From an optimization exercise on the open Yosys and OpenROAD flow, aimed at small area; shortcuts taken in it are not production practice.
At most, simulation tests tie the RTL to the original design; equivalence was not proved.
Not every run is shown, and edits may drop behaviour that the tests do not exercise.
Only the layout flow was run in runs 2 and 4 to 6; the RTL was not checked for function there.

## flow/map.dat

```
1111111111111111111111111111111111111111111111111111111111111111
1111111111111111111111111111111111111111111111111111111111111111
1110000000000000000000000000000000000000000000000000000000000111
1110000000000000000000000000000000000000000000000000000000000111
1110000000000000000000000000000000000000000000000000000000000111
1110000000000000000000000000000000000000000000000000000000000111
1110000000000000000000000000000000000000000000000000000000000111
1110000000000000000000000000011111111111100000000000000000000111
1110000000000000000000000000011111111111100000000000000000000111
1110000000000000000000000000000000011111100000000000000000000111
1110000000000000000000000000000000011111100000000000000000000111
1110000000000000000000000000000000011111100000000000000000000111
1110000000000000000000000000000000011111100000000000000000000111
1110000000000000000000000000000000011111100000000000000000000111
1110000001111111111111100000000000011111111111111111100000000111
1110000001111111111111100000000000011111111111111111100000000111
1110000000000000000000000000000000000000000000000000000000000111
1110000000000000000000000000000000000000000000000000000000000111
1110000000000000000000000000000000000000000000000000000000000111
1110000000000000000000000000000000000000000000000000000000000111
1110000000000000000000000000000000000000000000000000000000000111
1110000000000000000000000000000000000000000000000000000000000111
1110000000000000000000000000000000000000000000000000000000000111
1110000001111111111111100000000000011111111111111111100000000111
1110000001111111111111100000000000011111111111111111100000000111
1110000000000000000000000000000000000000000000000000000000000111
1110000000000000000000000000000000000000000000000000000000000111
1110000000000000000000000000000000000000000000000000000000000111
1110000000000000000000000000000000000000000000000000000000000111
1110000000000000000000000000000000000000000000000000000000000111
1110000000000000000000000011111100000000000000000000000000000111
1110000000000000000000000011111100000000000000000000000000000111
1110000000000000000000000011111100000000000000000000000000000111
1110000000000000000000000011111100000000000000000000000000000111
1110000000000000000000000011111100000000000000000000000000000111
1110000000000000000000000011111111111100000000000000000000000111
1110000000000000000000000011111111111100000000000000000000000111
1110000000000000000000000000000000000000000000000000000000000111
1110000000000000000000000000000000000000000000000000000000000111
1110000000000000000000000000000000000000000000000000000000000111
1110000000000000000000000000000000000000000000000000000000000111
1110000000000000000000000000000000000000000000000000000000000111
1111111111111111111111111111111111111111111111111111111111111111
1111111111111111111111111111111111111111111111111111111111111111
```

## flow/run.sh

```bash
#!/bin/bash
# synth_recipe.tcl (not shown) runs the flow's synth.tcl, then flattens the netlist and writes it again
# the make line also repeats each setting of config.mk as NAME=value (left out here)
make -C /OpenROAD-flow-scripts/flow DESIGN_CONFIG=/design/flow/config.mk WORK_HOME=/design/flow/orfs CLKGATE_MAP_FILE= SYNTH_SCRIPT=/design/flow/synth_recipe.tcl finish
```

## flow/config.mk

```make
export PLATFORM = sky130hd
export DESIGN_NAME = tank_game
export DESIGN_NICKNAME = tank_game
export VERILOG_FILES = /design/flow/design.v
export SDC_FILE = /design/flow/constraint.sdc
export NUM_CORES = 4
export LEC_CHECK = 0
export CAP_MARGIN = 20
export CORE_MARGIN = 2
export CORE_UTILIZATION = 35
export PLACE_DENSITY = 0.5
export SLEW_MARGIN = 20
```

## flow/constraint.sdc

```tcl
create_clock -name core_clock -period 40.0 [get_ports {clk}]
set_input_delay 8.0000 -clock core_clock [delete_from_list [all_inputs] [get_ports {clk}]]
set_output_delay 8.0000 -clock core_clock [all_outputs]
set_load 0.01 [all_outputs]
```

## flow/design.v

```verilog
module state(
    input clk,
    input rst_n,
    input press_up_1,    
    input press_down_1,
    input press_left_1,
    input press_right_1,
    input press_fire_1,
    input press_up_2,
    input press_down_2,
    input press_left_2,
    input press_right_2,
    input press_fire_2,
    input[5:0] tank_1_pos_x,
    input[5:0] tank_1_pos_y,
    input[5:0] tank_2_pos_x,
    input[5:0] tank_2_pos_y,
    input[1:0] tank_1_dir,
    input[1:0] tank_2_dir,
    input[2:0] tank_1_life,
    input[2:0] tank_2_life,
    output[5:0] o_init_tank_1_pos_x,
    output[5:0] o_init_tank_1_pos_y,
    output[5:0] o_init_tank_2_pos_x,
    output[5:0] o_init_tank_2_pos_y,
    output logic o_tank_1_hurt,
    output logic o_tank_2_hurt,
    input[4:0] i_valid_shell_1,    
    input[4:0] i_valid_shell_2,
    input[5:0] shell_1_0_pos_x,      
    input[5:0] shell_1_0_pos_y,
    input[5:0] shell_1_1_pos_x,      
    input[5:0] shell_1_1_pos_y,
    input[5:0] shell_1_2_pos_x,      
    input[5:0] shell_1_2_pos_y,
    input[5:0] shell_1_3_pos_x,      
    input[5:0] shell_1_3_pos_y, 
    input[5:0] shell_1_4_pos_x,      
    input[5:0] shell_1_4_pos_y,
    input[5:0] shell_2_0_pos_x,      
    input[5:0] shell_2_0_pos_y,
    input[5:0] shell_2_1_pos_x,      
    input[5:0] shell_2_1_pos_y,     
    input[5:0] shell_2_2_pos_x,      
    input[5:0] shell_2_2_pos_y,
    input[5:0] shell_2_3_pos_x,      
    input[5:0] shell_2_3_pos_y,
    input[5:0] shell_2_4_pos_x,      
    input[5:0] shell_2_4_pos_y,
    output[4:0] o_shell_vanish_1,      
    output[4:0] o_shell_vanish_2,
    output      o_valid_frame_1,   
    output      o_valid_frame_2,
    output[2:0] o_dir_1,       
    output[2:0] o_dir_2,       
    output o_fire_1,
    output o_fire_2,           
    input[5:0]  i_x_pos,   
    input[5:0]  i_y_pos, 
    input       i_busy,     
    output      o_is_map,      
    output[1:0] o_state,      
    output[1:0] o_who_wins     
);
    parameter START = 2'b00;
    parameter GAME = 2'b01;
    parameter END = 2'b10;
    reg   [63:0]   map_mem    [0:43];
    logic          valid_frame_1, next_valid_frame_1;
    logic          valid_frame_2, next_valid_frame_2;
    logic [2:0]    dir_1, next_dir_1;
    logic [2:0]    dir_2, next_dir_2;
    logic          fire_1, next_fire_1;
    logic          fire_2, next_fire_2;
    logic          save_fire_1, save_next_fire_1;
    logic          save_fire_2, save_next_fire_2;
    logic [4:0]    shell_vanish_1, next_shell_vanish_1;
    logic [4:0]    shell_vanish_2, next_shell_vanish_2;
    logic [4:0]    shell_hit_1, next_shell_hit_1;
    logic [4:0]    shell_hit_2, next_shell_hit_2;
    logic          next_tank_1_hurt, next_tank_2_hurt;
    logic          is_map, next_is_map;
    logic [1:0]    state, next_state;
    logic [1:0]    who_wins, next_who_wins;
    assign o_init_tank_1_pos_y = 6'd38;
    assign o_init_tank_1_pos_x = 6'd6;
    assign o_init_tank_2_pos_y = 6'd6;
    assign o_init_tank_2_pos_x = 6'd57;
    assign o_valid_frame_1 = valid_frame_1;
    assign o_valid_frame_2 = valid_frame_2;
    assign o_dir_1 = dir_1;
    assign o_dir_2 = dir_2;
    assign o_fire_1 = fire_1;
    assign o_fire_2 = fire_2;
    assign o_shell_vanish_1 = shell_vanish_1;
    assign o_shell_vanish_2 = shell_vanish_2;
    assign o_is_map = is_map;
    assign o_state = state;
    assign o_who_wins = who_wins;
    initial $readmemb ("map.dat",  map_mem);    
    always_comb begin
        next_tank_1_hurt = 1'b0;
        next_tank_2_hurt = 1'b0;
        case(state)
            default: begin
                next_state = state;
                next_valid_frame_1 = valid_frame_1;
                next_valid_frame_2 = valid_frame_2;
                next_dir_1 = dir_1;
                next_dir_2 = dir_2;
                next_fire_1 = fire_1;
                next_fire_2 = fire_2;
                next_shell_vanish_1 = shell_vanish_1;
                next_shell_vanish_2 = shell_vanish_2;
                next_shell_hit_1 = shell_hit_1;
                next_shell_hit_2 = shell_hit_2;
                next_is_map = is_map;
                next_who_wins = who_wins;
            end
            START: begin
                if( (~press_left_1)& (~press_left_2) ) next_state = GAME;
                else next_state = state;
                next_valid_frame_1  = 5'b0;
                next_valid_frame_2  = 5'b0;
                next_dir_1          = 3'b100;
                next_dir_2          = 3'b100;
                next_fire_1         = 1'b0;
                next_fire_2         = 1'b0;
                next_shell_vanish_1 = 5'b0;
                next_shell_vanish_2 = 5'b0;
                next_shell_hit_1    = 5'b0;
                next_shell_hit_2    = 5'b0;
                next_is_map         = 1'b0;
                next_who_wins       = 2'b00;
            end
            GAME: begin
                if( ~i_busy ) begin
                    next_valid_frame_1 = 1'b1;
                    next_valid_frame_2 = 1'b1;
                end
                else begin
                    next_valid_frame_1 = 1'b0;
                    next_valid_frame_2 = 1'b0;
                end
                if( ~fire_1 ) next_fire_1 = ~press_fire_1;
                else next_fire_1 = ~valid_frame_1;
                if( ~press_up_1 ) begin
                    if(tank_1_dir != 2'd0)next_dir_1 = 3'd0;
                    else if( tank_1_pos_y <= 2  
                      | map_mem[tank_1_pos_y - 3][63 - (tank_1_pos_x - 2)] 
                      | map_mem[tank_1_pos_y - 3][63 - (tank_1_pos_x - 1)]
                      | map_mem[tank_1_pos_y - 3][63 - (tank_1_pos_x)]
                      | map_mem[tank_1_pos_y - 3][63 - (tank_1_pos_x + 1)]
                      | map_mem[tank_1_pos_y - 3][63 - (tank_1_pos_x + 2)]      
                      | (( tank_1_pos_y < 7 + tank_2_pos_y )&&(tank_2_pos_y < tank_1_pos_y)
                        &&((tank_2_pos_x + 6 > tank_1_pos_x) && (tank_2_pos_x < tank_1_pos_x + 6))) )    
                        next_dir_1 = 3'b100;
                    else next_dir_1 = 3'b000;
                end
                else if( ~press_down_1 ) begin
                    if(tank_1_dir != 2'd1)next_dir_1 = 3'd1;
                    else if( tank_1_pos_y >= 41  
                      | map_mem[tank_1_pos_y + 3][63 - (tank_1_pos_x - 2)] 
                      | map_mem[tank_1_pos_y + 3][63 - (tank_1_pos_x - 1)]
                      | map_mem[tank_1_pos_y + 3][63 - (tank_1_pos_x)]
                      | map_mem[tank_1_pos_y + 3][63 - (tank_1_pos_x + 1)]
                      | map_mem[tank_1_pos_y + 3][63 - (tank_1_pos_x + 2)]      
                      | (( tank_2_pos_y < 7 + tank_1_pos_y)&&(tank_1_pos_y < tank_2_pos_y)
                     &&((tank_2_pos_x + 6> tank_1_pos_x) && (tank_2_pos_x < tank_1_pos_x + 6))) )    
                        next_dir_1 = 3'b100;
                    else next_dir_1 = 3'b001;
                end
                else if( ~press_left_1 ) begin
                    if(tank_1_dir != 2'd2)next_dir_1 = 3'd2;
                    else if( tank_1_pos_x <= 2  
                      | map_mem[tank_1_pos_y - 2][63 - (tank_1_pos_x - 3)]
                      | map_mem[tank_1_pos_y - 1][63 - (tank_1_pos_x - 3)]
                      | map_mem[tank_1_pos_y][63 - (tank_1_pos_x - 3)]
                      | map_mem[tank_1_pos_y + 1][63 - (tank_1_pos_x - 3)]
                      | map_mem[tank_1_pos_y + 2][63 - (tank_1_pos_x - 3)]     
                      | (( tank_1_pos_x < 7 + tank_2_pos_x )&&(tank_2_pos_x < tank_1_pos_x)
                        &&((tank_2_pos_y < tank_1_pos_y + 6) && (tank_2_pos_y + 6 > tank_1_pos_y))) )    
                        next_dir_1 = 3'b100;
                    else next_dir_1 = 3'b010;
                end
                else if( ~press_right_1 ) begin
                    if(tank_1_dir != 2'd3)next_dir_1 = 3'd3;
                    else if( tank_1_pos_x >= 61  
                      | map_mem[tank_1_pos_y - 2][63 - (tank_1_pos_x + 3)]
                      | map_mem[tank_1_pos_y - 1][63 - (tank_1_pos_x + 3)]
                      | map_mem[tank_1_pos_y][63 - (tank_1_pos_x + 3)]
                      | map_mem[tank_1_pos_y + 1][63 - (tank_1_pos_x + 3)]
                      | map_mem[tank_1_pos_y + 2][63 - (tank_1_pos_x + 3)]     
                      | (( tank_2_pos_x < 7 + tank_1_pos_x)&&(tank_1_pos_x < tank_2_pos_x)
                        &&((tank_2_pos_y < tank_1_pos_y + 6) && (tank_2_pos_y + 6 > tank_1_pos_y))) )    
                        next_dir_1 = 3'b100;
                    else next_dir_1 = 3'b011;
                end
                else begin
                    next_dir_1 = 3'b100;
                end
                if( ~fire_2 ) next_fire_2 = ~press_fire_2;
                else next_fire_2 = ~valid_frame_2;
                if( ~press_up_2 ) begin
                    if(tank_2_dir != 2'd0)next_dir_2 = 3'd0;
                    else if( tank_2_pos_y <= 2  
                      | map_mem[tank_2_pos_y - 3][63 - (tank_2_pos_x - 2)] 
                      | map_mem[tank_2_pos_y - 3][63 - (tank_2_pos_x - 1)]
                      | map_mem[tank_2_pos_y - 3][63 - (tank_2_pos_x)]
                      | map_mem[tank_2_pos_y - 3][63 - (tank_2_pos_x + 1)]
                      | map_mem[tank_2_pos_y - 3][63 - (tank_2_pos_x + 2)]     
                      | (( tank_2_pos_y  < 7 + tank_1_pos_y)&&(tank_1_pos_y < tank_2_pos_y)
                        &&((tank_1_pos_x +6 > tank_2_pos_x ) && (tank_1_pos_x < tank_2_pos_x + 6))) )    
                        next_dir_2 = 3'b100;
                    else next_dir_2 = 3'b000;
                end
                else if( ~press_down_2 ) begin
                    if(tank_2_dir != 2'd1)next_dir_2 = 3'd1;
                    else if( tank_2_pos_y >= 41  
                      | map_mem[tank_2_pos_y + 3][63 - (tank_2_pos_x - 2)] 
                      | map_mem[tank_2_pos_y + 3][63 - (tank_2_pos_x - 1)]
                      | map_mem[tank_2_pos_y + 3][63 - (tank_2_pos_x)]
                      | map_mem[tank_2_pos_y + 3][63 - (tank_2_pos_x + 1)]
                      | map_mem[tank_2_pos_y + 3][63 - (tank_2_pos_x + 2)]     
                      | (( tank_1_pos_y < 7 + tank_2_pos_y)&&(tank_2_pos_y < tank_1_pos_y)
                        &&((tank_1_pos_x +6 > tank_2_pos_x) && (tank_1_pos_x < tank_2_pos_x + 6))) )    
                        next_dir_2 = 3'b100;
                    else next_dir_2 = 3'b001;
                end
                else if( ~press_left_2 ) begin
                    if(tank_2_dir != 2'd2)next_dir_2 = 3'd2;
                    else if( tank_2_pos_x <= 2  
                      | map_mem[tank_2_pos_y - 2][63 - (tank_2_pos_x - 3)]
                      | map_mem[tank_2_pos_y - 1][63 - (tank_2_pos_x - 3)]
                      | map_mem[tank_2_pos_y][63 - (tank_2_pos_x - 3)]
                      | map_mem[tank_2_pos_y + 1][63 - (tank_2_pos_x - 3)]
                      | map_mem[tank_2_pos_y + 2][63 - (tank_2_pos_x - 3)]    
                      | (( tank_2_pos_x < 7 + tank_1_pos_x)&&(tank_1_pos_x < tank_2_pos_x)
                        &&((tank_1_pos_y < tank_2_pos_y + 6) && (tank_1_pos_y + 6 > tank_2_pos_y))) )    
                        next_dir_2 = 3'b100;
                    else next_dir_2 = 3'b010;
                end
                else if( ~press_right_2 ) begin
                    if(tank_2_dir != 2'd3)next_dir_2 = 3'd3;
                    else if( tank_2_pos_x >= 61  
                      | map_mem[tank_2_pos_y - 2][63 - (tank_2_pos_x + 3)]
                      | map_mem[tank_2_pos_y - 1][63 - (tank_2_pos_x + 3)]
                      | map_mem[tank_2_pos_y][63 - (tank_2_pos_x + 3)]
                      | map_mem[tank_2_pos_y + 1][63 - (tank_2_pos_x + 3)]
                      | map_mem[tank_2_pos_y + 2][63 - (tank_2_pos_x + 3)]     
                      | (( tank_1_pos_x < 7 + tank_2_pos_x)&&(tank_2_pos_x < tank_1_pos_x)
                        &&((tank_1_pos_y < tank_2_pos_y + 6) && (tank_1_pos_y + 6 > tank_2_pos_y))) )    
                        next_dir_2 = 3'b100;
                    else next_dir_2 = 3'b011;
                end
                else begin
                    next_dir_2 = 3'b100;
                end
                if( ~i_valid_shell_1[0] & ~shell_vanish_1[0]) begin
                    if( map_mem[shell_1_0_pos_y][63 - shell_1_0_pos_x] || 
                    shell_1_0_pos_x == 6'd0 || shell_1_0_pos_x == 6'd63 || 
                    shell_1_0_pos_y == 6'd0 || shell_1_0_pos_y == 6'd43) begin
                        next_shell_vanish_1[0] = 1'b1;
                    end 
                    else next_shell_vanish_1[0] = 1'b0;
                    if(( shell_1_0_pos_x >= (tank_2_pos_x - 2)
                      & shell_1_0_pos_x <= (tank_2_pos_x + 2)
                      & shell_1_0_pos_y >= tank_2_pos_y - 2
                      & shell_1_0_pos_y <= tank_2_pos_y + 2 )) begin
                        next_shell_hit_1[0] = 1'b1;
                        next_shell_vanish_1[0] = 1'b1;
                    end
                    else begin
                        next_shell_hit_1[0] = 1'b0;
                    end
                end
                else begin
                    next_shell_vanish_1[0] = 1'b0;
                    next_shell_hit_1[0] = 1'b0;
                end
                if( ~i_valid_shell_1[1] & ~shell_vanish_1[1]) begin
                    if( map_mem[shell_1_1_pos_y][63 - shell_1_1_pos_x] || 
                    shell_1_1_pos_x == 6'd0 || shell_1_1_pos_x == 6'd63 || 
                    shell_1_1_pos_y == 6'd0 || shell_1_1_pos_y == 6'd43 ) begin
                        next_shell_vanish_1[1] = 1'b1;
                    end 
                    else next_shell_vanish_1[1] = 1'b0;
                    if(( shell_1_1_pos_x >= (tank_2_pos_x - 2)
                      & shell_1_1_pos_x <= (tank_2_pos_x + 2)
                      & shell_1_1_pos_y >= tank_2_pos_y - 2
                      & shell_1_1_pos_y <= tank_2_pos_y + 2 )) begin
                        next_shell_hit_1[1] = 1'b1;
                        next_shell_vanish_1[1] = 1'b1;
                    end
                    else begin
                        next_shell_hit_1[1] = 1'b0;
                    end
                end
                else begin
                    next_shell_vanish_1[1] = 1'b0;
                    next_shell_hit_1[1] = 1'b0;
                end
                if( ~i_valid_shell_1[2] & ~shell_vanish_1[2]) begin
                    if( map_mem[shell_1_2_pos_y][63 - shell_1_2_pos_x] || 
                    shell_1_2_pos_x == 6'd0 || shell_1_2_pos_x == 6'd63 || 
                    shell_1_2_pos_y == 6'd0 || shell_1_2_pos_y == 6'd43 ) begin
                        next_shell_vanish_1[2] = 1'b1;
                    end
                    else next_shell_vanish_1[2] = 1'b0;
                    if(( shell_1_2_pos_x >= (tank_2_pos_x - 2)
                      & shell_1_2_pos_x <= (tank_2_pos_x + 2)
                      & shell_1_2_pos_y >= tank_2_pos_y - 2
                      & shell_1_2_pos_y <= tank_2_pos_y + 2 )) begin
                        next_shell_hit_1[2] = 1'b1;
                        next_shell_vanish_1[2] = 1'b1;
                    end
                    else begin
                        next_shell_hit_1[2] = 1'b0;
                    end
                end
                else begin
                    next_shell_vanish_1[2] = 1'b0;
                    next_shell_hit_1[2] = 1'b0;
                end
                if( ~i_valid_shell_1[3] & ~shell_vanish_1[3]) begin
                    if( map_mem[shell_1_3_pos_y][63 - shell_1_3_pos_x] || 
                    shell_1_3_pos_x == 6'd0 || shell_1_3_pos_x == 6'd63 || 
                    shell_1_3_pos_y == 6'd0 || shell_1_3_pos_y == 6'd43 ) begin
                        next_shell_vanish_1[3] = 1'b1;
                    end
                    else next_shell_vanish_1[3] = 1'b0;
                    if(( shell_1_3_pos_x >= (tank_2_pos_x - 2)
                      & shell_1_3_pos_x <= (tank_2_pos_x + 2)
                      & shell_1_3_pos_y >= tank_2_pos_y - 2
                      & shell_1_3_pos_y <= tank_2_pos_y + 2 )) begin
                        next_shell_hit_1[3] = 1'b1;
                        next_shell_vanish_1[3] = 1'b1;
                    end
                    else begin
                        next_shell_hit_1[3] = 1'b0;
                    end
                end
                else begin
                    next_shell_vanish_1[3] = 1'b0;
                    next_shell_hit_1[3] = 1'b0;
                end
                if( ~i_valid_shell_1[4] & ~shell_vanish_1[4]) begin
                    if( map_mem[shell_1_4_pos_y][63 - shell_1_4_pos_x] || 
                    shell_1_4_pos_x == 6'd0 || shell_1_4_pos_x == 6'd63 || 
                    shell_1_4_pos_y == 6'd0 || shell_1_4_pos_y == 6'd43 ) begin
                        next_shell_vanish_1[4] = 1'b1;
                    end
                    else next_shell_vanish_1[4] = 1'b0;
                    if(( shell_1_4_pos_x >= (tank_2_pos_x - 2)
                      & shell_1_4_pos_x <= (tank_2_pos_x + 2)
                      & shell_1_4_pos_y >= tank_2_pos_y - 2
                      & shell_1_4_pos_y <= tank_2_pos_y + 2 )) begin
                        next_shell_hit_1[4] = 1'b1;
                        next_shell_vanish_1[4] = 1'b1;
                    end
                    else begin
                        next_shell_hit_1[4] = 1'b0;
                    end
                end
                else begin
                    next_shell_vanish_1[4] = 1'b0;
                    next_shell_hit_1[4] = 1'b0;
                end
                if( ~i_valid_shell_2[0] & ~shell_vanish_2[0]) begin
                    if( map_mem[shell_2_0_pos_y][63 - shell_2_0_pos_x] || 
                    shell_2_0_pos_x == 6'd0 || shell_2_0_pos_x == 6'd63 || 
                    shell_2_0_pos_y == 6'd0 || shell_2_0_pos_y == 6'd43 ) begin
                        next_shell_vanish_2[0] = 1'b1;
                    end
                    else next_shell_vanish_2[0] = 1'b0;
                    if(( shell_2_0_pos_x >= (tank_1_pos_x - 2) 
                      & shell_2_0_pos_x <= (tank_1_pos_x + 2)  
                      & shell_2_0_pos_y >= tank_1_pos_y - 2
                      & shell_2_0_pos_y <= tank_1_pos_y + 2 )) begin
                        next_shell_hit_2[0] = 1'b1;
                        next_shell_vanish_2[0] = 1'b1;
                    end
                    else begin
                        next_shell_hit_2[0] = 1'b0;
                    end
                end
                else begin
                    next_shell_vanish_2[0] = 1'b0;
                    next_shell_hit_2[0] = 1'b0;
                end
                if( ~i_valid_shell_2[1] & ~shell_vanish_2[1]) begin
                    if( map_mem[shell_2_1_pos_y][63 - shell_2_1_pos_x] || 
                    shell_2_1_pos_x == 6'd0 || shell_2_1_pos_x == 6'd63 || 
                    shell_2_1_pos_y == 6'd0 || shell_2_1_pos_y == 6'd43 ) begin
                        next_shell_vanish_2[1] = 1'b1;
                    end
                    else next_shell_vanish_2[1] = 1'b0;
                    if(( shell_2_1_pos_x >= (tank_1_pos_x - 2) 
                      & shell_2_1_pos_x <= (tank_1_pos_x + 2)  
                      & shell_2_1_pos_y >= tank_1_pos_y - 2
                      & shell_2_1_pos_y <= tank_1_pos_y + 2 )) begin
                        next_shell_hit_2[1] = 1'b1;
                        next_shell_vanish_2[1] = 1'b1;
                    end
                    else begin
                        next_shell_hit_2[1] = 1'b0;
                    end
                end
                else begin
                    next_shell_vanish_2[1] = 1'b0;
                    next_shell_hit_2[1] = 1'b0;
                end
                if( ~i_valid_shell_2[2] & ~shell_vanish_2[2]) begin
                    if( map_mem[shell_2_2_pos_y][63 - shell_2_2_pos_x] || 
                    shell_2_2_pos_x == 6'd0 || shell_2_2_pos_x == 6'd63 || 
                    shell_2_2_pos_y == 6'd0 || shell_2_2_pos_y == 6'd43 ) begin
                        next_shell_vanish_2[2] = 1'b1;
                    end
                    else next_shell_vanish_2[2] = 1'b0;
                    if(( shell_2_2_pos_x >= (tank_1_pos_x - 2) 
                      & shell_2_2_pos_x <= (tank_1_pos_x + 2)  
                      & shell_2_2_pos_y >= tank_1_pos_y - 2
                      & shell_2_2_pos_y <= tank_1_pos_y + 2 )) begin
                        next_shell_hit_2[2] = 1'b1;
                        next_shell_vanish_2[2] = 1'b1;
                    end
                    else begin
                        next_shell_hit_2[2] = 1'b0;
                    end
                end
                else begin
                    next_shell_vanish_2[2] = 1'b0;
                    next_shell_hit_2[2] = 1'b0;
                end
                if( ~i_valid_shell_2[3] & ~shell_vanish_2[3]) begin
                    if( map_mem[shell_2_3_pos_y][63 - shell_2_3_pos_x] || 
                    shell_2_3_pos_x == 6'd0 || shell_2_3_pos_x == 6'd63 || 
                    shell_2_3_pos_y == 6'd0 || shell_2_3_pos_y == 6'd43 ) begin
                        next_shell_vanish_2[3] = 1'b1;
                    end
                    else next_shell_vanish_2[3] = 1'b0;
                    if(( shell_2_3_pos_x >= (tank_1_pos_x - 2) 
                      & shell_2_3_pos_x <= (tank_1_pos_x + 2)  
                      & shell_2_3_pos_y >= tank_1_pos_y - 2
                      & shell_2_3_pos_y <= tank_1_pos_y + 2 )) begin
                        next_shell_hit_2[3] = 1'b1;
                        next_shell_vanish_2[3] = 1'b1;
                    end
                    else begin
                        next_shell_hit_2[3] = 1'b0;
                    end
                end
                else begin
                    next_shell_vanish_2[3] = 1'b0;
                    next_shell_hit_2[3] = 1'b0;
                end
                if( ~i_valid_shell_2[4] & ~shell_vanish_2[4]) begin
                    if( map_mem[shell_2_4_pos_y][63 - shell_2_4_pos_x] || 
                    shell_2_4_pos_x == 6'd0 || shell_2_4_pos_x == 6'd63 || 
                    shell_2_4_pos_y == 6'd0 || shell_2_4_pos_y == 6'd43 ) begin
                        next_shell_vanish_2[4] = 1'b1;
                    end
                    else next_shell_vanish_2[4] = 1'b0;
                    if(( shell_2_4_pos_x >= (tank_1_pos_x - 2) 
                      & shell_2_4_pos_x <= (tank_1_pos_x + 2)  
                      & shell_2_4_pos_y >= tank_1_pos_y - 2
                      & shell_2_4_pos_y <= tank_1_pos_y + 2 )) begin
                        next_shell_hit_2[4] = 1'b1;
                        next_shell_vanish_2[4] = 1'b1;
                    end
                    else begin
                        next_shell_hit_2[4] = 1'b0;
                    end
                end
                else begin
                    next_shell_vanish_2[4] = 1'b0;
                    next_shell_hit_2[4] = 1'b0;
                end
                next_state = state;
                next_who_wins = 2'b00;
                if( shell_hit_1 ) begin
                    if(tank_2_life > 3'd1) next_tank_2_hurt = 1'b1;
                    else begin
                        next_state = END;
                        next_who_wins = 2'b01;
                    end
                end
                if( shell_hit_2 ) begin 
                    if(tank_1_life > 3'd1) next_tank_1_hurt = 1'b1;
                    else begin
                        next_state = END;
                        next_who_wins = 2'b10;
                    end
                end
                if( map_mem[i_y_pos][63 - i_x_pos] ) next_is_map = 1'b1;
                else next_is_map = 1'b0;
            end
            END: begin
                if( ~press_left_1 & ~press_left_2 ) next_state = GAME;
                else next_state = state;
                next_valid_frame_1  = 5'b0;
                next_valid_frame_2  = 5'b0;
                next_dir_1          = 3'b100;
                next_dir_2          = 3'b100;
                next_fire_1         = 1'b0;
                next_fire_2         = 1'b0;
                next_shell_vanish_1 = 5'b0;
                next_shell_vanish_2 = 5'b0;
                next_shell_hit_1    = 5'b0;
                next_shell_hit_2    = 5'b0;
                next_is_map         = 1'b0;
                next_who_wins       = who_wins;
            end
        endcase
    end
    always_ff@(posedge clk or negedge rst_n) begin
        if(~rst_n)begin
            valid_frame_1      <= 1'b0;
            valid_frame_2      <= 1'b0;
            dir_1            <= 3'b100;
            dir_2            <= 3'b100;
            fire_1           <= 1'b0;
            fire_2           <= 1'b0;
            shell_vanish_1   <= 5'b0;
            shell_vanish_2   <= 5'b0;
            shell_hit_1      <= 5'b0;
            shell_hit_2      <= 5'b0;
            o_tank_1_hurt    <= 1'b0;
            o_tank_2_hurt    <= 1'b0;
            is_map    <= 1'b0;
            state     <= START;
            who_wins  <= 2'b00;	
		end
		else begin
            valid_frame_1    <= next_valid_frame_1;
            valid_frame_2    <= next_valid_frame_2;
            dir_1          <= next_dir_1;
            dir_2          <= next_dir_2;
            fire_1         <= next_fire_1;
            fire_2         <= next_fire_2;
            shell_vanish_1 <= next_shell_vanish_1;
            shell_vanish_2 <= next_shell_vanish_2;
            shell_hit_1    <= next_shell_hit_1;
            shell_hit_2    <= next_shell_hit_2;
            o_tank_1_hurt    <= next_tank_1_hurt;
            o_tank_2_hurt    <= next_tank_2_hurt;
            is_map    <= next_is_map;
            state     <= next_state;
            who_wins  <= next_who_wins;	
		end
    end
endmodule
module tank(
	input clk,
	input rst_n,
    input [5:0] initial_x,
    input [5:0] initial_y,
    input [2:0] initial_direction,
    input [2:0] direction_in,  
    input valid_take_direction,
    input [1:0] game_state,
    input is_hurt,
    output logic [5:0] tank_x_pos, 
    output logic [5:0] tank_y_pos, 
    output logic [2:0] tank_life,
    output logic [1:0] direction_out
);
	localparam UP = 0;
	localparam DOWN = 1;
	localparam LEFT = 2;
	localparam RIGHT = 3;
	localparam STAND = 4;
	localparam STATE_0 = 0;
	localparam STATE_1 = 1;
	localparam STATE_2 = 2;
	localparam STATE_3 = 3;
	localparam STATE_4 = 4;
	localparam LIFE_MAX = 5;
	reg [2:0] state, state_n;
	reg [5:0] tank_x_pos_n, tank_y_pos_n;
	reg [2:0] direction_last, direction_last_n;  
	reg [1:0] direction_out_n;
	reg [2:0] tank_life_n;
	always_comb begin
		direction_out_n = direction_out;
		tank_life_n = is_hurt ? tank_life -3'd1 : tank_life;
		case(state)
			STATE_0: begin
				if (~valid_take_direction) begin
					state_n = state;
					tank_x_pos_n = tank_x_pos;
					tank_y_pos_n = tank_y_pos;
					direction_last_n = direction_last;
				end
				else begin
					if(direction_in != 3'd4)direction_out_n = direction_in[1:0];
					if (direction_last != direction_in) begin
						state_n = STATE_0;
						tank_x_pos_n = tank_x_pos;
						tank_y_pos_n = tank_y_pos;
						direction_last_n = direction_in;
					end
					else begin
						state_n = STATE_1;
						tank_x_pos_n = tank_x_pos;
						tank_y_pos_n = tank_y_pos;
						direction_last_n = direction_in;
					end
				end
			end
			STATE_1: begin
				if (~valid_take_direction) begin
					state_n = state;
					tank_x_pos_n = tank_x_pos;
					tank_y_pos_n = tank_y_pos;
					direction_last_n = direction_last;
				end
				else begin
					if (direction_last != direction_in) begin
						state_n = STATE_0;
						tank_x_pos_n = tank_x_pos;
						tank_y_pos_n = tank_y_pos;
						direction_last_n = direction_in;
					end
					else begin
						state_n = STATE_2;
						tank_x_pos_n = tank_x_pos;
						tank_y_pos_n = tank_y_pos;
						direction_last_n = direction_last;
					end
				end
			end
			STATE_2: begin
				if (~valid_take_direction) begin
					state_n = state;
					tank_x_pos_n = tank_x_pos;
					tank_y_pos_n = tank_y_pos;
					direction_last_n = direction_last;
				end
				else begin
					if (direction_last != direction_in) begin
						state_n = STATE_0;
						tank_x_pos_n = tank_x_pos;
						tank_y_pos_n = tank_y_pos;
						direction_last_n = direction_in;
					end
					else begin
						state_n = STATE_3;
						tank_x_pos_n = tank_x_pos;
						tank_y_pos_n = tank_y_pos;
						direction_last_n = direction_in;
					end
				end
			end
			STATE_3: begin
				if (~valid_take_direction) begin
					state_n = state;
					tank_x_pos_n = tank_x_pos;
					tank_y_pos_n = tank_y_pos;
					direction_last_n = direction_last;
				end
				else begin
					if (direction_last != direction_in) begin
						state_n = STATE_0;
						tank_x_pos_n = tank_x_pos;
						tank_y_pos_n = tank_y_pos;
						direction_last_n = direction_in;
					end
					else begin
						state_n = STATE_0;
						direction_last_n = direction_in;
						tank_x_pos_n = tank_x_pos;
						tank_y_pos_n = tank_y_pos;
						if (direction_last == UP) begin
							tank_y_pos_n = tank_y_pos - 1;
							direction_out_n = direction_last [1:0];
						end
						else if (direction_last == DOWN) begin
							tank_y_pos_n = tank_y_pos + 1;
							direction_out_n = direction_last [1:0];
						end
						else if (direction_last == LEFT) begin
							tank_x_pos_n = tank_x_pos - 1;
							direction_out_n = direction_last [1:0];
						end
						else if (direction_last == RIGHT) begin
							tank_x_pos_n = tank_x_pos + 1;
							direction_out_n = direction_last [1:0];
						end
					end
				end
			end
			default : begin
				state_n = state;
				tank_x_pos_n = tank_x_pos;
				tank_y_pos_n = tank_y_pos;
				direction_last_n = direction_last;
			end
		endcase  
		if (game_state == 2'b10) begin
			tank_x_pos_n = initial_x;
			tank_y_pos_n = initial_y;
			tank_life_n = LIFE_MAX;
		end
	end
	always_ff @(posedge clk or negedge rst_n) begin
		if (~rst_n) begin
			state <= STATE_0;
			tank_x_pos <= initial_x;
			tank_y_pos <= initial_y;
			direction_last <= STAND;
			direction_out <= initial_direction;
			tank_life <= LIFE_MAX;
		end
		else begin
			state <= state_n;
			tank_x_pos <= tank_x_pos_n;
			tank_y_pos <= tank_y_pos_n;
			direction_last <= direction_last_n;
			direction_out <= direction_out_n;
			tank_life <= tank_life_n;
		end
	end
endmodule  
module shell(
    input clk,
    input rst_n,
    input fire_1,
    input fire_2,
    input valid_give_shell_1,
    input valid_give_shell_2,
    input [4:0] vanish_1,
    input [4:0] vanish_2,
    input [1:0] game_state,
    input [1:0] direction_1_in,  
    input [1:0] direction_2_in,  
    input [5:0] tank_1_x_pos,
    input [5:0] tank_1_y_pos,
    input [5:0] tank_2_x_pos,
    input [5:0] tank_2_y_pos,
    output logic [5:0] shell_1_0_x_pos, 
    output logic [5:0] shell_1_0_y_pos, 
    output logic [5:0] shell_1_1_x_pos, 
    output logic [5:0] shell_1_1_y_pos, 
    output logic [5:0] shell_1_2_x_pos, 
    output logic [5:0] shell_1_2_y_pos, 
    output logic [5:0] shell_1_3_x_pos, 
    output logic [5:0] shell_1_3_y_pos, 
    output logic [5:0] shell_1_4_x_pos, 
    output logic [5:0] shell_1_4_y_pos, 
    output logic [5:0] shell_2_0_x_pos, 
    output logic [5:0] shell_2_0_y_pos, 
    output logic [5:0] shell_2_1_x_pos, 
    output logic [5:0] shell_2_1_y_pos, 
    output logic [5:0] shell_2_2_x_pos, 
    output logic [5:0] shell_2_2_y_pos, 
    output logic [5:0] shell_2_3_x_pos, 
    output logic [5:0] shell_2_3_y_pos, 
    output logic [5:0] shell_2_4_x_pos, 
    output logic [5:0] shell_2_4_y_pos, 
    output logic [4:0] valid_1_shell,  
    output logic [4:0] valid_2_shell  
    );
    logic [4:0] fire_1_out, fire_2_out;
    select_shell select_shell_1(.fire(fire_1), .valid_give_shell(valid_give_shell_1),
                                .valid_shell(valid_1_shell), .fire_out(fire_1_out));
    select_shell select_shell_2(.fire(fire_2), .valid_give_shell(valid_give_shell_2),
                                .valid_shell(valid_2_shell), .fire_out(fire_2_out));
    single_shell single_shell_1_0(.clk(clk), .rst_n(rst_n), .vanish(vanish_1[0]), 
                                  .fire(fire_1_out[0]), .direction_in(direction_1_in), 
                                  .tank_x_pos(tank_1_x_pos), .tank_y_pos(tank_1_y_pos),
                                  .game_state(game_state), 
                                  .shell_x_pos(shell_1_0_x_pos), .shell_y_pos(shell_1_0_y_pos), 
                                  .valid_shell(valid_1_shell[0]));
    single_shell single_shell_1_1(.clk(clk), .rst_n(rst_n), .vanish(vanish_1[1]), 
                                  .fire(fire_1_out[1]), .direction_in(direction_1_in), 
                                  .tank_x_pos(tank_1_x_pos), .tank_y_pos(tank_1_y_pos),
                                  .game_state(game_state), 
                                  .shell_x_pos(shell_1_1_x_pos), .shell_y_pos(shell_1_1_y_pos), 
                                  .valid_shell(valid_1_shell[1]));
    single_shell single_shell_1_2(.clk(clk), .rst_n(rst_n), .vanish(vanish_1[2]), 
                                  .fire(fire_1_out[2]), .direction_in(direction_1_in), 
                                  .tank_x_pos(tank_1_x_pos), .tank_y_pos(tank_1_y_pos),
                                  .game_state(game_state), 
                                  .shell_x_pos(shell_1_2_x_pos), .shell_y_pos(shell_1_2_y_pos), 
                                  .valid_shell(valid_1_shell[2]));
    single_shell single_shell_1_3(.clk(clk), .rst_n(rst_n), .vanish(vanish_1[3]), 
                                  .fire(fire_1_out[3]), .direction_in(direction_1_in), 
                                  .tank_x_pos(tank_1_x_pos), .tank_y_pos(tank_1_y_pos),
                                  .game_state(game_state), 
                                  .shell_x_pos(shell_1_3_x_pos), .shell_y_pos(shell_1_3_y_pos), 
                                  .valid_shell(valid_1_shell[3]));
    single_shell single_shell_1_4(.clk(clk), .rst_n(rst_n), .vanish(vanish_1[4]), 
                                  .fire(fire_1_out[4]), .direction_in(direction_1_in), 
                                  .tank_x_pos(tank_1_x_pos), .tank_y_pos(tank_1_y_pos),
                                  .game_state(game_state), 
                                  .shell_x_pos(shell_1_4_x_pos), .shell_y_pos(shell_1_4_y_pos), 
                                  .valid_shell(valid_1_shell[4]));
    single_shell single_shell_2_0(.clk(clk), .rst_n(rst_n), .vanish(vanish_2[0]), 
                                  .fire(fire_2_out[0]), .direction_in(direction_2_in), 
                                  .tank_x_pos(tank_2_x_pos), .tank_y_pos(tank_2_y_pos),
                                  .game_state(game_state), 
                                  .shell_x_pos(shell_2_0_x_pos), .shell_y_pos(shell_2_0_y_pos), 
                                  .valid_shell(valid_2_shell[0]));
    single_shell single_shell_2_1(.clk(clk), .rst_n(rst_n), .vanish(vanish_2[1]), 
                                  .fire(fire_2_out[1]), .direction_in(direction_2_in), 
                                  .tank_x_pos(tank_2_x_pos), .tank_y_pos(tank_2_y_pos),
                                  .game_state(game_state), 
                                  .shell_x_pos(shell_2_1_x_pos), .shell_y_pos(shell_2_1_y_pos), 
                                  .valid_shell(valid_2_shell[1]));
    single_shell single_shell_2_2(.clk(clk), .rst_n(rst_n), .vanish(vanish_2[2]), 
                                  .fire(fire_2_out[2]), .direction_in(direction_2_in), 
                                  .tank_x_pos(tank_2_x_pos), .tank_y_pos(tank_2_y_pos),
                                  .game_state(game_state), 
                                  .shell_x_pos(shell_2_2_x_pos), .shell_y_pos(shell_2_2_y_pos), 
                                  .valid_shell(valid_2_shell[2]));
    single_shell single_shell_2_3(.clk(clk), .rst_n(rst_n), .vanish(vanish_2[3]), 
                                  .fire(fire_2_out[3]), .direction_in(direction_2_in), 
                                  .tank_x_pos(tank_2_x_pos), .tank_y_pos(tank_2_y_pos),
                                  .game_state(game_state), 
                                  .shell_x_pos(shell_2_3_x_pos), .shell_y_pos(shell_2_3_y_pos), 
                                  .valid_shell(valid_2_shell[3]));
    single_shell single_shell_2_4(.clk(clk), .rst_n(rst_n), .vanish(vanish_2[4]), 
                                  .fire(fire_2_out[4]), .direction_in(direction_2_in), 
                                  .tank_x_pos(tank_2_x_pos), .tank_y_pos(tank_2_y_pos),
                                  .game_state(game_state), 
                                  .shell_x_pos(shell_2_4_x_pos), .shell_y_pos(shell_2_4_y_pos), 
                                  .valid_shell(valid_2_shell[4]));
endmodule
module select_shell(
    input fire,
    input valid_give_shell,
    input [4:0] valid_shell,
    output logic [4:0] fire_out 
    );
    assign fire_out = (fire == 0) ? 5'b00000 :
                      (valid_give_shell == 0) ? 5'b00000:
                      (valid_shell == 5'b11111) ? 5'b00001 :
                      (valid_shell == 5'b11110) ? 5'b00010 :
                      (valid_shell == 5'b11101) ? 5'b00001 :
                      (valid_shell == 5'b11100) ? 5'b00100 :
                      (valid_shell == 5'b11011) ? 5'b00001 :
                      (valid_shell == 5'b11010) ? 5'b00010 :
                      (valid_shell == 5'b11001) ? 5'b00001 :
                      (valid_shell == 5'b11000) ? 5'b01000 :
                      (valid_shell == 5'b10111) ? 5'b00001 :
                      (valid_shell == 5'b10110) ? 5'b00010 :
                      (valid_shell == 5'b10101) ? 5'b00001 :
                      (valid_shell == 5'b10100) ? 5'b00100 :
                      (valid_shell == 5'b10011) ? 5'b00001 :
                      (valid_shell == 5'b10010) ? 5'b00010 :
                      (valid_shell == 5'b10001) ? 5'b00001 :
                      (valid_shell == 5'b10000) ? 5'b10000 :
                      (valid_shell == 5'b01111) ? 5'b00001 :
                      (valid_shell == 5'b01110) ? 5'b00010 :
                      (valid_shell == 5'b01101) ? 5'b00001 :
                      (valid_shell == 5'b01100) ? 5'b00100 :
                      (valid_shell == 5'b01011) ? 5'b00001 :
                      (valid_shell == 5'b01010) ? 5'b00010 :
                      (valid_shell == 5'b01001) ? 5'b00001 :
                      (valid_shell == 5'b01000) ? 5'b01000 :
                      (valid_shell == 5'b00111) ? 5'b00001 :
                      (valid_shell == 5'b00110) ? 5'b00010 :
                      (valid_shell == 5'b00101) ? 5'b00001 :
                      (valid_shell == 5'b00100) ? 5'b00100 :
                      (valid_shell == 5'b00011) ? 5'b00001 :
                      (valid_shell == 5'b00010) ? 5'b00010 :
                      (valid_shell == 5'b00001) ? 5'b00001 :
                      (valid_shell == 5'b00000) ? 5'b00000 : 5'b00000;  
endmodule
module single_shell(
    input clk,
    input rst_n,
    input vanish,
    input fire,
    input [1:0] direction_in,  
    input [5:0] tank_x_pos,
    input [5:0] tank_y_pos,
    input [1:0] game_state,
    output logic [5:0] shell_x_pos, 
    output logic [5:0] shell_y_pos, 
    output logic valid_shell  
);
    reg [19:0] count;
    reg [19:0] count_n;
    reg state, state_n;
    reg [5:0] shell_x_pos_n, shell_y_pos_n;
    reg [2:0] record_direction, record_direction_n;
    localparam IDLE = 0;
    localparam SHOOT = 1;
    localparam UP = 0;
    localparam DOWN = 1;
    localparam LEFT = 2;
    localparam RIGHT = 3;
    localparam STAND = 4;
    always_comb begin
        case(state) 
            IDLE: begin
                count_n = 0;
                shell_x_pos_n = tank_x_pos; 
                shell_y_pos_n = tank_y_pos; 
                state_n = state;
                valid_shell = 1;
                record_direction_n = STAND;
                if (fire) begin
                    state_n = SHOOT;
                    valid_shell = 1; 
                    record_direction_n = direction_in;
                end
            end
            SHOOT: begin
                count_n = count + 1;
                shell_x_pos_n = shell_x_pos;
                shell_y_pos_n = shell_y_pos;
                state_n = SHOOT;
                valid_shell = 0;
                record_direction_n = record_direction;
                if (count == 20'd15) begin
                    count_n = 0;
                    if (record_direction == UP) begin
                        shell_y_pos_n = shell_y_pos - 1;
                    end
                    else if (record_direction == DOWN) begin
                        shell_y_pos_n = shell_y_pos + 1;
                    end
                    else if (record_direction == LEFT) begin
                        shell_x_pos_n = shell_x_pos - 1;
                    end
                    else if (record_direction == RIGHT) begin
                        shell_x_pos_n = shell_x_pos + 1;
                    end
                end
                if (vanish) begin
                    count_n = 0;
                    valid_shell = 1;
                    state_n = IDLE;
                end
            end
        endcase  
        if(game_state == 2'b10) begin
        valid_shell = 1;
        state_n = IDLE;
        count_n = 0;
        shell_x_pos_n = tank_x_pos;
        shell_y_pos_n = tank_y_pos;
      end
    end
    always_ff @(posedge clk) begin
        if (~rst_n) begin
            state <= IDLE;
            count <= 0;
            shell_x_pos <= tank_x_pos;
            shell_y_pos <= tank_y_pos;
            record_direction <= STAND;
        end
        else begin
            state <= state_n;
            count <= count_n;
            shell_x_pos <= shell_x_pos_n;
            shell_y_pos <= shell_y_pos_n;
            record_direction <= record_direction_n;
        end
    end
endmodule  
module tank_game(
    input        clk,
    input        rst_n,
    input        press_up_1,
    input        press_down_1,
    input        press_left_1,
    input        press_right_1,
    input        press_fire_1,
    input        press_up_2,
    input        press_down_2,
    input        press_left_2,
    input        press_right_2,
    input        press_fire_2,
    input        vga_busy,
    input  [5:0] vga_x,
    input  [5:0] vga_y,
    output       is_map,
    output [1:0] game_state,
    output [1:0] who_wins,
    output [5:0] tank_1_x,
    output [5:0] tank_1_y,
    output [1:0] tank_1_dir,
    output [2:0] tank_1_life,
    output [5:0] tank_2_x,
    output [5:0] tank_2_y,
    output [1:0] tank_2_dir,
    output [2:0] tank_2_life,
    output [4:0] valid_1_shell,
    output [4:0] valid_2_shell,
    output [5:0] shell_1_0_x, output [5:0] shell_1_0_y,
    output [5:0] shell_1_1_x, output [5:0] shell_1_1_y,
    output [5:0] shell_1_2_x, output [5:0] shell_1_2_y,
    output [5:0] shell_1_3_x, output [5:0] shell_1_3_y,
    output [5:0] shell_1_4_x, output [5:0] shell_1_4_y,
    output [5:0] shell_2_0_x, output [5:0] shell_2_0_y,
    output [5:0] shell_2_1_x, output [5:0] shell_2_1_y,
    output [5:0] shell_2_2_x, output [5:0] shell_2_2_y,
    output [5:0] shell_2_3_x, output [5:0] shell_2_3_y,
    output [5:0] shell_2_4_x, output [5:0] shell_2_4_y
);
logic tank_1_hurt, tank_2_hurt;
logic [5:0] init_1_x, init_1_y, init_2_x, init_2_y;
logic [4:0] shell_vanish_1, shell_vanish_2;
logic valid_frame_1, valid_frame_2;
logic [2:0] dir_1_cmd, dir_2_cmd;
logic fire_1, fire_2;
state state_1(.clk(clk), .rst_n(rst_n),
    .press_up_1(press_up_1), .press_down_1(press_down_1),
    .press_left_1(press_left_1), .press_right_1(press_right_1), .press_fire_1(press_fire_1),
    .press_up_2(press_up_2), .press_down_2(press_down_2),
    .press_left_2(press_left_2), .press_right_2(press_right_2), .press_fire_2(press_fire_2),
    .tank_1_pos_x(tank_1_x), .tank_1_pos_y(tank_1_y),
    .tank_2_pos_x(tank_2_x), .tank_2_pos_y(tank_2_y),
    .tank_1_dir(tank_1_dir), .tank_2_dir(tank_2_dir),
    .tank_1_life(tank_1_life), .tank_2_life(tank_2_life),
    .o_init_tank_1_pos_x(init_1_x), .o_init_tank_1_pos_y(init_1_y),
    .o_init_tank_2_pos_x(init_2_x), .o_init_tank_2_pos_y(init_2_y),
    .o_tank_1_hurt(tank_1_hurt), .o_tank_2_hurt(tank_2_hurt),
    .i_valid_shell_1(valid_1_shell), .i_valid_shell_2(valid_2_shell),
    .shell_1_0_pos_x(shell_1_0_x), .shell_1_0_pos_y(shell_1_0_y),
    .shell_1_1_pos_x(shell_1_1_x), .shell_1_1_pos_y(shell_1_1_y),
    .shell_1_2_pos_x(shell_1_2_x), .shell_1_2_pos_y(shell_1_2_y),
    .shell_1_3_pos_x(shell_1_3_x), .shell_1_3_pos_y(shell_1_3_y),
    .shell_1_4_pos_x(shell_1_4_x), .shell_1_4_pos_y(shell_1_4_y),
    .shell_2_0_pos_x(shell_2_0_x), .shell_2_0_pos_y(shell_2_0_y),
    .shell_2_1_pos_x(shell_2_1_x), .shell_2_1_pos_y(shell_2_1_y),
    .shell_2_2_pos_x(shell_2_2_x), .shell_2_2_pos_y(shell_2_2_y),
    .shell_2_3_pos_x(shell_2_3_x), .shell_2_3_pos_y(shell_2_3_y),
    .shell_2_4_pos_x(shell_2_4_x), .shell_2_4_pos_y(shell_2_4_y),
    .o_shell_vanish_1(shell_vanish_1), .o_shell_vanish_2(shell_vanish_2),
    .o_valid_frame_1(valid_frame_1), .o_valid_frame_2(valid_frame_2),
    .o_dir_1(dir_1_cmd), .o_dir_2(dir_2_cmd),
    .o_fire_1(fire_1), .o_fire_2(fire_2),
    .i_x_pos(vga_x), .i_y_pos(vga_y), .i_busy(vga_busy),
    .o_is_map(is_map), .o_state(game_state), .o_who_wins(who_wins));
shell shell_1(.clk(clk), .rst_n(rst_n), .fire_1(fire_1), .fire_2(fire_2),
    .valid_give_shell_1(valid_frame_1), .valid_give_shell_2(valid_frame_2),
    .vanish_1(shell_vanish_1), .vanish_2(shell_vanish_2),
    .game_state(game_state),
    .direction_1_in(tank_1_dir), .direction_2_in(tank_2_dir),
    .tank_1_x_pos(tank_1_x), .tank_1_y_pos(tank_1_y),
    .tank_2_x_pos(tank_2_x), .tank_2_y_pos(tank_2_y),
    .shell_1_0_x_pos(shell_1_0_x), .shell_1_0_y_pos(shell_1_0_y),
    .shell_1_1_x_pos(shell_1_1_x), .shell_1_1_y_pos(shell_1_1_y),
    .shell_1_2_x_pos(shell_1_2_x), .shell_1_2_y_pos(shell_1_2_y),
    .shell_1_3_x_pos(shell_1_3_x), .shell_1_3_y_pos(shell_1_3_y),
    .shell_1_4_x_pos(shell_1_4_x), .shell_1_4_y_pos(shell_1_4_y),
    .shell_2_0_x_pos(shell_2_0_x), .shell_2_0_y_pos(shell_2_0_y),
    .shell_2_1_x_pos(shell_2_1_x), .shell_2_1_y_pos(shell_2_1_y),
    .shell_2_2_x_pos(shell_2_2_x), .shell_2_2_y_pos(shell_2_2_y),
    .shell_2_3_x_pos(shell_2_3_x), .shell_2_3_y_pos(shell_2_3_y),
    .shell_2_4_x_pos(shell_2_4_x), .shell_2_4_y_pos(shell_2_4_y),
    .valid_1_shell(valid_1_shell), .valid_2_shell(valid_2_shell));
tank tank_1(.clk(clk), .rst_n(rst_n), .initial_x(init_1_x), .initial_y(init_1_y),
    .initial_direction(3'd3), .direction_in(dir_1_cmd), .valid_take_direction(valid_frame_1),
    .game_state(game_state), .is_hurt(tank_1_hurt),
    .tank_x_pos(tank_1_x), .tank_y_pos(tank_1_y), .tank_life(tank_1_life),
    .direction_out(tank_1_dir));
tank tank_2(.clk(clk), .rst_n(rst_n), .initial_x(init_2_x), .initial_y(init_2_y),
    .initial_direction(3'd2), .direction_in(dir_2_cmd), .valid_take_direction(valid_frame_2),
    .game_state(game_state), .is_hurt(tank_2_hurt),
    .tank_x_pos(tank_2_x), .tank_y_pos(tank_2_y), .tank_life(tank_2_life),
    .direction_out(tank_2_dir));
endmodule
```

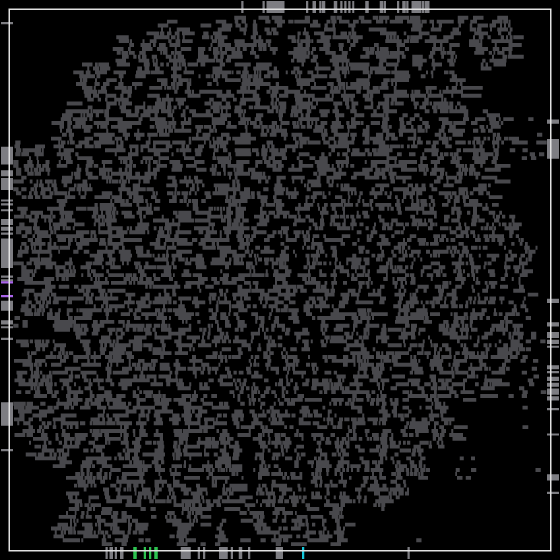
Figure 1: run 1, pin map.
Pins as bars across the die edge, other pins in gray.
Key: shell_2_4_y = green [pins 6, direction output, edge bottom]; press_right_1 = cyan [pins 1, direction input, edge bottom]; tank_2_dir = purple [pins 2, direction output, edge left]

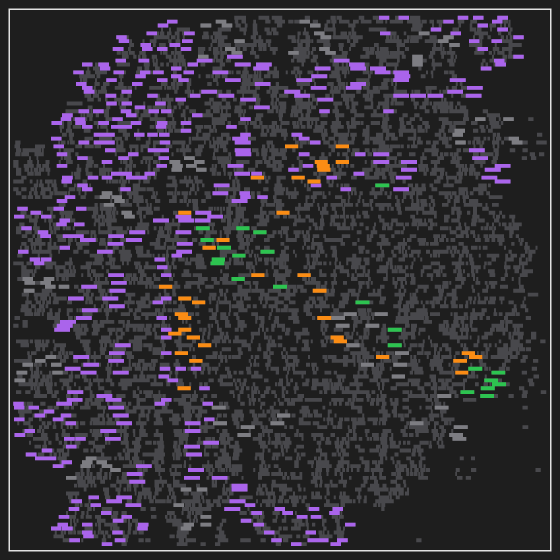
Figure 2: run 1, flops by top-level scope.
Other sequential cells in the stronger gray, the rest of the logic in the fainter gray.
Key: tank_2 = green [flops 22]; shell_1 = purple [flops 360, where spread over the die]; state_1 = orange [flops 36, where middle]

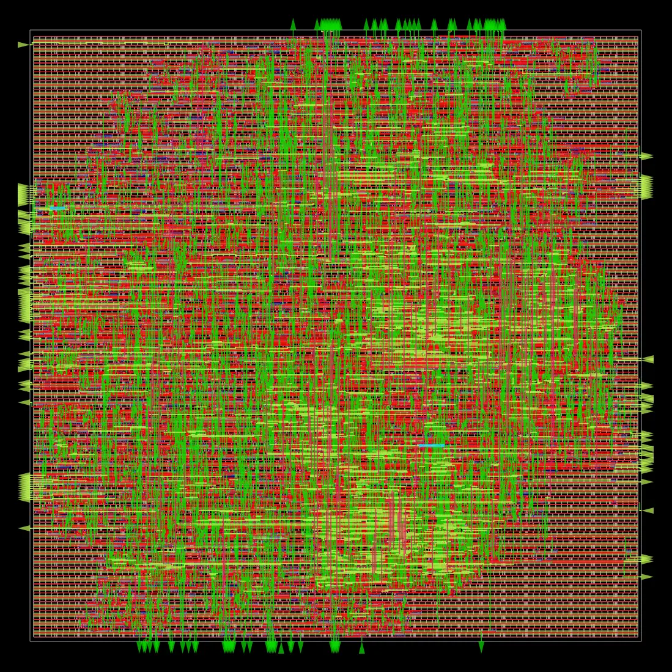
Figure 3: run 1, signal routing as the flow saved it.
Routed met3 length: 16,600 um
Routed met1 length: 87,500 um
met2 wire length: 82,400 um
Total GRT Usage: 0.264
final WL: 194,000 um

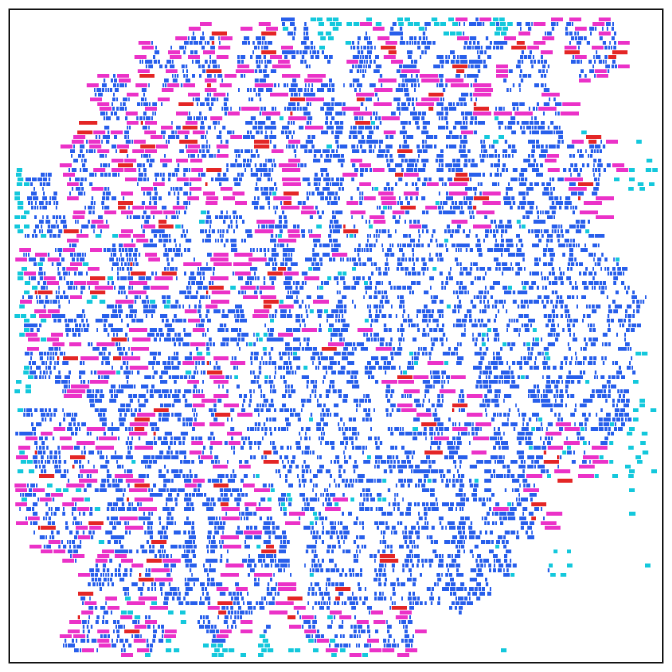
Figure 4: run 1, placed cells, one color a class.
Key: all other logic = blue [cells 5,437, share of their area 68%]; other buffers and delay cells = cyan [cells 293, share of their area 5.1%]; flip-flops = magenta [cells 510, share of their area 23%]; clock drivers and dummy loads = red [cells 124, share of their area 4.5%]

==> summary.md, run 1 <==
| Metric | Value |
|---|---|
| Crit path time final | `11.09 ns` |
| Multi-input gate share of the layout cell area | `0.633` |
| H-tree depth | `3` |
| Final non-filler cell area | `0.0546 mm^2` |
| Relative slew slack | `0.210` |
| Via count | `48,719` |
| Tapcells inserted | `approximately 1,800` |
| Met1 global-route usage | `0.369` |
| Drt wl/cell | `about 24 um` |
| Most common cell after layout, fill and taps aside | `nor2_1` |
| Ports | `194` |
| Clock buffer count from CTS | `68` |
| Post-synth top flop | `dfxtp_1` |
| Num rows | `136` |
| IO buf count | `about 190` |
| Placed insts | `about 8,000` |
| Max clock buf depth | `3` |
| CP Capture Type | `output pin` |
| Status | `timing/DRC/antenna clean` |
| Grt met3 use | `0.0543` |
| Peak Freq | `90.2 MHz` |
| XOR/XNOR Fraction of Synth Area | `0.0715` |
| DRC errors left | `0` |
| CTS sink cnt | `510` |
| Setup TNS | `0 ns` |
| Layout area overhead | `12.3%` |
| Mux share of post-synthesis cell area | `0.0453` |
| Setup CP Type | `reg -> out` |
| Worst hold margin | `0.438 ns` |
| R2R Path Start | `tank_1.tank_y_pos[2]` |
| WP data required | `32.00 ns` |
| Largest net degree at the start of global routing | `57` |
| Post-synthesis sequential area ratio | `0.244` |
| R2R depth | `18` |
| Hold endpoint | `shell_1.single_shell_1_4.count[0]` |
| Share of cells above drive strength 1 | `0.0651` |
| PostCTS Resize Cnt | `0` |
| Post-synthesis compound-gate area fraction | `0.240` |
| CLK BUF | `around 110` |
| Area of the multi-input gates | `0.0346 mm^2` |
| Hold WC Path Type | `reg -> reg` |
| Grt ovf | `0` |
| DRT antenna net count | `0` |
| Sequential share of cell area | `0.217` |
| Ys async rst share | `0.157` |
| Antenna cells | `2` |
| Non-clk buf share | `0.0491` |
| DR vias/cell | `~6.0` |
| Top Layer Used | `met5` |
==> run 1: cell usage after synthesis, drive strengths merged, types with 21 or more instances <==
| cell | n | area share |
|---|---|---|
| clkbuf | 248 | 0.019 |
| dfxtp | 310 | 0.13 |
| and3 | 90 | 0.012 |
| or4 | 22 | 0.0034 |
| nand3 | 242 | 0.025 |
| o22ai | 54 | 0.0069 |
| buf | 90 | 0.0094 |
| or3 | 50 | 0.0064 |
| nor3b | 23 | 0.0040 |
| a211oi | 59 | 0.0091 |
| mux2 | 57 | 0.013 |
| nand4 | 102 | 0.013 |
| dfstp | 22 | 0.012 |
| xor2 | 162 | 0.029 |
| mux2i | 120 | 0.025 |
| o211ai | 76 | 0.012 |
| and2 | 43 | 0.0055 |
| o21a | 63 | 0.0097 |
| a221oi | 32 | 0.0059 |
| nand2 | 588 | 0.045 |
| nor2b | 143 | 0.018 |
| edfxtp | 120 | 0.074 |
| a311oi | 30 | 0.0059 |
| ha | 421 | 0.11 |
| a21o | 92 | 0.014 |
| dfrtp | 58 | 0.030 |
| nand3b | 25 | 0.0039 |
| xnor2 | 229 | 0.042 |
| o311ai | 23 | 0.0041 |
| o31ai | 47 | 0.0082 |
| nor4 | 72 | 0.0094 |
| nor2 | 642 | 0.050 |
| nand2b | 139 | 0.018 |
| o21bai | 36 | 0.0056 |
| or2 | 21 | 0.0027 |
| o2111ai | 22 | 0.0040 |
| a22oi | 23 | 0.0036 |
| a31oi | 60 | 0.0080 |
| inv | 231 | 0.018 |
| o21ai | 491 | 0.051 |
| nor3 | 112 | 0.012 |
| a21oi | 490 | 0.051 |
| o221ai | 35 | 0.0064 |
==> run 1: critical path, cell delays in order (launching register included) <==
cell	delay (ns)
dfrtp_2	0.43
nand2b_2	0.43
buf_4	0.54
nand2_1	0.38
clkdlybuf4s50_1	0.59
==> run 1: worst max-delay path by stage <==
| stage | cells past startpoint | endpoint | slack (ns) | start |
|---|---|---|---|---|
| finish | 4 | valid_1_shell[1] | 28.91 | state_1.state[1] |
| detailed placement | 12 | register | 28.47 | rst_n |
| global placement | 12 | register | 28.46 | rst_n |
| floorplan | 10 | register | 29.70 | rst_n |
| global route | 12 | register | 28.79 | rst_n |
| CTS | 4 | valid_1_shell[1] | 28.89 | state_1.state[1] |
## Run 2: files that changed since run 1, shown whole
removed: flow/map.dat
removed: flow/run.sh
==> flow/design.v <==
module tg_wall(
    input  [5:0] x,
    input  [5:0] y,
    output       wall
);
    wire y_a = (y >= 6'd7)  & (y <= 6'd8);
    wire y_b = (y >= 6'd7)  & (y <= 6'd15);
    wire y_c = ((y >= 6'd14) & (y <= 6'd15)) | ((y >= 6'd23) & (y <= 6'd24));
    wire y_d = (y >= 6'd30) & (y <= 6'd36);
    wire y_e = (y >= 6'd35) & (y <= 6'd36);
    assign wall = (y <= 6'd1) | (y >= 6'd42) | (x <= 6'd2) | (x >= 6'd61)
                | (y_a & (x >= 6'd29) & (x <= 6'd40))
                | (y_b & (x >= 6'd35) & (x <= 6'd40))
                | (y_c & (((x >= 6'd9) & (x <= 6'd22)) | ((x >= 6'd35) & (x <= 6'd52))))
                | (y_d & (x >= 6'd26) & (x <= 6'd31))
                | (y_e & (x >= 6'd26) & (x <= 6'd37));
endmodule
module tg_strip_h #(parameter integer OFF = 3) (
    input  [5:0] tx,
    input  [5:0] ty,
    output       wall
);
    function automatic rin(input [5:0] v, input integer lo, input integer hi);
        integer t;
        begin
            t = v;
            rin = (t >= lo) && (t <= hi);
        end
    endfunction
    wire y_a = rin(ty, 7 - OFF, 8 - OFF);
    wire y_b = rin(ty, 7 - OFF, 15 - OFF);
    wire y_c = rin(ty, 14 - OFF, 15 - OFF) | rin(ty, 23 - OFF, 24 - OFF);
    wire y_d = rin(ty, 30 - OFF, 36 - OFF);
    wire y_e = rin(ty, 35 - OFF, 36 - OFF);
    assign wall = rin(ty, -64, 1 - OFF) | rin(ty, 42 - OFF, 127)
                | (tx <= 6'd4) | (tx >= 6'd59)
                | (y_a & rin(tx, 27, 42))
                | (y_b & rin(tx, 33, 42))
                | (y_c & (rin(tx, 7, 24) | rin(tx, 33, 54)))
                | (y_d & rin(tx, 24, 33))
                | (y_e & rin(tx, 24, 39));
endmodule
module tg_strip_v #(parameter integer OFF = 3) (
    input  [5:0] tx,
    input  [5:0] ty,
    output       wall
);
    function automatic rin(input [5:0] v, input integer lo, input integer hi);
        integer t;
        begin
            t = v;
            rin = (t >= lo) && (t <= hi);
        end
    endfunction
    wire x_a = rin(tx, 29 - OFF, 40 - OFF);
    wire x_b = rin(tx, 35 - OFF, 40 - OFF);
    wire x_c = rin(tx, 9 - OFF, 22 - OFF);
    wire x_d = rin(tx, 35 - OFF, 52 - OFF);
    wire x_e = rin(tx, 26 - OFF, 31 - OFF);
    wire x_f = rin(tx, 26 - OFF, 37 - OFF);
    assign wall = rin(tx, -64, 2 - OFF) | rin(tx, 61 - OFF, 127)
                | (ty <= 6'd3) | (ty >= 6'd40)
                | (x_a & rin(ty, 5, 10))
                | (x_b & rin(ty, 5, 17))
                | ((x_c | x_d) & (rin(ty, 12, 17) | rin(ty, 21, 26)))
                | (x_e & rin(ty, 28, 38))
                | (x_f & rin(ty, 33, 38));
endmodule
module tg_tank #(
    parameter [5:0] INIT_X = 6'd6,
    parameter [5:0] INIT_Y = 6'd38,
    parameter [1:0] INIT_DIR = 2'd3
) (
    input            clk,
    input            rst_n,
    input      [2:0] dir_in,       
    input            frame,
    input            end_screen,
    input            hurt,
    output reg [5:0] x,
    output reg [5:0] y,
    output reg [2:0] life,
    output reg [1:0] dir
);
    reg [1:0] cnt;
    reg [2:0] last;
    wire same = (last == dir_in);
    wire move = frame & same & (cnt == 2'd3) & ~last[2];
    wire turn = frame & ~dir_in[2] & ((cnt == 2'd0) | move);
    function automatic [5:0] radd(input [5:0] a, input [5:0] b, input ci);
        reg cy;
        integer i;
        begin
            cy = ci;
            for (i = 0; i < 6; i = i + 1) begin
                radd[i] = a[i] ^ b[i] ^ cy;
                cy = (a[i] & b[i]) | (cy & (a[i] ^ b[i]));
            end
        end
    endfunction
    wire [5:0] c  = last[1] ? x : y;
    wire [5:0] cn = radd(c, {{5{~last[0]}}, 1'b1}, 1'b0);
    wire [1:0] cnt_n = {cnt[1] ^ cnt[0], ~cnt[0]};
    wire [2:0] life_n = {life[2] ^ (life[1:0] == 2'b00), life[1] ^ ~life[0], ~life[0]};
    always @(posedge clk or negedge rst_n) begin
        if (~rst_n) begin
            cnt  <= 2'd0;
            last <= 3'd4;
            dir  <= INIT_DIR;
            x    <= INIT_X;
            y    <= INIT_Y;
            life <= 5;
        end else begin
            if (frame) begin
                cnt  <= same ? cnt_n : 2'd0;
                last <= dir_in;
            end
            if (turn) dir <= dir_in[1:0];
            if (end_screen) begin
                x    <= INIT_X;
                y    <= INIT_Y;
                life <= 5;
            end else begin
                if (move &  last[1]) x <= cn;
                if (move & ~last[1]) y <= cn;
                if (hurt) life <= life_n;
            end
        end
    end
endmodule
module tg_shell(
    input            clk,
    input            rst_n,
    input            fire,
    input            game,         
    input            end_screen,
    input      [1:0] dir_in,
    input      [5:0] tank_x,       
    input      [5:0] tank_y,
    input      [5:0] hx,           
    input      [5:0] hy,
    output reg [5:0] x,
    output reg [5:0] y,
    output           valid,
    output           hit
);
    reg       fly;
    reg       vanish;
    reg [3:0] count;
    reg [1:0] rdir;
    wire wall;
    tg_wall u_wall(.x(x), .y(y), .wall(wall));
    function automatic [5:0] radd(input [5:0] a, input [5:0] b, input ci);
        reg cy;
        integer i;
        begin
            cy = ci;
            for (i = 0; i < 6; i = i + 1) begin
                radd[i] = a[i] ^ b[i] ^ cy;
                cy = (a[i] & b[i]) | (cy & (a[i] ^ b[i]));
            end
        end
    endfunction
    wire [5:0] dx = radd(x, hx, 1'b0);
    wire [5:0] dy = radd(y, hy, 1'b0);
    wire in_x = (dx[5:3] == 3'd0) & ~(dx[2] & (dx[1] | dx[0]));
    wire in_y = (dy[5:3] == 3'd0) & ~(dy[2] & (dy[1] | dy[0]));
    wire live = fly & ~vanish;
    assign hit = live & in_x & in_y;
    assign valid = ~fly | vanish | end_screen;
    wire fb = count[3] ^ count[2] ^ (count[2:0] == 3'b000);
    wire [3:0] count_n = {count[2:0], fb};
    wire step = (count == 4'b1000);
    wire [5:0] c  = rdir[1] ? x : y;
    wire [5:0] cn = radd(c, {{5{~rdir[0]}}, 1'b1}, 1'b0);
    wire load = ~fly | end_screen;
    always @(posedge clk) begin
        if (~rst_n) fly <= 1'b0;
        else if (end_screen) fly <= 1'b0;
        else if (fly) fly <= ~vanish;
        else fly <= fire;
        vanish <= game & live & (wall | in_x & in_y);
        count <= fly ? count_n : 4'd0;
        if (~fly) rdir <= dir_in;
        if (load) begin
            x <= tank_x;
            y <= tank_y;
        end else if (step) begin
            if (rdir[1]) x <= cn;
            else y <= cn;
        end
    end
endmodule
module tank_game(
    input        clk,
    input        rst_n,
    input        press_up_1,
    input        press_down_1,
    input        press_left_1,
    input        press_right_1,
    input        press_fire_1,
    input        press_up_2,
    input        press_down_2,
    input        press_left_2,
    input        press_right_2,
    input        press_fire_2,
    input        vga_busy,
    input  [5:0] vga_x,
    input  [5:0] vga_y,
    output       is_map,
    output [1:0] game_state,
    output [1:0] who_wins,
    output [5:0] tank_1_x,
    output [5:0] tank_1_y,
    output [1:0] tank_1_dir,
    output [2:0] tank_1_life,
    output [5:0] tank_2_x,
    output [5:0] tank_2_y,
    output [1:0] tank_2_dir,
    output [2:0] tank_2_life,
    output [4:0] valid_1_shell,
    output [4:0] valid_2_shell,
    output [5:0] shell_1_0_x, output [5:0] shell_1_0_y,
    output [5:0] shell_1_1_x, output [5:0] shell_1_1_y,
    output [5:0] shell_1_2_x, output [5:0] shell_1_2_y,
    output [5:0] shell_1_3_x, output [5:0] shell_1_3_y,
    output [5:0] shell_1_4_x, output [5:0] shell_1_4_y,
    output [5:0] shell_2_0_x, output [5:0] shell_2_0_y,
    output [5:0] shell_2_1_x, output [5:0] shell_2_1_y,
    output [5:0] shell_2_2_x, output [5:0] shell_2_2_y,
    output [5:0] shell_2_3_x, output [5:0] shell_2_3_y,
    output [5:0] shell_2_4_x, output [5:0] shell_2_4_y
);
localparam [1:0] START = 2'd0, GAME = 2'd1, END = 2'd2;
reg  [1:0] state;
reg  [1:0] wins;
reg        map_q;
reg        frame;
reg  [2:0] cmd_1, cmd_2;
reg        fire_q_1, fire_q_2;
reg        hit_1, hit_2;           
reg        hurt_1, hurt_2;
wire game = (state == GAME);
wire end_screen = (state == END);
assign game_state = state;
assign who_wins = wins;
assign is_map = map_q;
tg_tank #(.INIT_X(6'd6), .INIT_Y(6'd38), .INIT_DIR(2'd3)) u_tank_1(
    .clk(clk), .rst_n(rst_n), .dir_in(cmd_1), .frame(frame), .end_screen(end_screen),
    .hurt(hurt_1), .x(tank_1_x), .y(tank_1_y), .life(tank_1_life), .dir(tank_1_dir));
tg_tank #(.INIT_X(6'd57), .INIT_Y(6'd6), .INIT_DIR(2'd2)) u_tank_2(
    .clk(clk), .rst_n(rst_n), .dir_in(cmd_2), .frame(frame), .end_screen(end_screen),
    .hurt(hurt_2), .x(tank_2_x), .y(tank_2_y), .life(tank_2_life), .dir(tank_2_dir));
function automatic [6:0] rsub(input [5:0] a, input [5:0] b);
    reg cy;
    integer i;
    begin
        cy = 1'b1;
        for (i = 0; i < 6; i = i + 1) begin
            rsub[i] = a[i] ^ ~b[i] ^ cy;
            cy = (a[i] & ~b[i]) | (cy & (a[i] ^ ~b[i]));
        end
        rsub[6] = ~cy;
    end
endfunction
wire [6:0] ddx = rsub(tank_1_x, tank_2_x);
wire [6:0] ddy = rsub(tank_1_y, tank_2_y);
wire dx_pos = ~ddx[6] & (ddx[5:0] != 6'd0) & (ddx[5:0] <= 6'd6);      
wire dx_neg = ddx[6] & (ddx[5:0] >= 6'd58);                           
wire dx_near = ~ddx[6] ? (ddx[5:0] <= 6'd5) : (ddx[5:0] >= 6'd59);     
wire dy_pos = ~ddy[6] & (ddy[5:0] != 6'd0) & (ddy[5:0] <= 6'd6);
wire dy_neg = ddy[6] & (ddy[5:0] >= 6'd58);
wire dy_near = ~ddy[6] ? (ddy[5:0] <= 6'd5) : (ddy[5:0] >= 6'd59);
wire wu_1, wd_1, wl_1, wr_1, wu_2, wd_2, wl_2, wr_2;
tg_strip_h #(.OFF(-3)) u_su_1(.tx(tank_1_x), .ty(tank_1_y), .wall(wu_1));
tg_strip_h #(.OFF(3))  u_sd_1(.tx(tank_1_x), .ty(tank_1_y), .wall(wd_1));
tg_strip_v #(.OFF(-3)) u_sl_1(.tx(tank_1_x), .ty(tank_1_y), .wall(wl_1));
tg_strip_v #(.OFF(3))  u_sr_1(.tx(tank_1_x), .ty(tank_1_y), .wall(wr_1));
tg_strip_h #(.OFF(-3)) u_su_2(.tx(tank_2_x), .ty(tank_2_y), .wall(wu_2));
tg_strip_h #(.OFF(3))  u_sd_2(.tx(tank_2_x), .ty(tank_2_y), .wall(wd_2));
tg_strip_v #(.OFF(-3)) u_sl_2(.tx(tank_2_x), .ty(tank_2_y), .wall(wl_2));
tg_strip_v #(.OFF(3))  u_sr_2(.tx(tank_2_x), .ty(tank_2_y), .wall(wr_2));
wire bu_1 = (tank_1_y <= 6'd2)  | wu_1 | (dy_pos & dx_near);
wire bd_1 = (tank_1_y >= 6'd41) | wd_1 | (dy_neg & dx_near);
wire bl_1 = (tank_1_x <= 6'd2)  | wl_1 | (dx_pos & dy_near);
wire br_1 = (tank_1_x >= 6'd61) | wr_1 | (dx_neg & dy_near);
wire bu_2 = (tank_2_y <= 6'd2)  | wu_2 | (dy_neg & dx_near);
wire bd_2 = (tank_2_y >= 6'd41) | wd_2 | (dy_pos & dx_near);
wire bl_2 = (tank_2_x <= 6'd2)  | wl_2 | (dx_neg & dy_near);
wire br_2 = (tank_2_x >= 6'd61) | wr_2 | (dx_pos & dy_near);
reg blk_1, blk_2;
always @* begin
    case (tank_1_dir)
        2'd0: blk_1 = bu_1;
        2'd1: blk_1 = bd_1;
        2'd2: blk_1 = bl_1;
        default: blk_1 = br_1;
    endcase
    case (tank_2_dir)
        2'd0: blk_2 = bu_2;
        2'd1: blk_2 = bd_2;
        2'd2: blk_2 = bl_2;
        default: blk_2 = br_2;
    endcase
end
function automatic [2:0] command(input up, input down, input left, input right,
                                 input [1:0] facing, input blocked);
    reg [1:0] p;
    begin
        p = ~up ? 2'd0 : ~down ? 2'd1 : ~left ? 2'd2 : 2'd3;
        if (up & down & left & right) command = 3'd4;
        else if (facing != p) command = {1'b0, p};
        else command = blocked ? 3'd4 : {1'b0, p};
    end
endfunction
wire [2:0] next_cmd_1 = command(press_up_1, press_down_1, press_left_1, press_right_1,
                                tank_1_dir, blk_1);
wire [2:0] next_cmd_2 = command(press_up_2, press_down_2, press_left_2, press_right_2,
                                tank_2_dir, blk_2);
wire [5:0] hx_1 = ~tank_2_x + 6'd3, hy_1 = ~tank_2_y + 6'd3;    
wire [5:0] hx_2 = ~tank_1_x + 6'd3, hy_2 = ~tank_1_y + 6'd3;
function automatic [4:0] lowest(input [4:0] v);
    lowest = {v[4] & ~|v[3:0], v[3] & ~|v[2:0], v[2] & ~|v[1:0], v[1] & ~v[0], v[0]};
endfunction
wire [4:0] shot_1 = frame & fire_q_1 ? lowest(valid_1_shell) : 5'd0;
wire [4:0] shot_2 = frame & fire_q_2 ? lowest(valid_2_shell) : 5'd0;
wire [4:0] sh_hit_1, sh_hit_2;
wire [5:0] sx_1 [0:4], sy_1 [0:4], sx_2 [0:4], sy_2 [0:4];
genvar k;
generate
    for (k = 0; k < 5; k = k + 1) begin : g_shell
        tg_shell u_1(.clk(clk), .rst_n(rst_n), .fire(shot_1[k]), .game(game),
            .end_screen(end_screen), .dir_in(tank_1_dir), .tank_x(tank_1_x), .tank_y(tank_1_y),
            .hx(hx_1), .hy(hy_1), .x(sx_1[k]), .y(sy_1[k]), .valid(valid_1_shell[k]),
            .hit(sh_hit_1[k]));
        tg_shell u_2(.clk(clk), .rst_n(rst_n), .fire(shot_2[k]), .game(game),
            .end_screen(end_screen), .dir_in(tank_2_dir), .tank_x(tank_2_x), .tank_y(tank_2_y),
            .hx(hx_2), .hy(hy_2), .x(sx_2[k]), .y(sy_2[k]), .valid(valid_2_shell[k]),
            .hit(sh_hit_2[k]));
    end
endgenerate
assign shell_1_0_x = sx_1[0]; assign shell_1_0_y = sy_1[0];
assign shell_1_1_x = sx_1[1]; assign shell_1_1_y = sy_1[1];
assign shell_1_2_x = sx_1[2]; assign shell_1_2_y = sy_1[2];
assign shell_1_3_x = sx_1[3]; assign shell_1_3_y = sy_1[3];
assign shell_1_4_x = sx_1[4]; assign shell_1_4_y = sy_1[4];
assign shell_2_0_x = sx_2[0]; assign shell_2_0_y = sy_2[0];
assign shell_2_1_x = sx_2[1]; assign shell_2_1_y = sy_2[1];
assign shell_2_2_x = sx_2[2]; assign shell_2_2_y = sy_2[2];
assign shell_2_3_x = sx_2[3]; assign shell_2_3_y = sy_2[3];
assign shell_2_4_x = sx_2[4]; assign shell_2_4_y = sy_2[4];
wire map_wall;
tg_wall u_map(.x(vga_x), .y(vga_y), .wall(map_wall));
wire start_press = ~press_left_1 & ~press_left_2;
wire lose_1 = hit_2 & (tank_1_life <= 3'd1);
wire lose_2 = hit_1 & (tank_2_life <= 3'd1);
always @(posedge clk or negedge rst_n) begin
    if (~rst_n) state <= START;
    else if (game) state <= (lose_1 | lose_2) ? END : GAME;
    else if (start_press) state <= GAME;
end
always @(posedge clk) begin
    wins     <= game ? (lose_1 ? 2'd2 : lose_2 ? 2'd1 : 2'd0) : (end_screen ? wins : 2'd0);
    map_q    <= game & map_wall;
    frame    <= game & ~vga_busy;
    fire_q_1 <= game & (fire_q_1 ? ~frame : ~press_fire_1);
    fire_q_2 <= game & (fire_q_2 ? ~frame : ~press_fire_2);
    cmd_1    <= game ? next_cmd_1 : 3'd4;
    cmd_2    <= game ? next_cmd_2 : 3'd4;
    hit_1    <= game & (|sh_hit_1);
    hit_2    <= game & (|sh_hit_2);
    hurt_1   <= game & hit_2 & ~lose_1;
    hurt_2   <= game & hit_1 & ~lose_2;
end
endmodule
==> flow/flow/run.sh <==
#!/bin/bash
# Layout: the standard ORFS flow, with the smallest buffer on the ports and
# no dummy loads in the clock tree.
set -euo pipefail
export BUFFER_PORTS_ARGS="-buffer_cell sky130_fd_sc_hd__buf_1"
export CTS_ARGS="-sink_clustering_enable -repair_clock_nets -dont_use_dummy_load"
bash standard.sh > standard.log 2>&1
==> flow/standard.sh <==
#!/bin/bash
# synth_recipe.tcl (not shown) runs the flow's synth.tcl, then flattens the netlist and writes it again
# the make line also repeats each setting of config.mk as NAME=value (left out here)
make -C /OpenROAD-flow-scripts/flow DESIGN_CONFIG=/design/flow/config.mk WORK_HOME=/design/flow/orfs CLKGATE_MAP_FILE= SYNTH_SCRIPT=/design/flow/synth_recipe.tcl "${@:-finish}"
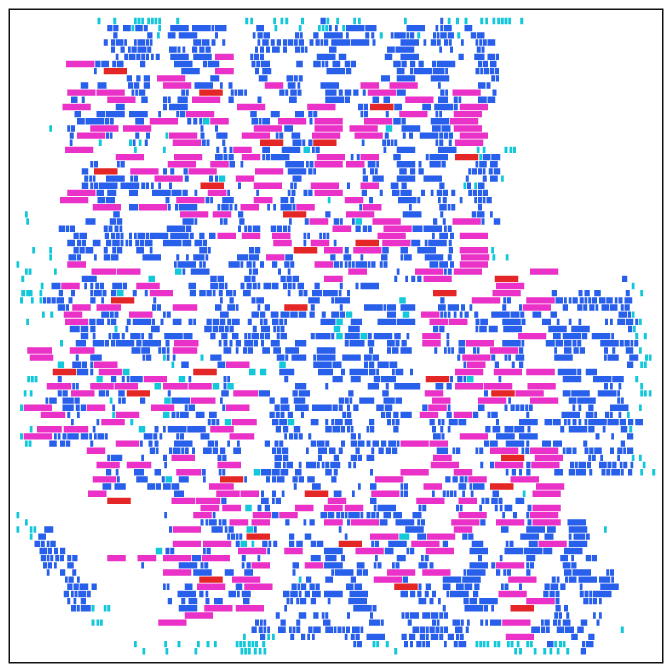
Figure 5: run 2, placed cells, one color a class.
Key: all other logic = blue [cells 1,866, share of their area 60%]; flip-flops = magenta [cells 262, share of their area 32%]; cells driving clock nets = red [cells 30, share of their area 3.4%]; other buffers and delay cells = cyan [cells 232, share of their area 4.7%]

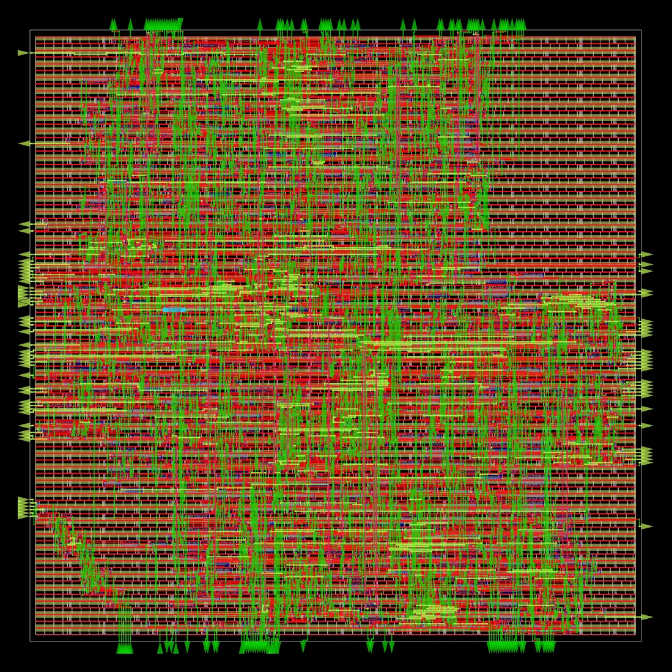
Figure 6: run 2, signal routing as the flow saved it.
Routed met3 length: 5080 um
via count: 17,895
final WL: 70,900 um

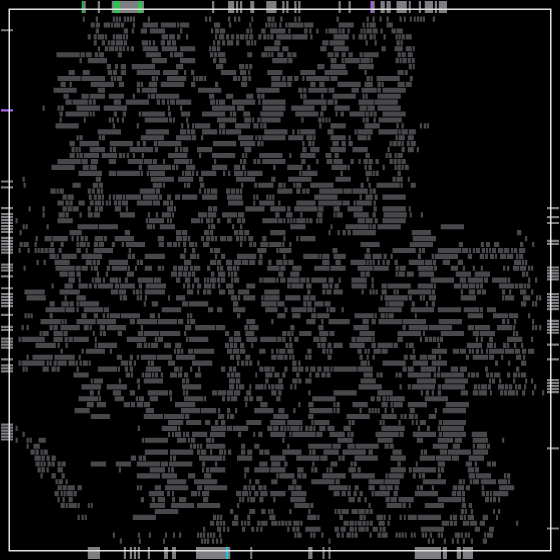
Figure 7: run 2, pin map.
Pins as bars across the die edge, other pins in gray.
IO buf count: 193
Die Span Y: 248 um
die span in x: 248 um

==> run 2 against run 1 <==
Against the previous run:
- still clean on timing, DRC and antenna
- worst setup slack better by 0.70 ns
- critical path depth stayed put
- wire length is 63% lower
- worst hold slack better by 0.019 ns
- global-route usage is 3.5 points lower
- sequential cell count is 248 lower
- synthesized cell count is 64% lower
- via count is 63% lower
- fmax is 6.7% higher
- largest cell class unchanged
==> summary.md, run 2 <==
| Metric | Value |
|---|---|
| Met2 wire length | `31,800 um` |
| Peak Freq | `96.2 MHz` |
| Most frequent cell after synthesis | `nor2_1` |
| Clock buffer count from CTS | `30` |
| CTS sink cnt | `about 260` |
| H-tree depth | `1` |
| Status | `timing/DRC/antenna clean` |
| Critical path's slowest cell | `nor2b_4` |
| Top Layer Used | `met5` |
| Final non-filler cell area | `0.0229 mm^2` |
| Routed met1 length | `31,900 um` |
| Max clock buf depth | `3` |
| Share of cells above drive strength 1 | `0.0594` |
| Drt wl/cell | `22.4 um` |
| Hold WC Path Type | `reg -> reg` |
| CP Capture Type | `output pin` |
| Post-synth top cells | `243 x nor2_1, 170 x inv_1, 169 x a21oi_1` |
| PostCTS Resize Cnt | `0` |
| Setup TNS | `0 ns` |
| Crit-path max cell delay | `0.52 ns` |
| Starting Density | `0.353` |
| Num rows | `around 90` |
| Grt ovf | `0` |
| Drt initial violations | `around 1,600` |
| Post-synthesis sequential area ratio | `0.333` |
| Cells along the critical path | `nor2b_4, buf_4, or3_1, buf_1` |
| WP data required | `32.00 ns` |
| Largest net degree at the start of global routing | `48` |
| DRT antenna net count | `0` |
| Synth unique cells | `92` |
| Synth top area cells | `edfxtp_1 21%, fa_1 13%, dfxtp_1 7.1%, nor2_1 4.4%, a21oi_1 4.1%` |
| Ports | `194` |
| Relative slew slack | `0.300` |
| Layout area overhead | `10.3%` |
| Post-DP Area | `0.0222 mm^2` |
| Post-synth top flop | `edfxtp_1` |
| Placed insts | `3,133` |
| Total GRT Usage | `0.229` |
| Crit path time final | `~10 ns` |
| DRC errors left | `0` |
## run 2: cell count changes after synthesis, moves of 197 or more
| cell | delta |
|---|---|
| nand3_1 | -197 |
| ha_1 | -368 |
| nor2_1 | -399 |
| dfxtp_1 | -236 |
| nand2_1 | -422 |
| o21ai_0 | -332 |
| a21oi_1 | -317 |
## run 2: area by class of cell
| cell class | count | area, um^2 |
|---|---|---|
| Fill cell | 5907 | 35900 |
| Multi-Input combinational cell | 1690 | 12600 |
| Sequential cell | 262 | 6920 |
| Timing Repair Buffer | 232 | 1020 |
| Tap cell | 773 | 967 |
| Clock buffer | 30 | 751 |
| Inverter | 176 | 661 |
| Antenna cell | 1 | 2.50 |
## run 2: final timing paths
path / to / startpoint / slack (ns) / cells past startpoint
max in group asynchronous: u_tank_1.cnt[0] / rst_n / 32.05 / 2
hold / removal: g_shell[0].u_1.count[3] / g_shell[0].u_1.count[2] / 0.46 / 2
min in group asynchronous: u_tank_2.y[3] / rst_n / 7.52 / 2
hold reg to reg: g_shell[0].u_1.count[3] / g_shell[0].u_1.count[2] / 0.46 / 2
setup reg to reg: cmd_2[0] / u_tank_1.x[0] / 34.53 / 17
setup / recovery: valid_1_shell[3] / state[1] / 29.61 / 4
## run 2: critical path: cells and delay by family (launching register included)
| family | cells | cell delay, ns |
|---|---|---|
| simple gates | 2 | 0.78 |
| flops | 1 | 0.42 |
| buf+inv | 2 | 0.63 |
## run 2: cell families (layout without fill, tap and decap cells)
group,after synthesis,count (layout),share of synthesized area
AOI/OAI and AO/OA,587,587,0.183
DFF,262,262,0.333
buffers and inverters,339,438,0.0647
xor gates and xnor gates,104,104,0.0453
and+or+nand+nor,721,721,0.166
other,0,1,0
adders and majority gates,199,199,0.169
muxes,79,79,0.0388
## run 2: routing by layer
| layer | up-vias | GRT usage |
|---|---|---|
| met5 | - | 0 |
| met4 | 2 | 0.0690 |
| met3 | 99 | 0.0367 |
| met2 | 693 | 0.352 |
| met1 | 8806 | 0.331 |
| li1 | 8295 | - |
==> run 3: changes to the inputs <==
--- a/flow/design.v
+++ b/flow/design.v
@@ -87,21 +87,8 @@
     wire same = (last == dir_in);
     wire move = frame & same & (cnt == 2'd3) & ~last[2];
     wire turn = frame & ~dir_in[2] & ((cnt == 2'd0) | move);
-    function automatic [5:0] radd(input [5:0] a, input [5:0] b, input ci);
-        reg cy;
-        integer i;
-        begin
-            cy = ci;
-            for (i = 0; i < 6; i = i + 1) begin
-                radd[i] = a[i] ^ b[i] ^ cy;
-                cy = (a[i] & b[i]) | (cy & (a[i] ^ b[i]));
-            end
-        end
-    endfunction
     wire [5:0] c  = last[1] ? x : y;
-    wire [5:0] cn = radd(c, {{5{~last[0]}}, 1'b1}, 1'b0);
-    wire [1:0] cnt_n = {cnt[1] ^ cnt[0], ~cnt[0]};
-    wire [2:0] life_n = {life[2] ^ (life[1:0] == 2'b00), life[1] ^ ~life[0], ~life[0]};
+    wire [5:0] cn = c + {{5{~last[0]}}, 1'b1};
     always @(posedge clk or negedge rst_n) begin
         if (~rst_n) begin
             cnt  <= 2'd0;
@@ -112,7 +99,7 @@
             life <= 5;
         end else begin
             if (frame) begin
-                cnt  <= same ? cnt_n : 2'd0;
+                cnt  <= same ? cnt + 2'd1 : 2'd0;
                 last <= dir_in;
             end
             if (turn) dir <= dir_in[1:0];
@@ -123,7 +110,7 @@
             end else begin
                 if (move &  last[1]) x <= cn;
                 if (move & ~last[1]) y <= cn;
-                if (hurt) life <= life_n;
+                if (hurt) life <= life - 3'd1;
             end
         end
     end
@@ -150,29 +137,16 @@
     reg [1:0] rdir;
     wire wall;
     tg_wall u_wall(.x(x), .y(y), .wall(wall));
-    function automatic [5:0] radd(input [5:0] a, input [5:0] b, input ci);
-        reg cy;
-        integer i;
-        begin
-            cy = ci;
-            for (i = 0; i < 6; i = i + 1) begin
-                radd[i] = a[i] ^ b[i] ^ cy;
-                cy = (a[i] & b[i]) | (cy & (a[i] ^ b[i]));
-            end
-        end
-    endfunction
-    wire [5:0] dx = radd(x, hx, 1'b0);
-    wire [5:0] dy = radd(y, hy, 1'b0);
+    wire [5:0] dx = x + hx;
+    wire [5:0] dy = y + hy;
     wire in_x = (dx[5:3] == 3'd0) & ~(dx[2] & (dx[1] | dx[0]));
     wire in_y = (dy[5:3] == 3'd0) & ~(dy[2] & (dy[1] | dy[0]));
     wire live = fly & ~vanish;
     assign hit = live & in_x & in_y;
     assign valid = ~fly | vanish | end_screen;
-    wire fb = count[3] ^ count[2] ^ (count[2:0] == 3'b000);
-    wire [3:0] count_n = {count[2:0], fb};
-    wire step = (count == 4'b1000);
+    wire step = (count == 4'd15);
     wire [5:0] c  = rdir[1] ? x : y;
-    wire [5:0] cn = radd(c, {{5{~rdir[0]}}, 1'b1}, 1'b0);
+    wire [5:0] cn = c + {{5{~rdir[0]}}, 1'b1};
     wire load = ~fly | end_screen;
     always @(posedge clk) begin
         if (~rst_n) fly <= 1'b0;
@@ -180,7 +154,7 @@
         else if (fly) fly <= ~vanish;
         else fly <= fire;
         vanish <= game & live & (wall | in_x & in_y);
-        count <= fly ? count_n : 4'd0;
+        count <= fly ? count + 4'd1 : 4'd0;
         if (~fly) rdir <= dir_in;
         if (load) begin
             x <= tank_x;
@@ -251,20 +225,8 @@
 tg_tank #(.INIT_X(6'd57), .INIT_Y(6'd6), .INIT_DIR(2'd2)) u_tank_2(
     .clk(clk), .rst_n(rst_n), .dir_in(cmd_2), .frame(frame), .end_screen(end_screen),
     .hurt(hurt_2), .x(tank_2_x), .y(tank_2_y), .life(tank_2_life), .dir(tank_2_dir));
-function automatic [6:0] rsub(input [5:0] a, input [5:0] b);
-    reg cy;
-    integer i;
-    begin
-        cy = 1'b1;
-        for (i = 0; i < 6; i = i + 1) begin
-            rsub[i] = a[i] ^ ~b[i] ^ cy;
-            cy = (a[i] & ~b[i]) | (cy & (a[i] ^ ~b[i]));
-        end
-        rsub[6] = ~cy;
-    end
-endfunction
-wire [6:0] ddx = rsub(tank_1_x, tank_2_x);
-wire [6:0] ddy = rsub(tank_1_y, tank_2_y);
+wire [6:0] ddx = {1'b0, tank_1_x} - {1'b0, tank_2_x};
+wire [6:0] ddy = {1'b0, tank_1_y} - {1'b0, tank_2_y};
 wire dx_pos = ~ddx[6] & (ddx[5:0] != 6'd0) & (ddx[5:0] <= 6'd6);      
 wire dx_neg = ddx[6] & (ddx[5:0] >= 6'd58);                           
 wire dx_near = ~ddx[6] ? (ddx[5:0] <= 6'd5) : (ddx[5:0] >= 6'd59);     
@@ -288,42 +250,29 @@
 wire bd_2 = (tank_2_y >= 6'd41) | wd_2 | (dy_pos & dx_near);
 wire bl_2 = (tank_2_x <= 6'd2)  | wl_2 | (dx_neg & dy_near);
 wire br_2 = (tank_2_x >= 6'd61) | wr_2 | (dx_pos & dy_near);
-reg blk_1, blk_2;
-always @* begin
-    case (tank_1_dir)
-        2'd0: blk_1 = bu_1;
-        2'd1: blk_1 = bd_1;
-        2'd2: blk_1 = bl_1;
-        default: blk_1 = br_1;
-    endcase
-    case (tank_2_dir)
-        2'd0: blk_2 = bu_2;
-        2'd1: blk_2 = bd_2;
-        2'd2: blk_2 = bl_2;
-        default: blk_2 = br_2;
-    endcase
-end
 function automatic [2:0] command(input up, input down, input left, input right,
-                                 input [1:0] facing, input blocked);
+                                 input [1:0] facing,
+                                 input bu, input bd, input bl, input br);
     reg [1:0] p;
+    reg b;
     begin
-        p = ~up ? 2'd0 : ~down ? 2'd1 : ~left ? 2'd2 : 2'd3;
+        if (~up)         begin p = 2'd0; b = bu; end
+        else if (~down)  begin p = 2'd1; b = bd; end
+        else if (~left)  begin p = 2'd2; b = bl; end
+        else             begin p = 2'd3; b = br; end
         if (up & down & left & right) command = 3'd4;
         else if (facing != p) command = {1'b0, p};
-        else command = blocked ? 3'd4 : {1'b0, p};
+        else command = b ? 3'd4 : {1'b0, p};
     end
 endfunction
 wire [2:0] next_cmd_1 = command(press_up_1, press_down_1, press_left_1, press_right_1,
-                                tank_1_dir, blk_1);
+                                tank_1_dir, bu_1, bd_1, bl_1, br_1);
 wire [2:0] next_cmd_2 = command(press_up_2, press_down_2, press_left_2, press_right_2,
-                                tank_2_dir, blk_2);
-wire [5:0] hx_1 = ~tank_2_x + 6'd3, hy_1 = ~tank_2_y + 6'd3;    
-wire [5:0] hx_2 = ~tank_1_x + 6'd3, hy_2 = ~tank_1_y + 6'd3;
-function automatic [4:0] lowest(input [4:0] v);
-    lowest = {v[4] & ~|v[3:0], v[3] & ~|v[2:0], v[2] & ~|v[1:0], v[1] & ~v[0], v[0]};
-endfunction
-wire [4:0] shot_1 = frame & fire_q_1 ? lowest(valid_1_shell) : 5'd0;
-wire [4:0] shot_2 = frame & fire_q_2 ? lowest(valid_2_shell) : 5'd0;
+                                tank_2_dir, bu_2, bd_2, bl_2, br_2);
+wire [5:0] hx_1 = 6'd2 - tank_2_x, hy_1 = 6'd2 - tank_2_y;    
+wire [5:0] hx_2 = 6'd2 - tank_1_x, hy_2 = 6'd2 - tank_1_y;
+wire [4:0] shot_1 = frame & fire_q_1 ? valid_1_shell & (~valid_1_shell + 5'd1) : 5'd0;
+wire [4:0] shot_2 = frame & fire_q_2 ? valid_2_shell & (~valid_2_shell + 5'd1) : 5'd0;
 wire [4:0] sh_hit_1, sh_hit_2;
 wire [5:0] sx_1 [0:4], sy_1 [0:4], sx_2 [0:4], sy_2 [0:4];
 genvar k;
==> flow/run.sh (new file) <==
#!/bin/bash
# synth_recipe.tcl (not shown) runs the flow's synth.tcl, then flattens the netlist and writes it again
# the make line also repeats each setting of config.mk as NAME=value (left out here)
make -C /OpenROAD-flow-scripts/flow DESIGN_CONFIG=/design/flow/config.mk WORK_HOME=/design/flow/orfs CLKGATE_MAP_FILE= SYNTH_SCRIPT=/design/flow/synth_recipe.tcl finish
removed: flow/flow/run.sh
removed: flow/standard.sh
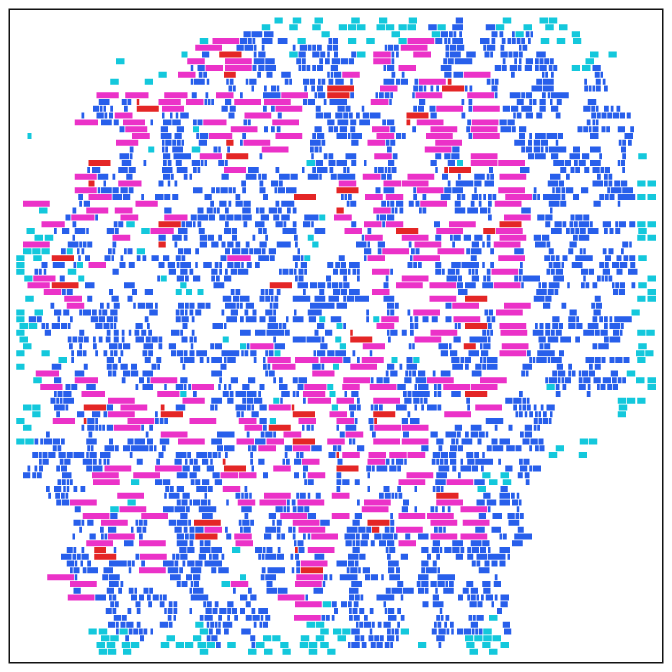
Figure 8: run 3, placed cells, one color a class.
Key: flip-flops = magenta [cells 262, share of their area 27%]; clock drivers and dummy loads = red [cells 56, share of their area 4.0%]; all other logic = blue [cells 2,273, share of their area 61%]; other buffers and delay cells = cyan [cells 227, share of their area 8.5%]

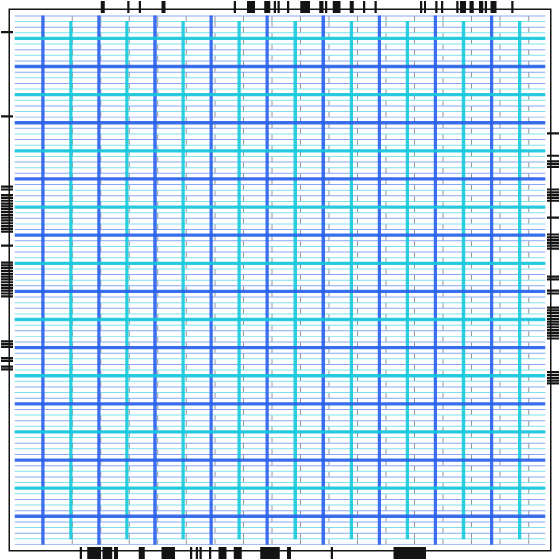
Figure 9: run 3, supply network.
Pins as bars on the die edge. Tap cells in gray.
Key: VDD = cyan; VSS = blue
18 straps on met4. 864 tap cells. 18 straps on met5. 95 met1 rails follow the rows. The core has 94 rows.

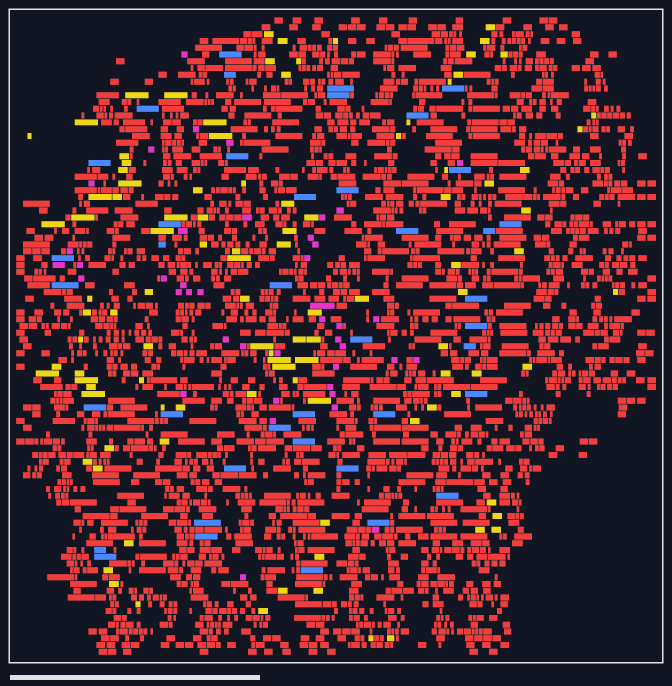
Figure 10: run 3, drive-strength map.
The bar under the picture is 100 um long.
Key: drive 1 or less = red [cells 2,631, most used o21ai_0]; drive 6 and up = blue [cells 40, most used clkbuf_16]; drive 3 to 4 = magenta [cells 42, most used buf_4]; drive 2 = yellow [cells 105, most used mux2_2]

==> run 3 against run 2 <==
Against the previous run:
- still clean on timing, DRC and antenna
- worst hold slack lost 0.021 ns
- sequential share of layout area down 4.4 points
- critical path depth is the same
- clock skew is 0.014 ns lower
- count of clock-buffer cells in the layout up 11
- synthesized cell count grew 18%
- first-iteration DRC count rose by 13%
- utilization increased by 1.9 points
- design area is 17% higher
- worst setup slack worse by 0.18 ns
- critical path type unchanged
==> summary.md, run 3 <==
| Metric | Value |
|---|---|
| Status | `timing/DRC/antenna clean` |
| Die span in x | `261 um` |
| Post-DP Area | `between 0.02 and 0.03 mm^2` |
| Setup TNS | `0 ns` |
| Via count | `21,078` |
| Post-synth top cells | `235 x o21ai_0, 214 x nand2_1, 199 x nor2_1` |
| Synth unique cells | `89` |
| Drt wl/cell | `22.2 um` |
| DRC errors left | `0` |
| Total GRT Usage | `0.234` |
| Share of cells above drive strength 1 | `0.0664` |
| Cells along the critical path | `nor2b_4, buf_4, or3_1, clkdlybuf4s50_1` |
| Max clock buf depth | `3` |
| Crit path time final | `approximately 11 ns` |
| Post-synthesis sequential area ratio | `0.299` |
| Layout area overhead | `15.8%` |
| Crit-path max cell delay | `0.56 ns` |
| Critical path's slowest cell | `clkdlybuf4s50_1` |
| Synth top area share | `0.184` |
| Synth top area cells | `edfxtp_1 18%, ha_1 11%, dfxtp_1 6.4%, xnor2_1 5.9%, o21ai_0 5.1%` |
| DRT antenna net count | `0` |
| DR vias/cell | `around 5.7` |
| CP Capture Type | `output pin` |
| Post-synth top flop | `edfxtp_1` |
| Final non-filler cell area | `0.0268 mm^2` |
| Largest net degree at the start of global routing | `49` |
| Setup CP Type | `reg -> out` |
| Most frequent cell after synthesis | `o21ai_0` |
| IO buf count | `193` |
| PostCTS Resize Cnt | `0` |
| Num rows | `94` |
| WP data required | `32.00 ns` |
| Most common cell after layout, fill and taps aside | `o21ai_0` |
| WP buf/inv | `2` |
| Clock buffer count from CTS | `30` |
| Hold WC Path Type | `reg -> reg` |
| Starting Density | `0.353` |
| Die Span Y | `about 260 um` |
| CP Max Fanout | `48` |
| Relative slew slack | `0.214` |
| Peak Freq | `approximately 95 MHz` |
| Grt ovf | `0` |
| Post-synth top area cell | `edfxtp_1` |
| Antenna cells | `0` |
| Ports | `194` |
| Drt initial violations | `around 1,800` |
run 3: kinds of logic (layout without fill, tap and decap cells):
group	after synthesis	count (layout)	synth area share
AOI/OAI and AO/OA	840	840	0.235
muxes	83	83	0.0386
xor gates and xnor gates	200	200	0.0756
DFF	262	262	0.299
buffers and inverters	332	447	0.0569
and+or+nand+nor	748	748	0.157
adders and majority gates	238	238	0.139
run 3: layout make-up:
cell class | count | area (um^2)
multi-input combinational | 2109 | 15000
inverter | 164 | 616
clock buffer | 41 | 875
fill | 6527 | 38800
clock inverter | 15 | 164
timing repair buffer | 227 | 2180
tap | 864 | 1080
sequential | 262 | 6920
run 3: stage by stage:
step                      hold slack (ns)  setup WS (ns)  std cells   util
after detailed placement            0.425          29.65       3626  0.393
after floorplan                     0.402          30.37       2703      -
final                               0.436          29.42       3682  0.409
after global routing                0.458          29.32       3682  0.409
after CTS                           0.439          29.36       3682  0.409
after global placement              0.414          29.77       3626  0.393
run 3: final timing paths:
check | start | to | slack (ns) | cells after the start
worst max register to register | u_tank_1.y[1] | g_shell[4].u_2.vanish | 34.80 | 12
min in group asynchronous | rst_n | u_tank_1.life[1] | 7.33 | 1
worst min register to register | g_shell[4].u_1.count[0] | g_shell[4].u_1.count[0] | 0.44 | 1
worst min-delay path | g_shell[4].u_1.count[0] | g_shell[4].u_1.count[0] | 0.44 | 1
max in group asynchronous | rst_n | u_tank_1.y[5] | 31.79 | 2
worst max-delay path | state[1] | valid_1_shell[3] | 29.42 | 4
run 3: metal layers:
metal / vias to the layer above / share of wire / routed length [um] / track usage
li1: 10024 / - / - / -
met1: 10293 / 0.47 / 38600 / 0.340
met4: 0 / 0.020 / 1660 / 0.0513
met2: 672 / 0.45 / 36800 / 0.376
met5: - / 0 / 0 / 0
met3: 89 / 0.056 / 4560 / 0.0226
--- run 4 (changed files replaced; the others as in run 3) ---
removed: flow/run.sh
==> flow/design.v <==
module tg_wall(
    input  [5:0] x,
    input  [5:0] y,
    output       wall
);
    wire y_a = (y >= 6'd7)  & (y <= 6'd8);
    wire y_b = (y >= 6'd7)  & (y <= 6'd15);
    wire y_c = ((y >= 6'd14) & (y <= 6'd15)) | ((y >= 6'd23) & (y <= 6'd24));
    wire y_d = (y >= 6'd30) & (y <= 6'd36);
    wire y_e = (y >= 6'd35) & (y <= 6'd36);
    assign wall = (y <= 6'd1) | (y >= 6'd42) | (x <= 6'd2) | (x >= 6'd61)
                | (y_a & (x >= 6'd29) & (x <= 6'd40))
                | (y_b & (x >= 6'd35) & (x <= 6'd40))
                | (y_c & (((x >= 6'd9) & (x <= 6'd22)) | ((x >= 6'd35) & (x <= 6'd52))))
                | (y_d & (x >= 6'd26) & (x <= 6'd31))
                | (y_e & (x >= 6'd26) & (x <= 6'd37));
endmodule
module tg_wall_ahead(
    input  [5:0] tx,
    input  [5:0] ty,
    input  [1:0] facing,
    output reg   wall
);
    function automatic rin(input [5:0] v, input integer lo, input integer hi);
        integer t;
        begin
            t = v;
            rin = (t >= lo) && (t <= hi);
        end
    endfunction
    wire xc = rin(tx, 7, 24) | rin(tx, 33, 54);
    wire yc = rin(ty, 12, 17) | rin(ty, 21, 26);
    wire up    = (ty == 6'd4) | (((ty == 6'd18) | (ty == 6'd27)) & xc)
               | ((ty == 6'd11) & rin(tx, 27, 42)) | ((ty == 6'd39) & rin(tx, 24, 39));
    wire down  = (ty == 6'd39) | ((ty == 6'd4) & rin(tx, 27, 42))
               | (((ty == 6'd11) | (ty == 6'd20)) & xc)
               | ((ty == 6'd27) & rin(tx, 24, 33)) | ((ty == 6'd32) & rin(tx, 24, 39));
    wire left  = (tx == 6'd5) | ((tx == 6'd43) & rin(ty, 5, 17))
               | (((tx == 6'd25) | (tx == 6'd55)) & yc)
               | ((tx == 6'd34) & rin(ty, 28, 38)) | ((tx == 6'd40) & rin(ty, 33, 38));
    wire right = (tx == 6'd58) | ((tx == 6'd26) & rin(ty, 5, 10))
               | ((tx == 6'd32) & (rin(ty, 5, 17) | rin(ty, 21, 26)))
               | ((tx == 6'd6) & yc) | ((tx == 6'd23) & rin(ty, 28, 38));
    always @* begin
        case (facing)
            2'd0: wall = up;
            2'd1: wall = down;
            2'd2: wall = left;
            default: wall = right;
        endcase
    end
endmodule
module tg_tank #(
    parameter [5:0] INIT_X = 6'd6,
    parameter [5:0] INIT_Y = 6'd38,
    parameter [1:0] INIT_DIR = 2'd3
) (
    input            clk,
    input            rst_n,
    input      [2:0] dir_in,       
    input            frame,
    input            end_screen,
    input            hurt,
    output reg [5:0] x,
    output reg [5:0] y,
    output reg [2:0] life,
    output reg [1:0] dir
);
    reg [1:0] cnt;
    reg [2:0] last;
    wire same = (last == dir_in);
    wire move = frame & same & (cnt == 2'd3) & ~last[2];
    wire turn = frame & ~dir_in[2] & ((cnt == 2'd0) | move);
    function automatic [5:0] radd(input [5:0] a, input [5:0] b, input ci);
        reg cy;
        integer i;
        begin
            cy = ci;
            for (i = 0; i < 6; i = i + 1) begin
                radd[i] = a[i] ^ b[i] ^ cy;
                cy = (a[i] & b[i]) | (cy & (a[i] ^ b[i]));
            end
        end
    endfunction
    wire [5:0] c  = last[1] ? x : y;
    wire [5:0] cn = radd(c, {{5{~last[0]}}, 1'b1}, 1'b0);
    wire [1:0] cnt_n = {cnt[1] ^ cnt[0], ~cnt[0]};
    wire [2:0] life_n = {life[2] ^ (life[1:0] == 2'b00), life[1] ^ ~life[0], ~life[0]};
    always @(posedge clk or negedge rst_n) begin
        if (~rst_n) begin
            cnt  <= 2'd0;
            last <= 3'd4;
            dir  <= INIT_DIR;
            x    <= INIT_X;
            y    <= INIT_Y;
            life <= 5;
        end else begin
            if (frame) begin
                cnt  <= same ? cnt_n : 2'd0;
                last <= dir_in;
            end
            if (turn) dir <= dir_in[1:0];
            if (end_screen) begin
                x    <= INIT_X;
                y    <= INIT_Y;
                life <= 5;
            end else begin
                if (move &  last[1]) x <= cn;
                if (move & ~last[1]) y <= cn;
                if (hurt) life <= life_n;
            end
        end
    end
endmodule
module tg_shell(
    input            clk,
    input            rst_n,
    input            fire,
    input            game,         
    input            end_screen,
    input      [1:0] dir_in,
    input      [5:0] tank_x,       
    input      [5:0] tank_y,
    input      [5:0] hx,           
    input      [5:0] hy,
    output reg [5:0] x,
    output reg [5:0] y,
    output           valid,
    output           hit
);
    reg       fly;
    reg       vanish;
    reg [3:0] count;
    reg [1:0] rdir;
    wire wall;
    tg_wall u_wall(.x(x), .y(y), .wall(wall));
    function automatic [5:0] radd(input [5:0] a, input [5:0] b, input ci);
        reg cy;
        integer i;
        begin
            cy = ci;
            for (i = 0; i < 6; i = i + 1) begin
                radd[i] = a[i] ^ b[i] ^ cy;
                cy = (a[i] & b[i]) | (cy & (a[i] ^ b[i]));
            end
        end
    endfunction
    wire [5:0] dx = radd(x, hx, 1'b0);
    wire [5:0] dy = radd(y, hy, 1'b0);
    wire in_x = (dx[5:3] == 3'd0) & ~(dx[2] & (dx[1] | dx[0]));
    wire in_y = (dy[5:3] == 3'd0) & ~(dy[2] & (dy[1] | dy[0]));
    wire live = fly & ~vanish;
    assign hit = live & in_x & in_y;
    assign valid = ~fly | vanish | end_screen;
    wire fb = count[3] ^ count[2] ^ (count[2:0] == 3'b000);
    wire [3:0] count_n = {count[2:0], fb};
    wire step = (count == 4'b1000);
    wire [5:0] c  = rdir[1] ? x : y;
    wire [5:0] cn = radd(c, {{5{~rdir[0]}}, 1'b1}, 1'b0);
    wire load = ~fly | end_screen;
    always @(posedge clk) begin
        if (~rst_n) fly <= 1'b0;
        else if (end_screen) fly <= 1'b0;
        else if (fly) fly <= ~vanish;
        else fly <= fire;
        vanish <= game & live & (wall | in_x & in_y);
        count <= fly ? count_n : 4'd0;
        if (~fly) rdir <= dir_in;
        if (load) begin
            x <= tank_x;
            y <= tank_y;
        end else if (step) begin
            if (rdir[1]) x <= cn;
            else y <= cn;
        end
    end
endmodule
module tank_game(
    input        clk,
    input        rst_n,
    input        press_up_1,
    input        press_down_1,
    input        press_left_1,
    input        press_right_1,
    input        press_fire_1,
    input        press_up_2,
    input        press_down_2,
    input        press_left_2,
    input        press_right_2,
    input        press_fire_2,
    input        vga_busy,
    input  [5:0] vga_x,
    input  [5:0] vga_y,
    output       is_map,
    output [1:0] game_state,
    output [1:0] who_wins,
    output [5:0] tank_1_x,
    output [5:0] tank_1_y,
    output [1:0] tank_1_dir,
    output [2:0] tank_1_life,
    output [5:0] tank_2_x,
    output [5:0] tank_2_y,
    output [1:0] tank_2_dir,
    output [2:0] tank_2_life,
    output [4:0] valid_1_shell,
    output [4:0] valid_2_shell,
    output [5:0] shell_1_0_x, output [5:0] shell_1_0_y,
    output [5:0] shell_1_1_x, output [5:0] shell_1_1_y,
    output [5:0] shell_1_2_x, output [5:0] shell_1_2_y,
    output [5:0] shell_1_3_x, output [5:0] shell_1_3_y,
    output [5:0] shell_1_4_x, output [5:0] shell_1_4_y,
    output [5:0] shell_2_0_x, output [5:0] shell_2_0_y,
    output [5:0] shell_2_1_x, output [5:0] shell_2_1_y,
    output [5:0] shell_2_2_x, output [5:0] shell_2_2_y,
    output [5:0] shell_2_3_x, output [5:0] shell_2_3_y,
    output [5:0] shell_2_4_x, output [5:0] shell_2_4_y
);
localparam [1:0] START = 2'd0, GAME = 2'd1, END = 2'd2;
reg  [1:0] state;
reg  [1:0] wins;
reg        map_q;
reg        frame;
reg  [2:0] cmd_1, cmd_2;
reg        fire_q_1, fire_q_2;
reg        hit_1, hit_2;           
reg        hurt_1, hurt_2;
wire game = (state == GAME);
wire end_screen = (state == END);
assign game_state = state;
assign who_wins = wins;
assign is_map = map_q;
tg_tank #(.INIT_X(6'd6), .INIT_Y(6'd38), .INIT_DIR(2'd3)) u_tank_1(
    .clk(clk), .rst_n(rst_n), .dir_in(cmd_1), .frame(frame), .end_screen(end_screen),
    .hurt(hurt_1), .x(tank_1_x), .y(tank_1_y), .life(tank_1_life), .dir(tank_1_dir));
tg_tank #(.INIT_X(6'd57), .INIT_Y(6'd6), .INIT_DIR(2'd2)) u_tank_2(
    .clk(clk), .rst_n(rst_n), .dir_in(cmd_2), .frame(frame), .end_screen(end_screen),
    .hurt(hurt_2), .x(tank_2_x), .y(tank_2_y), .life(tank_2_life), .dir(tank_2_dir));
function automatic [6:0] rsub(input [5:0] a, input [5:0] b);
    reg cy;
    integer i;
    begin
        cy = 1'b1;
        for (i = 0; i < 6; i = i + 1) begin
            rsub[i] = a[i] ^ ~b[i] ^ cy;
            cy = (a[i] & ~b[i]) | (cy & (a[i] ^ ~b[i]));
        end
        rsub[6] = ~cy;
    end
endfunction
wire [6:0] ddx = rsub(tank_1_x, tank_2_x);
wire [6:0] ddy = rsub(tank_1_y, tank_2_y);
wire dx_pos = ~ddx[6] & (ddx[5:0] != 6'd0) & (ddx[5:0] <= 6'd6);      
wire dx_neg = ddx[6] & (ddx[5:0] >= 6'd58);                           
wire dx_near = ~ddx[6] ? (ddx[5:0] <= 6'd5) : (ddx[5:0] >= 6'd59);     
wire dy_pos = ~ddy[6] & (ddy[5:0] != 6'd0) & (ddy[5:0] <= 6'd6);
wire dy_neg = ddy[6] & (ddy[5:0] >= 6'd58);
wire dy_near = ~ddy[6] ? (ddy[5:0] <= 6'd5) : (ddy[5:0] >= 6'd59);
wire wa_1, wa_2;
tg_wall_ahead u_wa_1(.tx(tank_1_x), .ty(tank_1_y), .facing(tank_1_dir), .wall(wa_1));
tg_wall_ahead u_wa_2(.tx(tank_2_x), .ty(tank_2_y), .facing(tank_2_dir), .wall(wa_2));
reg tk_1, tk_2;
always @* begin
    case (tank_1_dir)
        2'd0: tk_1 = dy_pos & dx_near;
        2'd1: tk_1 = dy_neg & dx_near;
        2'd2: tk_1 = dx_pos & dy_near;
        default: tk_1 = dx_neg & dy_near;
    endcase
    case (tank_2_dir)
        2'd0: tk_2 = dy_neg & dx_near;
        2'd1: tk_2 = dy_pos & dx_near;
        2'd2: tk_2 = dx_neg & dy_near;
        default: tk_2 = dx_pos & dy_near;
    endcase
end
wire blk_1 = wa_1 | tk_1;
wire blk_2 = wa_2 | tk_2;
function automatic [2:0] command(input up, input down, input left, input right,
                                 input [1:0] facing, input blocked);
    reg [1:0] p;
    begin
        p = ~up ? 2'd0 : ~down ? 2'd1 : ~left ? 2'd2 : 2'd3;
        if (up & down & left & right) command = 3'd4;
        else if (facing != p) command = {1'b0, p};
        else command = blocked ? 3'd4 : {1'b0, p};
    end
endfunction
wire [2:0] next_cmd_1 = command(press_up_1, press_down_1, press_left_1, press_right_1,
                                tank_1_dir, blk_1);
wire [2:0] next_cmd_2 = command(press_up_2, press_down_2, press_left_2, press_right_2,
                                tank_2_dir, blk_2);
wire [5:0] hx_1 = ~tank_2_x + 6'd3, hy_1 = ~tank_2_y + 6'd3;    
wire [5:0] hx_2 = ~tank_1_x + 6'd3, hy_2 = ~tank_1_y + 6'd3;
function automatic [4:0] lowest(input [4:0] v);
    lowest = {v[4] & ~|v[3:0], v[3] & ~|v[2:0], v[2] & ~|v[1:0], v[1] & ~v[0], v[0]};
endfunction
wire [4:0] shot_1 = frame & fire_q_1 ? lowest(valid_1_shell) : 5'd0;
wire [4:0] shot_2 = frame & fire_q_2 ? lowest(valid_2_shell) : 5'd0;
wire [4:0] sh_hit_1, sh_hit_2;
wire [5:0] sx_1 [0:4], sy_1 [0:4], sx_2 [0:4], sy_2 [0:4];
genvar k;
generate
    for (k = 0; k < 5; k = k + 1) begin : g_shell
        tg_shell u_1(.clk(clk), .rst_n(rst_n), .fire(shot_1[k]), .game(game),
            .end_screen(end_screen), .dir_in(tank_1_dir), .tank_x(tank_1_x), .tank_y(tank_1_y),
            .hx(hx_1), .hy(hy_1), .x(sx_1[k]), .y(sy_1[k]), .valid(valid_1_shell[k]),
            .hit(sh_hit_1[k]));
        tg_shell u_2(.clk(clk), .rst_n(rst_n), .fire(shot_2[k]), .game(game),
            .end_screen(end_screen), .dir_in(tank_2_dir), .tank_x(tank_2_x), .tank_y(tank_2_y),
            .hx(hx_2), .hy(hy_2), .x(sx_2[k]), .y(sy_2[k]), .valid(valid_2_shell[k]),
            .hit(sh_hit_2[k]));
    end
endgenerate
assign shell_1_0_x = sx_1[0]; assign shell_1_0_y = sy_1[0];
assign shell_1_1_x = sx_1[1]; assign shell_1_1_y = sy_1[1];
assign shell_1_2_x = sx_1[2]; assign shell_1_2_y = sy_1[2];
assign shell_1_3_x = sx_1[3]; assign shell_1_3_y = sy_1[3];
assign shell_1_4_x = sx_1[4]; assign shell_1_4_y = sy_1[4];
assign shell_2_0_x = sx_2[0]; assign shell_2_0_y = sy_2[0];
assign shell_2_1_x = sx_2[1]; assign shell_2_1_y = sy_2[1];
assign shell_2_2_x = sx_2[2]; assign shell_2_2_y = sy_2[2];
assign shell_2_3_x = sx_2[3]; assign shell_2_3_y = sy_2[3];
assign shell_2_4_x = sx_2[4]; assign shell_2_4_y = sy_2[4];
wire map_wall;
tg_wall u_map(.x(vga_x), .y(vga_y), .wall(map_wall));
wire start_press = ~press_left_1 & ~press_left_2;
wire lose_1 = hit_2 & (tank_1_life <= 3'd1);
wire lose_2 = hit_1 & (tank_2_life <= 3'd1);
always @(posedge clk or negedge rst_n) begin
    if (~rst_n) state <= START;
    else if (game) state <= (lose_1 | lose_2) ? END : GAME;
    else if (start_press) state <= GAME;
end
always @(posedge clk) begin
    wins     <= game ? (lose_1 ? 2'd2 : lose_2 ? 2'd1 : 2'd0) : (end_screen ? wins : 2'd0);
    map_q    <= game & map_wall;
    frame    <= game & ~vga_busy;
    fire_q_1 <= game & (fire_q_1 ? ~frame : ~press_fire_1);
    fire_q_2 <= game & (fire_q_2 ? ~frame : ~press_fire_2);
    cmd_1    <= game ? next_cmd_1 : 3'd4;
    cmd_2    <= game ? next_cmd_2 : 3'd4;
    hit_1    <= game & (|sh_hit_1);
    hit_2    <= game & (|sh_hit_2);
    hurt_1   <= game & hit_2 & ~lose_1;
    hurt_2   <= game & hit_1 & ~lose_2;
end
endmodule
==> flow/flow/run.sh <==
#!/bin/bash
# Layout: the standard ORFS flow, with the smallest buffer on the ports and
# no dummy loads in the clock tree.
set -euo pipefail
export BUFFER_PORTS_ARGS="-buffer_cell sky130_fd_sc_hd__buf_1"
export CTS_ARGS="-sink_clustering_enable -repair_clock_nets -dont_use_dummy_load -buf_list sky130_fd_sc_hd__clkbuf_8"
bash standard.sh > standard.log 2>&1
==> flow/standard.sh <==
#!/bin/bash
# synth_recipe.tcl (not shown) runs the flow's synth.tcl, then flattens the netlist and writes it again
# the make line also repeats each setting of config.mk as NAME=value (left out here)
make -C /OpenROAD-flow-scripts/flow DESIGN_CONFIG=/design/flow/config.mk WORK_HOME=/design/flow/orfs CLKGATE_MAP_FILE= SYNTH_SCRIPT=/design/flow/synth_recipe.tcl "${@:-finish}"
==> run 4 against run 3 <==
Against the previous run:
- still clean on timing, DRC and antenna
- sequential cell count stayed put
- worst hold slack better by 0.022 ns
- fmax is 2.1% higher
- sequential share of layout area is 4.8 points higher
- clock skew is 0.0093 ns higher
- via count is 17% lower
- die area is 11% lower
- largest cell class unchanged
- highest routed layer is now met5
==> summary.md, run 4 <==
| Metric | Value |
|---|---|
| Status | `timing/DRC/antenna clean` |
| Setup ws final | `approximately 30 ns` |
| Hold WC Path Type | `reg -> reg` |
| PostCTS Resize Cnt | `0` |
| Grt ovf | `0` |
| IO buf count | `193` |
| WP data required | `32.00 ns` |
| Post-Place Setup Slack | `about 30 ns` |
| Most frequent cell after synthesis | `nor2_1` |
| Ports | `a little under 200` |
| Relative slew slack | `0.287` |
| CP Capture Type | `output pin` |
| Met1 global-route usage | `0.314` |
| Post-synth top area cell | `edfxtp_1` |
| CTS sink cnt | `~260` |
| Synth top area share | `0.207` |
| Fillers | `5,924` |
| Setup CP Type | `reg -> out` |
| Synth unique cells | `99` |
| Crit path time final | `slightly above 10 ns` |
| Setup TNS | `0 ns` |
| Met2 GRT Util | `0.351` |
| Via count | `17,422` |
| DRT antenna net count | `0` |
| Layout area overhead | `9.97%` |
| Post-synth top cells | `199 x nor2_1, 180 x inv_1, 170 x nand2_1` |
| Ys async rst share | `0.176` |
-- run 4: area by class of cell --
type / instances / area [um^2] / share of cell area
flip-flops and latches: 262 / 6920 / 0.306
diodes: 1 / 2.50 / 0.000111
well taps: 765 / 957 / 0.0423
repair buffers: 229 / 996 / 0.0440
clock buffers: 48 / 661 / 0.0292
multi-input cells: 1634 / 12400 / 0.548
inverters: 182 / 683 / 0.0302
-- run 4: worst paths after layout --
| path | startpoint | endpoint | cells past startpoint |
|---|---|---|---|
| max | state[1] | valid_2_shell[3] | 6 |
| min | g_shell[1].u_2.count[2] | g_shell[1].u_2.count[3] | 2 |
| max reg2reg | u_tank_1.x[0] | cmd_2[1] | 16 |
| min reg2reg | g_shell[1].u_2.count[2] | g_shell[1].u_2.count[3] | 2 |
| max in group asynchronous | rst_n | u_tank_1.x[4] | 2 |
| min in group asynchronous | rst_n | u_tank_1.life[1] | 2 |
-- run 4: kinds of logic after synthesis --
group	count (synthesis)	synth area share
and+or+nand+nor	700	0.167
AOI/OAI and AO/OA	545	0.173
buffers and inverters	324	0.0632
DFF	262	0.337
adders and majority gates	206	0.175
xor gates and xnor gates	107	0.0470
muxes	76	0.0382
-- run 4: routing by layer --
metal / share of wire / wire [um]
met1: 0.46 / 31000
met2: 0.46 / 31100
met3: 0.066 / 4480
met4: 0.021 / 1460
met5: 0.00035 / 24
-- run 4: metrics by stage --
step                       util  hold WS [ns]  std cells  instance area (um^2)
after global placement    0.379         0.441       3072                 21900
after detailed placement  0.379         0.453       3072                 21900
after floorplan               -         0.431       2220                 20600
after CTS                 0.390         0.460       3120                 22600
final                     0.390         0.458       3121                 22600
after global routing      0.390         0.491       3121                 22600
-- run 4: critical path: stages (launching register included) --
cell and delay, ns:
dfrtp_1 0.43, nor2b_4 0.17, buf_4 0.49, nor2_1 0.08, buf_4 0.22, nand2_1 0.15
buf_1 0.18
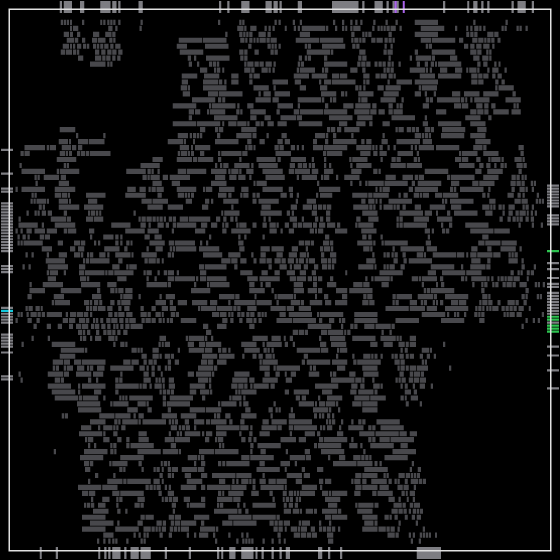
Figure 11: run 4, pin map.
Pins as bars across the die edge, other pins in gray.
Key: press_right_1 = cyan [pins 1, direction input, edge left]; tank_2_dir = purple [pins 2, direction output, edge top]; shell_2_4_y = green [pins 6, direction output, edge right]
All pins by edge: 66 top, 54 bottom, 38 left, 36 right.

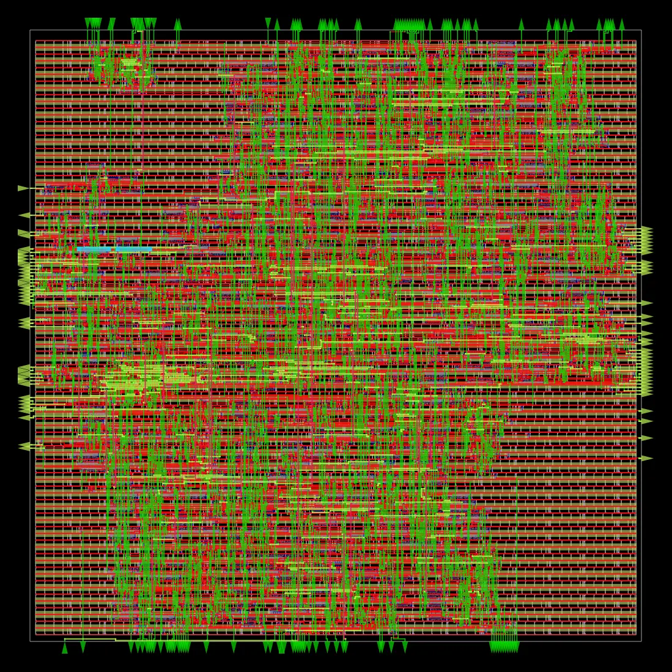
Figure 12: run 4, signal routing as the flow saved it.
drt wl/cell: 21.8 um
Top Layer Used: met5
final WL: 68,100 um
Routed met1 length: 31,000 um
Total GRT Usage: 0.222

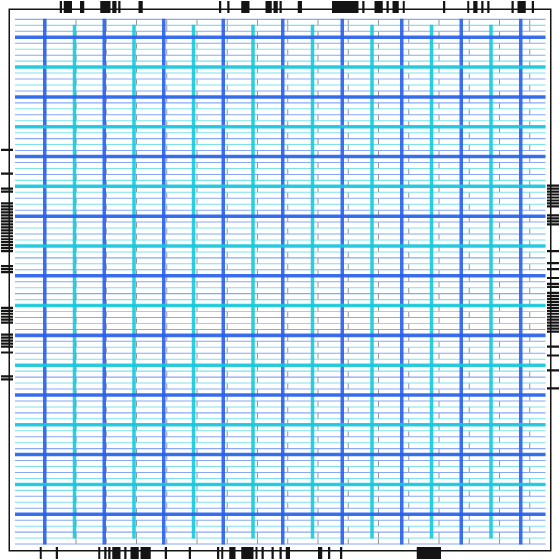
Figure 13: run 4, supply network.
Pins as bars on the die edge. Tap cells in gray.
die span in x: 246 um
core area: 0.0579 mm^2

==> run 5: changes to the inputs <==
==> flow/flow/run.sh (replaced) <==
#!/bin/bash
# Layout: the standard ORFS flow, with the smallest buffer on the ports and
# no dummy loads in the clock tree.
set -euo pipefail
export BUFFER_PORTS_ARGS="-buffer_cell sky130_fd_sc_hd__buf_1"
export CTS_ARGS="-sink_clustering_enable -repair_clock_nets -dont_use_dummy_load -buf_list sky130_fd_sc_hd__clkbuf_4"
bash standard.sh > standard.log 2>&1
==> run 5 against run 4 <==
Against the previous run:
- still clean
- first-iteration DRC count fell by 4.5%
- fmax fell by 1.6%
- clock skew rose by 0.063 ns
- critical path depth did not move
- critical path type unchanged
- largest cell class unchanged
- highest routed layer unchanged
==> summary.md, run 5 <==
| Metric | Value |
|---|---|
| Drt initial violations | `1,395` |
| Area of the multi-input gates | `0.0124 mm^2` |
| Num rows | `88` |
| IO buf count | `about 190` |
| Post-synth top flop | `edfxtp_1` |
| Share of cells above drive strength 1 | `0.0810` |
| Largest net degree at the start of global routing | `48` |
| Relative slew slack | `0.286` |
| Total GRT Usage | `0.224` |
| Post-Place Setup Slack | `30.32 ns` |
| Post-DP Area | `0.0219 mm^2` |
| Flop-to-flop setup slack | `34.22 ns` |
| Post-synthesis sequential area ratio | `0.337` |
| Die Span Y | `246 um` |
| DR vias/cell | `5.59` |
| Most common cell after layout, fill and taps aside | `nor2_1` |
| Core area | `0.0579 mm^2` |
| Die span in x | `246 um` |
| Synth unique cells | `99` |
| Cell Count, Final, Fillers Out | `3,150` |
| Final WL | `roughly 70,000 um` |
| Drt wl/cell | `21.6 um` |
| Starting Density | `0.355` |
| PostCTS Resize Cnt | `0` |
| Met1 global-route usage | `0.312` |
| Status | `timing/DRC/antenna clean` |
| Ports | `194` |
| Crit path time final | `roughly 11 ns` |
| Max clock buf depth | `3` |
| Setup TNS | `0 ns` |
| Peak Freq | `95.0 MHz` |
| Post-synth top cells | `199 x nor2_1, 180 x inv_1, 170 x nand2_1` |
| Hold WC Path Type | `reg -> reg` |
| Placed insts | `3,072` |
| Grt met3 use | `0.0418` |
| Met2 GRT Util | `0.353` |
| Grt ovf | `0` |
| Final non-filler cell area | `0.0225 mm^2` |
| Clock buffer count from CTS | `a little under 80` |
| Reg area | `0.00692 mm^2` |
| Gr busiest metal | `met2` |
| CP Max Fanout | `44` |
| WP data required | `32.00 ns` |
## run 5: critical path, stage by stage (launching register included)
cell	delay (ns)
dfrtp_1	0.44
nor2b_4	0.17
buf_4	0.49
nor2_1	0.08
buf_4	0.22
nand2_1	0.16
buf_1	0.18
## run 5: final cells by class
type                       instances  share of cell area
tap                              765              0.0425
sequential                       262               0.307
inverter                         182              0.0303
multi-input combinational       1634               0.550
timing repair buffer             229              0.0442
antenna                            1            0.000111
clock buffer                      77              0.0257
## run 5: layer usage
metal / vias up / wire (um) / part of all wire
met4: 4 / 1400 / 0.021
met3: 102 / 4670 / 0.069
met5: - / 23 / 0.00034
met2: 576 / 31300 / 0.46
met1: 8748 / 30600 / 0.45
li1: 8191 / - / -
## run 5: worst paths after layout
path / start / depth (start not counted) / to
worst max-delay path: state[1] / 6 / valid_2_shell[3]
worst min-delay path: g_shell[0].u_1.count[2] / 2 / g_shell[0].u_1.count[3]
worst max register to register: u_tank_1.x[0] / 16 / cmd_2[1]
worst min register to register: g_shell[0].u_1.count[2] / 2 / g_shell[0].u_1.count[3]
max in group asynchronous: rst_n / 2 / u_tank_1.y[0]
min in group asynchronous: rst_n / 2 / u_tank_2.y[4]
## run 5: logic make-up (layout without fill, tap and decap cells)
kind of cell               after synthesis  after routing  share of synthesized area
DFF                                    262            262                      0.337
and+or+nand+nor                        700            700                      0.167
buffers and inverters                  324            488                     0.0632
adders and majority gates              206            206                      0.175
xor gates and xnor gates               107            107                     0.0470
other                                    0              1                          0
AOI/OAI and AO/OA                      545            545                      0.173
muxes                                   76             76                     0.0382
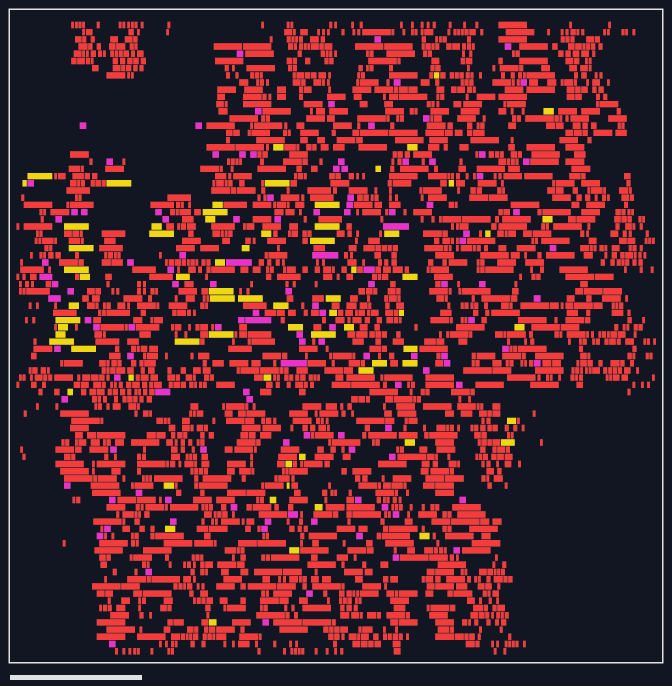
Figure 14: run 5, drive-strength map.
The bar under the picture is 50 um long.
Layout area overhead: 9.57%
Non-CTS buffers: 229
setup ws final: 29.48 ns

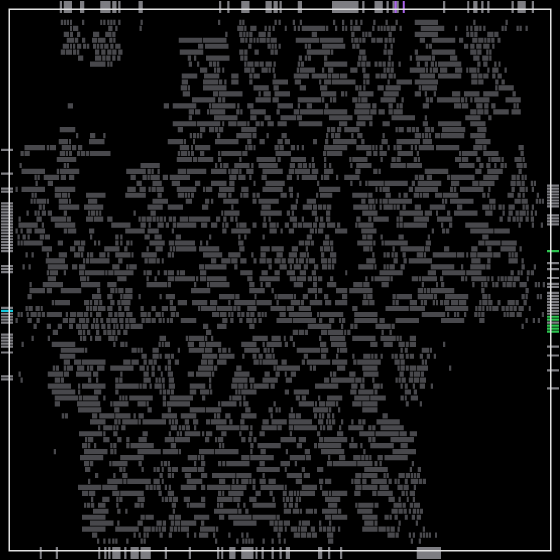
Figure 15: run 5, pin map.
Pins as bars across the die edge, other pins in gray.
Key: press_right_1 = cyan [pins 1, direction input, edge left]; shell_2_4_y = green [pins 6, direction output, edge right]; tank_2_dir = purple [pins 2, direction output, edge top]
All pins by edge: 66 top, 54 bottom, 38 left, 36 right.

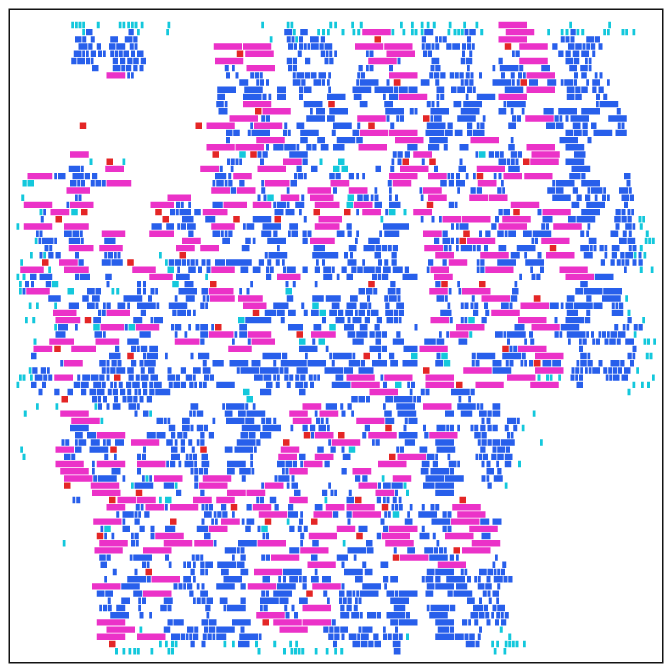
Figure 16: run 5, placed cells, one color a class.
Key: flip-flops = magenta [cells 262, share of their area 32%]; cells driving clock nets = red [cells 77, share of their area 2.7%]; other buffers and delay cells = cyan [cells 229, share of their area 4.6%]; all other logic = blue [cells 1,816, share of their area 61%]

==> run 6: changes to the inputs <==
--- a/flow/design.v
+++ b/flow/design.v
@@ -86,29 +86,28 @@
     wire [5:0] cn = radd(c, {{5{~last[0]}}, 1'b1}, 1'b0);
     wire [1:0] cnt_n = {cnt[1] ^ cnt[0], ~cnt[0]};
     wire [2:0] life_n = {life[2] ^ (life[1:0] == 2'b00), life[1] ^ ~life[0], ~life[0]};
+    always @(posedge clk) begin
+        if (~rst_n | end_screen) begin
+            x    <= INIT_X;
+            y    <= INIT_Y;
+            life <= 5;
+        end else begin
+            if (move &  last[1]) x <= cn;
+            if (move & ~last[1]) y <= cn;
+            if (hurt) life <= life_n;
+        end
+    end
     always @(posedge clk or negedge rst_n) begin
         if (~rst_n) begin
             cnt  <= 2'd0;
             last <= 3'd4;
             dir  <= INIT_DIR;
-            x    <= INIT_X;
-            y    <= INIT_Y;
-            life <= 5;
         end else begin
             if (frame) begin
                 cnt  <= same ? cnt_n : 2'd0;
                 last <= dir_in;
             end
             if (turn) dir <= dir_in[1:0];
-            if (end_screen) begin
-                x    <= INIT_X;
-                y    <= INIT_Y;
-                life <= 5;
-            end else begin
-                if (move &  last[1]) x <= cn;
-                if (move & ~last[1]) y <= cn;
-                if (hurt) life <= life_n;
-            end
         end
     end
 endmodule
==> flow/flow/run.sh (replaced) <==
#!/bin/bash
# Layout: the standard ORFS flow, except that
#  - the standard synthesis's logic between the registers is re-mapped by ABC
#    for area (registers untouched: same cells, same names);
#  - the ports get the smallest buffer;
#  - the clock tree uses clkbuf_4 in clusters of at most 8 sinks, no dummy loads.
set -euo pipefail
W=$PWD
R=$W/orfs/results/$FLOW_PLATFORM/tank_game/base
LIB=$FLOW_HOME/platforms/$FLOW_PLATFORM/lib/sky130_fd_sc_hd__tt_025C_1v80.lib
export BUFFER_PORTS_ARGS="-buffer_cell sky130_fd_sc_hd__buf_1"
export CTS_ARGS="-sink_clustering_enable -repair_clock_nets -dont_use_dummy_load -buf_list sky130_fd_sc_hd__clkbuf_4 -sink_clustering_size 8 -sink_clustering_max_diameter 50"

bash standard.sh $R/1_2_yosys.v > $W/synth.log 2>&1
cp $R/1_2_yosys.v $W/standard_synth.v
sed -e "s#{LIB}#$LIB#g" -e "s#{IN}#$W/standard_synth.v#" -e "s#{OUT}#$W/remapped.v#" \
    -e "s#{TOP}#$FLOW_TOP#" -e "s#{ABC}#$W/flow/area.abc#" $W/flow/remap.ys > $W/remap.ys
yosys -q -l $W/remap.log -s $W/remap.ys > /dev/null
cp $W/remapped.v $R/1_2_yosys.v
touch $R/1_2_yosys.v $R/1_2_yosys.sdc
bash standard.sh > $W/layout.log 2>&1
==> flow/flow/area.abc (new file) <==
&get -n
&st
&b
&dc2
&dch -f
&nf -R 1000
&st
&b
&dc2
&dch -f
&nf -R 1000
&st
&b
&dc2
&dch -f
&nf -R 1000
&st
&b
&dc2
&dch -f
&nf -R 1000
&put
topo
==> flow/flow/remap.ys (new file) <==
# Re-map the standard synthesis's logic for area. The registers are kept as
# they are (same cells, same names): only the cells between them are re-mapped.
read_liberty -ignore_miss_func -ignore_miss_dir {LIB}
blackbox sky130_fd_sc_hd__df* sky130_fd_sc_hd__edf* sky130_fd_sc_hd__sdf* sky130_fd_sc_hd__sedf* sky130_fd_sc_hd__dl* sky130_fd_sc_hd__lpflow_inputisolatch_1
read_verilog {IN}
hierarchy -top {TOP}
flatten
opt_clean
techmap
opt -fast
abc -liberty {LIB} -script {ABC} -dont_use sky130_fd_sc_hd__probe_p_8 -dont_use sky130_fd_sc_hd__probec_p_8 -dont_use sky130_fd_sc_hd__lpflow_*
read_liberty -lib -ignore_redef {LIB}
opt_clean -purge
setundef -zero
hilomap -singleton -hicell sky130_fd_sc_hd__conb_1 HI -locell sky130_fd_sc_hd__conb_1 LO
stat -liberty {LIB}
check -assert
write_verilog -noattr -nohex -nodec {OUT}
==> run 6 against run 5 <==
Against the previous run:
- sequential share of layout area increased by 1.4 points
- synthesized cell count increased by 3.2%
- wire length increased by 6.1%
- utilization increased by 1.0 points
- clock skew increased by 0.029 ns
- fmax decreased by 4.2%
- first-iteration DRC count increased by 25%
- worst hold slack got worse by 0.0064 ns
- critical path depth decreased by 1
==> summary.md, run 6 <==
| Metric | Value |
|---|---|
| Status | `timing/DRC/antenna clean` |
| Core area | `~0.053 mm^2` |
| PostCTS Resize Cnt | `0` |
| Crit path to | `valid_1_shell[3]` |
| Cell count after synthesis | `between 2,000 and 2,500` |
| R2R Path Start | `u_tank_2.x[1]` |
| Final Util | `0.399` |
| Via count | `19,524` |
| Max clock buf depth | `3` |
| Final WL | `72,200 um` |
| Flop-to-flop setup slack | `35.15 ns` |
| Starting Density | `0.354` |
| Post-Place Setup Slack | `29.80 ns` |
| Post-DP Area | `0.0206 mm^2` |
| Most common cell after layout, fill and taps aside | `nand2_1` |
| Share of cells above drive strength 1 | `0.0434` |
| Placed insts | `3,220` |
| CTS sink cnt | `262` |
| CP Capture Type | `output pin` |
| Peak Freq | `just over 90 MHz` |
| Total GRT Usage | `0.251` |
| Final non-filler cell area | `0.0210 mm^2` |
| Ports | `194` |
| Setup ws final | `29.01 ns` |
| Reg area | `0.00675 mm^2` |
| WP data required | `32.00 ns` |
| R2R depth | `14` |
| Crit path time final | `10.99 ns` |
| Area of the multi-input gates | `0.0118 mm^2` |
| Largest net degree at the start of global routing | `30` |
| IO buf count | `193` |
| Relative slew slack | `0.267` |
| Grt ovf | `0` |
| DR vias/cell | `5.97` |
| Num rows | `84` |
| CP startpoint | `state[0]` |
| Hold WC Path Type | `reg -> reg` |
| Drt initial violations | `between 1,500 and 2,000` |
| DRC errors left | `0` |
| CP Max Fanout | `18` |
| Clock buffer count from CTS | `between 40 and 50` |
| Fillers | `5,398` |
| DRT antenna net count | `0` |
| Cell Count, Final, Fillers Out | `3,269` |
run 6: worst min path at each step:
stage	start	to	slack (ns)	cells after the start
2_1_floorplan	hit_2	hurt_1	0.40	2
3_3_place_gp	hit_2	hurt_1	0.43	2
3_5_place_dp	hit_2	hurt_1	0.42	2
4_1_cts	g_shell[2].u_1.count[0]	g_shell[2].u_1.count[1]	0.38	1
5_1_grt	g_shell[2].u_1.count[0]	g_shell[2].u_1.count[1]	0.43	1
6_report	g_shell[2].u_1.count[0]	g_shell[2].u_1.count[1]	0.39	1
run 6: cell type report:
class	instances	share of cell area
Antenna cell	1	0.000119
Clock buffer	47	0.0168
Inverter	55	0.00982
Multi-Input combinational cell	1973	0.559
Sequential cell	262	0.321
Tap cell	688	0.0409
Timing Repair Buffer	243	0.0522
run 6: metal layers:
metal / part of all wire / vias up / GRT usage
li1: - / 9161 / -
met1: 0.45 / 9430 / 0.345
met2: 0.45 / 797 / 0.398
met3: 0.063 / 136 / 0.0310
met4: 0.039 / 0 / 0.103
met5: 0 / - / 0
run 6: worst max-delay path, cell delays in order (launching register included):
cell and delay (ns):
dfrtp_1 0.40, nand2b_2 0.49, buf_4 0.40, and2_0 0.56, nand2b_1 0.20, buf_1 0.17
run 6: metrics by stage:
| step | hold slack (ns) |
|---|---|
| 2_1_floorplan | 0.405 |
| 4_1_cts | 0.382 |
| 5_1_grt | 0.430 |
| 3_3_place_gp | 0.431 |
| 3_5_place_dp | 0.424 |
| 6_report | 0.392 |
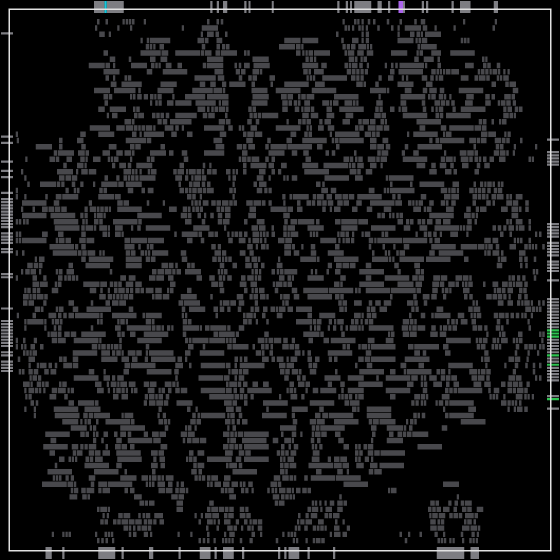
Figure 17: run 6, pin map.
Pins as bars across the die edge, other pins in gray.
die span in x: 235 um
Die Span Y: 235 um

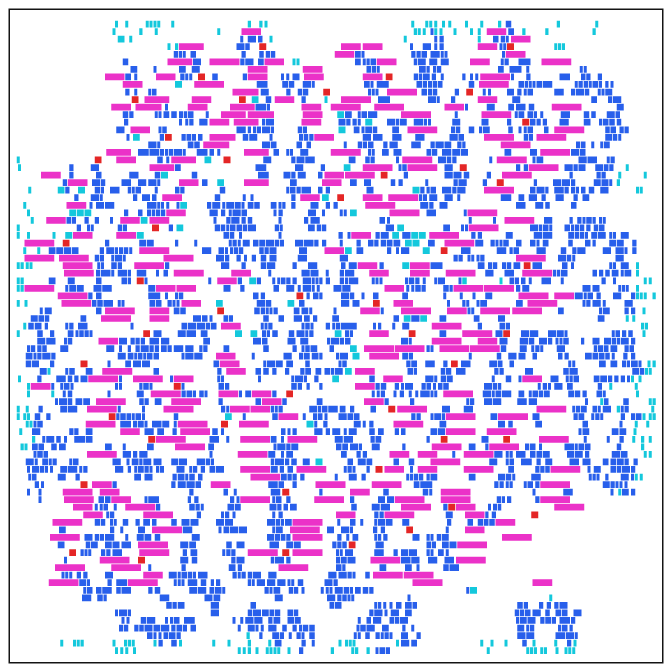
Figure 18: run 6, placed cells, one color a class.
Key: other buffers and delay cells = cyan [cells 243, share of their area 5.4%]; flip-flops = magenta [cells 262, share of their area 33%]; all other logic = blue [cells 2,028, share of their area 59%]; cells driving clock nets = red [cells 47, share of their area 1.8%]

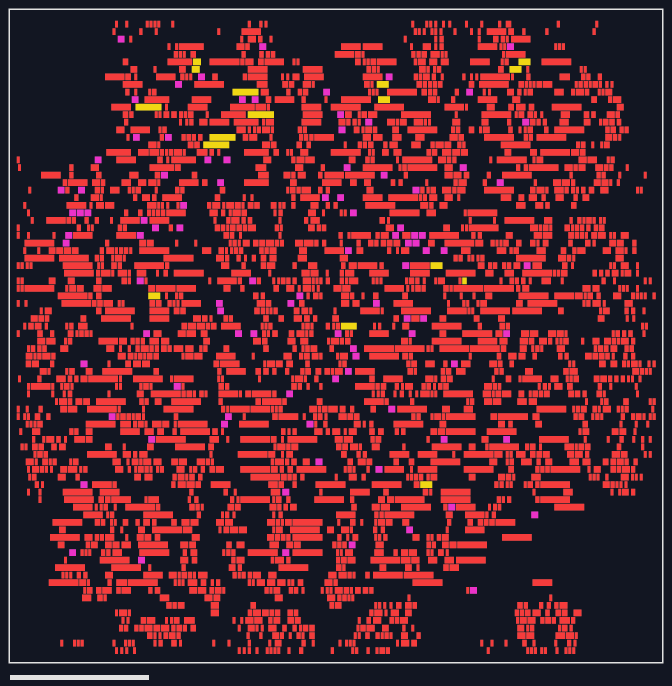
Figure 19: run 6, drive-strength map.
The bar under the picture is 50 um long.
Key: drive 1 or less = red [cells 2,468, most used nand2_1]; drive 3 to 4 = magenta [cells 96, most used buf_4]; drive 2 = yellow [cells 16, most used o31ai_2]

==> run 7: changes to the inputs <==
--- a/flow/design.v
+++ b/flow/design.v
@@ -120,7 +120,9 @@
     input      [1:0] dir_in,
     input      [5:0] tank_x,       
     input      [5:0] tank_y,
-    input      [5:0] hx,           
+    input      [5:0] lx,           
+    input      [5:0] hx,
+    input      [5:0] ly,
     input      [5:0] hy,
     output reg [5:0] x,
     output reg [5:0] y,
@@ -144,10 +146,18 @@
             end
         end
     endfunction
-    wire [5:0] dx = radd(x, hx, 1'b0);
-    wire [5:0] dy = radd(y, hy, 1'b0);
-    wire in_x = (dx[5:3] == 3'd0) & ~(dx[2] & (dx[1] | dx[0]));
-    wire in_y = (dy[5:3] == 3'd0) & ~(dy[2] & (dy[1] | dy[0]));
+    function automatic ge(input [5:0] a, input [5:0] b);
+        reg cy;
+        integer i;
+        begin
+            cy = 1'b1;
+            for (i = 0; i < 6; i = i + 1)
+                cy = (a[i] & ~b[i]) | (cy & (a[i] | ~b[i]));
+            ge = cy;
+        end
+    endfunction
+    wire in_x = ge(x, lx) & ge(hx, x);
+    wire in_y = ge(y, ly) & ge(hy, y);
     wire live = fly & ~vanish;
     assign hit = live & in_x & in_y;
     assign valid = ~fly | vanish | end_screen;
@@ -288,8 +298,10 @@
                                 tank_1_dir, blk_1);
 wire [2:0] next_cmd_2 = command(press_up_2, press_down_2, press_left_2, press_right_2,
                                 tank_2_dir, blk_2);
-wire [5:0] hx_1 = ~tank_2_x + 6'd3, hy_1 = ~tank_2_y + 6'd3;    
-wire [5:0] hx_2 = ~tank_1_x + 6'd3, hy_2 = ~tank_1_y + 6'd3;
+wire [5:0] lx_1 = tank_2_x - 6'd2, hx_1 = tank_2_x + 6'd2;    
+wire [5:0] ly_1 = tank_2_y - 6'd2, hy_1 = tank_2_y + 6'd2;
+wire [5:0] lx_2 = tank_1_x - 6'd2, hx_2 = tank_1_x + 6'd2;
+wire [5:0] ly_2 = tank_1_y - 6'd2, hy_2 = tank_1_y + 6'd2;
 function automatic [4:0] lowest(input [4:0] v);
     lowest = {v[4] & ~|v[3:0], v[3] & ~|v[2:0], v[2] & ~|v[1:0], v[1] & ~v[0], v[0]};
 endfunction
@@ -302,11 +314,11 @@
     for (k = 0; k < 5; k = k + 1) begin : g_shell
         tg_shell u_1(.clk(clk), .rst_n(rst_n), .fire(shot_1[k]), .game(game),
             .end_screen(end_screen), .dir_in(tank_1_dir), .tank_x(tank_1_x), .tank_y(tank_1_y),
-            .hx(hx_1), .hy(hy_1), .x(sx_1[k]), .y(sy_1[k]), .valid(valid_1_shell[k]),
+            .lx(lx_1), .hx(hx_1), .ly(ly_1), .hy(hy_1), .x(sx_1[k]), .y(sy_1[k]), .valid(valid_1_shell[k]),
             .hit(sh_hit_1[k]));
         tg_shell u_2(.clk(clk), .rst_n(rst_n), .fire(shot_2[k]), .game(game),
             .end_screen(end_screen), .dir_in(tank_2_dir), .tank_x(tank_2_x), .tank_y(tank_2_y),
-            .hx(hx_2), .hy(hy_2), .x(sx_2[k]), .y(sy_2[k]), .valid(valid_2_shell[k]),
+            .lx(lx_2), .hx(hx_2), .ly(ly_2), .hy(hy_2), .x(sx_2[k]), .y(sy_2[k]), .valid(valid_2_shell[k]),
             .hit(sh_hit_2[k]));
     end
 endgenerate
--- a/flow/config.mk
+++ b/flow/config.mk
@@ -5,8 +5,8 @@
 export SDC_FILE = /design/flow/constraint.sdc
 export NUM_CORES = 4
 export LEC_CHECK = 0
-export CAP_MARGIN = 20
+export CAP_MARGIN = 0
 export CORE_MARGIN = 2
 export CORE_UTILIZATION = 35
 export PLACE_DENSITY = 0.5
-export SLEW_MARGIN = 20
+export SLEW_MARGIN = 0
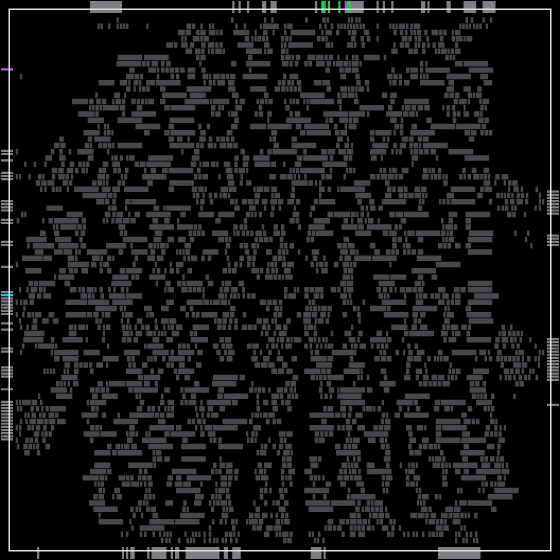
Figure 20: run 7, pin map.
Pins as bars across the die edge, other pins in gray.
Key: tank_2_dir = purple [pins 2, direction output, edge 1 top, 1 left]; shell_2_4_y = green [pins 6, direction output, edge top]; press_right_1 = cyan [pins 1, direction input, edge left]
All pins by edge: 64 bottom, 57 top, 46 left, 27 right.

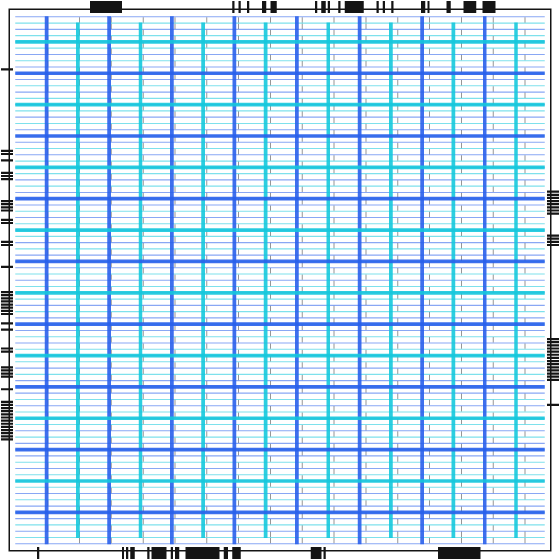
Figure 21: run 7, supply network.
Pins as bars on the die edge. Tap cells in gray.
Die Span Y: 234 um
core area: 0.0524 mm^2
die span in x: 234 um

==> run 7 against run 6 <==
Against the previous run:
- critical path type unchanged
- count of clock-buffer cells in the layout decreased by 3
- wire length increased by 3.5%
- largest cell class unchanged
- synthesized cell count increased by 0.13%
- synthesized area decreased by 0.66%
==> summary.md, run 7 <==
| Metric | Value |
|---|---|
| WP data required | `32.00 ns` |
| Layout area overhead | `12.1%` |
| Final Util | `0.396` |
| Relative slew slack | `0.179` |
| Clock buffer count from CTS | `between 40 and 50` |
| Status | `timing/DRC/antenna clean` |
| Ports | `194` |
| Drt wl/cell | `about 23 um` |
| CP Max Fanout | `34` |
| DR vias/cell | `6.18` |
| Setup TNS | `0 ns` |
| Grt ovf | `0` |
| Flop-to-flop setup slack | `35.26 ns` |
| Share of cells above drive strength 1 | `0.0373` |
| Starting Density | `0.353` |
| Crit path time final | `roughly 10 ns` |
| R2R Path End | `cmd_2[1]` |
| Peak Freq | `97.9 MHz` |
| CTS sink cnt | `262` |
| Final WL | `74,800 um` |
| Met2 wire length | `around 33,000 um` |
| Max clock buf depth | `3` |
| IO buf count | `approximately 190` |
| Largest net degree at the start of global routing | `42` |
| Most common cell after layout, fill and taps aside | `nand2_1` |
| CP Capture Type | `output pin` |
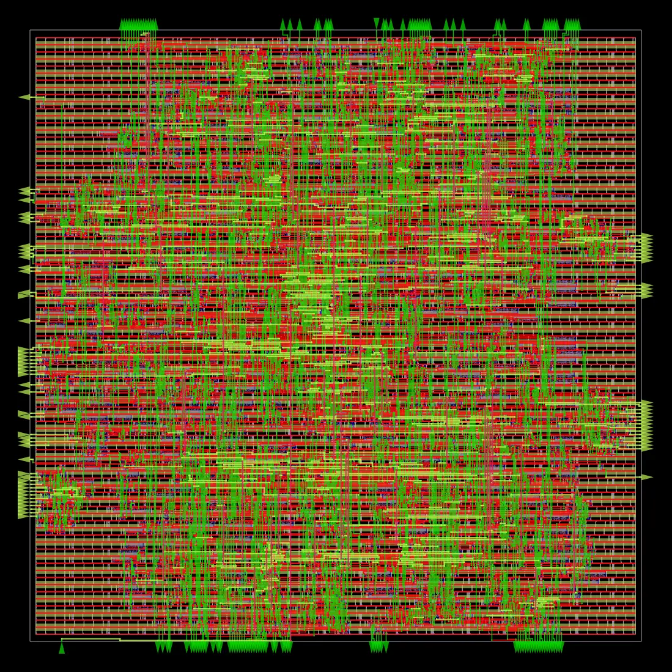
Figure 22: run 7, signal routing as the flow saved it.
via count: 20,185
Routed met1 length: 33,500 um
Total GRT Usage: 0.265
Routed met3 length: 6680 um
Top Layer Used: met4

-- run 7: final cells by class --
type                    count  area [um^2]
fillers                  5440        31700
inverters                  66          248
clock buffers              44          330
repair buffers            235         1040
flip-flops and latches    262         6760
multi-input cells        1965        11500
well taps                 688          861
diodes                      5         12.5
-- run 7: worst min-delay path by stage --
stage,startpoint,end,cells after the start
6_report,hit_1,hurt_2,2
5_1_grt,hit_1,hurt_2,2
4_1_cts,hit_2,hurt_1,2
3_5_place_dp,hit_2,hurt_1,2
3_3_place_gp,hit_2,hurt_1,2
2_1_floorplan,hit_2,hurt_1,2
-- run 7: per-layer routing --
metal	GRT usage	vias up
met5	0	-
met4	0.0769	0
met3	0.0502	134
met2	0.406	941
met1	0.379	9702
li1	-	9408
-- run 7: per-stage QoR --
stage	cell area, um^2	worst slack (ns)	instances	hold WS [ns]
after CTS	20800	29.72	3260	0.435
after detailed placement	20400	29.93	3216	0.426
final	20800	29.78	3265	0.432
after global routing	20800	29.66	3262	0.455
after global placement	20400	29.94	3216	0.418
after floorplan	18500	30.71	2293	0.405
-- run 7: worst max-delay path, stage by stage, from the launching register on --
cell      delay, ns
dfrtp_1        0.40
nand2b_2       0.13
buf_4          0.46
nand2_1        0.22
buf_1          0.19
==> run 8: changes to the inputs <==
--- a/flow/config.mk
+++ b/flow/config.mk
@@ -8,5 +8,6 @@
 export CAP_MARGIN = 0
 export CORE_MARGIN = 2
 export CORE_UTILIZATION = 35
+export GPL_TIMING_DRIVEN = 0
 export PLACE_DENSITY = 0.5
 export SLEW_MARGIN = 0
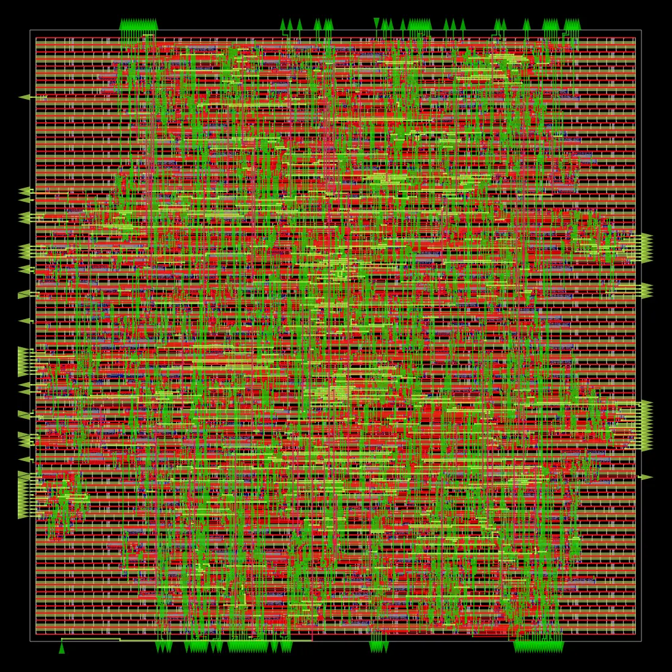
Figure 23: run 8, signal routing as the flow saved it.
Routed met1 length: 32,200 um
Routed met3 length: 5450 um
via count: 19,706

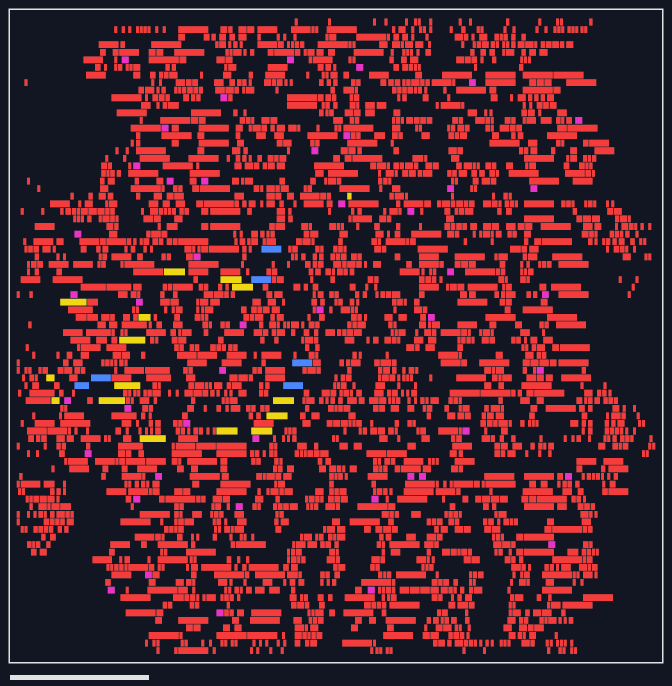
Figure 24: run 8, drive-strength map.
The bar under the picture is 50 um long.
setup ws final: 29.70 ns
Layout area overhead: 11.1%

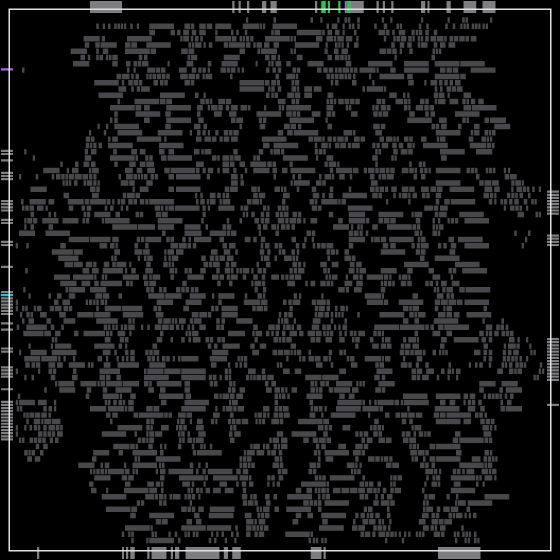
Figure 25: run 8, pin map.
Pins as bars across the die edge, other pins in gray.

==> run 8 against run 7 <==
Against the previous run:
- highest routed layer unchanged
- sequential share of layout area increased by 0.32 points
- global-route usage fell by 1.2 points
- synthesized cell count unchanged
- count of clock-buffer cells in the layout up 1
- sequential cell count unchanged
- non-clock buffer count decreased by 35
- still clean
==> summary.md, run 8 <==
| Metric | Value |
|---|---|
| Die Span Y | `234 um` |
| Largest net degree at the start of global routing | `38` |
| DRT antenna net count | `0` |
| Core area | `about 0.052 mm^2` |
| R2R Path Start | `u_tank_2.x[0]` |
| Most common cell after layout, fill and taps aside | `nand2_1` |
| CTS tree | `built` |
| CP Capture Type | `output pin` |
| IO buf count | `slightly below 200` |
| PostCTS Resize Cnt | `0` |
| DR vias/cell | `6.11` |
| Num rows | `84` |
| R2R depth | `17` |
| DRC errors left | `0` |
| Relative slew slack | `0.0682` |
| Max clock buf depth | `3` |
| Peak Freq | `97.1 MHz` |
| WP data required | `approximately 32 ns` |
| CTS sink cnt | `262` |
| H-tree depth | `2` |
| Vias in the first global route | `about 18,000` |
| Die span in x | `234 um` |
| Crit path time final | `10.30 ns` |
| Final non-filler cell area | `0.0206 mm^2` |
| Post-DP Area | `0.0203 mm^2` |
| CP startpoint | `state[0]` |
| Grt ovf | `0` |
| Total GRT Usage | `0.253` |
| Ys Warns | `5` |
| Share of cells above drive strength 1 | `0.0264` |
| Starting Density | `0.353` |
| Flop-to-flop setup slack | `34.16 ns` |
| Ports | `roughly 190` |
| Cell count after synthesis | `about 2,300` |
| Crit path to | `valid_1_shell[2]` |
| Status | `timing/DRC/antenna clean` |
| Setup CP Type | `reg -> out` |
| Final WL | `slightly above 70,000 um` |
| Setup TNS | `0 ns` |
| Drt initial violations | `around 2,200` |
| R2R Path End | `cmd_2[1]` |
| Clock buffer count from CTS | `45` |
| Hold WC Path Type | `reg -> reg` |
| CP Max Fanout | `22` |
| Placed insts | `3,180` |
run 8: metrics by stage:
| step | setup WS (ns) | utilization |
|---|---|---|
| global placement | 29.40 | 0.384 |
| detailed placement | 29.48 | 0.386 |
| floorplan | 30.71 | - |
| finish | 29.70 | 0.393 |
| CTS | 29.61 | 0.393 |
| global route | 29.61 | 0.393 |
run 8: area by class of cell:
cell class,count,area (um^2)
antenna,1,2.50
timing repair buffer,200,845
multi-input combinational,1965,11500
fill,5420,31800
tap,688,861
inverter,66,248
sequential,262,6760
clock buffer,45,338
run 8: critical path: stages (launching register included):
cell	delay [ns]
dfrtp_1	0.42
nand2b_2	0.41
buf_12	0.28
nand2_1	0.16
buf_1	0.20
run 8: worst min-delay path by stage:
stage	from	to	slack, ns	cells after the start
final	g_shell[1].u_1.count[1]	g_shell[1].u_1.count[2]	0.42	1
after global routing	g_shell[2].u_1.count[0]	g_shell[2].u_1.count[1]	0.46	1
after CTS	g_shell[1].u_1.count[1]	g_shell[1].u_1.count[2]	0.43	1
after detailed placement	fire_q_1	fire_q_1	0.43	2
after global placement	hit_2	hurt_1	0.43	2
after floorplan	hit_2	hurt_1	0.40	2
run 8: layer usage:
| layer | wire, um | track usage |
|---|---|---|
| met5 | 0 | 0 |
| met2 | 31200 | 0.389 |
| met1 | 32200 | 0.363 |
| met4 | 2250 | 0.0823 |
| met3 | 5450 | 0.0381 |
==> run 9: changes to the inputs <==
--- a/flow/design.v
+++ b/flow/design.v
@@ -115,15 +115,14 @@
     input            clk,
     input            rst_n,
     input            fire,
-    input            game,         
     input            end_screen,
     input      [1:0] dir_in,
     input      [5:0] tank_x,       
     input      [5:0] tank_y,
-    input      [5:0] lx,           
-    input      [5:0] hx,
-    input      [5:0] ly,
-    input      [5:0] hy,
+    input      [5:0] nlx,          
+    input      [5:0] nhx,          
+    input      [5:0] nly,
+    input      [5:0] nhy,
     output reg [5:0] x,
     output reg [5:0] y,
     output           valid,
@@ -146,18 +145,18 @@
             end
         end
     endfunction
-    function automatic ge(input [5:0] a, input [5:0] b);
+    function automatic cout(input [5:0] a, input [5:0] b, input ci);
         reg cy;
         integer i;
         begin
-            cy = 1'b1;
+            cy = ci;
             for (i = 0; i < 6; i = i + 1)
-                cy = (a[i] & ~b[i]) | (cy & (a[i] | ~b[i]));
-            ge = cy;
+                cy = (a[i] & b[i]) | (cy & (a[i] | b[i]));
+            cout = cy;
         end
     endfunction
-    wire in_x = ge(x, lx) & ge(hx, x);
-    wire in_y = ge(y, ly) & ge(hy, y);
+    wire in_x = cout(x, nlx, 1'b1) & ~cout(x, nhx, 1'b0);
+    wire in_y = cout(y, nly, 1'b1) & ~cout(y, nhy, 1'b0);
     wire live = fly & ~vanish;
     assign hit = live & in_x & in_y;
     assign valid = ~fly | vanish | end_screen;
@@ -172,7 +171,7 @@
         else if (end_screen) fly <= 1'b0;
         else if (fly) fly <= ~vanish;
         else fly <= fire;
-        vanish <= game & live & (wall | in_x & in_y);
+        vanish <= live & (wall | in_x & in_y);
         count <= fly ? count_n : 4'd0;
         if (~fly) rdir <= dir_in;
         if (load) begin
@@ -312,13 +311,13 @@
 genvar k;
 generate
     for (k = 0; k < 5; k = k + 1) begin : g_shell
-        tg_shell u_1(.clk(clk), .rst_n(rst_n), .fire(shot_1[k]), .game(game),
+        tg_shell u_1(.clk(clk), .rst_n(rst_n), .fire(shot_1[k]),
             .end_screen(end_screen), .dir_in(tank_1_dir), .tank_x(tank_1_x), .tank_y(tank_1_y),
-            .lx(lx_1), .hx(hx_1), .ly(ly_1), .hy(hy_1), .x(sx_1[k]), .y(sy_1[k]), .valid(valid_1_shell[k]),
+            .nlx(~lx_1), .nhx(~hx_1), .nly(~ly_1), .nhy(~hy_1), .x(sx_1[k]), .y(sy_1[k]), .valid(valid_1_shell[k]),
             .hit(sh_hit_1[k]));
-        tg_shell u_2(.clk(clk), .rst_n(rst_n), .fire(shot_2[k]), .game(game),
+        tg_shell u_2(.clk(clk), .rst_n(rst_n), .fire(shot_2[k]),
             .end_screen(end_screen), .dir_in(tank_2_dir), .tank_x(tank_2_x), .tank_y(tank_2_y),
-            .lx(lx_2), .hx(hx_2), .ly(ly_2), .hy(hy_2), .x(sx_2[k]), .y(sy_2[k]), .valid(valid_2_shell[k]),
+            .nlx(~lx_2), .nhx(~hx_2), .nly(~ly_2), .nhy(~hy_2), .x(sx_2[k]), .y(sy_2[k]), .valid(valid_2_shell[k]),
             .hit(sh_hit_2[k]));
     end
 endgenerate
==> flow/flow/run.sh (replaced) <==
#!/bin/bash
# Layout: the standard ORFS flow, except that
#  - the standard synthesis's logic between the registers is re-mapped by ABC
#    for area with a few scripts, keeping the smallest result (registers
#    untouched: same cells, same names);
#  - the ports get the smallest buffer;
#  - the clock tree uses clkbuf_4 in clusters of at most 8 sinks, no dummy loads.
set -euo pipefail
W=$PWD
R=$W/orfs/results/$FLOW_PLATFORM/tank_game/base
LIB=$FLOW_HOME/platforms/$FLOW_PLATFORM/lib/sky130_fd_sc_hd__tt_025C_1v80.lib
export BUFFER_PORTS_ARGS="-buffer_cell sky130_fd_sc_hd__buf_1"
export CTS_ARGS="-sink_clustering_enable -repair_clock_nets -dont_use_dummy_load -buf_list sky130_fd_sc_hd__clkbuf_4 -sink_clustering_size 8 -sink_clustering_max_diameter 50"

bash standard.sh $R/1_2_yosys.v > $W/synth.log 2>&1
cp $R/1_2_yosys.v $W/standard_synth.v

best=""
best_area=""
for s in $W/flow/area*.abc; do
  n=$(basename $s .abc)
  sed -e "s#{LIB}#$LIB#g" -e "s#{IN}#$W/standard_synth.v#" -e "s#{OUT}#$W/remap_$n.v#" \
      -e "s#{TOP}#$FLOW_TOP#" -e "s#{ABC}#$s#" $W/flow/remap.ys > $W/remap_$n.ys
  yosys -q -l $W/remap_$n.log -s $W/remap_$n.ys > /dev/null
  a=$(grep "Chip area" $W/remap_$n.log | tail -1 | awk '{print $NF}')
  echo "$n $a" >> $W/remap_areas.txt
  if [[ -z "$best" ]] || awk -v a="$a" -v b="$best_area" 'BEGIN{exit !(a < b)}'; then
    best=$n; best_area=$a
  fi
done
echo "chosen $best $best_area" >> $W/remap_areas.txt
cp $W/remap_$best.v $R/1_2_yosys.v
touch $R/1_2_yosys.v $R/1_2_yosys.sdc
bash standard.sh > $W/layout.log 2>&1
==> flow/flow/area1.abc (new file) <==
&get -n
&st
&b
&dc2
&dch -f
&nf -R 1000
&st
&b
&dc2
&dch -f
&nf -R 1000
&st
&b
&dc2
&dch -f
&nf -R 1000
&st
&b
&dc2
&dch -f
&nf -R 1000
&put
topo
==> flow/flow/area2.abc (new file) <==
&get -n
&st
&b
&dc2
&dch -f
&nf -R 1000
&st
&b
&dc2
&dch -f
&nf -R 1000
&st
&b
&dc2
&dch -f
&nf -R 1000
&st
&b
&dc2
&dch -f
&nf -R 1000
&put
&get -n
&st
&dch -f
&nf -R 1000 -p
&put
topo
==> flow/flow/area3.abc (new file) <==
&get -n
&st
&dc2
&dch -f
&nf -R 1000
&st
&dc2
&dch -f
&nf -R 1000
&st
&dc2
&dch -f
&nf -R 1000
&st
&dc2
&dch -f
&nf -R 1000
&put
topo
==> flow/flow/area4.abc (new file) <==
&get -n
&st
&dc2
&dch -f
&nf -R 1000
&st
&dc2
&dch -f
&nf -R 1000
&st
&dc2
&dch -f
&nf -R 1000
&st
&dc2
&dch -f
&nf -R 1000
&st
&dc2
&dch -f
&nf -R 1000
&st
&dc2
&dch -f
&nf -R 1000
&st
&dc2
&dch -f
&nf -R 1000
&st
&dc2
&dch -f
&nf -R 1000
&put
topo
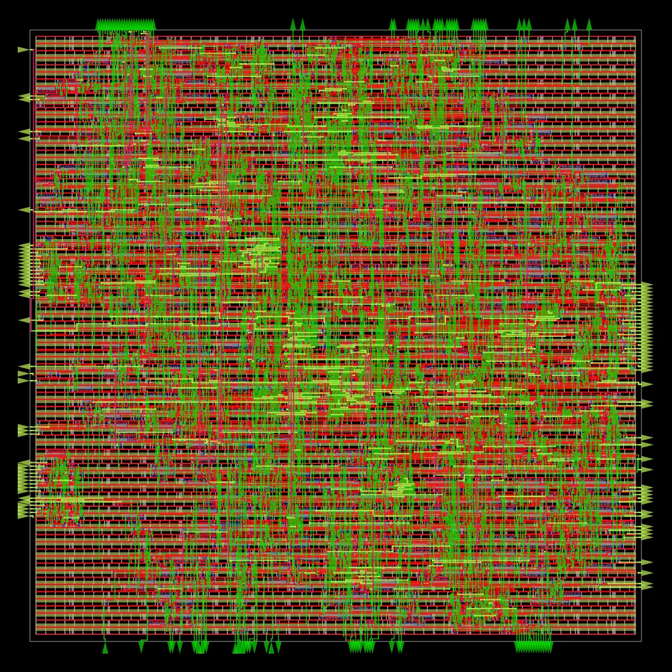
Figure 26: run 9, signal routing as the flow saved it.
Routed met1 length: 31,400 um
Total GRT Usage: 0.252
met2 wire length: 32,800 um
final WL: 70,300 um
via count: 19,531

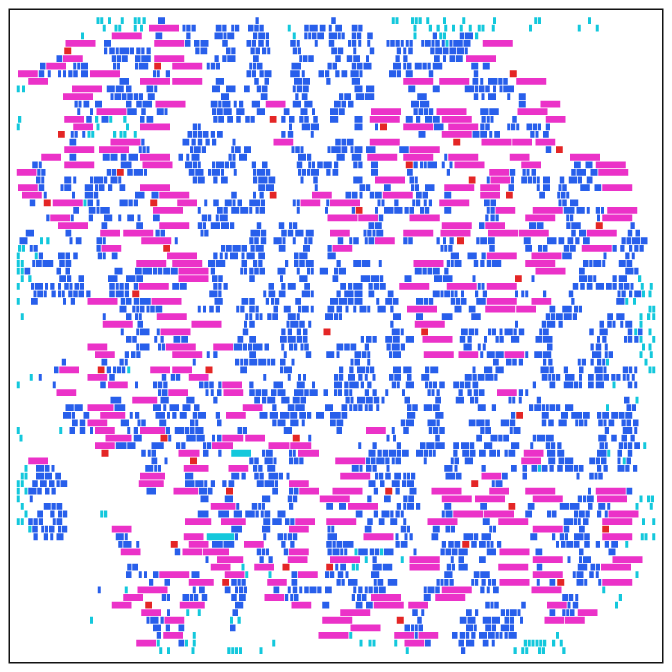
Figure 27: run 9, placed cells, one color a class.
Key: flip-flops = magenta [cells 262, share of their area 35%]; all other logic = blue [cells 1,997, share of their area 60%]; cells driving clock nets = red [cells 43, share of their area 1.6%]; other buffers and delay cells = cyan [cells 195, share of their area 3.9%]

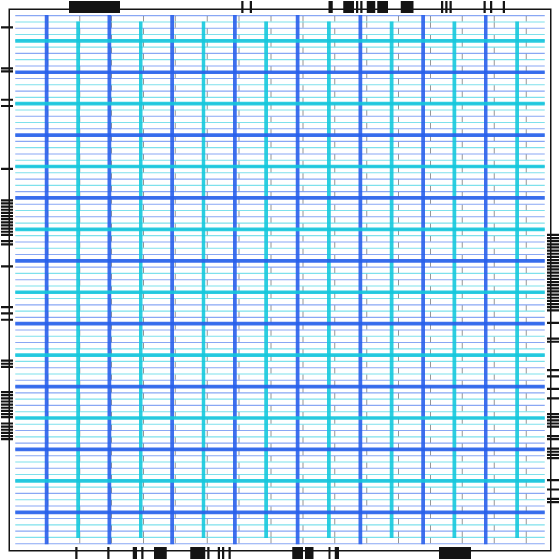
Figure 28: run 9, supply network.
Pins as bars on the die edge. Tap cells in gray.
Die Span Y: 234 um
die span in x: 234 um

==> run 9 against run 8 <==
Against the previous run:
- utilization down 0.24 points
- still clean on timing, DRC and antenna
- first-iteration DRC count down 19%
- highest routed layer unchanged
- sequential share of layout area rose by 0.26 points
==> summary.md, run 9 <==
| Metric | Value |
|---|---|
| Status | `timing/DRC/antenna clean` |
| CP Max Fanout | `20` |
| Hold WC Path Type | `reg -> reg` |
| H-tree depth | `2` |
| IO buf count | `193` |
| Starting Density | `0.353` |
| Initial antenna violation count | `3` |
| Vias in the first global route | `17,672` |
| Setup Fix Bufs, Post-CTS | `0` |
| CP top delay family | `simple AND/OR/NAND/NOR gates` |
| DR vias/cell | `around 6` |
| Peak Freq | `~97 MHz` |
| Relative slew slack | `0.0473` |
| CTS sink cnt | `around 260` |
| RSZ-0062 raised after global routing | `no` |
| CTS tree | `built` |
| Nature of the critical path startpoint | `register` |
| Cell count after synthesis | `2,259` |
| Core area | `between 0.05 and 0.06 mm^2` |
| WP buf/inv | `2` |
| Drt initial violations | `between 1,500 and 2,000` |
| Critical path's slowest cell | `nand2b_2` |
| CP Capture Type | `output pin` |
| Largest net degree at the start of global routing | `36` |
| Die area | `~0.055 mm^2` |
| Share of cells above drive strength 1 | `0.0232` |
| Ys Warns | `5` |
| Worst hold margin | `0.448 ns` |
| Crit-path max cell delay | `0.46 ns` |
| Register clock-pin slew on the reported worst setup and hold paths | `0.08 ns` |
| Mapped Avg Cell Area | `8.17 um^2` |
| Max clock buf depth | `3` |
| DRT antenna net count | `0` |
| Final Hold Fails | `0` |
| WP data arrival | `2.31 ns` |
| WP data required | `32.00 ns` |
| Count of final max-slew check failures | `0` |
| Flop-to-flop setup slack | `34.52 ns` |
| Ports | `194` |
| Cells along the critical path | `nand2b_2, buf_16, nand2b_1, buf_1` |
| Layout area overhead | `10.7%` |
| PostCTS Resize Cnt | `0` |
| Setup TNS | `0 ns` |
| Drt wl/cell | `22.0 um` |
| DRC errors left | `0` |
| Final Cycle Share | `0.258` |
| Post-DP HPWL | `48,000 um` |
| Setup ws final | `29.69 ns` |
| Worst Tran Pin Value | `1.43 ns` |
| Num rows | `84` |
| First-pass GRT wire length | `106,000 um` |
| Grt ovf | `0` |
| Post-Place Setup Slack | `29.28 ns` |
| Clock buffer count from CTS | `43` |
| Most common cell after layout, fill and taps aside | `nand2_1` |
| Setup CP Type | `reg -> out` |
| Crit path time final | `approximately 10 ns` |
run 9: metal layers:
layer | part of all wire | routed length [um] | track usage | vias up
met5 | 0 | 0 | 0 | -
li1 | - | - | - | 9203
met1 | 0.45 | 31400 | 0.341 | 9436
met3 | 0.061 | 4260 | 0.0369 | 133
met4 | 0.026 | 1840 | 0.0692 | 0
met2 | 0.47 | 32800 | 0.418 | 759
run 9: final timing paths:
check	cells past startpoint	startpoint	end
setup / recovery	4	state[0]	valid_1_shell[0]
hold / removal	1	g_shell[0].u_2.count[1]	g_shell[0].u_2.count[2]
setup reg to reg	15	u_tank_2.y[2]	cmd_2[0]
hold reg to reg	1	g_shell[0].u_2.count[1]	g_shell[0].u_2.count[2]
max in group asynchronous	1	rst_n	u_tank_2.cnt[0]
min in group asynchronous	1	rst_n	u_tank_1.last[0]
run 9: cell type report:
| type | instances | area [um^2] |
|---|---|---|
| Antenna cell | 4 | 10.0 |
| Sequential cell | 262 | 6760 |
| Timing Repair Buffer | 195 | 772 |
| Clock buffer | 43 | 323 |
| Tap cell | 688 | 861 |
| Inverter | 55 | 206 |
| Fill cell | 5440 | 31900 |
| Multi-Input combinational cell | 1942 | 11500 |
run 9: through the flow:
step	utilization	cells	area (um^2)
after floorplan	-	2259	18500
after global placement	0.383	3140	20000
after detailed placement	0.384	3142	20100
after CTS	0.390	3185	20400
after global routing	0.391	3189	20400
final	0.391	3189	20400
==> run 10: changes to the inputs <==
removed: flow/flow/area.abc
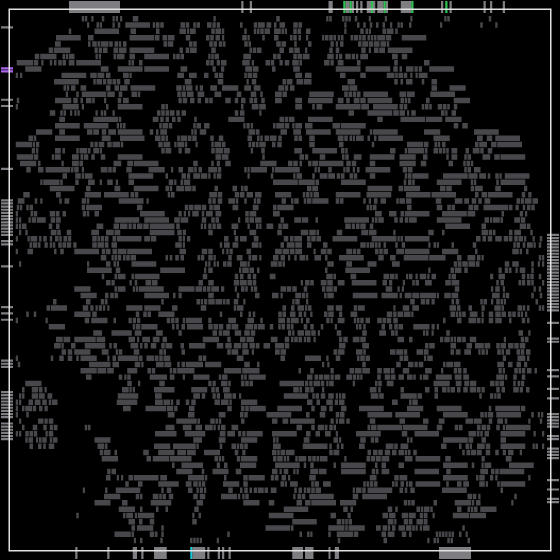
Figure 29: run 10, pin map.
Pins as bars across the die edge, other pins in gray.
Key: shell_2_4_y = green [pins 6, direction output, edge top]; press_right_1 = cyan [pins 1, direction input, edge bottom]; tank_2_dir = purple [pins 2, direction output, edge left]

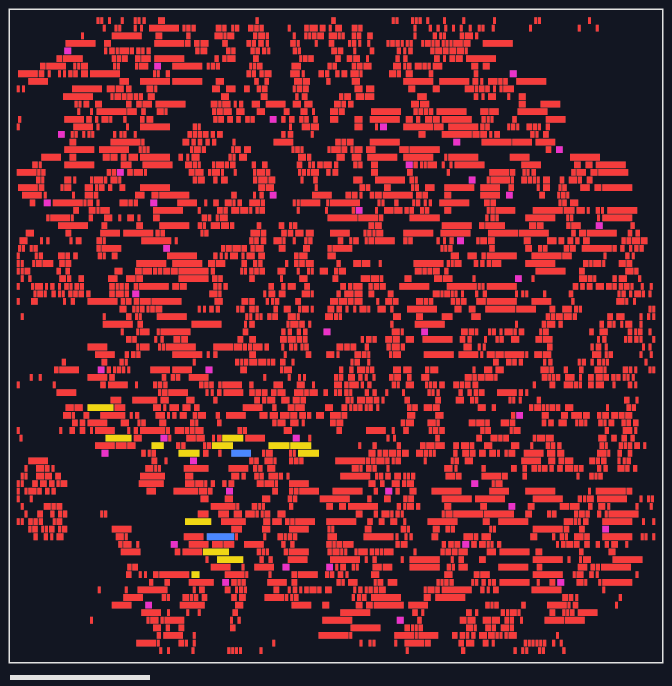
Figure 30: run 10, drive-strength map.
The bar under the picture is 50 um long.
final non-filler cell area: 0.0204 mm^2
Layout area overhead: 10.7%

==> run 10 against run 9 <==
Against the previous run:
- die area unchanged
- via count unchanged
- utilization did not move
- critical endpoint unchanged
==> summary.md, run 10 <==
| Metric | Value |
|---|---|
| Cell count after synthesis | `around 2,300` |
| Final WL | `roughly 70,000 um` |
| Drt initial violations | `approximately 1,800` |
| Setup Fix Bufs, Post-CTS | `0` |
| Die span in x | `234 um` |
| Relative slew slack | `0.0473` |
| CP Max Fanout | `20` |
| DRC errors left | `0` |
| Setup CP Type | `reg -> out` |
| Final Hold Fails | `0` |
| Cell Count, Final, Fillers Out | `~3,200` |
| Largest net degree at the start of global routing | `36` |
| Num rows | `84` |
| Share of cells above drive strength 1 | `0.0232` |
| R2R Path End | `cmd_2[0]` |
| Die Span Y | `~230 um` |
| WP data required | `32.00 ns` |
| Fillers | `5,440` |
| Hold endpoint | `g_shell[0].u_2.count[2]` |
| First-pass GRT wire length | `106,000 um` |
| Initial antenna violation count | `3` |
| RSZ-0062 raised after global routing | `no` |
| Worst Tran Pin Value | `1.43 ns` |
| Most common cell after layout, fill and taps aside | `nand2_1` |
| Status | `timing/DRC/antenna clean` |
| Total GRT Usage | `0.252` |
| Vias in the first global route | `17,672` |
| Max clock buf depth | `3` |
| CP Capture Type | `output pin` |
| Worst hold margin | `approximately 0.45 ns` |
| R2R Path Start | `u_tank_2.y[2]` |
| Hold WC Path Type | `reg -> reg` |
| IO buf count | `193` |
| Clock buffer count from CTS | `43` |
| Core area | `0.0523 mm^2` |
| Hold path start | `g_shell[0].u_2.count[1]` |
| H-tree depth | `2` |
| Final Cycle Share | `0.258` |
| Post-DP Area | `0.0201 mm^2` |
| Placed insts | `3,142` |
| Via count | `19,531` |
| DR vias/cell | `6.12` |
| Nature of the critical path startpoint | `register` |
| Register clock-pin slew on the reported worst setup and hold paths | `0.08 ns` |
| Ys Warns | `5` |
| Flop-to-flop setup slack | `34.52 ns` |
| Mapped Avg Cell Area | `8.17 um^2` |
| CTS sink cnt | `approximately 260` |
| Post-DP HPWL | `48,000 um` |
| Crit path time final | `10.31 ns` |
| Hold path cells | `1` |
| Drt wl/cell | `22.0 um` |
| PostCTS Resize Cnt | `0` |
| CP startpoint | `state[0]` |
| Die area | `0.0546 mm^2` |
| Grt ovf | `0` |
-- run 10: how the worst max path moves through the flow --
stage                                  end  slack (ns)  cells past startpoint
after floorplan           valid_1_shell[0]       30.68                      2
after global placement       u_tank_2.x[0]       29.36                      4
after detailed placement     u_tank_2.x[0]       29.28                      4
after CTS                 valid_1_shell[0]       29.59                      4
after global routing      valid_1_shell[0]       29.52                      4
final                     valid_1_shell[0]       29.69                      4
-- run 10: stage by stage --
step	utilization	worst slack, ns
floorplan	-	30.68
global placement	0.383	29.36
detailed placement	0.384	29.28
CTS	0.390	29.59
global route	0.391	29.52
finish	0.391	29.69
-- run 10: worst max-delay path: stages (launching register included) --
cell and delay (ns):
dfrtp_1 0.42, nand2b_2 0.46, buf_16 0.30, nand2b_1 0.13, buf_1 0.22
-- run 10: layout make-up --
type / count / area, um^2 / share of cell area
Tap cell: 688 / 861 / 0.0421
Inverter: 55 / 206 / 0.0101
Clock buffer: 43 / 323 / 0.0158
Timing Repair Buffer: 195 / 772 / 0.0378
Sequential cell: 262 / 6760 / 0.331
Antenna cell: 4 / 10.0 / 0.000490
Multi-Input combinational cell: 1942 / 11500 / 0.563
-- run 10: per-layer routing --
layer  global-route usage  part of all wire  vias up
li1                     -                 -     9203
met1                0.341              0.45     9436
met2                0.418              0.47      759
met3               0.0369             0.061      133
met4               0.0692             0.026        0
met5                    0                 0        -
==> run 11: changes to the inputs <==
==> flow/flow/run.sh (replaced) <==
#!/bin/bash
# Layout: the standard ORFS flow, except that
#  - the standard synthesis's logic between the registers is re-mapped by ABC
#    for area: a few scripts, each run on the smallest netlist so far, for up
#    to three rounds (registers untouched: same cells, same names);
#  - the ports get the smallest buffer;
#  - the clock tree uses clkbuf_4 in clusters of at most 8 sinks, no dummy loads.
set -euo pipefail
W=$PWD
R=$W/orfs/results/$FLOW_PLATFORM/tank_game/base
LIB=$FLOW_HOME/platforms/$FLOW_PLATFORM/lib/sky130_fd_sc_hd__tt_025C_1v80.lib
export BUFFER_PORTS_ARGS="-buffer_cell sky130_fd_sc_hd__buf_1"
export CTS_ARGS="-sink_clustering_enable -repair_clock_nets -dont_use_dummy_load -buf_list sky130_fd_sc_hd__clkbuf_4 -sink_clustering_size 8 -sink_clustering_max_diameter 50"

bash standard.sh $R/1_2_yosys.v > $W/synth.log 2>&1
cp $R/1_2_yosys.v $W/standard_synth.v

area() { grep "Chip area" "$1" | tail -1 | awk '{print $NF}'; }
smaller() { awk -v a="$1" -v b="$2" 'BEGIN { exit !(a < b) }'; }

best=$W/standard_synth.v
best_area=1e12
for round in 1 2 3; do
  pids=()
  for s in $W/flow/s*.abc; do
    n=r${round}_$(basename $s .abc)
    sed -e "s#{LIB}#$LIB#g" -e "s#{IN}#$best#" -e "s#{OUT}#$W/$n.v#" \
        -e "s#{TOP}#$FLOW_TOP#" -e "s#{ABC}#$s#" $W/flow/remap.ys > $W/$n.ys
    yosys -q -l $W/$n.log -s $W/$n.ys > /dev/null 2>&1 &
    pids+=($!)
  done
  for p in "${pids[@]}"; do wait $p; done
  improved=0
  for s in $W/flow/s*.abc; do
    n=r${round}_$(basename $s .abc)
    a=$(area $W/$n.log)
    echo "$n $a" >> $W/remap_areas.txt
    if smaller "$a" "$best_area"; then best=$W/$n.v; best_area=$a; improved=1; fi
  done
  echo "round $round best $best $best_area" >> $W/remap_areas.txt
  [[ $improved == 1 ]] || break
done
cp $best $R/1_2_yosys.v
touch $R/1_2_yosys.v $R/1_2_yosys.sdc
bash standard.sh > $W/layout.log 2>&1
==> flow/flow/s1.abc (new file) <==
&get -n
&st
&b
&dc2
&dch -f
&nf -R 1000
&st
&b
&dc2
&dch -f
&nf -R 1000
&st
&b
&dc2
&dch -f
&nf -R 1000
&st
&b
&dc2
&dch -f
&nf -R 1000
&put
topo
==> flow/flow/s2.abc (new file) <==
&get -n
&st
&b
&dc2
&dch -f
&nf -R 1000
&st
&b
&dc2
&dch -f
&nf -R 1000
&st
&b
&dc2
&dch -f
&nf -R 1000
&st
&b
&dc2
&dch -f
&nf -R 1000
&put
&get -n
&st
&dch -f
&nf -R 1000 -p
&put
topo
==> flow/flow/s3.abc (new file) <==
&get -n
&st
&dc2
&dch -f
&nf -R 1000
&st
&dc2
&dch -f
&nf -R 1000
&st
&dc2
&dch -f
&nf -R 1000
&st
&dc2
&dch -f
&nf -R 1000
&put
topo
==> flow/flow/s4.abc (new file) <==
&get -n
&st
&deepsyn -T 60
&dch -f
&nf -R 1000
&st
&b
&dc2
&dch -f
&nf -R 1000
&st
&b
&dc2
&dch -f
&nf -R 1000
&put
topo
removed: flow/flow/area1.abc
removed: flow/flow/area2.abc
removed: flow/flow/area3.abc
removed: flow/flow/area4.abc
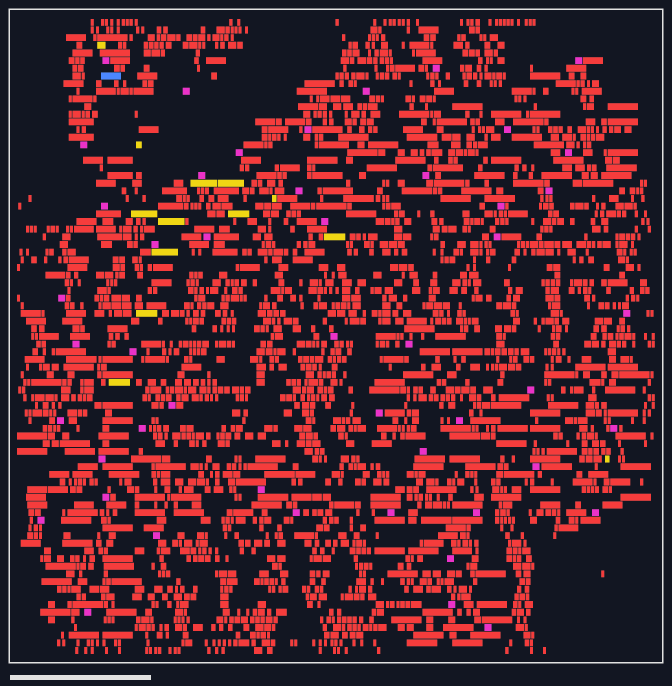
Figure 31: run 11, drive-strength map.
The bar under the picture is 50 um long.
Key: drive 3 to 4 = magenta [cells 48, most used clkbuf_4]; drive 2 = yellow [cells 13, most used dfstp_2]; drive 6 and up = blue [cells 1, most used buf_12]; drive 1 or less = red [cells 2,410, most used nand2_1]

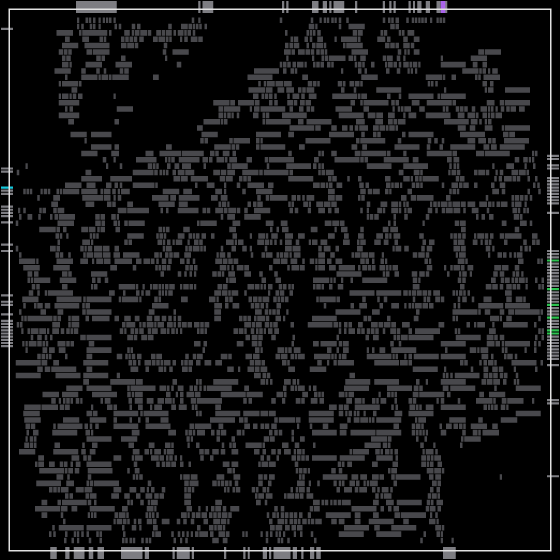
Figure 32: run 11, pin map.
Pins as bars across the die edge, other pins in gray.
Key: shell_2_4_y = green [pins 6, direction output, edge right]; press_right_1 = cyan [pins 1, direction input, edge left]; tank_2_dir = purple [pins 2, direction output, edge top]
All pins by edge: 62 bottom, 53 top, 53 right, 26 left.

==> run 11 against run 10 <==
Against the previous run:
- global-route usage shrank 0.30 points
- synthesized area shrank 1.9%
- wire length shrank 1.5%
- non-clock buffer count grew 1
- final cell count shrank 1.1%
- count of clock-buffer cells in the layout grew 5
- critical endpoint is now valid_2_shell[0]
- highest routed layer unchanged
==> summary.md, run 11 <==
| Metric | Value |
|---|---|
| Status | `timing/DRC/antenna clean` |
| WP data required | `between 30 and 40 ns` |
| Fillers | `5,328` |
| DRC errors left | `0` |
| Setup CP Type | `reg -> out` |
| Flop-to-flop setup slack | `34.53 ns` |
| Cell count after synthesis | `2,228` |
| Hold endpoint | `hurt_1` |
| Max clock buf depth | `3` |
| Num rows | `83` |
| Setup ws final | `29.56 ns` |
| Grt ovf | `0` |
| R2R Path Start | `u_tank_1.x[2]` |
| R2R depth | `12` |
| CTS tree | `built` |
| PostCTS Resize Cnt | `0` |
| Drt initial violations | `1,789` |
| CP Capture Type | `output pin` |
| Layout area overhead | `10.9%` |
| Largest net degree at the start of global routing | `38` |
| Crit path time final | `10.44 ns` |
| Hold path cells | `2` |
| Die Span Y | `231 um` |
| Worst Tran Pin Value | `1.38 ns` |
| R2R Path End | `hit_2` |
| Drt wl/cell | `22.0 um` |
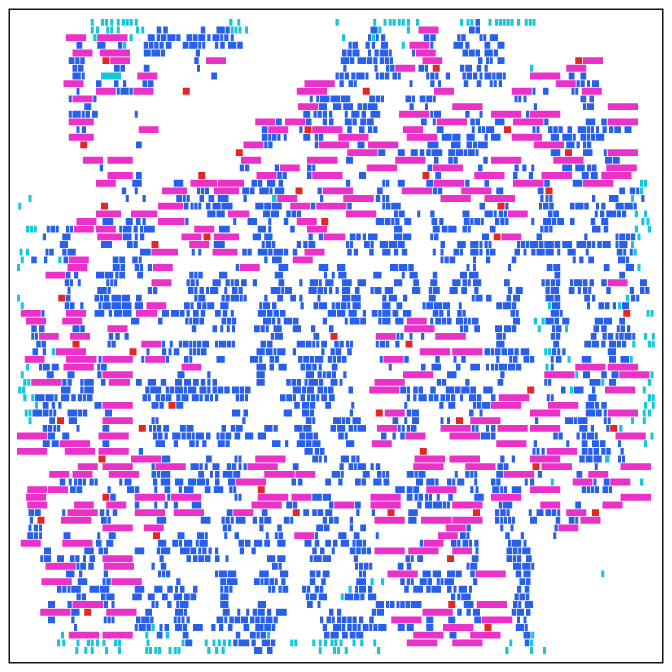
Figure 33: run 11, placed cells, one color a class.
Key: all other logic = blue [cells 1,966, share of their area 59%]; flip-flops = magenta [cells 262, share of their area 35%]; other buffers and delay cells = cyan [cells 196, share of their area 3.9%]; cells driving clock nets = red [cells 48, share of their area 1.9%]

==> run 11: changes by cell type in the layout (fill, tap and decap cells not counted), sizes merged, moves of 11 or more <==
cell	change
or3	+13
nor3b	+11
or2	-11
nor2	+43
o21a	-12
xor2	+12
nand2b	-39
clkinv	+11
o21ai	-11
a21boi	-21
==> run 11: worst max-delay path, stage by stage, from the launching register on <==
cell	delay [ns]
dfrtp_1	0.43
nand2b_2	0.54
buf_12	0.35
nand2_1	0.19
buf_1	0.18
==> run 11: how the worst max path moves through the flow <==
stage | from | endpoint | cells after the start
global route | state[0] | valid_2_shell[0] | 4
finish | state[0] | valid_2_shell[0] | 4
floorplan | state[0] | valid_1_shell[0] | 2
CTS | state[0] | valid_2_shell[0] | 4
global placement | state[0] | valid_2_shell[0] | 3
detailed placement | rst_n | u_tank_1.y[1] | 4
==> run 11: through the flow <==
stage,util,cell area [um^2],cells
floorplan,-,18100,2228
global placement,0.385,19700,3101
detailed placement,0.385,19700,3103
CTS,0.392,20100,3151
global route,0.392,20100,3153
finish,0.392,20100,3153
==> run 11: area by class of cell <==
cell class	instances	area, um^2	area share
Clock buffer	48	360	0.0179
Timing Repair Buffer	196	754	0.0376
Multi-Input combinational cell	1900	11100	0.553
Tap cell	680	851	0.0423
Antenna cell	1	2.50	0.000125
Sequential cell	262	6760	0.336
Inverter	66	248	0.0123
==> run 11: metal layers <==
metal  track usage  share of wire
met4         0.108          0.039
met1         0.346           0.44
met2         0.379           0.44
met5             0              0
met3        0.0433          0.082
Figure 34. Supply network (run 11).
Pins as bars on the die edge. Tap cells in gray.
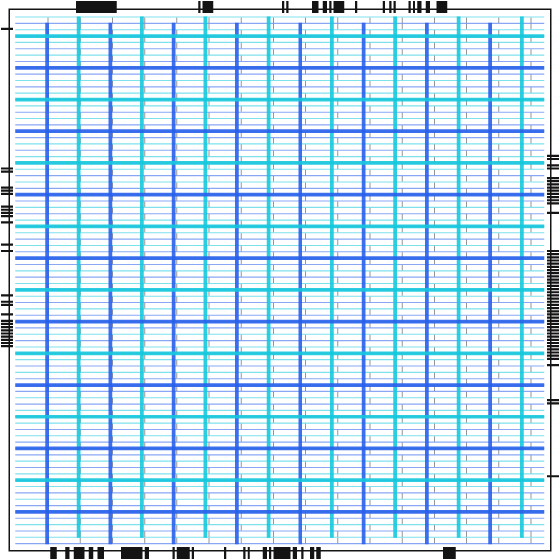

==> run 12: changes to the inputs <==
--- a/flow/flow/run.sh
+++ b/flow/flow/run.sh
@@ -2,7 +2,7 @@
 # Layout: the standard ORFS flow, except that
 #  - the standard synthesis's logic between the registers is re-mapped by ABC
 #    for area: a few scripts, each run on the smallest netlist so far, for up
-#    to three rounds (registers untouched: same cells, same names);
+#    to eight rounds, until a round gains less than 0.1% (registers untouched: same cells, same names);
 #  - the ports get the smallest buffer;
 #  - the clock tree uses clkbuf_4 in clusters of at most 8 sinks, no dummy loads.
 set -euo pipefail
@@ -20,7 +20,8 @@
 
 best=$W/standard_synth.v
 best_area=1e12
-for round in 1 2 3; do
+for round in 1 2 3 4 5 6 7 8; do
+  prev_area=$best_area
   pids=()
   for s in $W/flow/s*.abc; do
     n=r${round}_$(basename $s .abc)
@@ -39,6 +40,7 @@
   done
   echo "round $round best $best $best_area" >> $W/remap_areas.txt
   [[ $improved == 1 ]] || break
+  awk -v a="$best_area" -v b="$prev_area" 'BEGIN { exit !(a < 0.999 * b) }' || break
 done
 cp $best $R/1_2_yosys.v
 touch $R/1_2_yosys.v $R/1_2_yosys.sdc
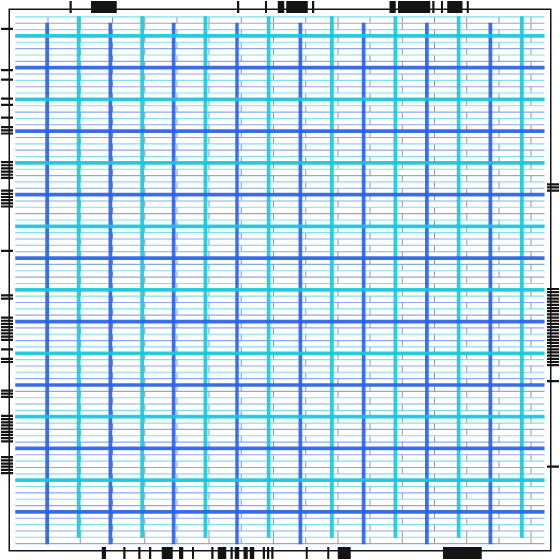
Figure 35: run 12, supply network.
Pins as bars on the die edge. Tap cells in gray.
Key: VDD = cyan; VSS = blue
680 tap cells. 84 met1 rails follow the rows. 16 straps on met5. 194 signal pins sit on the boundary.

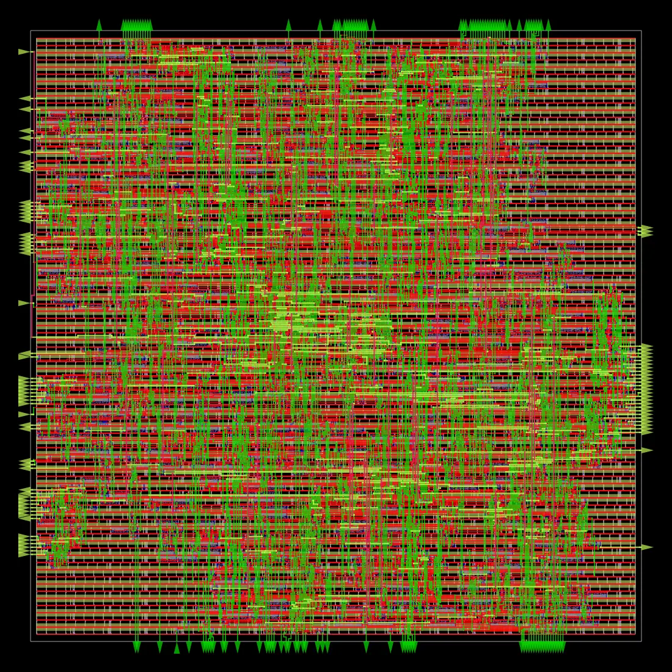
Figure 36: run 12, signal routing as the flow saved it.
Routed met1 length: 31,300 um
met2 wire length: 31,200 um
Total GRT Usage: 0.253
drt wl/cell: 22.2 um

==> run 12 against run 11 <==
Against the previous run:
- fmax about the same
- wire length up 0.48%
- first-iteration DRC count up 1.3%
- synthesized area about the same
- global-route usage up 0.39 points
- critical path depth unchanged
- sequential share of layout area down 0.057 points
- register-to-register slack worse by 0.21 ns
- die area about the same
==> summary.md, run 12 <==
| Metric | Value |
|---|---|
| Status | `timing/DRC/antenna clean` |
| DRC errors left | `0` |
| Setup ws final | `29.56 ns` |
| DRT antenna net count | `0` |
| Clock buffer count from CTS | `between 40 and 50` |
| Final Hold Fails | `0` |
| Cells along the critical path | `clkinv_1, nor2_1, nand2_1, buf_1` |
| CP Capture Type | `output pin` |
| Final WL | `69,600 um` |
| WP data arrival | `2.44 ns` |
| Most common cell after layout, fill and taps aside | `nand2_1` |
| Initial antenna violation count | `1` |
| Die span in x | `around 230 um` |
| Gr busiest metal | `met2` |
| Met2 GRT Util | `0.398` |
| Setup CP Type | `reg -> out` |
| Die Span Y | `231 um` |
| Core area | `0.0512 mm^2` |
| Hold WC Path Type | `reg -> reg` |
| Post-Place Setup Slack | `29.02 ns` |
| Ys Warns | `5` |
| Grt ovf | `0` |
| Worst Tran Pin Value | `1.37 ns` |
| Fillers | `5,297` |
| CP top delay family | `simple AND/OR/NAND/NOR gates` |
| Post-DP HPWL | `46,700 um` |
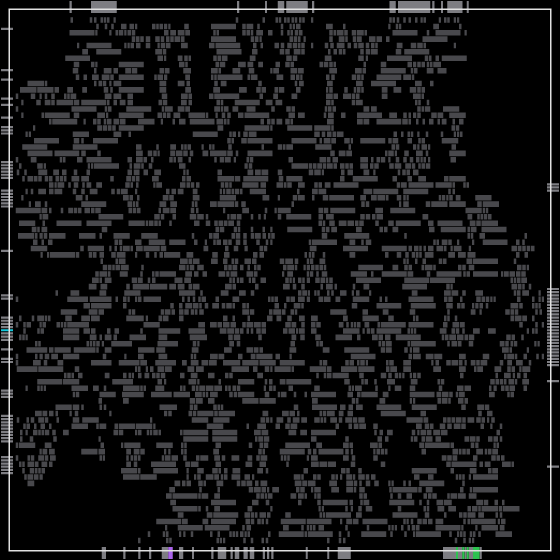
Figure 37: run 12, pin map.
Pins as bars across the die edge, other pins in gray.
Key: shell_2_4_y = green [pins 6, direction output, edge bottom]; tank_2_dir = purple [pins 2, direction output, edge bottom]; press_right_1 = cyan [pins 1, direction input, edge left]
All pins by edge: 57 top, 54 bottom, 53 left, 30 right.

==> run 12: changes by cell type in the layout (fill, tap and decap cells not counted), moves of 8 or more <==
cell	previous run	this run
o22ai_1	68	58
a221oi_1	29	38
nor2b_1	30	44
clkinv_1	66	50
o221ai_1	18	26
or3_1	26	16
nor2_1	266	240
a22oi_1	29	39
nand3_1	35	49
o21ai_0	237	208
xor2_1	31	19
nand2b_1	28	51
a21o_1	39	68
==> run 12: path summary, 6_finish.rpt <==
check                      slack (ns)                 endpoint                    start  depth (start not counted)
setup / recovery                29.56         valid_2_shell[1]       g_shell[1].u_2.fly                          4
hold / removal                   0.44  g_shell[3].u_2.count[2]  g_shell[3].u_2.count[1]                          1
setup reg to reg                34.32                 cmd_2[0]            u_tank_1.x[0]                         15
hold reg to reg                  0.44  g_shell[3].u_2.count[2]  g_shell[3].u_2.count[1]                          1
max in group asynchronous       31.99                 state[0]                    rst_n                          1
min in group asynchronous        7.39          u_tank_1.cnt[1]                    rst_n                          1
==> run 12: area by class of cell <==
cell class | instances | area (um^2) | area share
repair buffers | 201 | 830 | 0.0412
flip-flops and latches | 262 | 6760 | 0.336
diodes | 1 | 2.50 | 0.000124
multi-input cells | 1891 | 11200 | 0.555
inverters | 50 | 188 | 0.00932
well taps | 680 | 851 | 0.0423
clock buffers | 44 | 330 | 0.0164
==> run 12: metal layers <==
metal,wire length (um),part of all wire
met5,0,0
met4,2410,0.035
met3,4660,0.067
met2,31200,0.45
met1,31300,0.45
==> run 12: through the flow <==
stage | utilization | hold WS [ns] | cells | area [um^2]
3_5_place_dp | 0.387 | 0.441 | 3084 | 19800
4_1_cts | 0.393 | 0.453 | 3128 | 20100
5_1_grt | 0.393 | 0.481 | 3129 | 20100
3_3_place_gp | 0.384 | 0.432 | 3076 | 19700
2_1_floorplan | - | 0.410 | 2203 | 18100
6_report | 0.393 | 0.440 | 3129 | 20100
==> run 13: changes to the inputs <==
==> flow/flow/s5.abc (new file) <==
&get -n
&st
&dch -f
&nf -R 1000 -E 100
&put
topo
==> flow/flow/s6.abc (new file) <==
&get -n
&st
&dch -f
&nf -R 1000 -a -A 4
&put
topo
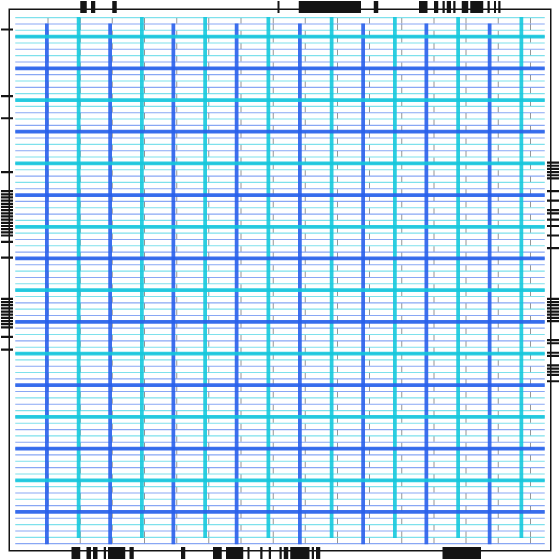
Figure 38: run 13, supply network.
Pins as bars on the die edge. Tap cells in gray.
core area: 0.0513 mm^2
die span in x: 232 um
Die Span Y: 232 um

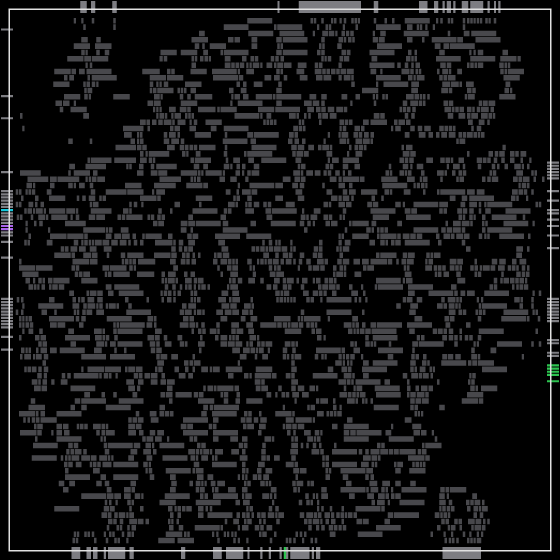
Figure 39: run 13, pin map.
Pins as bars across the die edge, other pins in gray.
Key: shell_2_4_y = green [pins 6, direction output, edge 5 right, 1 bottom]; press_right_1 = cyan [pins 1, direction input, edge left]; tank_2_dir = purple [pins 2, direction output, edge left]
All pins by edge: 69 bottom, 61 top, 33 left, 31 right.

==> run 13 against run 12 <==
Against the previous run:
- still clean
- clock skew grew 0.036 ns
- via count is essentially flat
- design area is essentially flat
- worst hold slack is essentially flat
- critical path depth grew 1
- non-clock buffer count shrank 6
- synthesized area grew 0.28%
- utilization shrank 0.11 points
- sequential share of layout area is essentially flat
==> summary.md, run 13 <==
| Metric | Value |
|---|---|
| Status | `timing/DRC/antenna clean` |
| Cell count after synthesis | `2,191` |
| Post-DP HPWL | `47,300 um` |
| Num rows | `83` |
| Setup TNS | `0 ns` |
| WP data arrival | `2.91 ns` |
| Cell Count, Final, Fillers Out | `3,113` |
| RSZ-0062 raised after global routing | `no` |
| Max clock buf depth | `3` |
| CP Max Fanout | `15` |
| Setup Fix Bufs, Post-CTS | `0` |
| Post-Place Setup Slack | `29.25 ns` |
| CTS sink cnt | `262` |
| PostCTS Resize Cnt | `0` |
| CTS tree | `built` |
| Grt ovf | `0` |
| Drt initial violations | `1,656` |
| Vias in the first global route | `17,553` |
| Most common cell after layout, fill and taps aside | `nand2_1` |
| Drt wl/cell | `22.5 um` |
| Initial antenna violation count | `2` |
| Worst Tran Pin Value | `1.44 ns` |
| R2R depth | `15` |
| Ys Warns | `5` |
| Mapped Avg Cell Area | `8.29 um^2` |
| Flop-to-flop setup slack | `around 34 ns` |
| Starting Density | `0.354` |
| Clock buffer count from CTS | `45` |
| DR vias/cell | `6.12` |
| Relative slew slack | `0.0410` |
| Nature of the critical path startpoint | `register` |
| Crit. path cell count | `5` |
| First-pass GRT wire length | `105,000 um` |
| WP buf/inv | `2` |
| Top Layer Used | `met4` |
| Hold WC Path Type | `reg -> reg` |
| Largest net degree at the start of global routing | `37` |
| Crit path time final | `10.91 ns` |
| Fillers | `approximately 5,300` |
| Setup ws final | `29.09 ns` |
| DRC errors left | `0` |
| Via count | `around 19,000` |
| Placed insts | `3,066` |
| H-tree depth | `2` |
| Post-DP Area | `0.0198 mm^2` |
| CP top delay family | `simple AND/OR/NAND/NOR gates` |
| Final non-filler cell area | `about 0.020 mm^2` |
| Final Cycle Share | `0.273` |
| Layout area overhead | `10.8%` |
| Peak Freq | `91.7 MHz` |
| Share of cells above drive strength 1 | `0.0243` |
| Die area | `0.0537 mm^2` |
| DRT antenna net count | `0` |
| Routed met3 length | `~4900 um` |
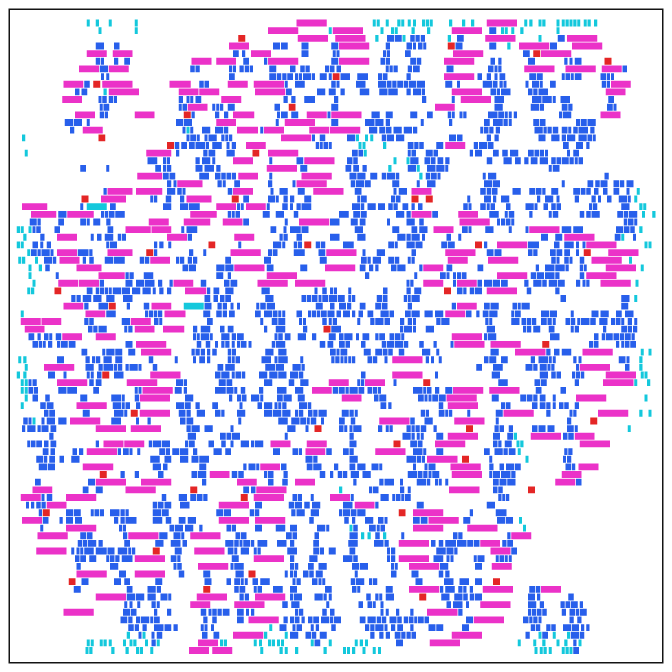
Figure 40: run 13, placed cells, one color a class.
Key: cells driving clock nets = red [cells 45, share of their area 1.8%]; all other logic = blue [cells 1,929, share of their area 59%]; other buffers and delay cells = cyan [cells 195, share of their area 4.0%]; flip-flops = magenta [cells 262, share of their area 35%]

==> run 13: area by class of cell <==
cell class	count	area, um^2	area share
Antenna cell	2	5.00	0.000249
Tap cell	680	851	0.0423
Sequential cell	262	6760	0.336
Timing Repair Buffer	195	764	0.0380
Clock buffer	45	338	0.0168
Multi-Input combinational cell	1873	11200	0.556
Inverter	56	210	0.0104
==> run 13: path summary, 6_finish.rpt <==
kind                          startpoint                to
max in group asynchronous          rst_n   u_tank_1.cnt[1]
min reg2reg                     cmd_2[1]   u_tank_2.dir[1]
max                             state[0]  valid_2_shell[0]
min in group asynchronous          rst_n  u_tank_1.last[1]
min                             cmd_2[1]   u_tank_2.dir[1]
max reg2reg                u_tank_2.x[1]          cmd_2[0]
==> run 13: worst min-delay path, stage by stage (launching register included) <==
cell	delay (ns)
dfxtp_1	0.31
clkinv_1	0.08
a21oi_1	0.07
==> run 13: per-layer routing <==
metal  GRT usage  vias up
met3      0.0335      155
li1            -     8964
met5           0        -
met1       0.344     9162
met4       0.103        0
met2       0.411      767
==> run 14: changes to the inputs <==
==> flow/flow/run.sh (replaced) <==
#!/bin/bash
# Layout: the standard ORFS flow, except that
#  - the standard synthesis's logic between the registers is re-mapped by ABC
#    for area (registers untouched: same cells, same names): in each round
#    every script s*.abc runs on each of the two smallest netlists so far,
#    for up to six rounds, until the smallest gains less than 0.05%;
#  - the ports get the smallest buffer;
#  - the clock tree uses clkbuf_4 in clusters of at most 8 sinks, no dummy loads.
set -euo pipefail
W=$PWD
R=$W/orfs/results/$FLOW_PLATFORM/tank_game/base
LIB=$FLOW_HOME/platforms/$FLOW_PLATFORM/lib/sky130_fd_sc_hd__tt_025C_1v80.lib
export BUFFER_PORTS_ARGS="-buffer_cell sky130_fd_sc_hd__buf_1"
export CTS_ARGS="-sink_clustering_enable -repair_clock_nets -dont_use_dummy_load -buf_list sky130_fd_sc_hd__clkbuf_4 -sink_clustering_size 8 -sink_clustering_max_diameter 50"

bash standard.sh $R/1_2_yosys.v > $W/synth.log 2>&1
cp $R/1_2_yosys.v $W/standard_synth.v

area() { grep "Chip area" "$1" | tail -1 | awk '{print $NF}'; }

# candidates: "area netlist" lines, smallest first
echo "1e12 $W/standard_synth.v" > $W/cands.txt
for round in 1 2 3 4 5 6; do
  prev=$(head -1 $W/cands.txt | awk '{print $1}')
  k=0
  for c in $(head -2 $W/cands.txt | awk '{print $2}'); do
    k=$((k + 1))
    pids=()
    for s in $W/flow/s*.abc; do
      n=r${round}_c${k}_$(basename $s .abc)
      sed -e "s#{LIB}#$LIB#g" -e "s#{IN}#$c#" -e "s#{OUT}#$W/$n.v#" \
          -e "s#{TOP}#$FLOW_TOP#" -e "s#{ABC}#$s#" $W/flow/remap.ys > $W/$n.ys
      yosys -q -l $W/$n.log -s $W/$n.ys > /dev/null 2>&1 &
      pids+=($!)
    done
    for p in "${pids[@]}"; do wait $p; done
    for s in $W/flow/s*.abc; do
      n=r${round}_c${k}_$(basename $s .abc)
      echo "$(area $W/$n.log) $W/$n.v" >> $W/cands.txt
      echo "$n $(area $W/$n.log)" >> $W/remap_areas.txt
    done
  done
  sort -g $W/cands.txt | awk '!seen[$1]++' > $W/cands.tmp && mv $W/cands.tmp $W/cands.txt
  best=$(head -1 $W/cands.txt | awk '{print $1}')
  echo "round $round best $(head -1 $W/cands.txt)" >> $W/remap_areas.txt
  awk -v a="$best" -v b="$prev" 'BEGIN { exit !(a < 0.9995 * b) }' || break
done
cp $(head -1 $W/cands.txt | awk '{print $2}') $R/1_2_yosys.v
touch $R/1_2_yosys.v $R/1_2_yosys.sdc
bash standard.sh > $W/layout.log 2>&1
--- a/flow/config.mk
+++ b/flow/config.mk
@@ -7,7 +7,7 @@
 export LEC_CHECK = 0
 export CAP_MARGIN = 0
 export CORE_MARGIN = 2
-export CORE_UTILIZATION = 35
+export CORE_UTILIZATION = 45
 export GPL_TIMING_DRIVEN = 0
-export PLACE_DENSITY = 0.5
+export PLACE_DENSITY = 0.6
 export SLEW_MARGIN = 0
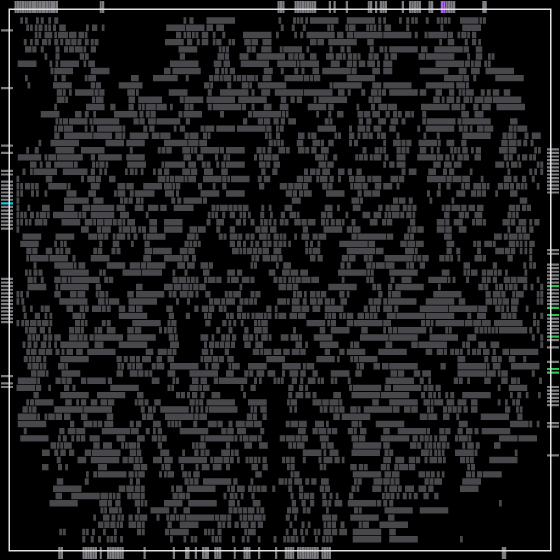
Figure 41: run 14, pin map.
Pins as bars across the die edge, other pins in gray.
Key: press_right_1 = cyan [pins 1, direction input, edge left]; tank_2_dir = purple [pins 2, direction output, edge top]; shell_2_4_y = green [pins 6, direction output, edge right]
All pins by edge: 57 top, 52 bottom, 49 right, 36 left.

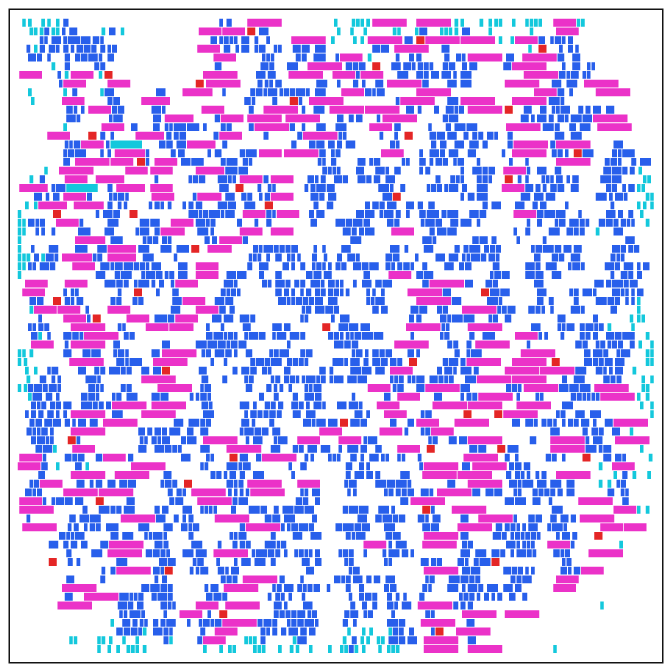
Figure 42: run 14, placed cells, one color a class.
Key: cells driving clock nets = red [cells 44, share of their area 1.7%]; all other logic = blue [cells 1,916, share of their area 59%]; flip-flops = magenta [cells 262, share of their area 35%]; other buffers and delay cells = cyan [cells 195, share of their area 4.1%]

==> run 14 against run 13 <==
Against the previous run:
- via count up 0.45%
- synthesized area decreased by 0.95%
- count of clock-buffer cells in the layout decreased by 1
- clock skew fell by 0.024 ns
- critical path type unchanged
- highest routed layer unchanged
==> summary.md, run 14 <==
| Metric | Value |
|---|---|
| Hold endpoint | `g_shell[0].u_2.count[2]` |
| CTS tree | `built` |
| Num rows | `73` |
| Max clock buf depth | `3` |
| Area of the multi-input gates | `0.0110 mm^2` |
| CP Max Fanout | `19` |
| Cell count after synthesis | `2,178` |
| Initial antenna violation count | `3` |
| Setup TNS | `0 ns` |
| Largest net degree at the start of global routing | `37` |
| DR vias/cell | `6.50` |
| DRT antenna net count | `0` |
| Met2 wire length | `29,000 um` |
| Die area | `0.0416 mm^2` |
| Layout area overhead | `9.91%` |
| Critical path's slowest cell | `nand2b_2` |
| H-tree depth | `2` |
| RSZ-0062 raised after global routing | `no` |
| Crit path time final | `10.33 ns` |
| Reg area | `0.00676 mm^2` |
| First-pass GRT wire length | `98,600 um` |
| Setup Fix Bufs, Post-CTS | `0` |
| CP startpoint | `state[0]` |
| Fillers | `3,882` |
| Top Layer Used | `met4` |
| Final Hold Fails | `0` |
| Ports | `194` |
| Register clock-pin slew on the reported worst setup and hold paths | `~0.08 ns` |
| WP data arrival | `2.33 ns` |
| Post-Place Setup Slack | `28.92 ns` |
| Crit-path max cell delay | `0.49 ns` |
| Routed met3 length | `slightly below 6000 um` |
| CP top delay family | `simple AND/OR/NAND/NOR gates` |
| CP Capture Type | `output pin` |
| CTS sink cnt | `262` |
| Vias in the first global route | `17,106` |
| R2R depth | `18` |
| Peak Freq | `between 90 and 100 MHz` |
| Status | `timing/DRC/antenna clean` |
| Ys Warns | `5` |
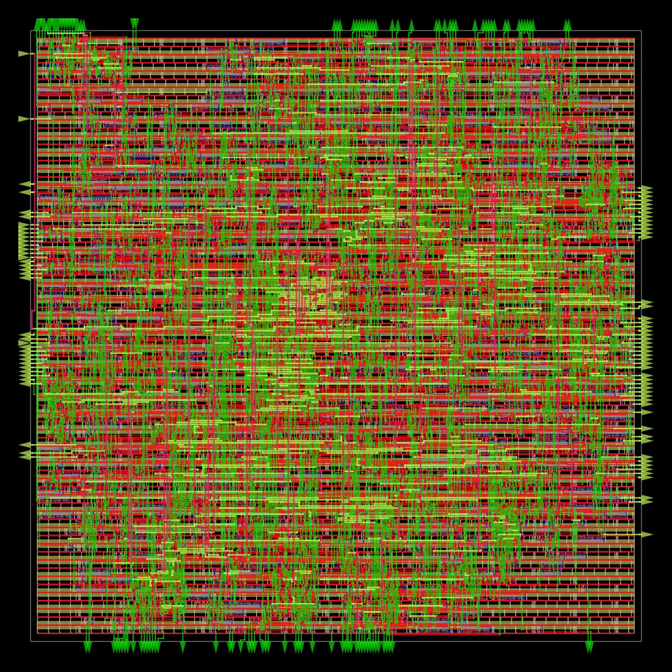
Figure 43: run 14, signal routing as the flow saved it.
drt wl/cell: 22.1 um
Total GRT Usage: 0.306
final WL: 65,200 um
via count: 19,134
Routed met1 length: 28,000 um

[run 14: cell types whose count changed in the layout (fill, tap and decap cells not counted), sizes merged, moves of 10 or more]
cell	previous run	this run
o22ai	55	70
clkinv	56	74
nor2b	35	15
a31oi	29	41
a221o	2	12
nand2b	51	23
a22oi	34	20
nor2	219	251
xnor2	56	68
[run 14: layer usage]
metal	up-vias	track usage
met3	171	0.0513
li1	8905	-
met2	959	0.473
met4	0	0.132
met1	9099	0.421
met5	-	0
[run 14: through the flow]
step / instances / hold WS (ns) / utilization / area, um^2
finish: 2945 / 0.448 / 0.500 / 19800
global route: 2944 / 0.479 / 0.500 / 19800
CTS: 2941 / 0.447 / 0.499 / 19700
detailed placement: 2897 / 0.442 / 0.490 / 19400
global placement: 2896 / 0.434 / 0.490 / 19400
floorplan: 2178 / 0.411 / - / 18000
[run 14: final cells by class]
cell class	count	share of cell area
repair buffers	195	0.0394
well taps	525	0.0332
multi-input cells	1842	0.554
inverters	74	0.0141
flip-flops and latches	262	0.342
clock buffers	44	0.0167
diodes	3	0.000380
[run 14: worst max-delay path by stage]
| stage | to | cells past startpoint |
|---|---|---|
| after detailed placement | u_tank_1.y[2] | 4 |
| after floorplan | valid_1_shell[2] | 2 |
| after global routing | valid_1_shell[2] | 4 |
| after CTS | valid_1_shell[2] | 4 |
| after global placement | u_tank_1.y[1] | 4 |
| final | valid_1_shell[2] | 4 |
[run 14: worst reg2reg max path: stages, from the launching register on]
cell,delay [ns]
dfxtp_1,0.86
clkinv_1,1.06
nor2_1,0.54
maj3_1,0.28
o21ai_0,0.14
nand2b_1,0.17
o21ai_0,0.17
nand2_1,0.10
a21oi_1,0.33
xor2_1,0.12
or4_1,0.42
a21oi_1,0.19
clkinv_1,0.09
o22ai_1,0.23
nand3_1,0.21
o2111ai_1,0.16
a31oi_1,0.18
o311ai_0,0.60
nor2_1,0.08
Figure 44. Supply network (run 14).
Pins as bars on the die edge. Tap cells in gray.
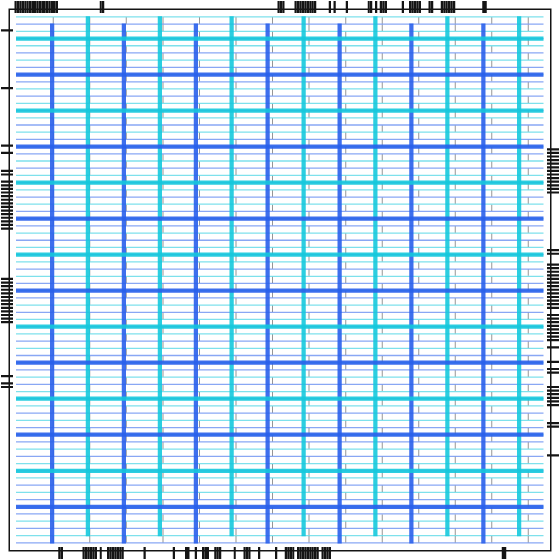

==> run 15: changes to the inputs <==
--- a/flow/config.mk
+++ b/flow/config.mk
@@ -7,7 +7,7 @@
 export LEC_CHECK = 0
 export CAP_MARGIN = 0
 export CORE_MARGIN = 2
-export CORE_UTILIZATION = 45
+export CORE_UTILIZATION = 35
 export GPL_TIMING_DRIVEN = 0
-export PLACE_DENSITY = 0.6
+export PLACE_DENSITY = 0.65
 export SLEW_MARGIN = 0
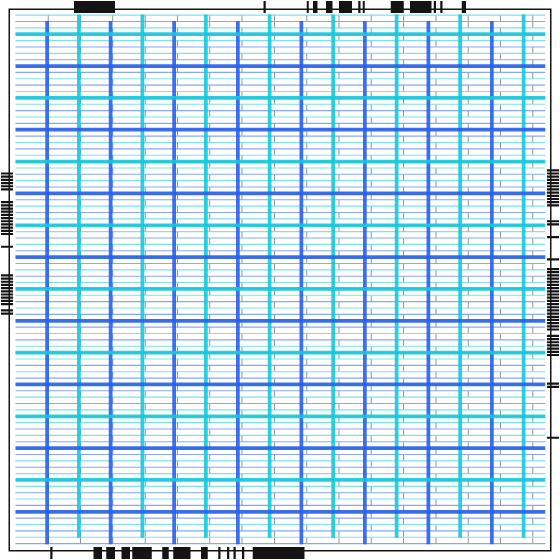
Figure 45: run 15, supply network.
Pins as bars on the die edge. Tap cells in gray.
Key: VSS = blue; VDD = cyan
680 tap cells. 16 straps on met5. 84 met1 rails follow the rows.

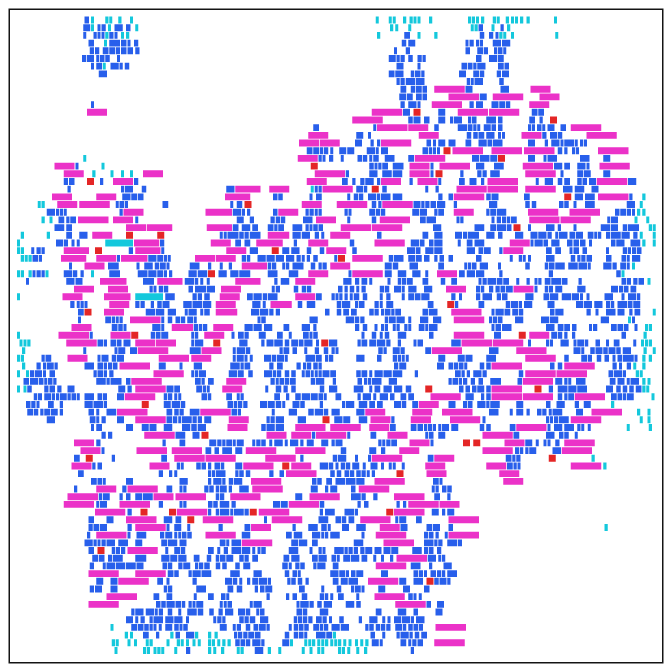
Figure 46: run 15, placed cells, one color a class.
Key: other buffers and delay cells = cyan [cells 195, share of their area 4.1%]; all other logic = blue [cells 1,916, share of their area 59%]; flip-flops = magenta [cells 262, share of their area 35%]; cells driving clock nets = red [cells 41, share of their area 1.6%]

==> run 15 against run 14 <==
Against the previous run:
- sequential share of layout area is 0.29 points lower
- synthesized area stayed put
- count of clock-buffer cells in the layout shrank 3
- synthesized cell count unchanged
- critical endpoint is now valid_2_shell[0]
- largest cell class unchanged
==> summary.md, run 15 <==
| Metric | Value |
|---|---|
| Share of cells above drive strength 1 | `0.0220` |
| Register clock-pin slew on the reported worst setup and hold paths | `0.09 ns` |
| Hold WC Path Type | `reg -> reg` |
| IO buf count | `193` |
| Setup Fix Bufs, Post-CTS | `0` |
| Layout area overhead | `10.8%` |
| CTS sink cnt | `262` |
| R2R Path End | `cmd_2[0]` |
| Flop-to-flop setup slack | `33.86 ns` |
| Largest net degree at the start of global routing | `37` |
| Hold path start | `hurt_2` |
| Nature of the critical path startpoint | `register` |
| Hold endpoint | `u_tank_2.life[0]` |
| Max clock buf depth | `3` |
| CP Capture Type | `output pin` |
| CP Max Fanout | `21` |
| Ports | `194` |
| Grt met3 use | `0.0403` |
| Gr busiest metal | `met2` |
| Clock buffer count from CTS | `41` |
| Drt wl/cell | `about 21 um` |
| Final Cycle Share | `0.257` |
| Drt initial violations | `2,251` |
| Final WL | `66,300 um` |
| Met1 global-route usage | `0.308` |
| Final non-filler cell area | `around 0.02 mm^2` |
| Core area | `approximately 0.051 mm^2` |
| Count of final max-slew check failures | `0` |
| Post-Place Setup Slack | `28.97 ns` |
| R2R depth | `18` |
| Status | `timing/DRC/antenna clean` |
| PostCTS Resize Cnt | `0` |
| Relative slew slack | `0.0944` |
| Met2 GRT Util | `0.392` |
| Worst Tran Pin Value | `1.36 ns` |
| Most common cell after layout, fill and taps aside | `nand2_1` |
| Final Hold Fails | `0` |
| DRT antenna net count | `0` |
| Crit path time final | `~10 ns` |
| R2R Path Start | `u_tank_2.x[0]` |
| Placed insts | `3,052` |
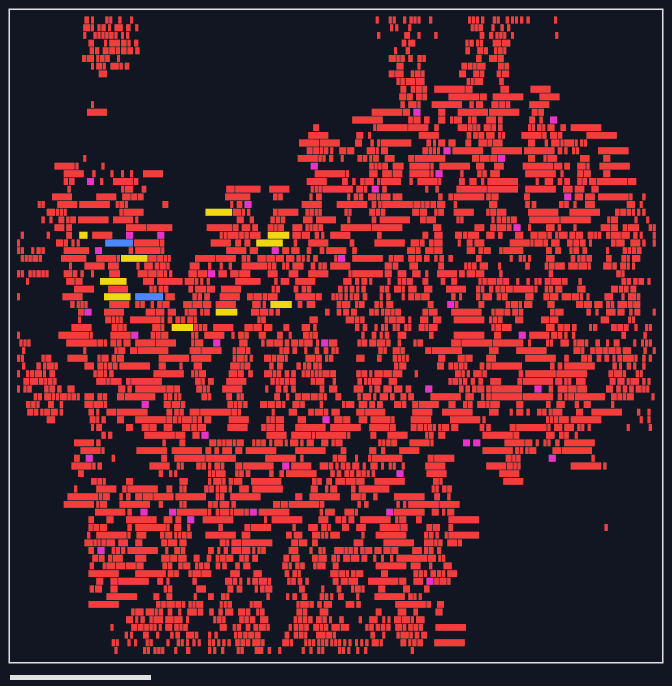
Figure 47: run 15, drive-strength map.
The bar under the picture is 50 um long.
Key: drive 3 to 4 = magenta [cells 41, most used clkbuf_4]; drive 1 or less = red [cells 2,361, most used nand2_1]; drive 2 = yellow [cells 10, most used dfstp_2]; drive 6 and up = blue [cells 2, most used buf_16]

-- run 15: how the worst max path moves through the flow --
| stage | from | endpoint | slack [ns] | depth (start not counted) |
|---|---|---|---|---|
| after global placement | rst_n | u_tank_1.y[1] | 28.98 | 4 |
| final | state[0] | valid_2_shell[0] | 29.70 | 4 |
| after floorplan | state[0] | valid_1_shell[2] | 30.69 | 2 |
| after CTS | state[0] | valid_2_shell[0] | 29.62 | 4 |
| after detailed placement | rst_n | u_tank_1.y[0] | 28.97 | 4 |
| after global routing | state[0] | valid_2_shell[0] | 29.61 | 4 |
-- run 15: area by class of cell --
| type | instances | area [um^2] |
|---|---|---|
| fill | 5228 | 31200 |
| antenna | 2 | 5.00 |
| clock buffer | 41 | 308 |
| inverter | 74 | 278 |
| tap | 680 | 851 |
| timing repair buffer | 195 | 779 |
| sequential | 262 | 6760 |
| multi-input combinational | 1842 | 11000 |
-- run 15: critical path: stages, from the launching register on --
cell	delay (ns)
dfrtp_1	0.42
nand2b_2	0.47
buf_16	0.31
nand2_1	0.18
buf_1	0.17
-- run 15: through the flow --
| stage | utilization |
|---|---|
| global route | 0.390 |
| CTS | 0.389 |
| floorplan | - |
| detailed placement | 0.383 |
| finish | 0.390 |
| global placement | 0.383 |
-- run 15: per-layer routing --
layer	routed length [um]	up-vias
met5	9	-
met4	2840	2
met3	6620	205
met2	30300	1133
met1	26500	9186
li1	-	8890
==> run 16: changes to the inputs <==
--- a/flow/config.mk
+++ b/flow/config.mk
@@ -9,5 +9,5 @@
 export CORE_MARGIN = 2
 export CORE_UTILIZATION = 35
 export GPL_TIMING_DRIVEN = 0
-export PLACE_DENSITY = 0.65
+export PLACE_DENSITY = 0.5
 export SLEW_MARGIN = 0
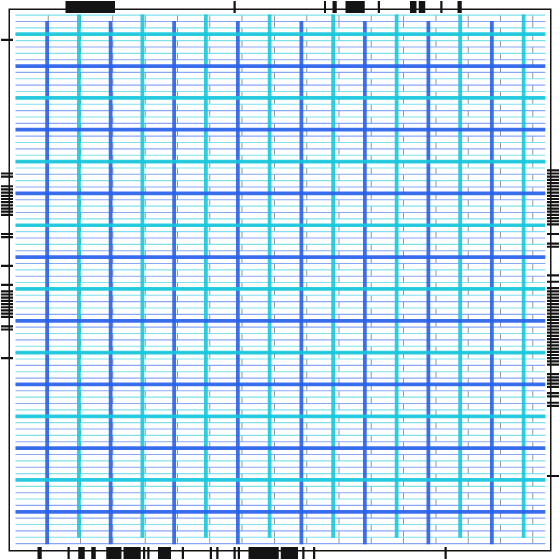
Figure 48: run 16, supply network.
Pins as bars on the die edge. Tap cells in gray.
Key: VSS = blue; VDD = cyan
680 tap cells. The core has 83 rows. 194 signal pins sit on the boundary. 16 straps on met4.

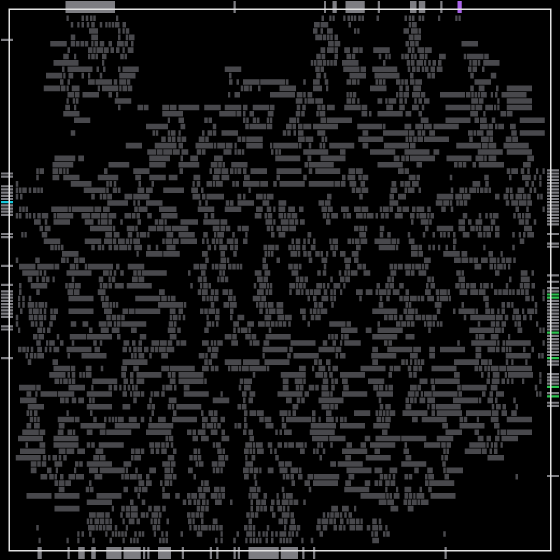
Figure 49: run 16, pin map.
Pins as bars across the die edge, other pins in gray.
Key: shell_2_4_y = green [pins 6, direction output, edge right]; tank_2_dir = purple [pins 2, direction output, edge top]; press_right_1 = cyan [pins 1, direction input, edge left]
All pins by edge: 61 bottom, 58 right, 46 top, 29 left.

==> run 16 against run 15 <==
Against the previous run:
- worst setup slack got worse by 0.052 ns
- global-route usage is 1.3 points higher
- fmax decreased by 0.50%
==> summary.md, run 16 <==
| Metric | Value |
|---|---|
| Initial antenna violation count | `1` |
| Worst Tran Pin Value | `1.41 ns` |
| Die span in x | `roughly 230 um` |
| Setup CP Type | `reg -> out` |
| CP Max Fanout | `19` |
| Mapped Avg Cell Area | `8.26 um^2` |
| Die area | `0.0532 mm^2` |
| Vias in the first global route | `17,129` |
| Cell count after synthesis | `2,178` |
| Setup ws final | `29.65 ns` |
| DRT antenna net count | `0` |
| Final Cycle Share | `0.259` |
| Register clock-pin slew on the reported worst setup and hold paths | `0.10 ns` |
| RSZ-0062 raised after global routing | `no` |
| Largest net degree at the start of global routing | `37` |
| Peak Freq | `96.6 MHz` |
| Drt initial violations | `1,749` |
| IO buf count | `193` |
| Final Hold Fails | `0` |
| Post-Place Setup Slack | `29.34 ns` |
| Status | `timing/DRC/antenna clean` |
| Cells along the critical path | `nand2b_2, buf_12, nand2_1, buf_1` |
| Crit path time final | `10.35 ns` |
| H-tree depth | `2` |
| DR vias/cell | `6.13` |
| CP Capture Type | `output pin` |
| Ports | `194` |
| Final Util | `0.390` |
| Ys Warns | `5` |
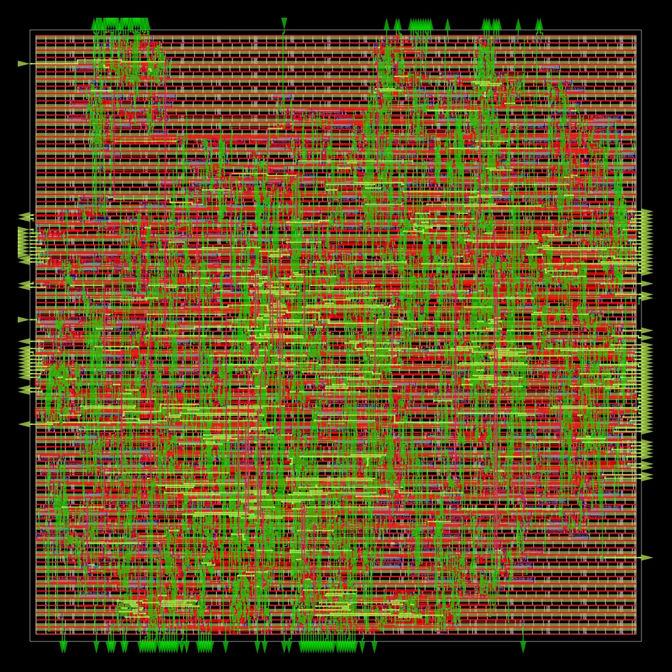
Figure 50: run 16, signal routing as the flow saved it.
Routed met3 length: 4780 um
via count: 18,963
Total GRT Usage: 0.252

## run 16: changes by cell type in the layout (fill, tap and decap cells not counted)
| cell | delta |
|---|---|
| buf_12 | +2 |
| nand2_1 | -1 |
| buf_16 | -2 |
| diode_2 | -1 |
| nand2_2 | +1 |
## run 16: worst max-delay path: cells and delay by family (launching register included)
kind / cells / cell delay (ns)
and+or+nand+nor: 2 / 0.68
buffers and inverters: 2 / 0.49
DFF: 1 / 0.42
## run 16: worst paths after layout
check,to,cells after the start,from,slack [ns]
worst max-delay path,valid_1_shell[2],4,state[0],29.65
worst min-delay path,g_shell[0].u_1.count[1],1,g_shell[0].u_1.count[0],0.44
worst max register to register,cmd_2[0],18,u_tank_2.x[0],34.22
worst min register to register,g_shell[0].u_1.count[1],1,g_shell[0].u_1.count[0],0.44
max in group asynchronous,u_tank_1.cnt[1],1,rst_n,31.96
min in group asynchronous,u_tank_2.dir[0],1,rst_n,7.41
## run 16: per-layer routing
layer,GRT usage,part of all wire
met2,0.408,0.46
met1,0.352,0.45
met3,0.0293,0.069
met4,0.0786,0.025
met5,0,0
## run 16: through the flow
stage                     cell area, um^2  cells  hold slack, ns
after global placement              19600   3051           0.432
after CTS                           19900   3094           0.447
final                               19900   3095           0.437
after global routing                19900   3095           0.479
after floorplan                     18000   2178           0.411
after detailed placement            19600   3053           0.439
## run 16: area by class of cell
class	instances	area (um^2)
Antenna cell	1	2.50
Clock buffer	41	308
Fill cell	5398	31200
Inverter	74	278
Multi-Input combinational cell	1842	11000
Sequential cell	262	6760
Tap cell	680	851
Timing Repair Buffer	195	764

## separate check: timing with driven ports
No port has a modelled driver above. Below, the same layouts with a new extraction and two added sets of constraints. Step 1: set_driving_cell puts a clkbuf_16 on clk and a buf_2 on each other input, an assumption about the parent block. Step 2 times the ports against the registers' clock, not the clock port: input delays grow and output delays shrink by t, the midpoint of the rising clock arrivals with the driver on. Three values: no drivers, after step 1, after step 2; two values: the first two.
run	shift t [ns]	setup WS [ns]	hold slack, ns	worst setup path after step 2
run 1	0.745	28.913 / 28.836 / 28.380	0.438 / 0.438 / 0.438	input to register
run 2	0.622	29.609 / 29.550 / 30.172	0.457 / 0.457 / 0.457	register to output
run 3	0.633	29.424 / 29.368 / 29.637	0.436 / 0.436 / 0.436	input to register
run 4	0.658	29.644 / 29.592 / 30.250	0.458 / 0.458 / 0.458	register to output
run 5	0.816	29.476 / 29.426 / 30.242	0.398 / 0.398 / 0.398	register to output
run 6	0.803	29.013 / 28.962 / 29.765	0.392 / 0.392 / 0.392	register to output
run 7	0.815	29.781 / 29.728 / 30.001	0.432 / 0.432 / 0.432	input to register
run 8	0.800	29.704 / 29.652 / 29.517	0.421 / 0.421 / 0.421	input to register
run 9	0.805	29.685 / 29.633 / 29.458	0.448 / 0.448 / 0.448	input to register
run 10	0.805	29.685 / 29.633 / 29.458	0.448 / 0.448 / 0.448	input to register
run 11	0.818	29.564 / 29.507 / 29.689	0.418 / 0.418 / 0.418	input to register
run 12	0.811	29.561 / 29.512 / 29.092	0.440 / 0.440 / 0.440	input to register
run 13	0.830	29.094 / 29.040 / 29.300	0.441 / 0.441 / 0.441	input to register
run 14	0.797	29.668 / 29.619 / 29.327	0.448 / 0.448 / 0.448	input to register
run 15	0.779	29.704 / 29.650 / 29.454	0.443 / 0.443 / 0.443	input to register
run 16	0.796	29.652 / 29.596 / 29.375	0.437 / 0.437 / 0.437	input to register
After both steps setup and hold are still met in every run listed. For run 1, which loses most, drivers alone change the setup slack by -0.077 ns; drivers and shift together by -0.533 ns.
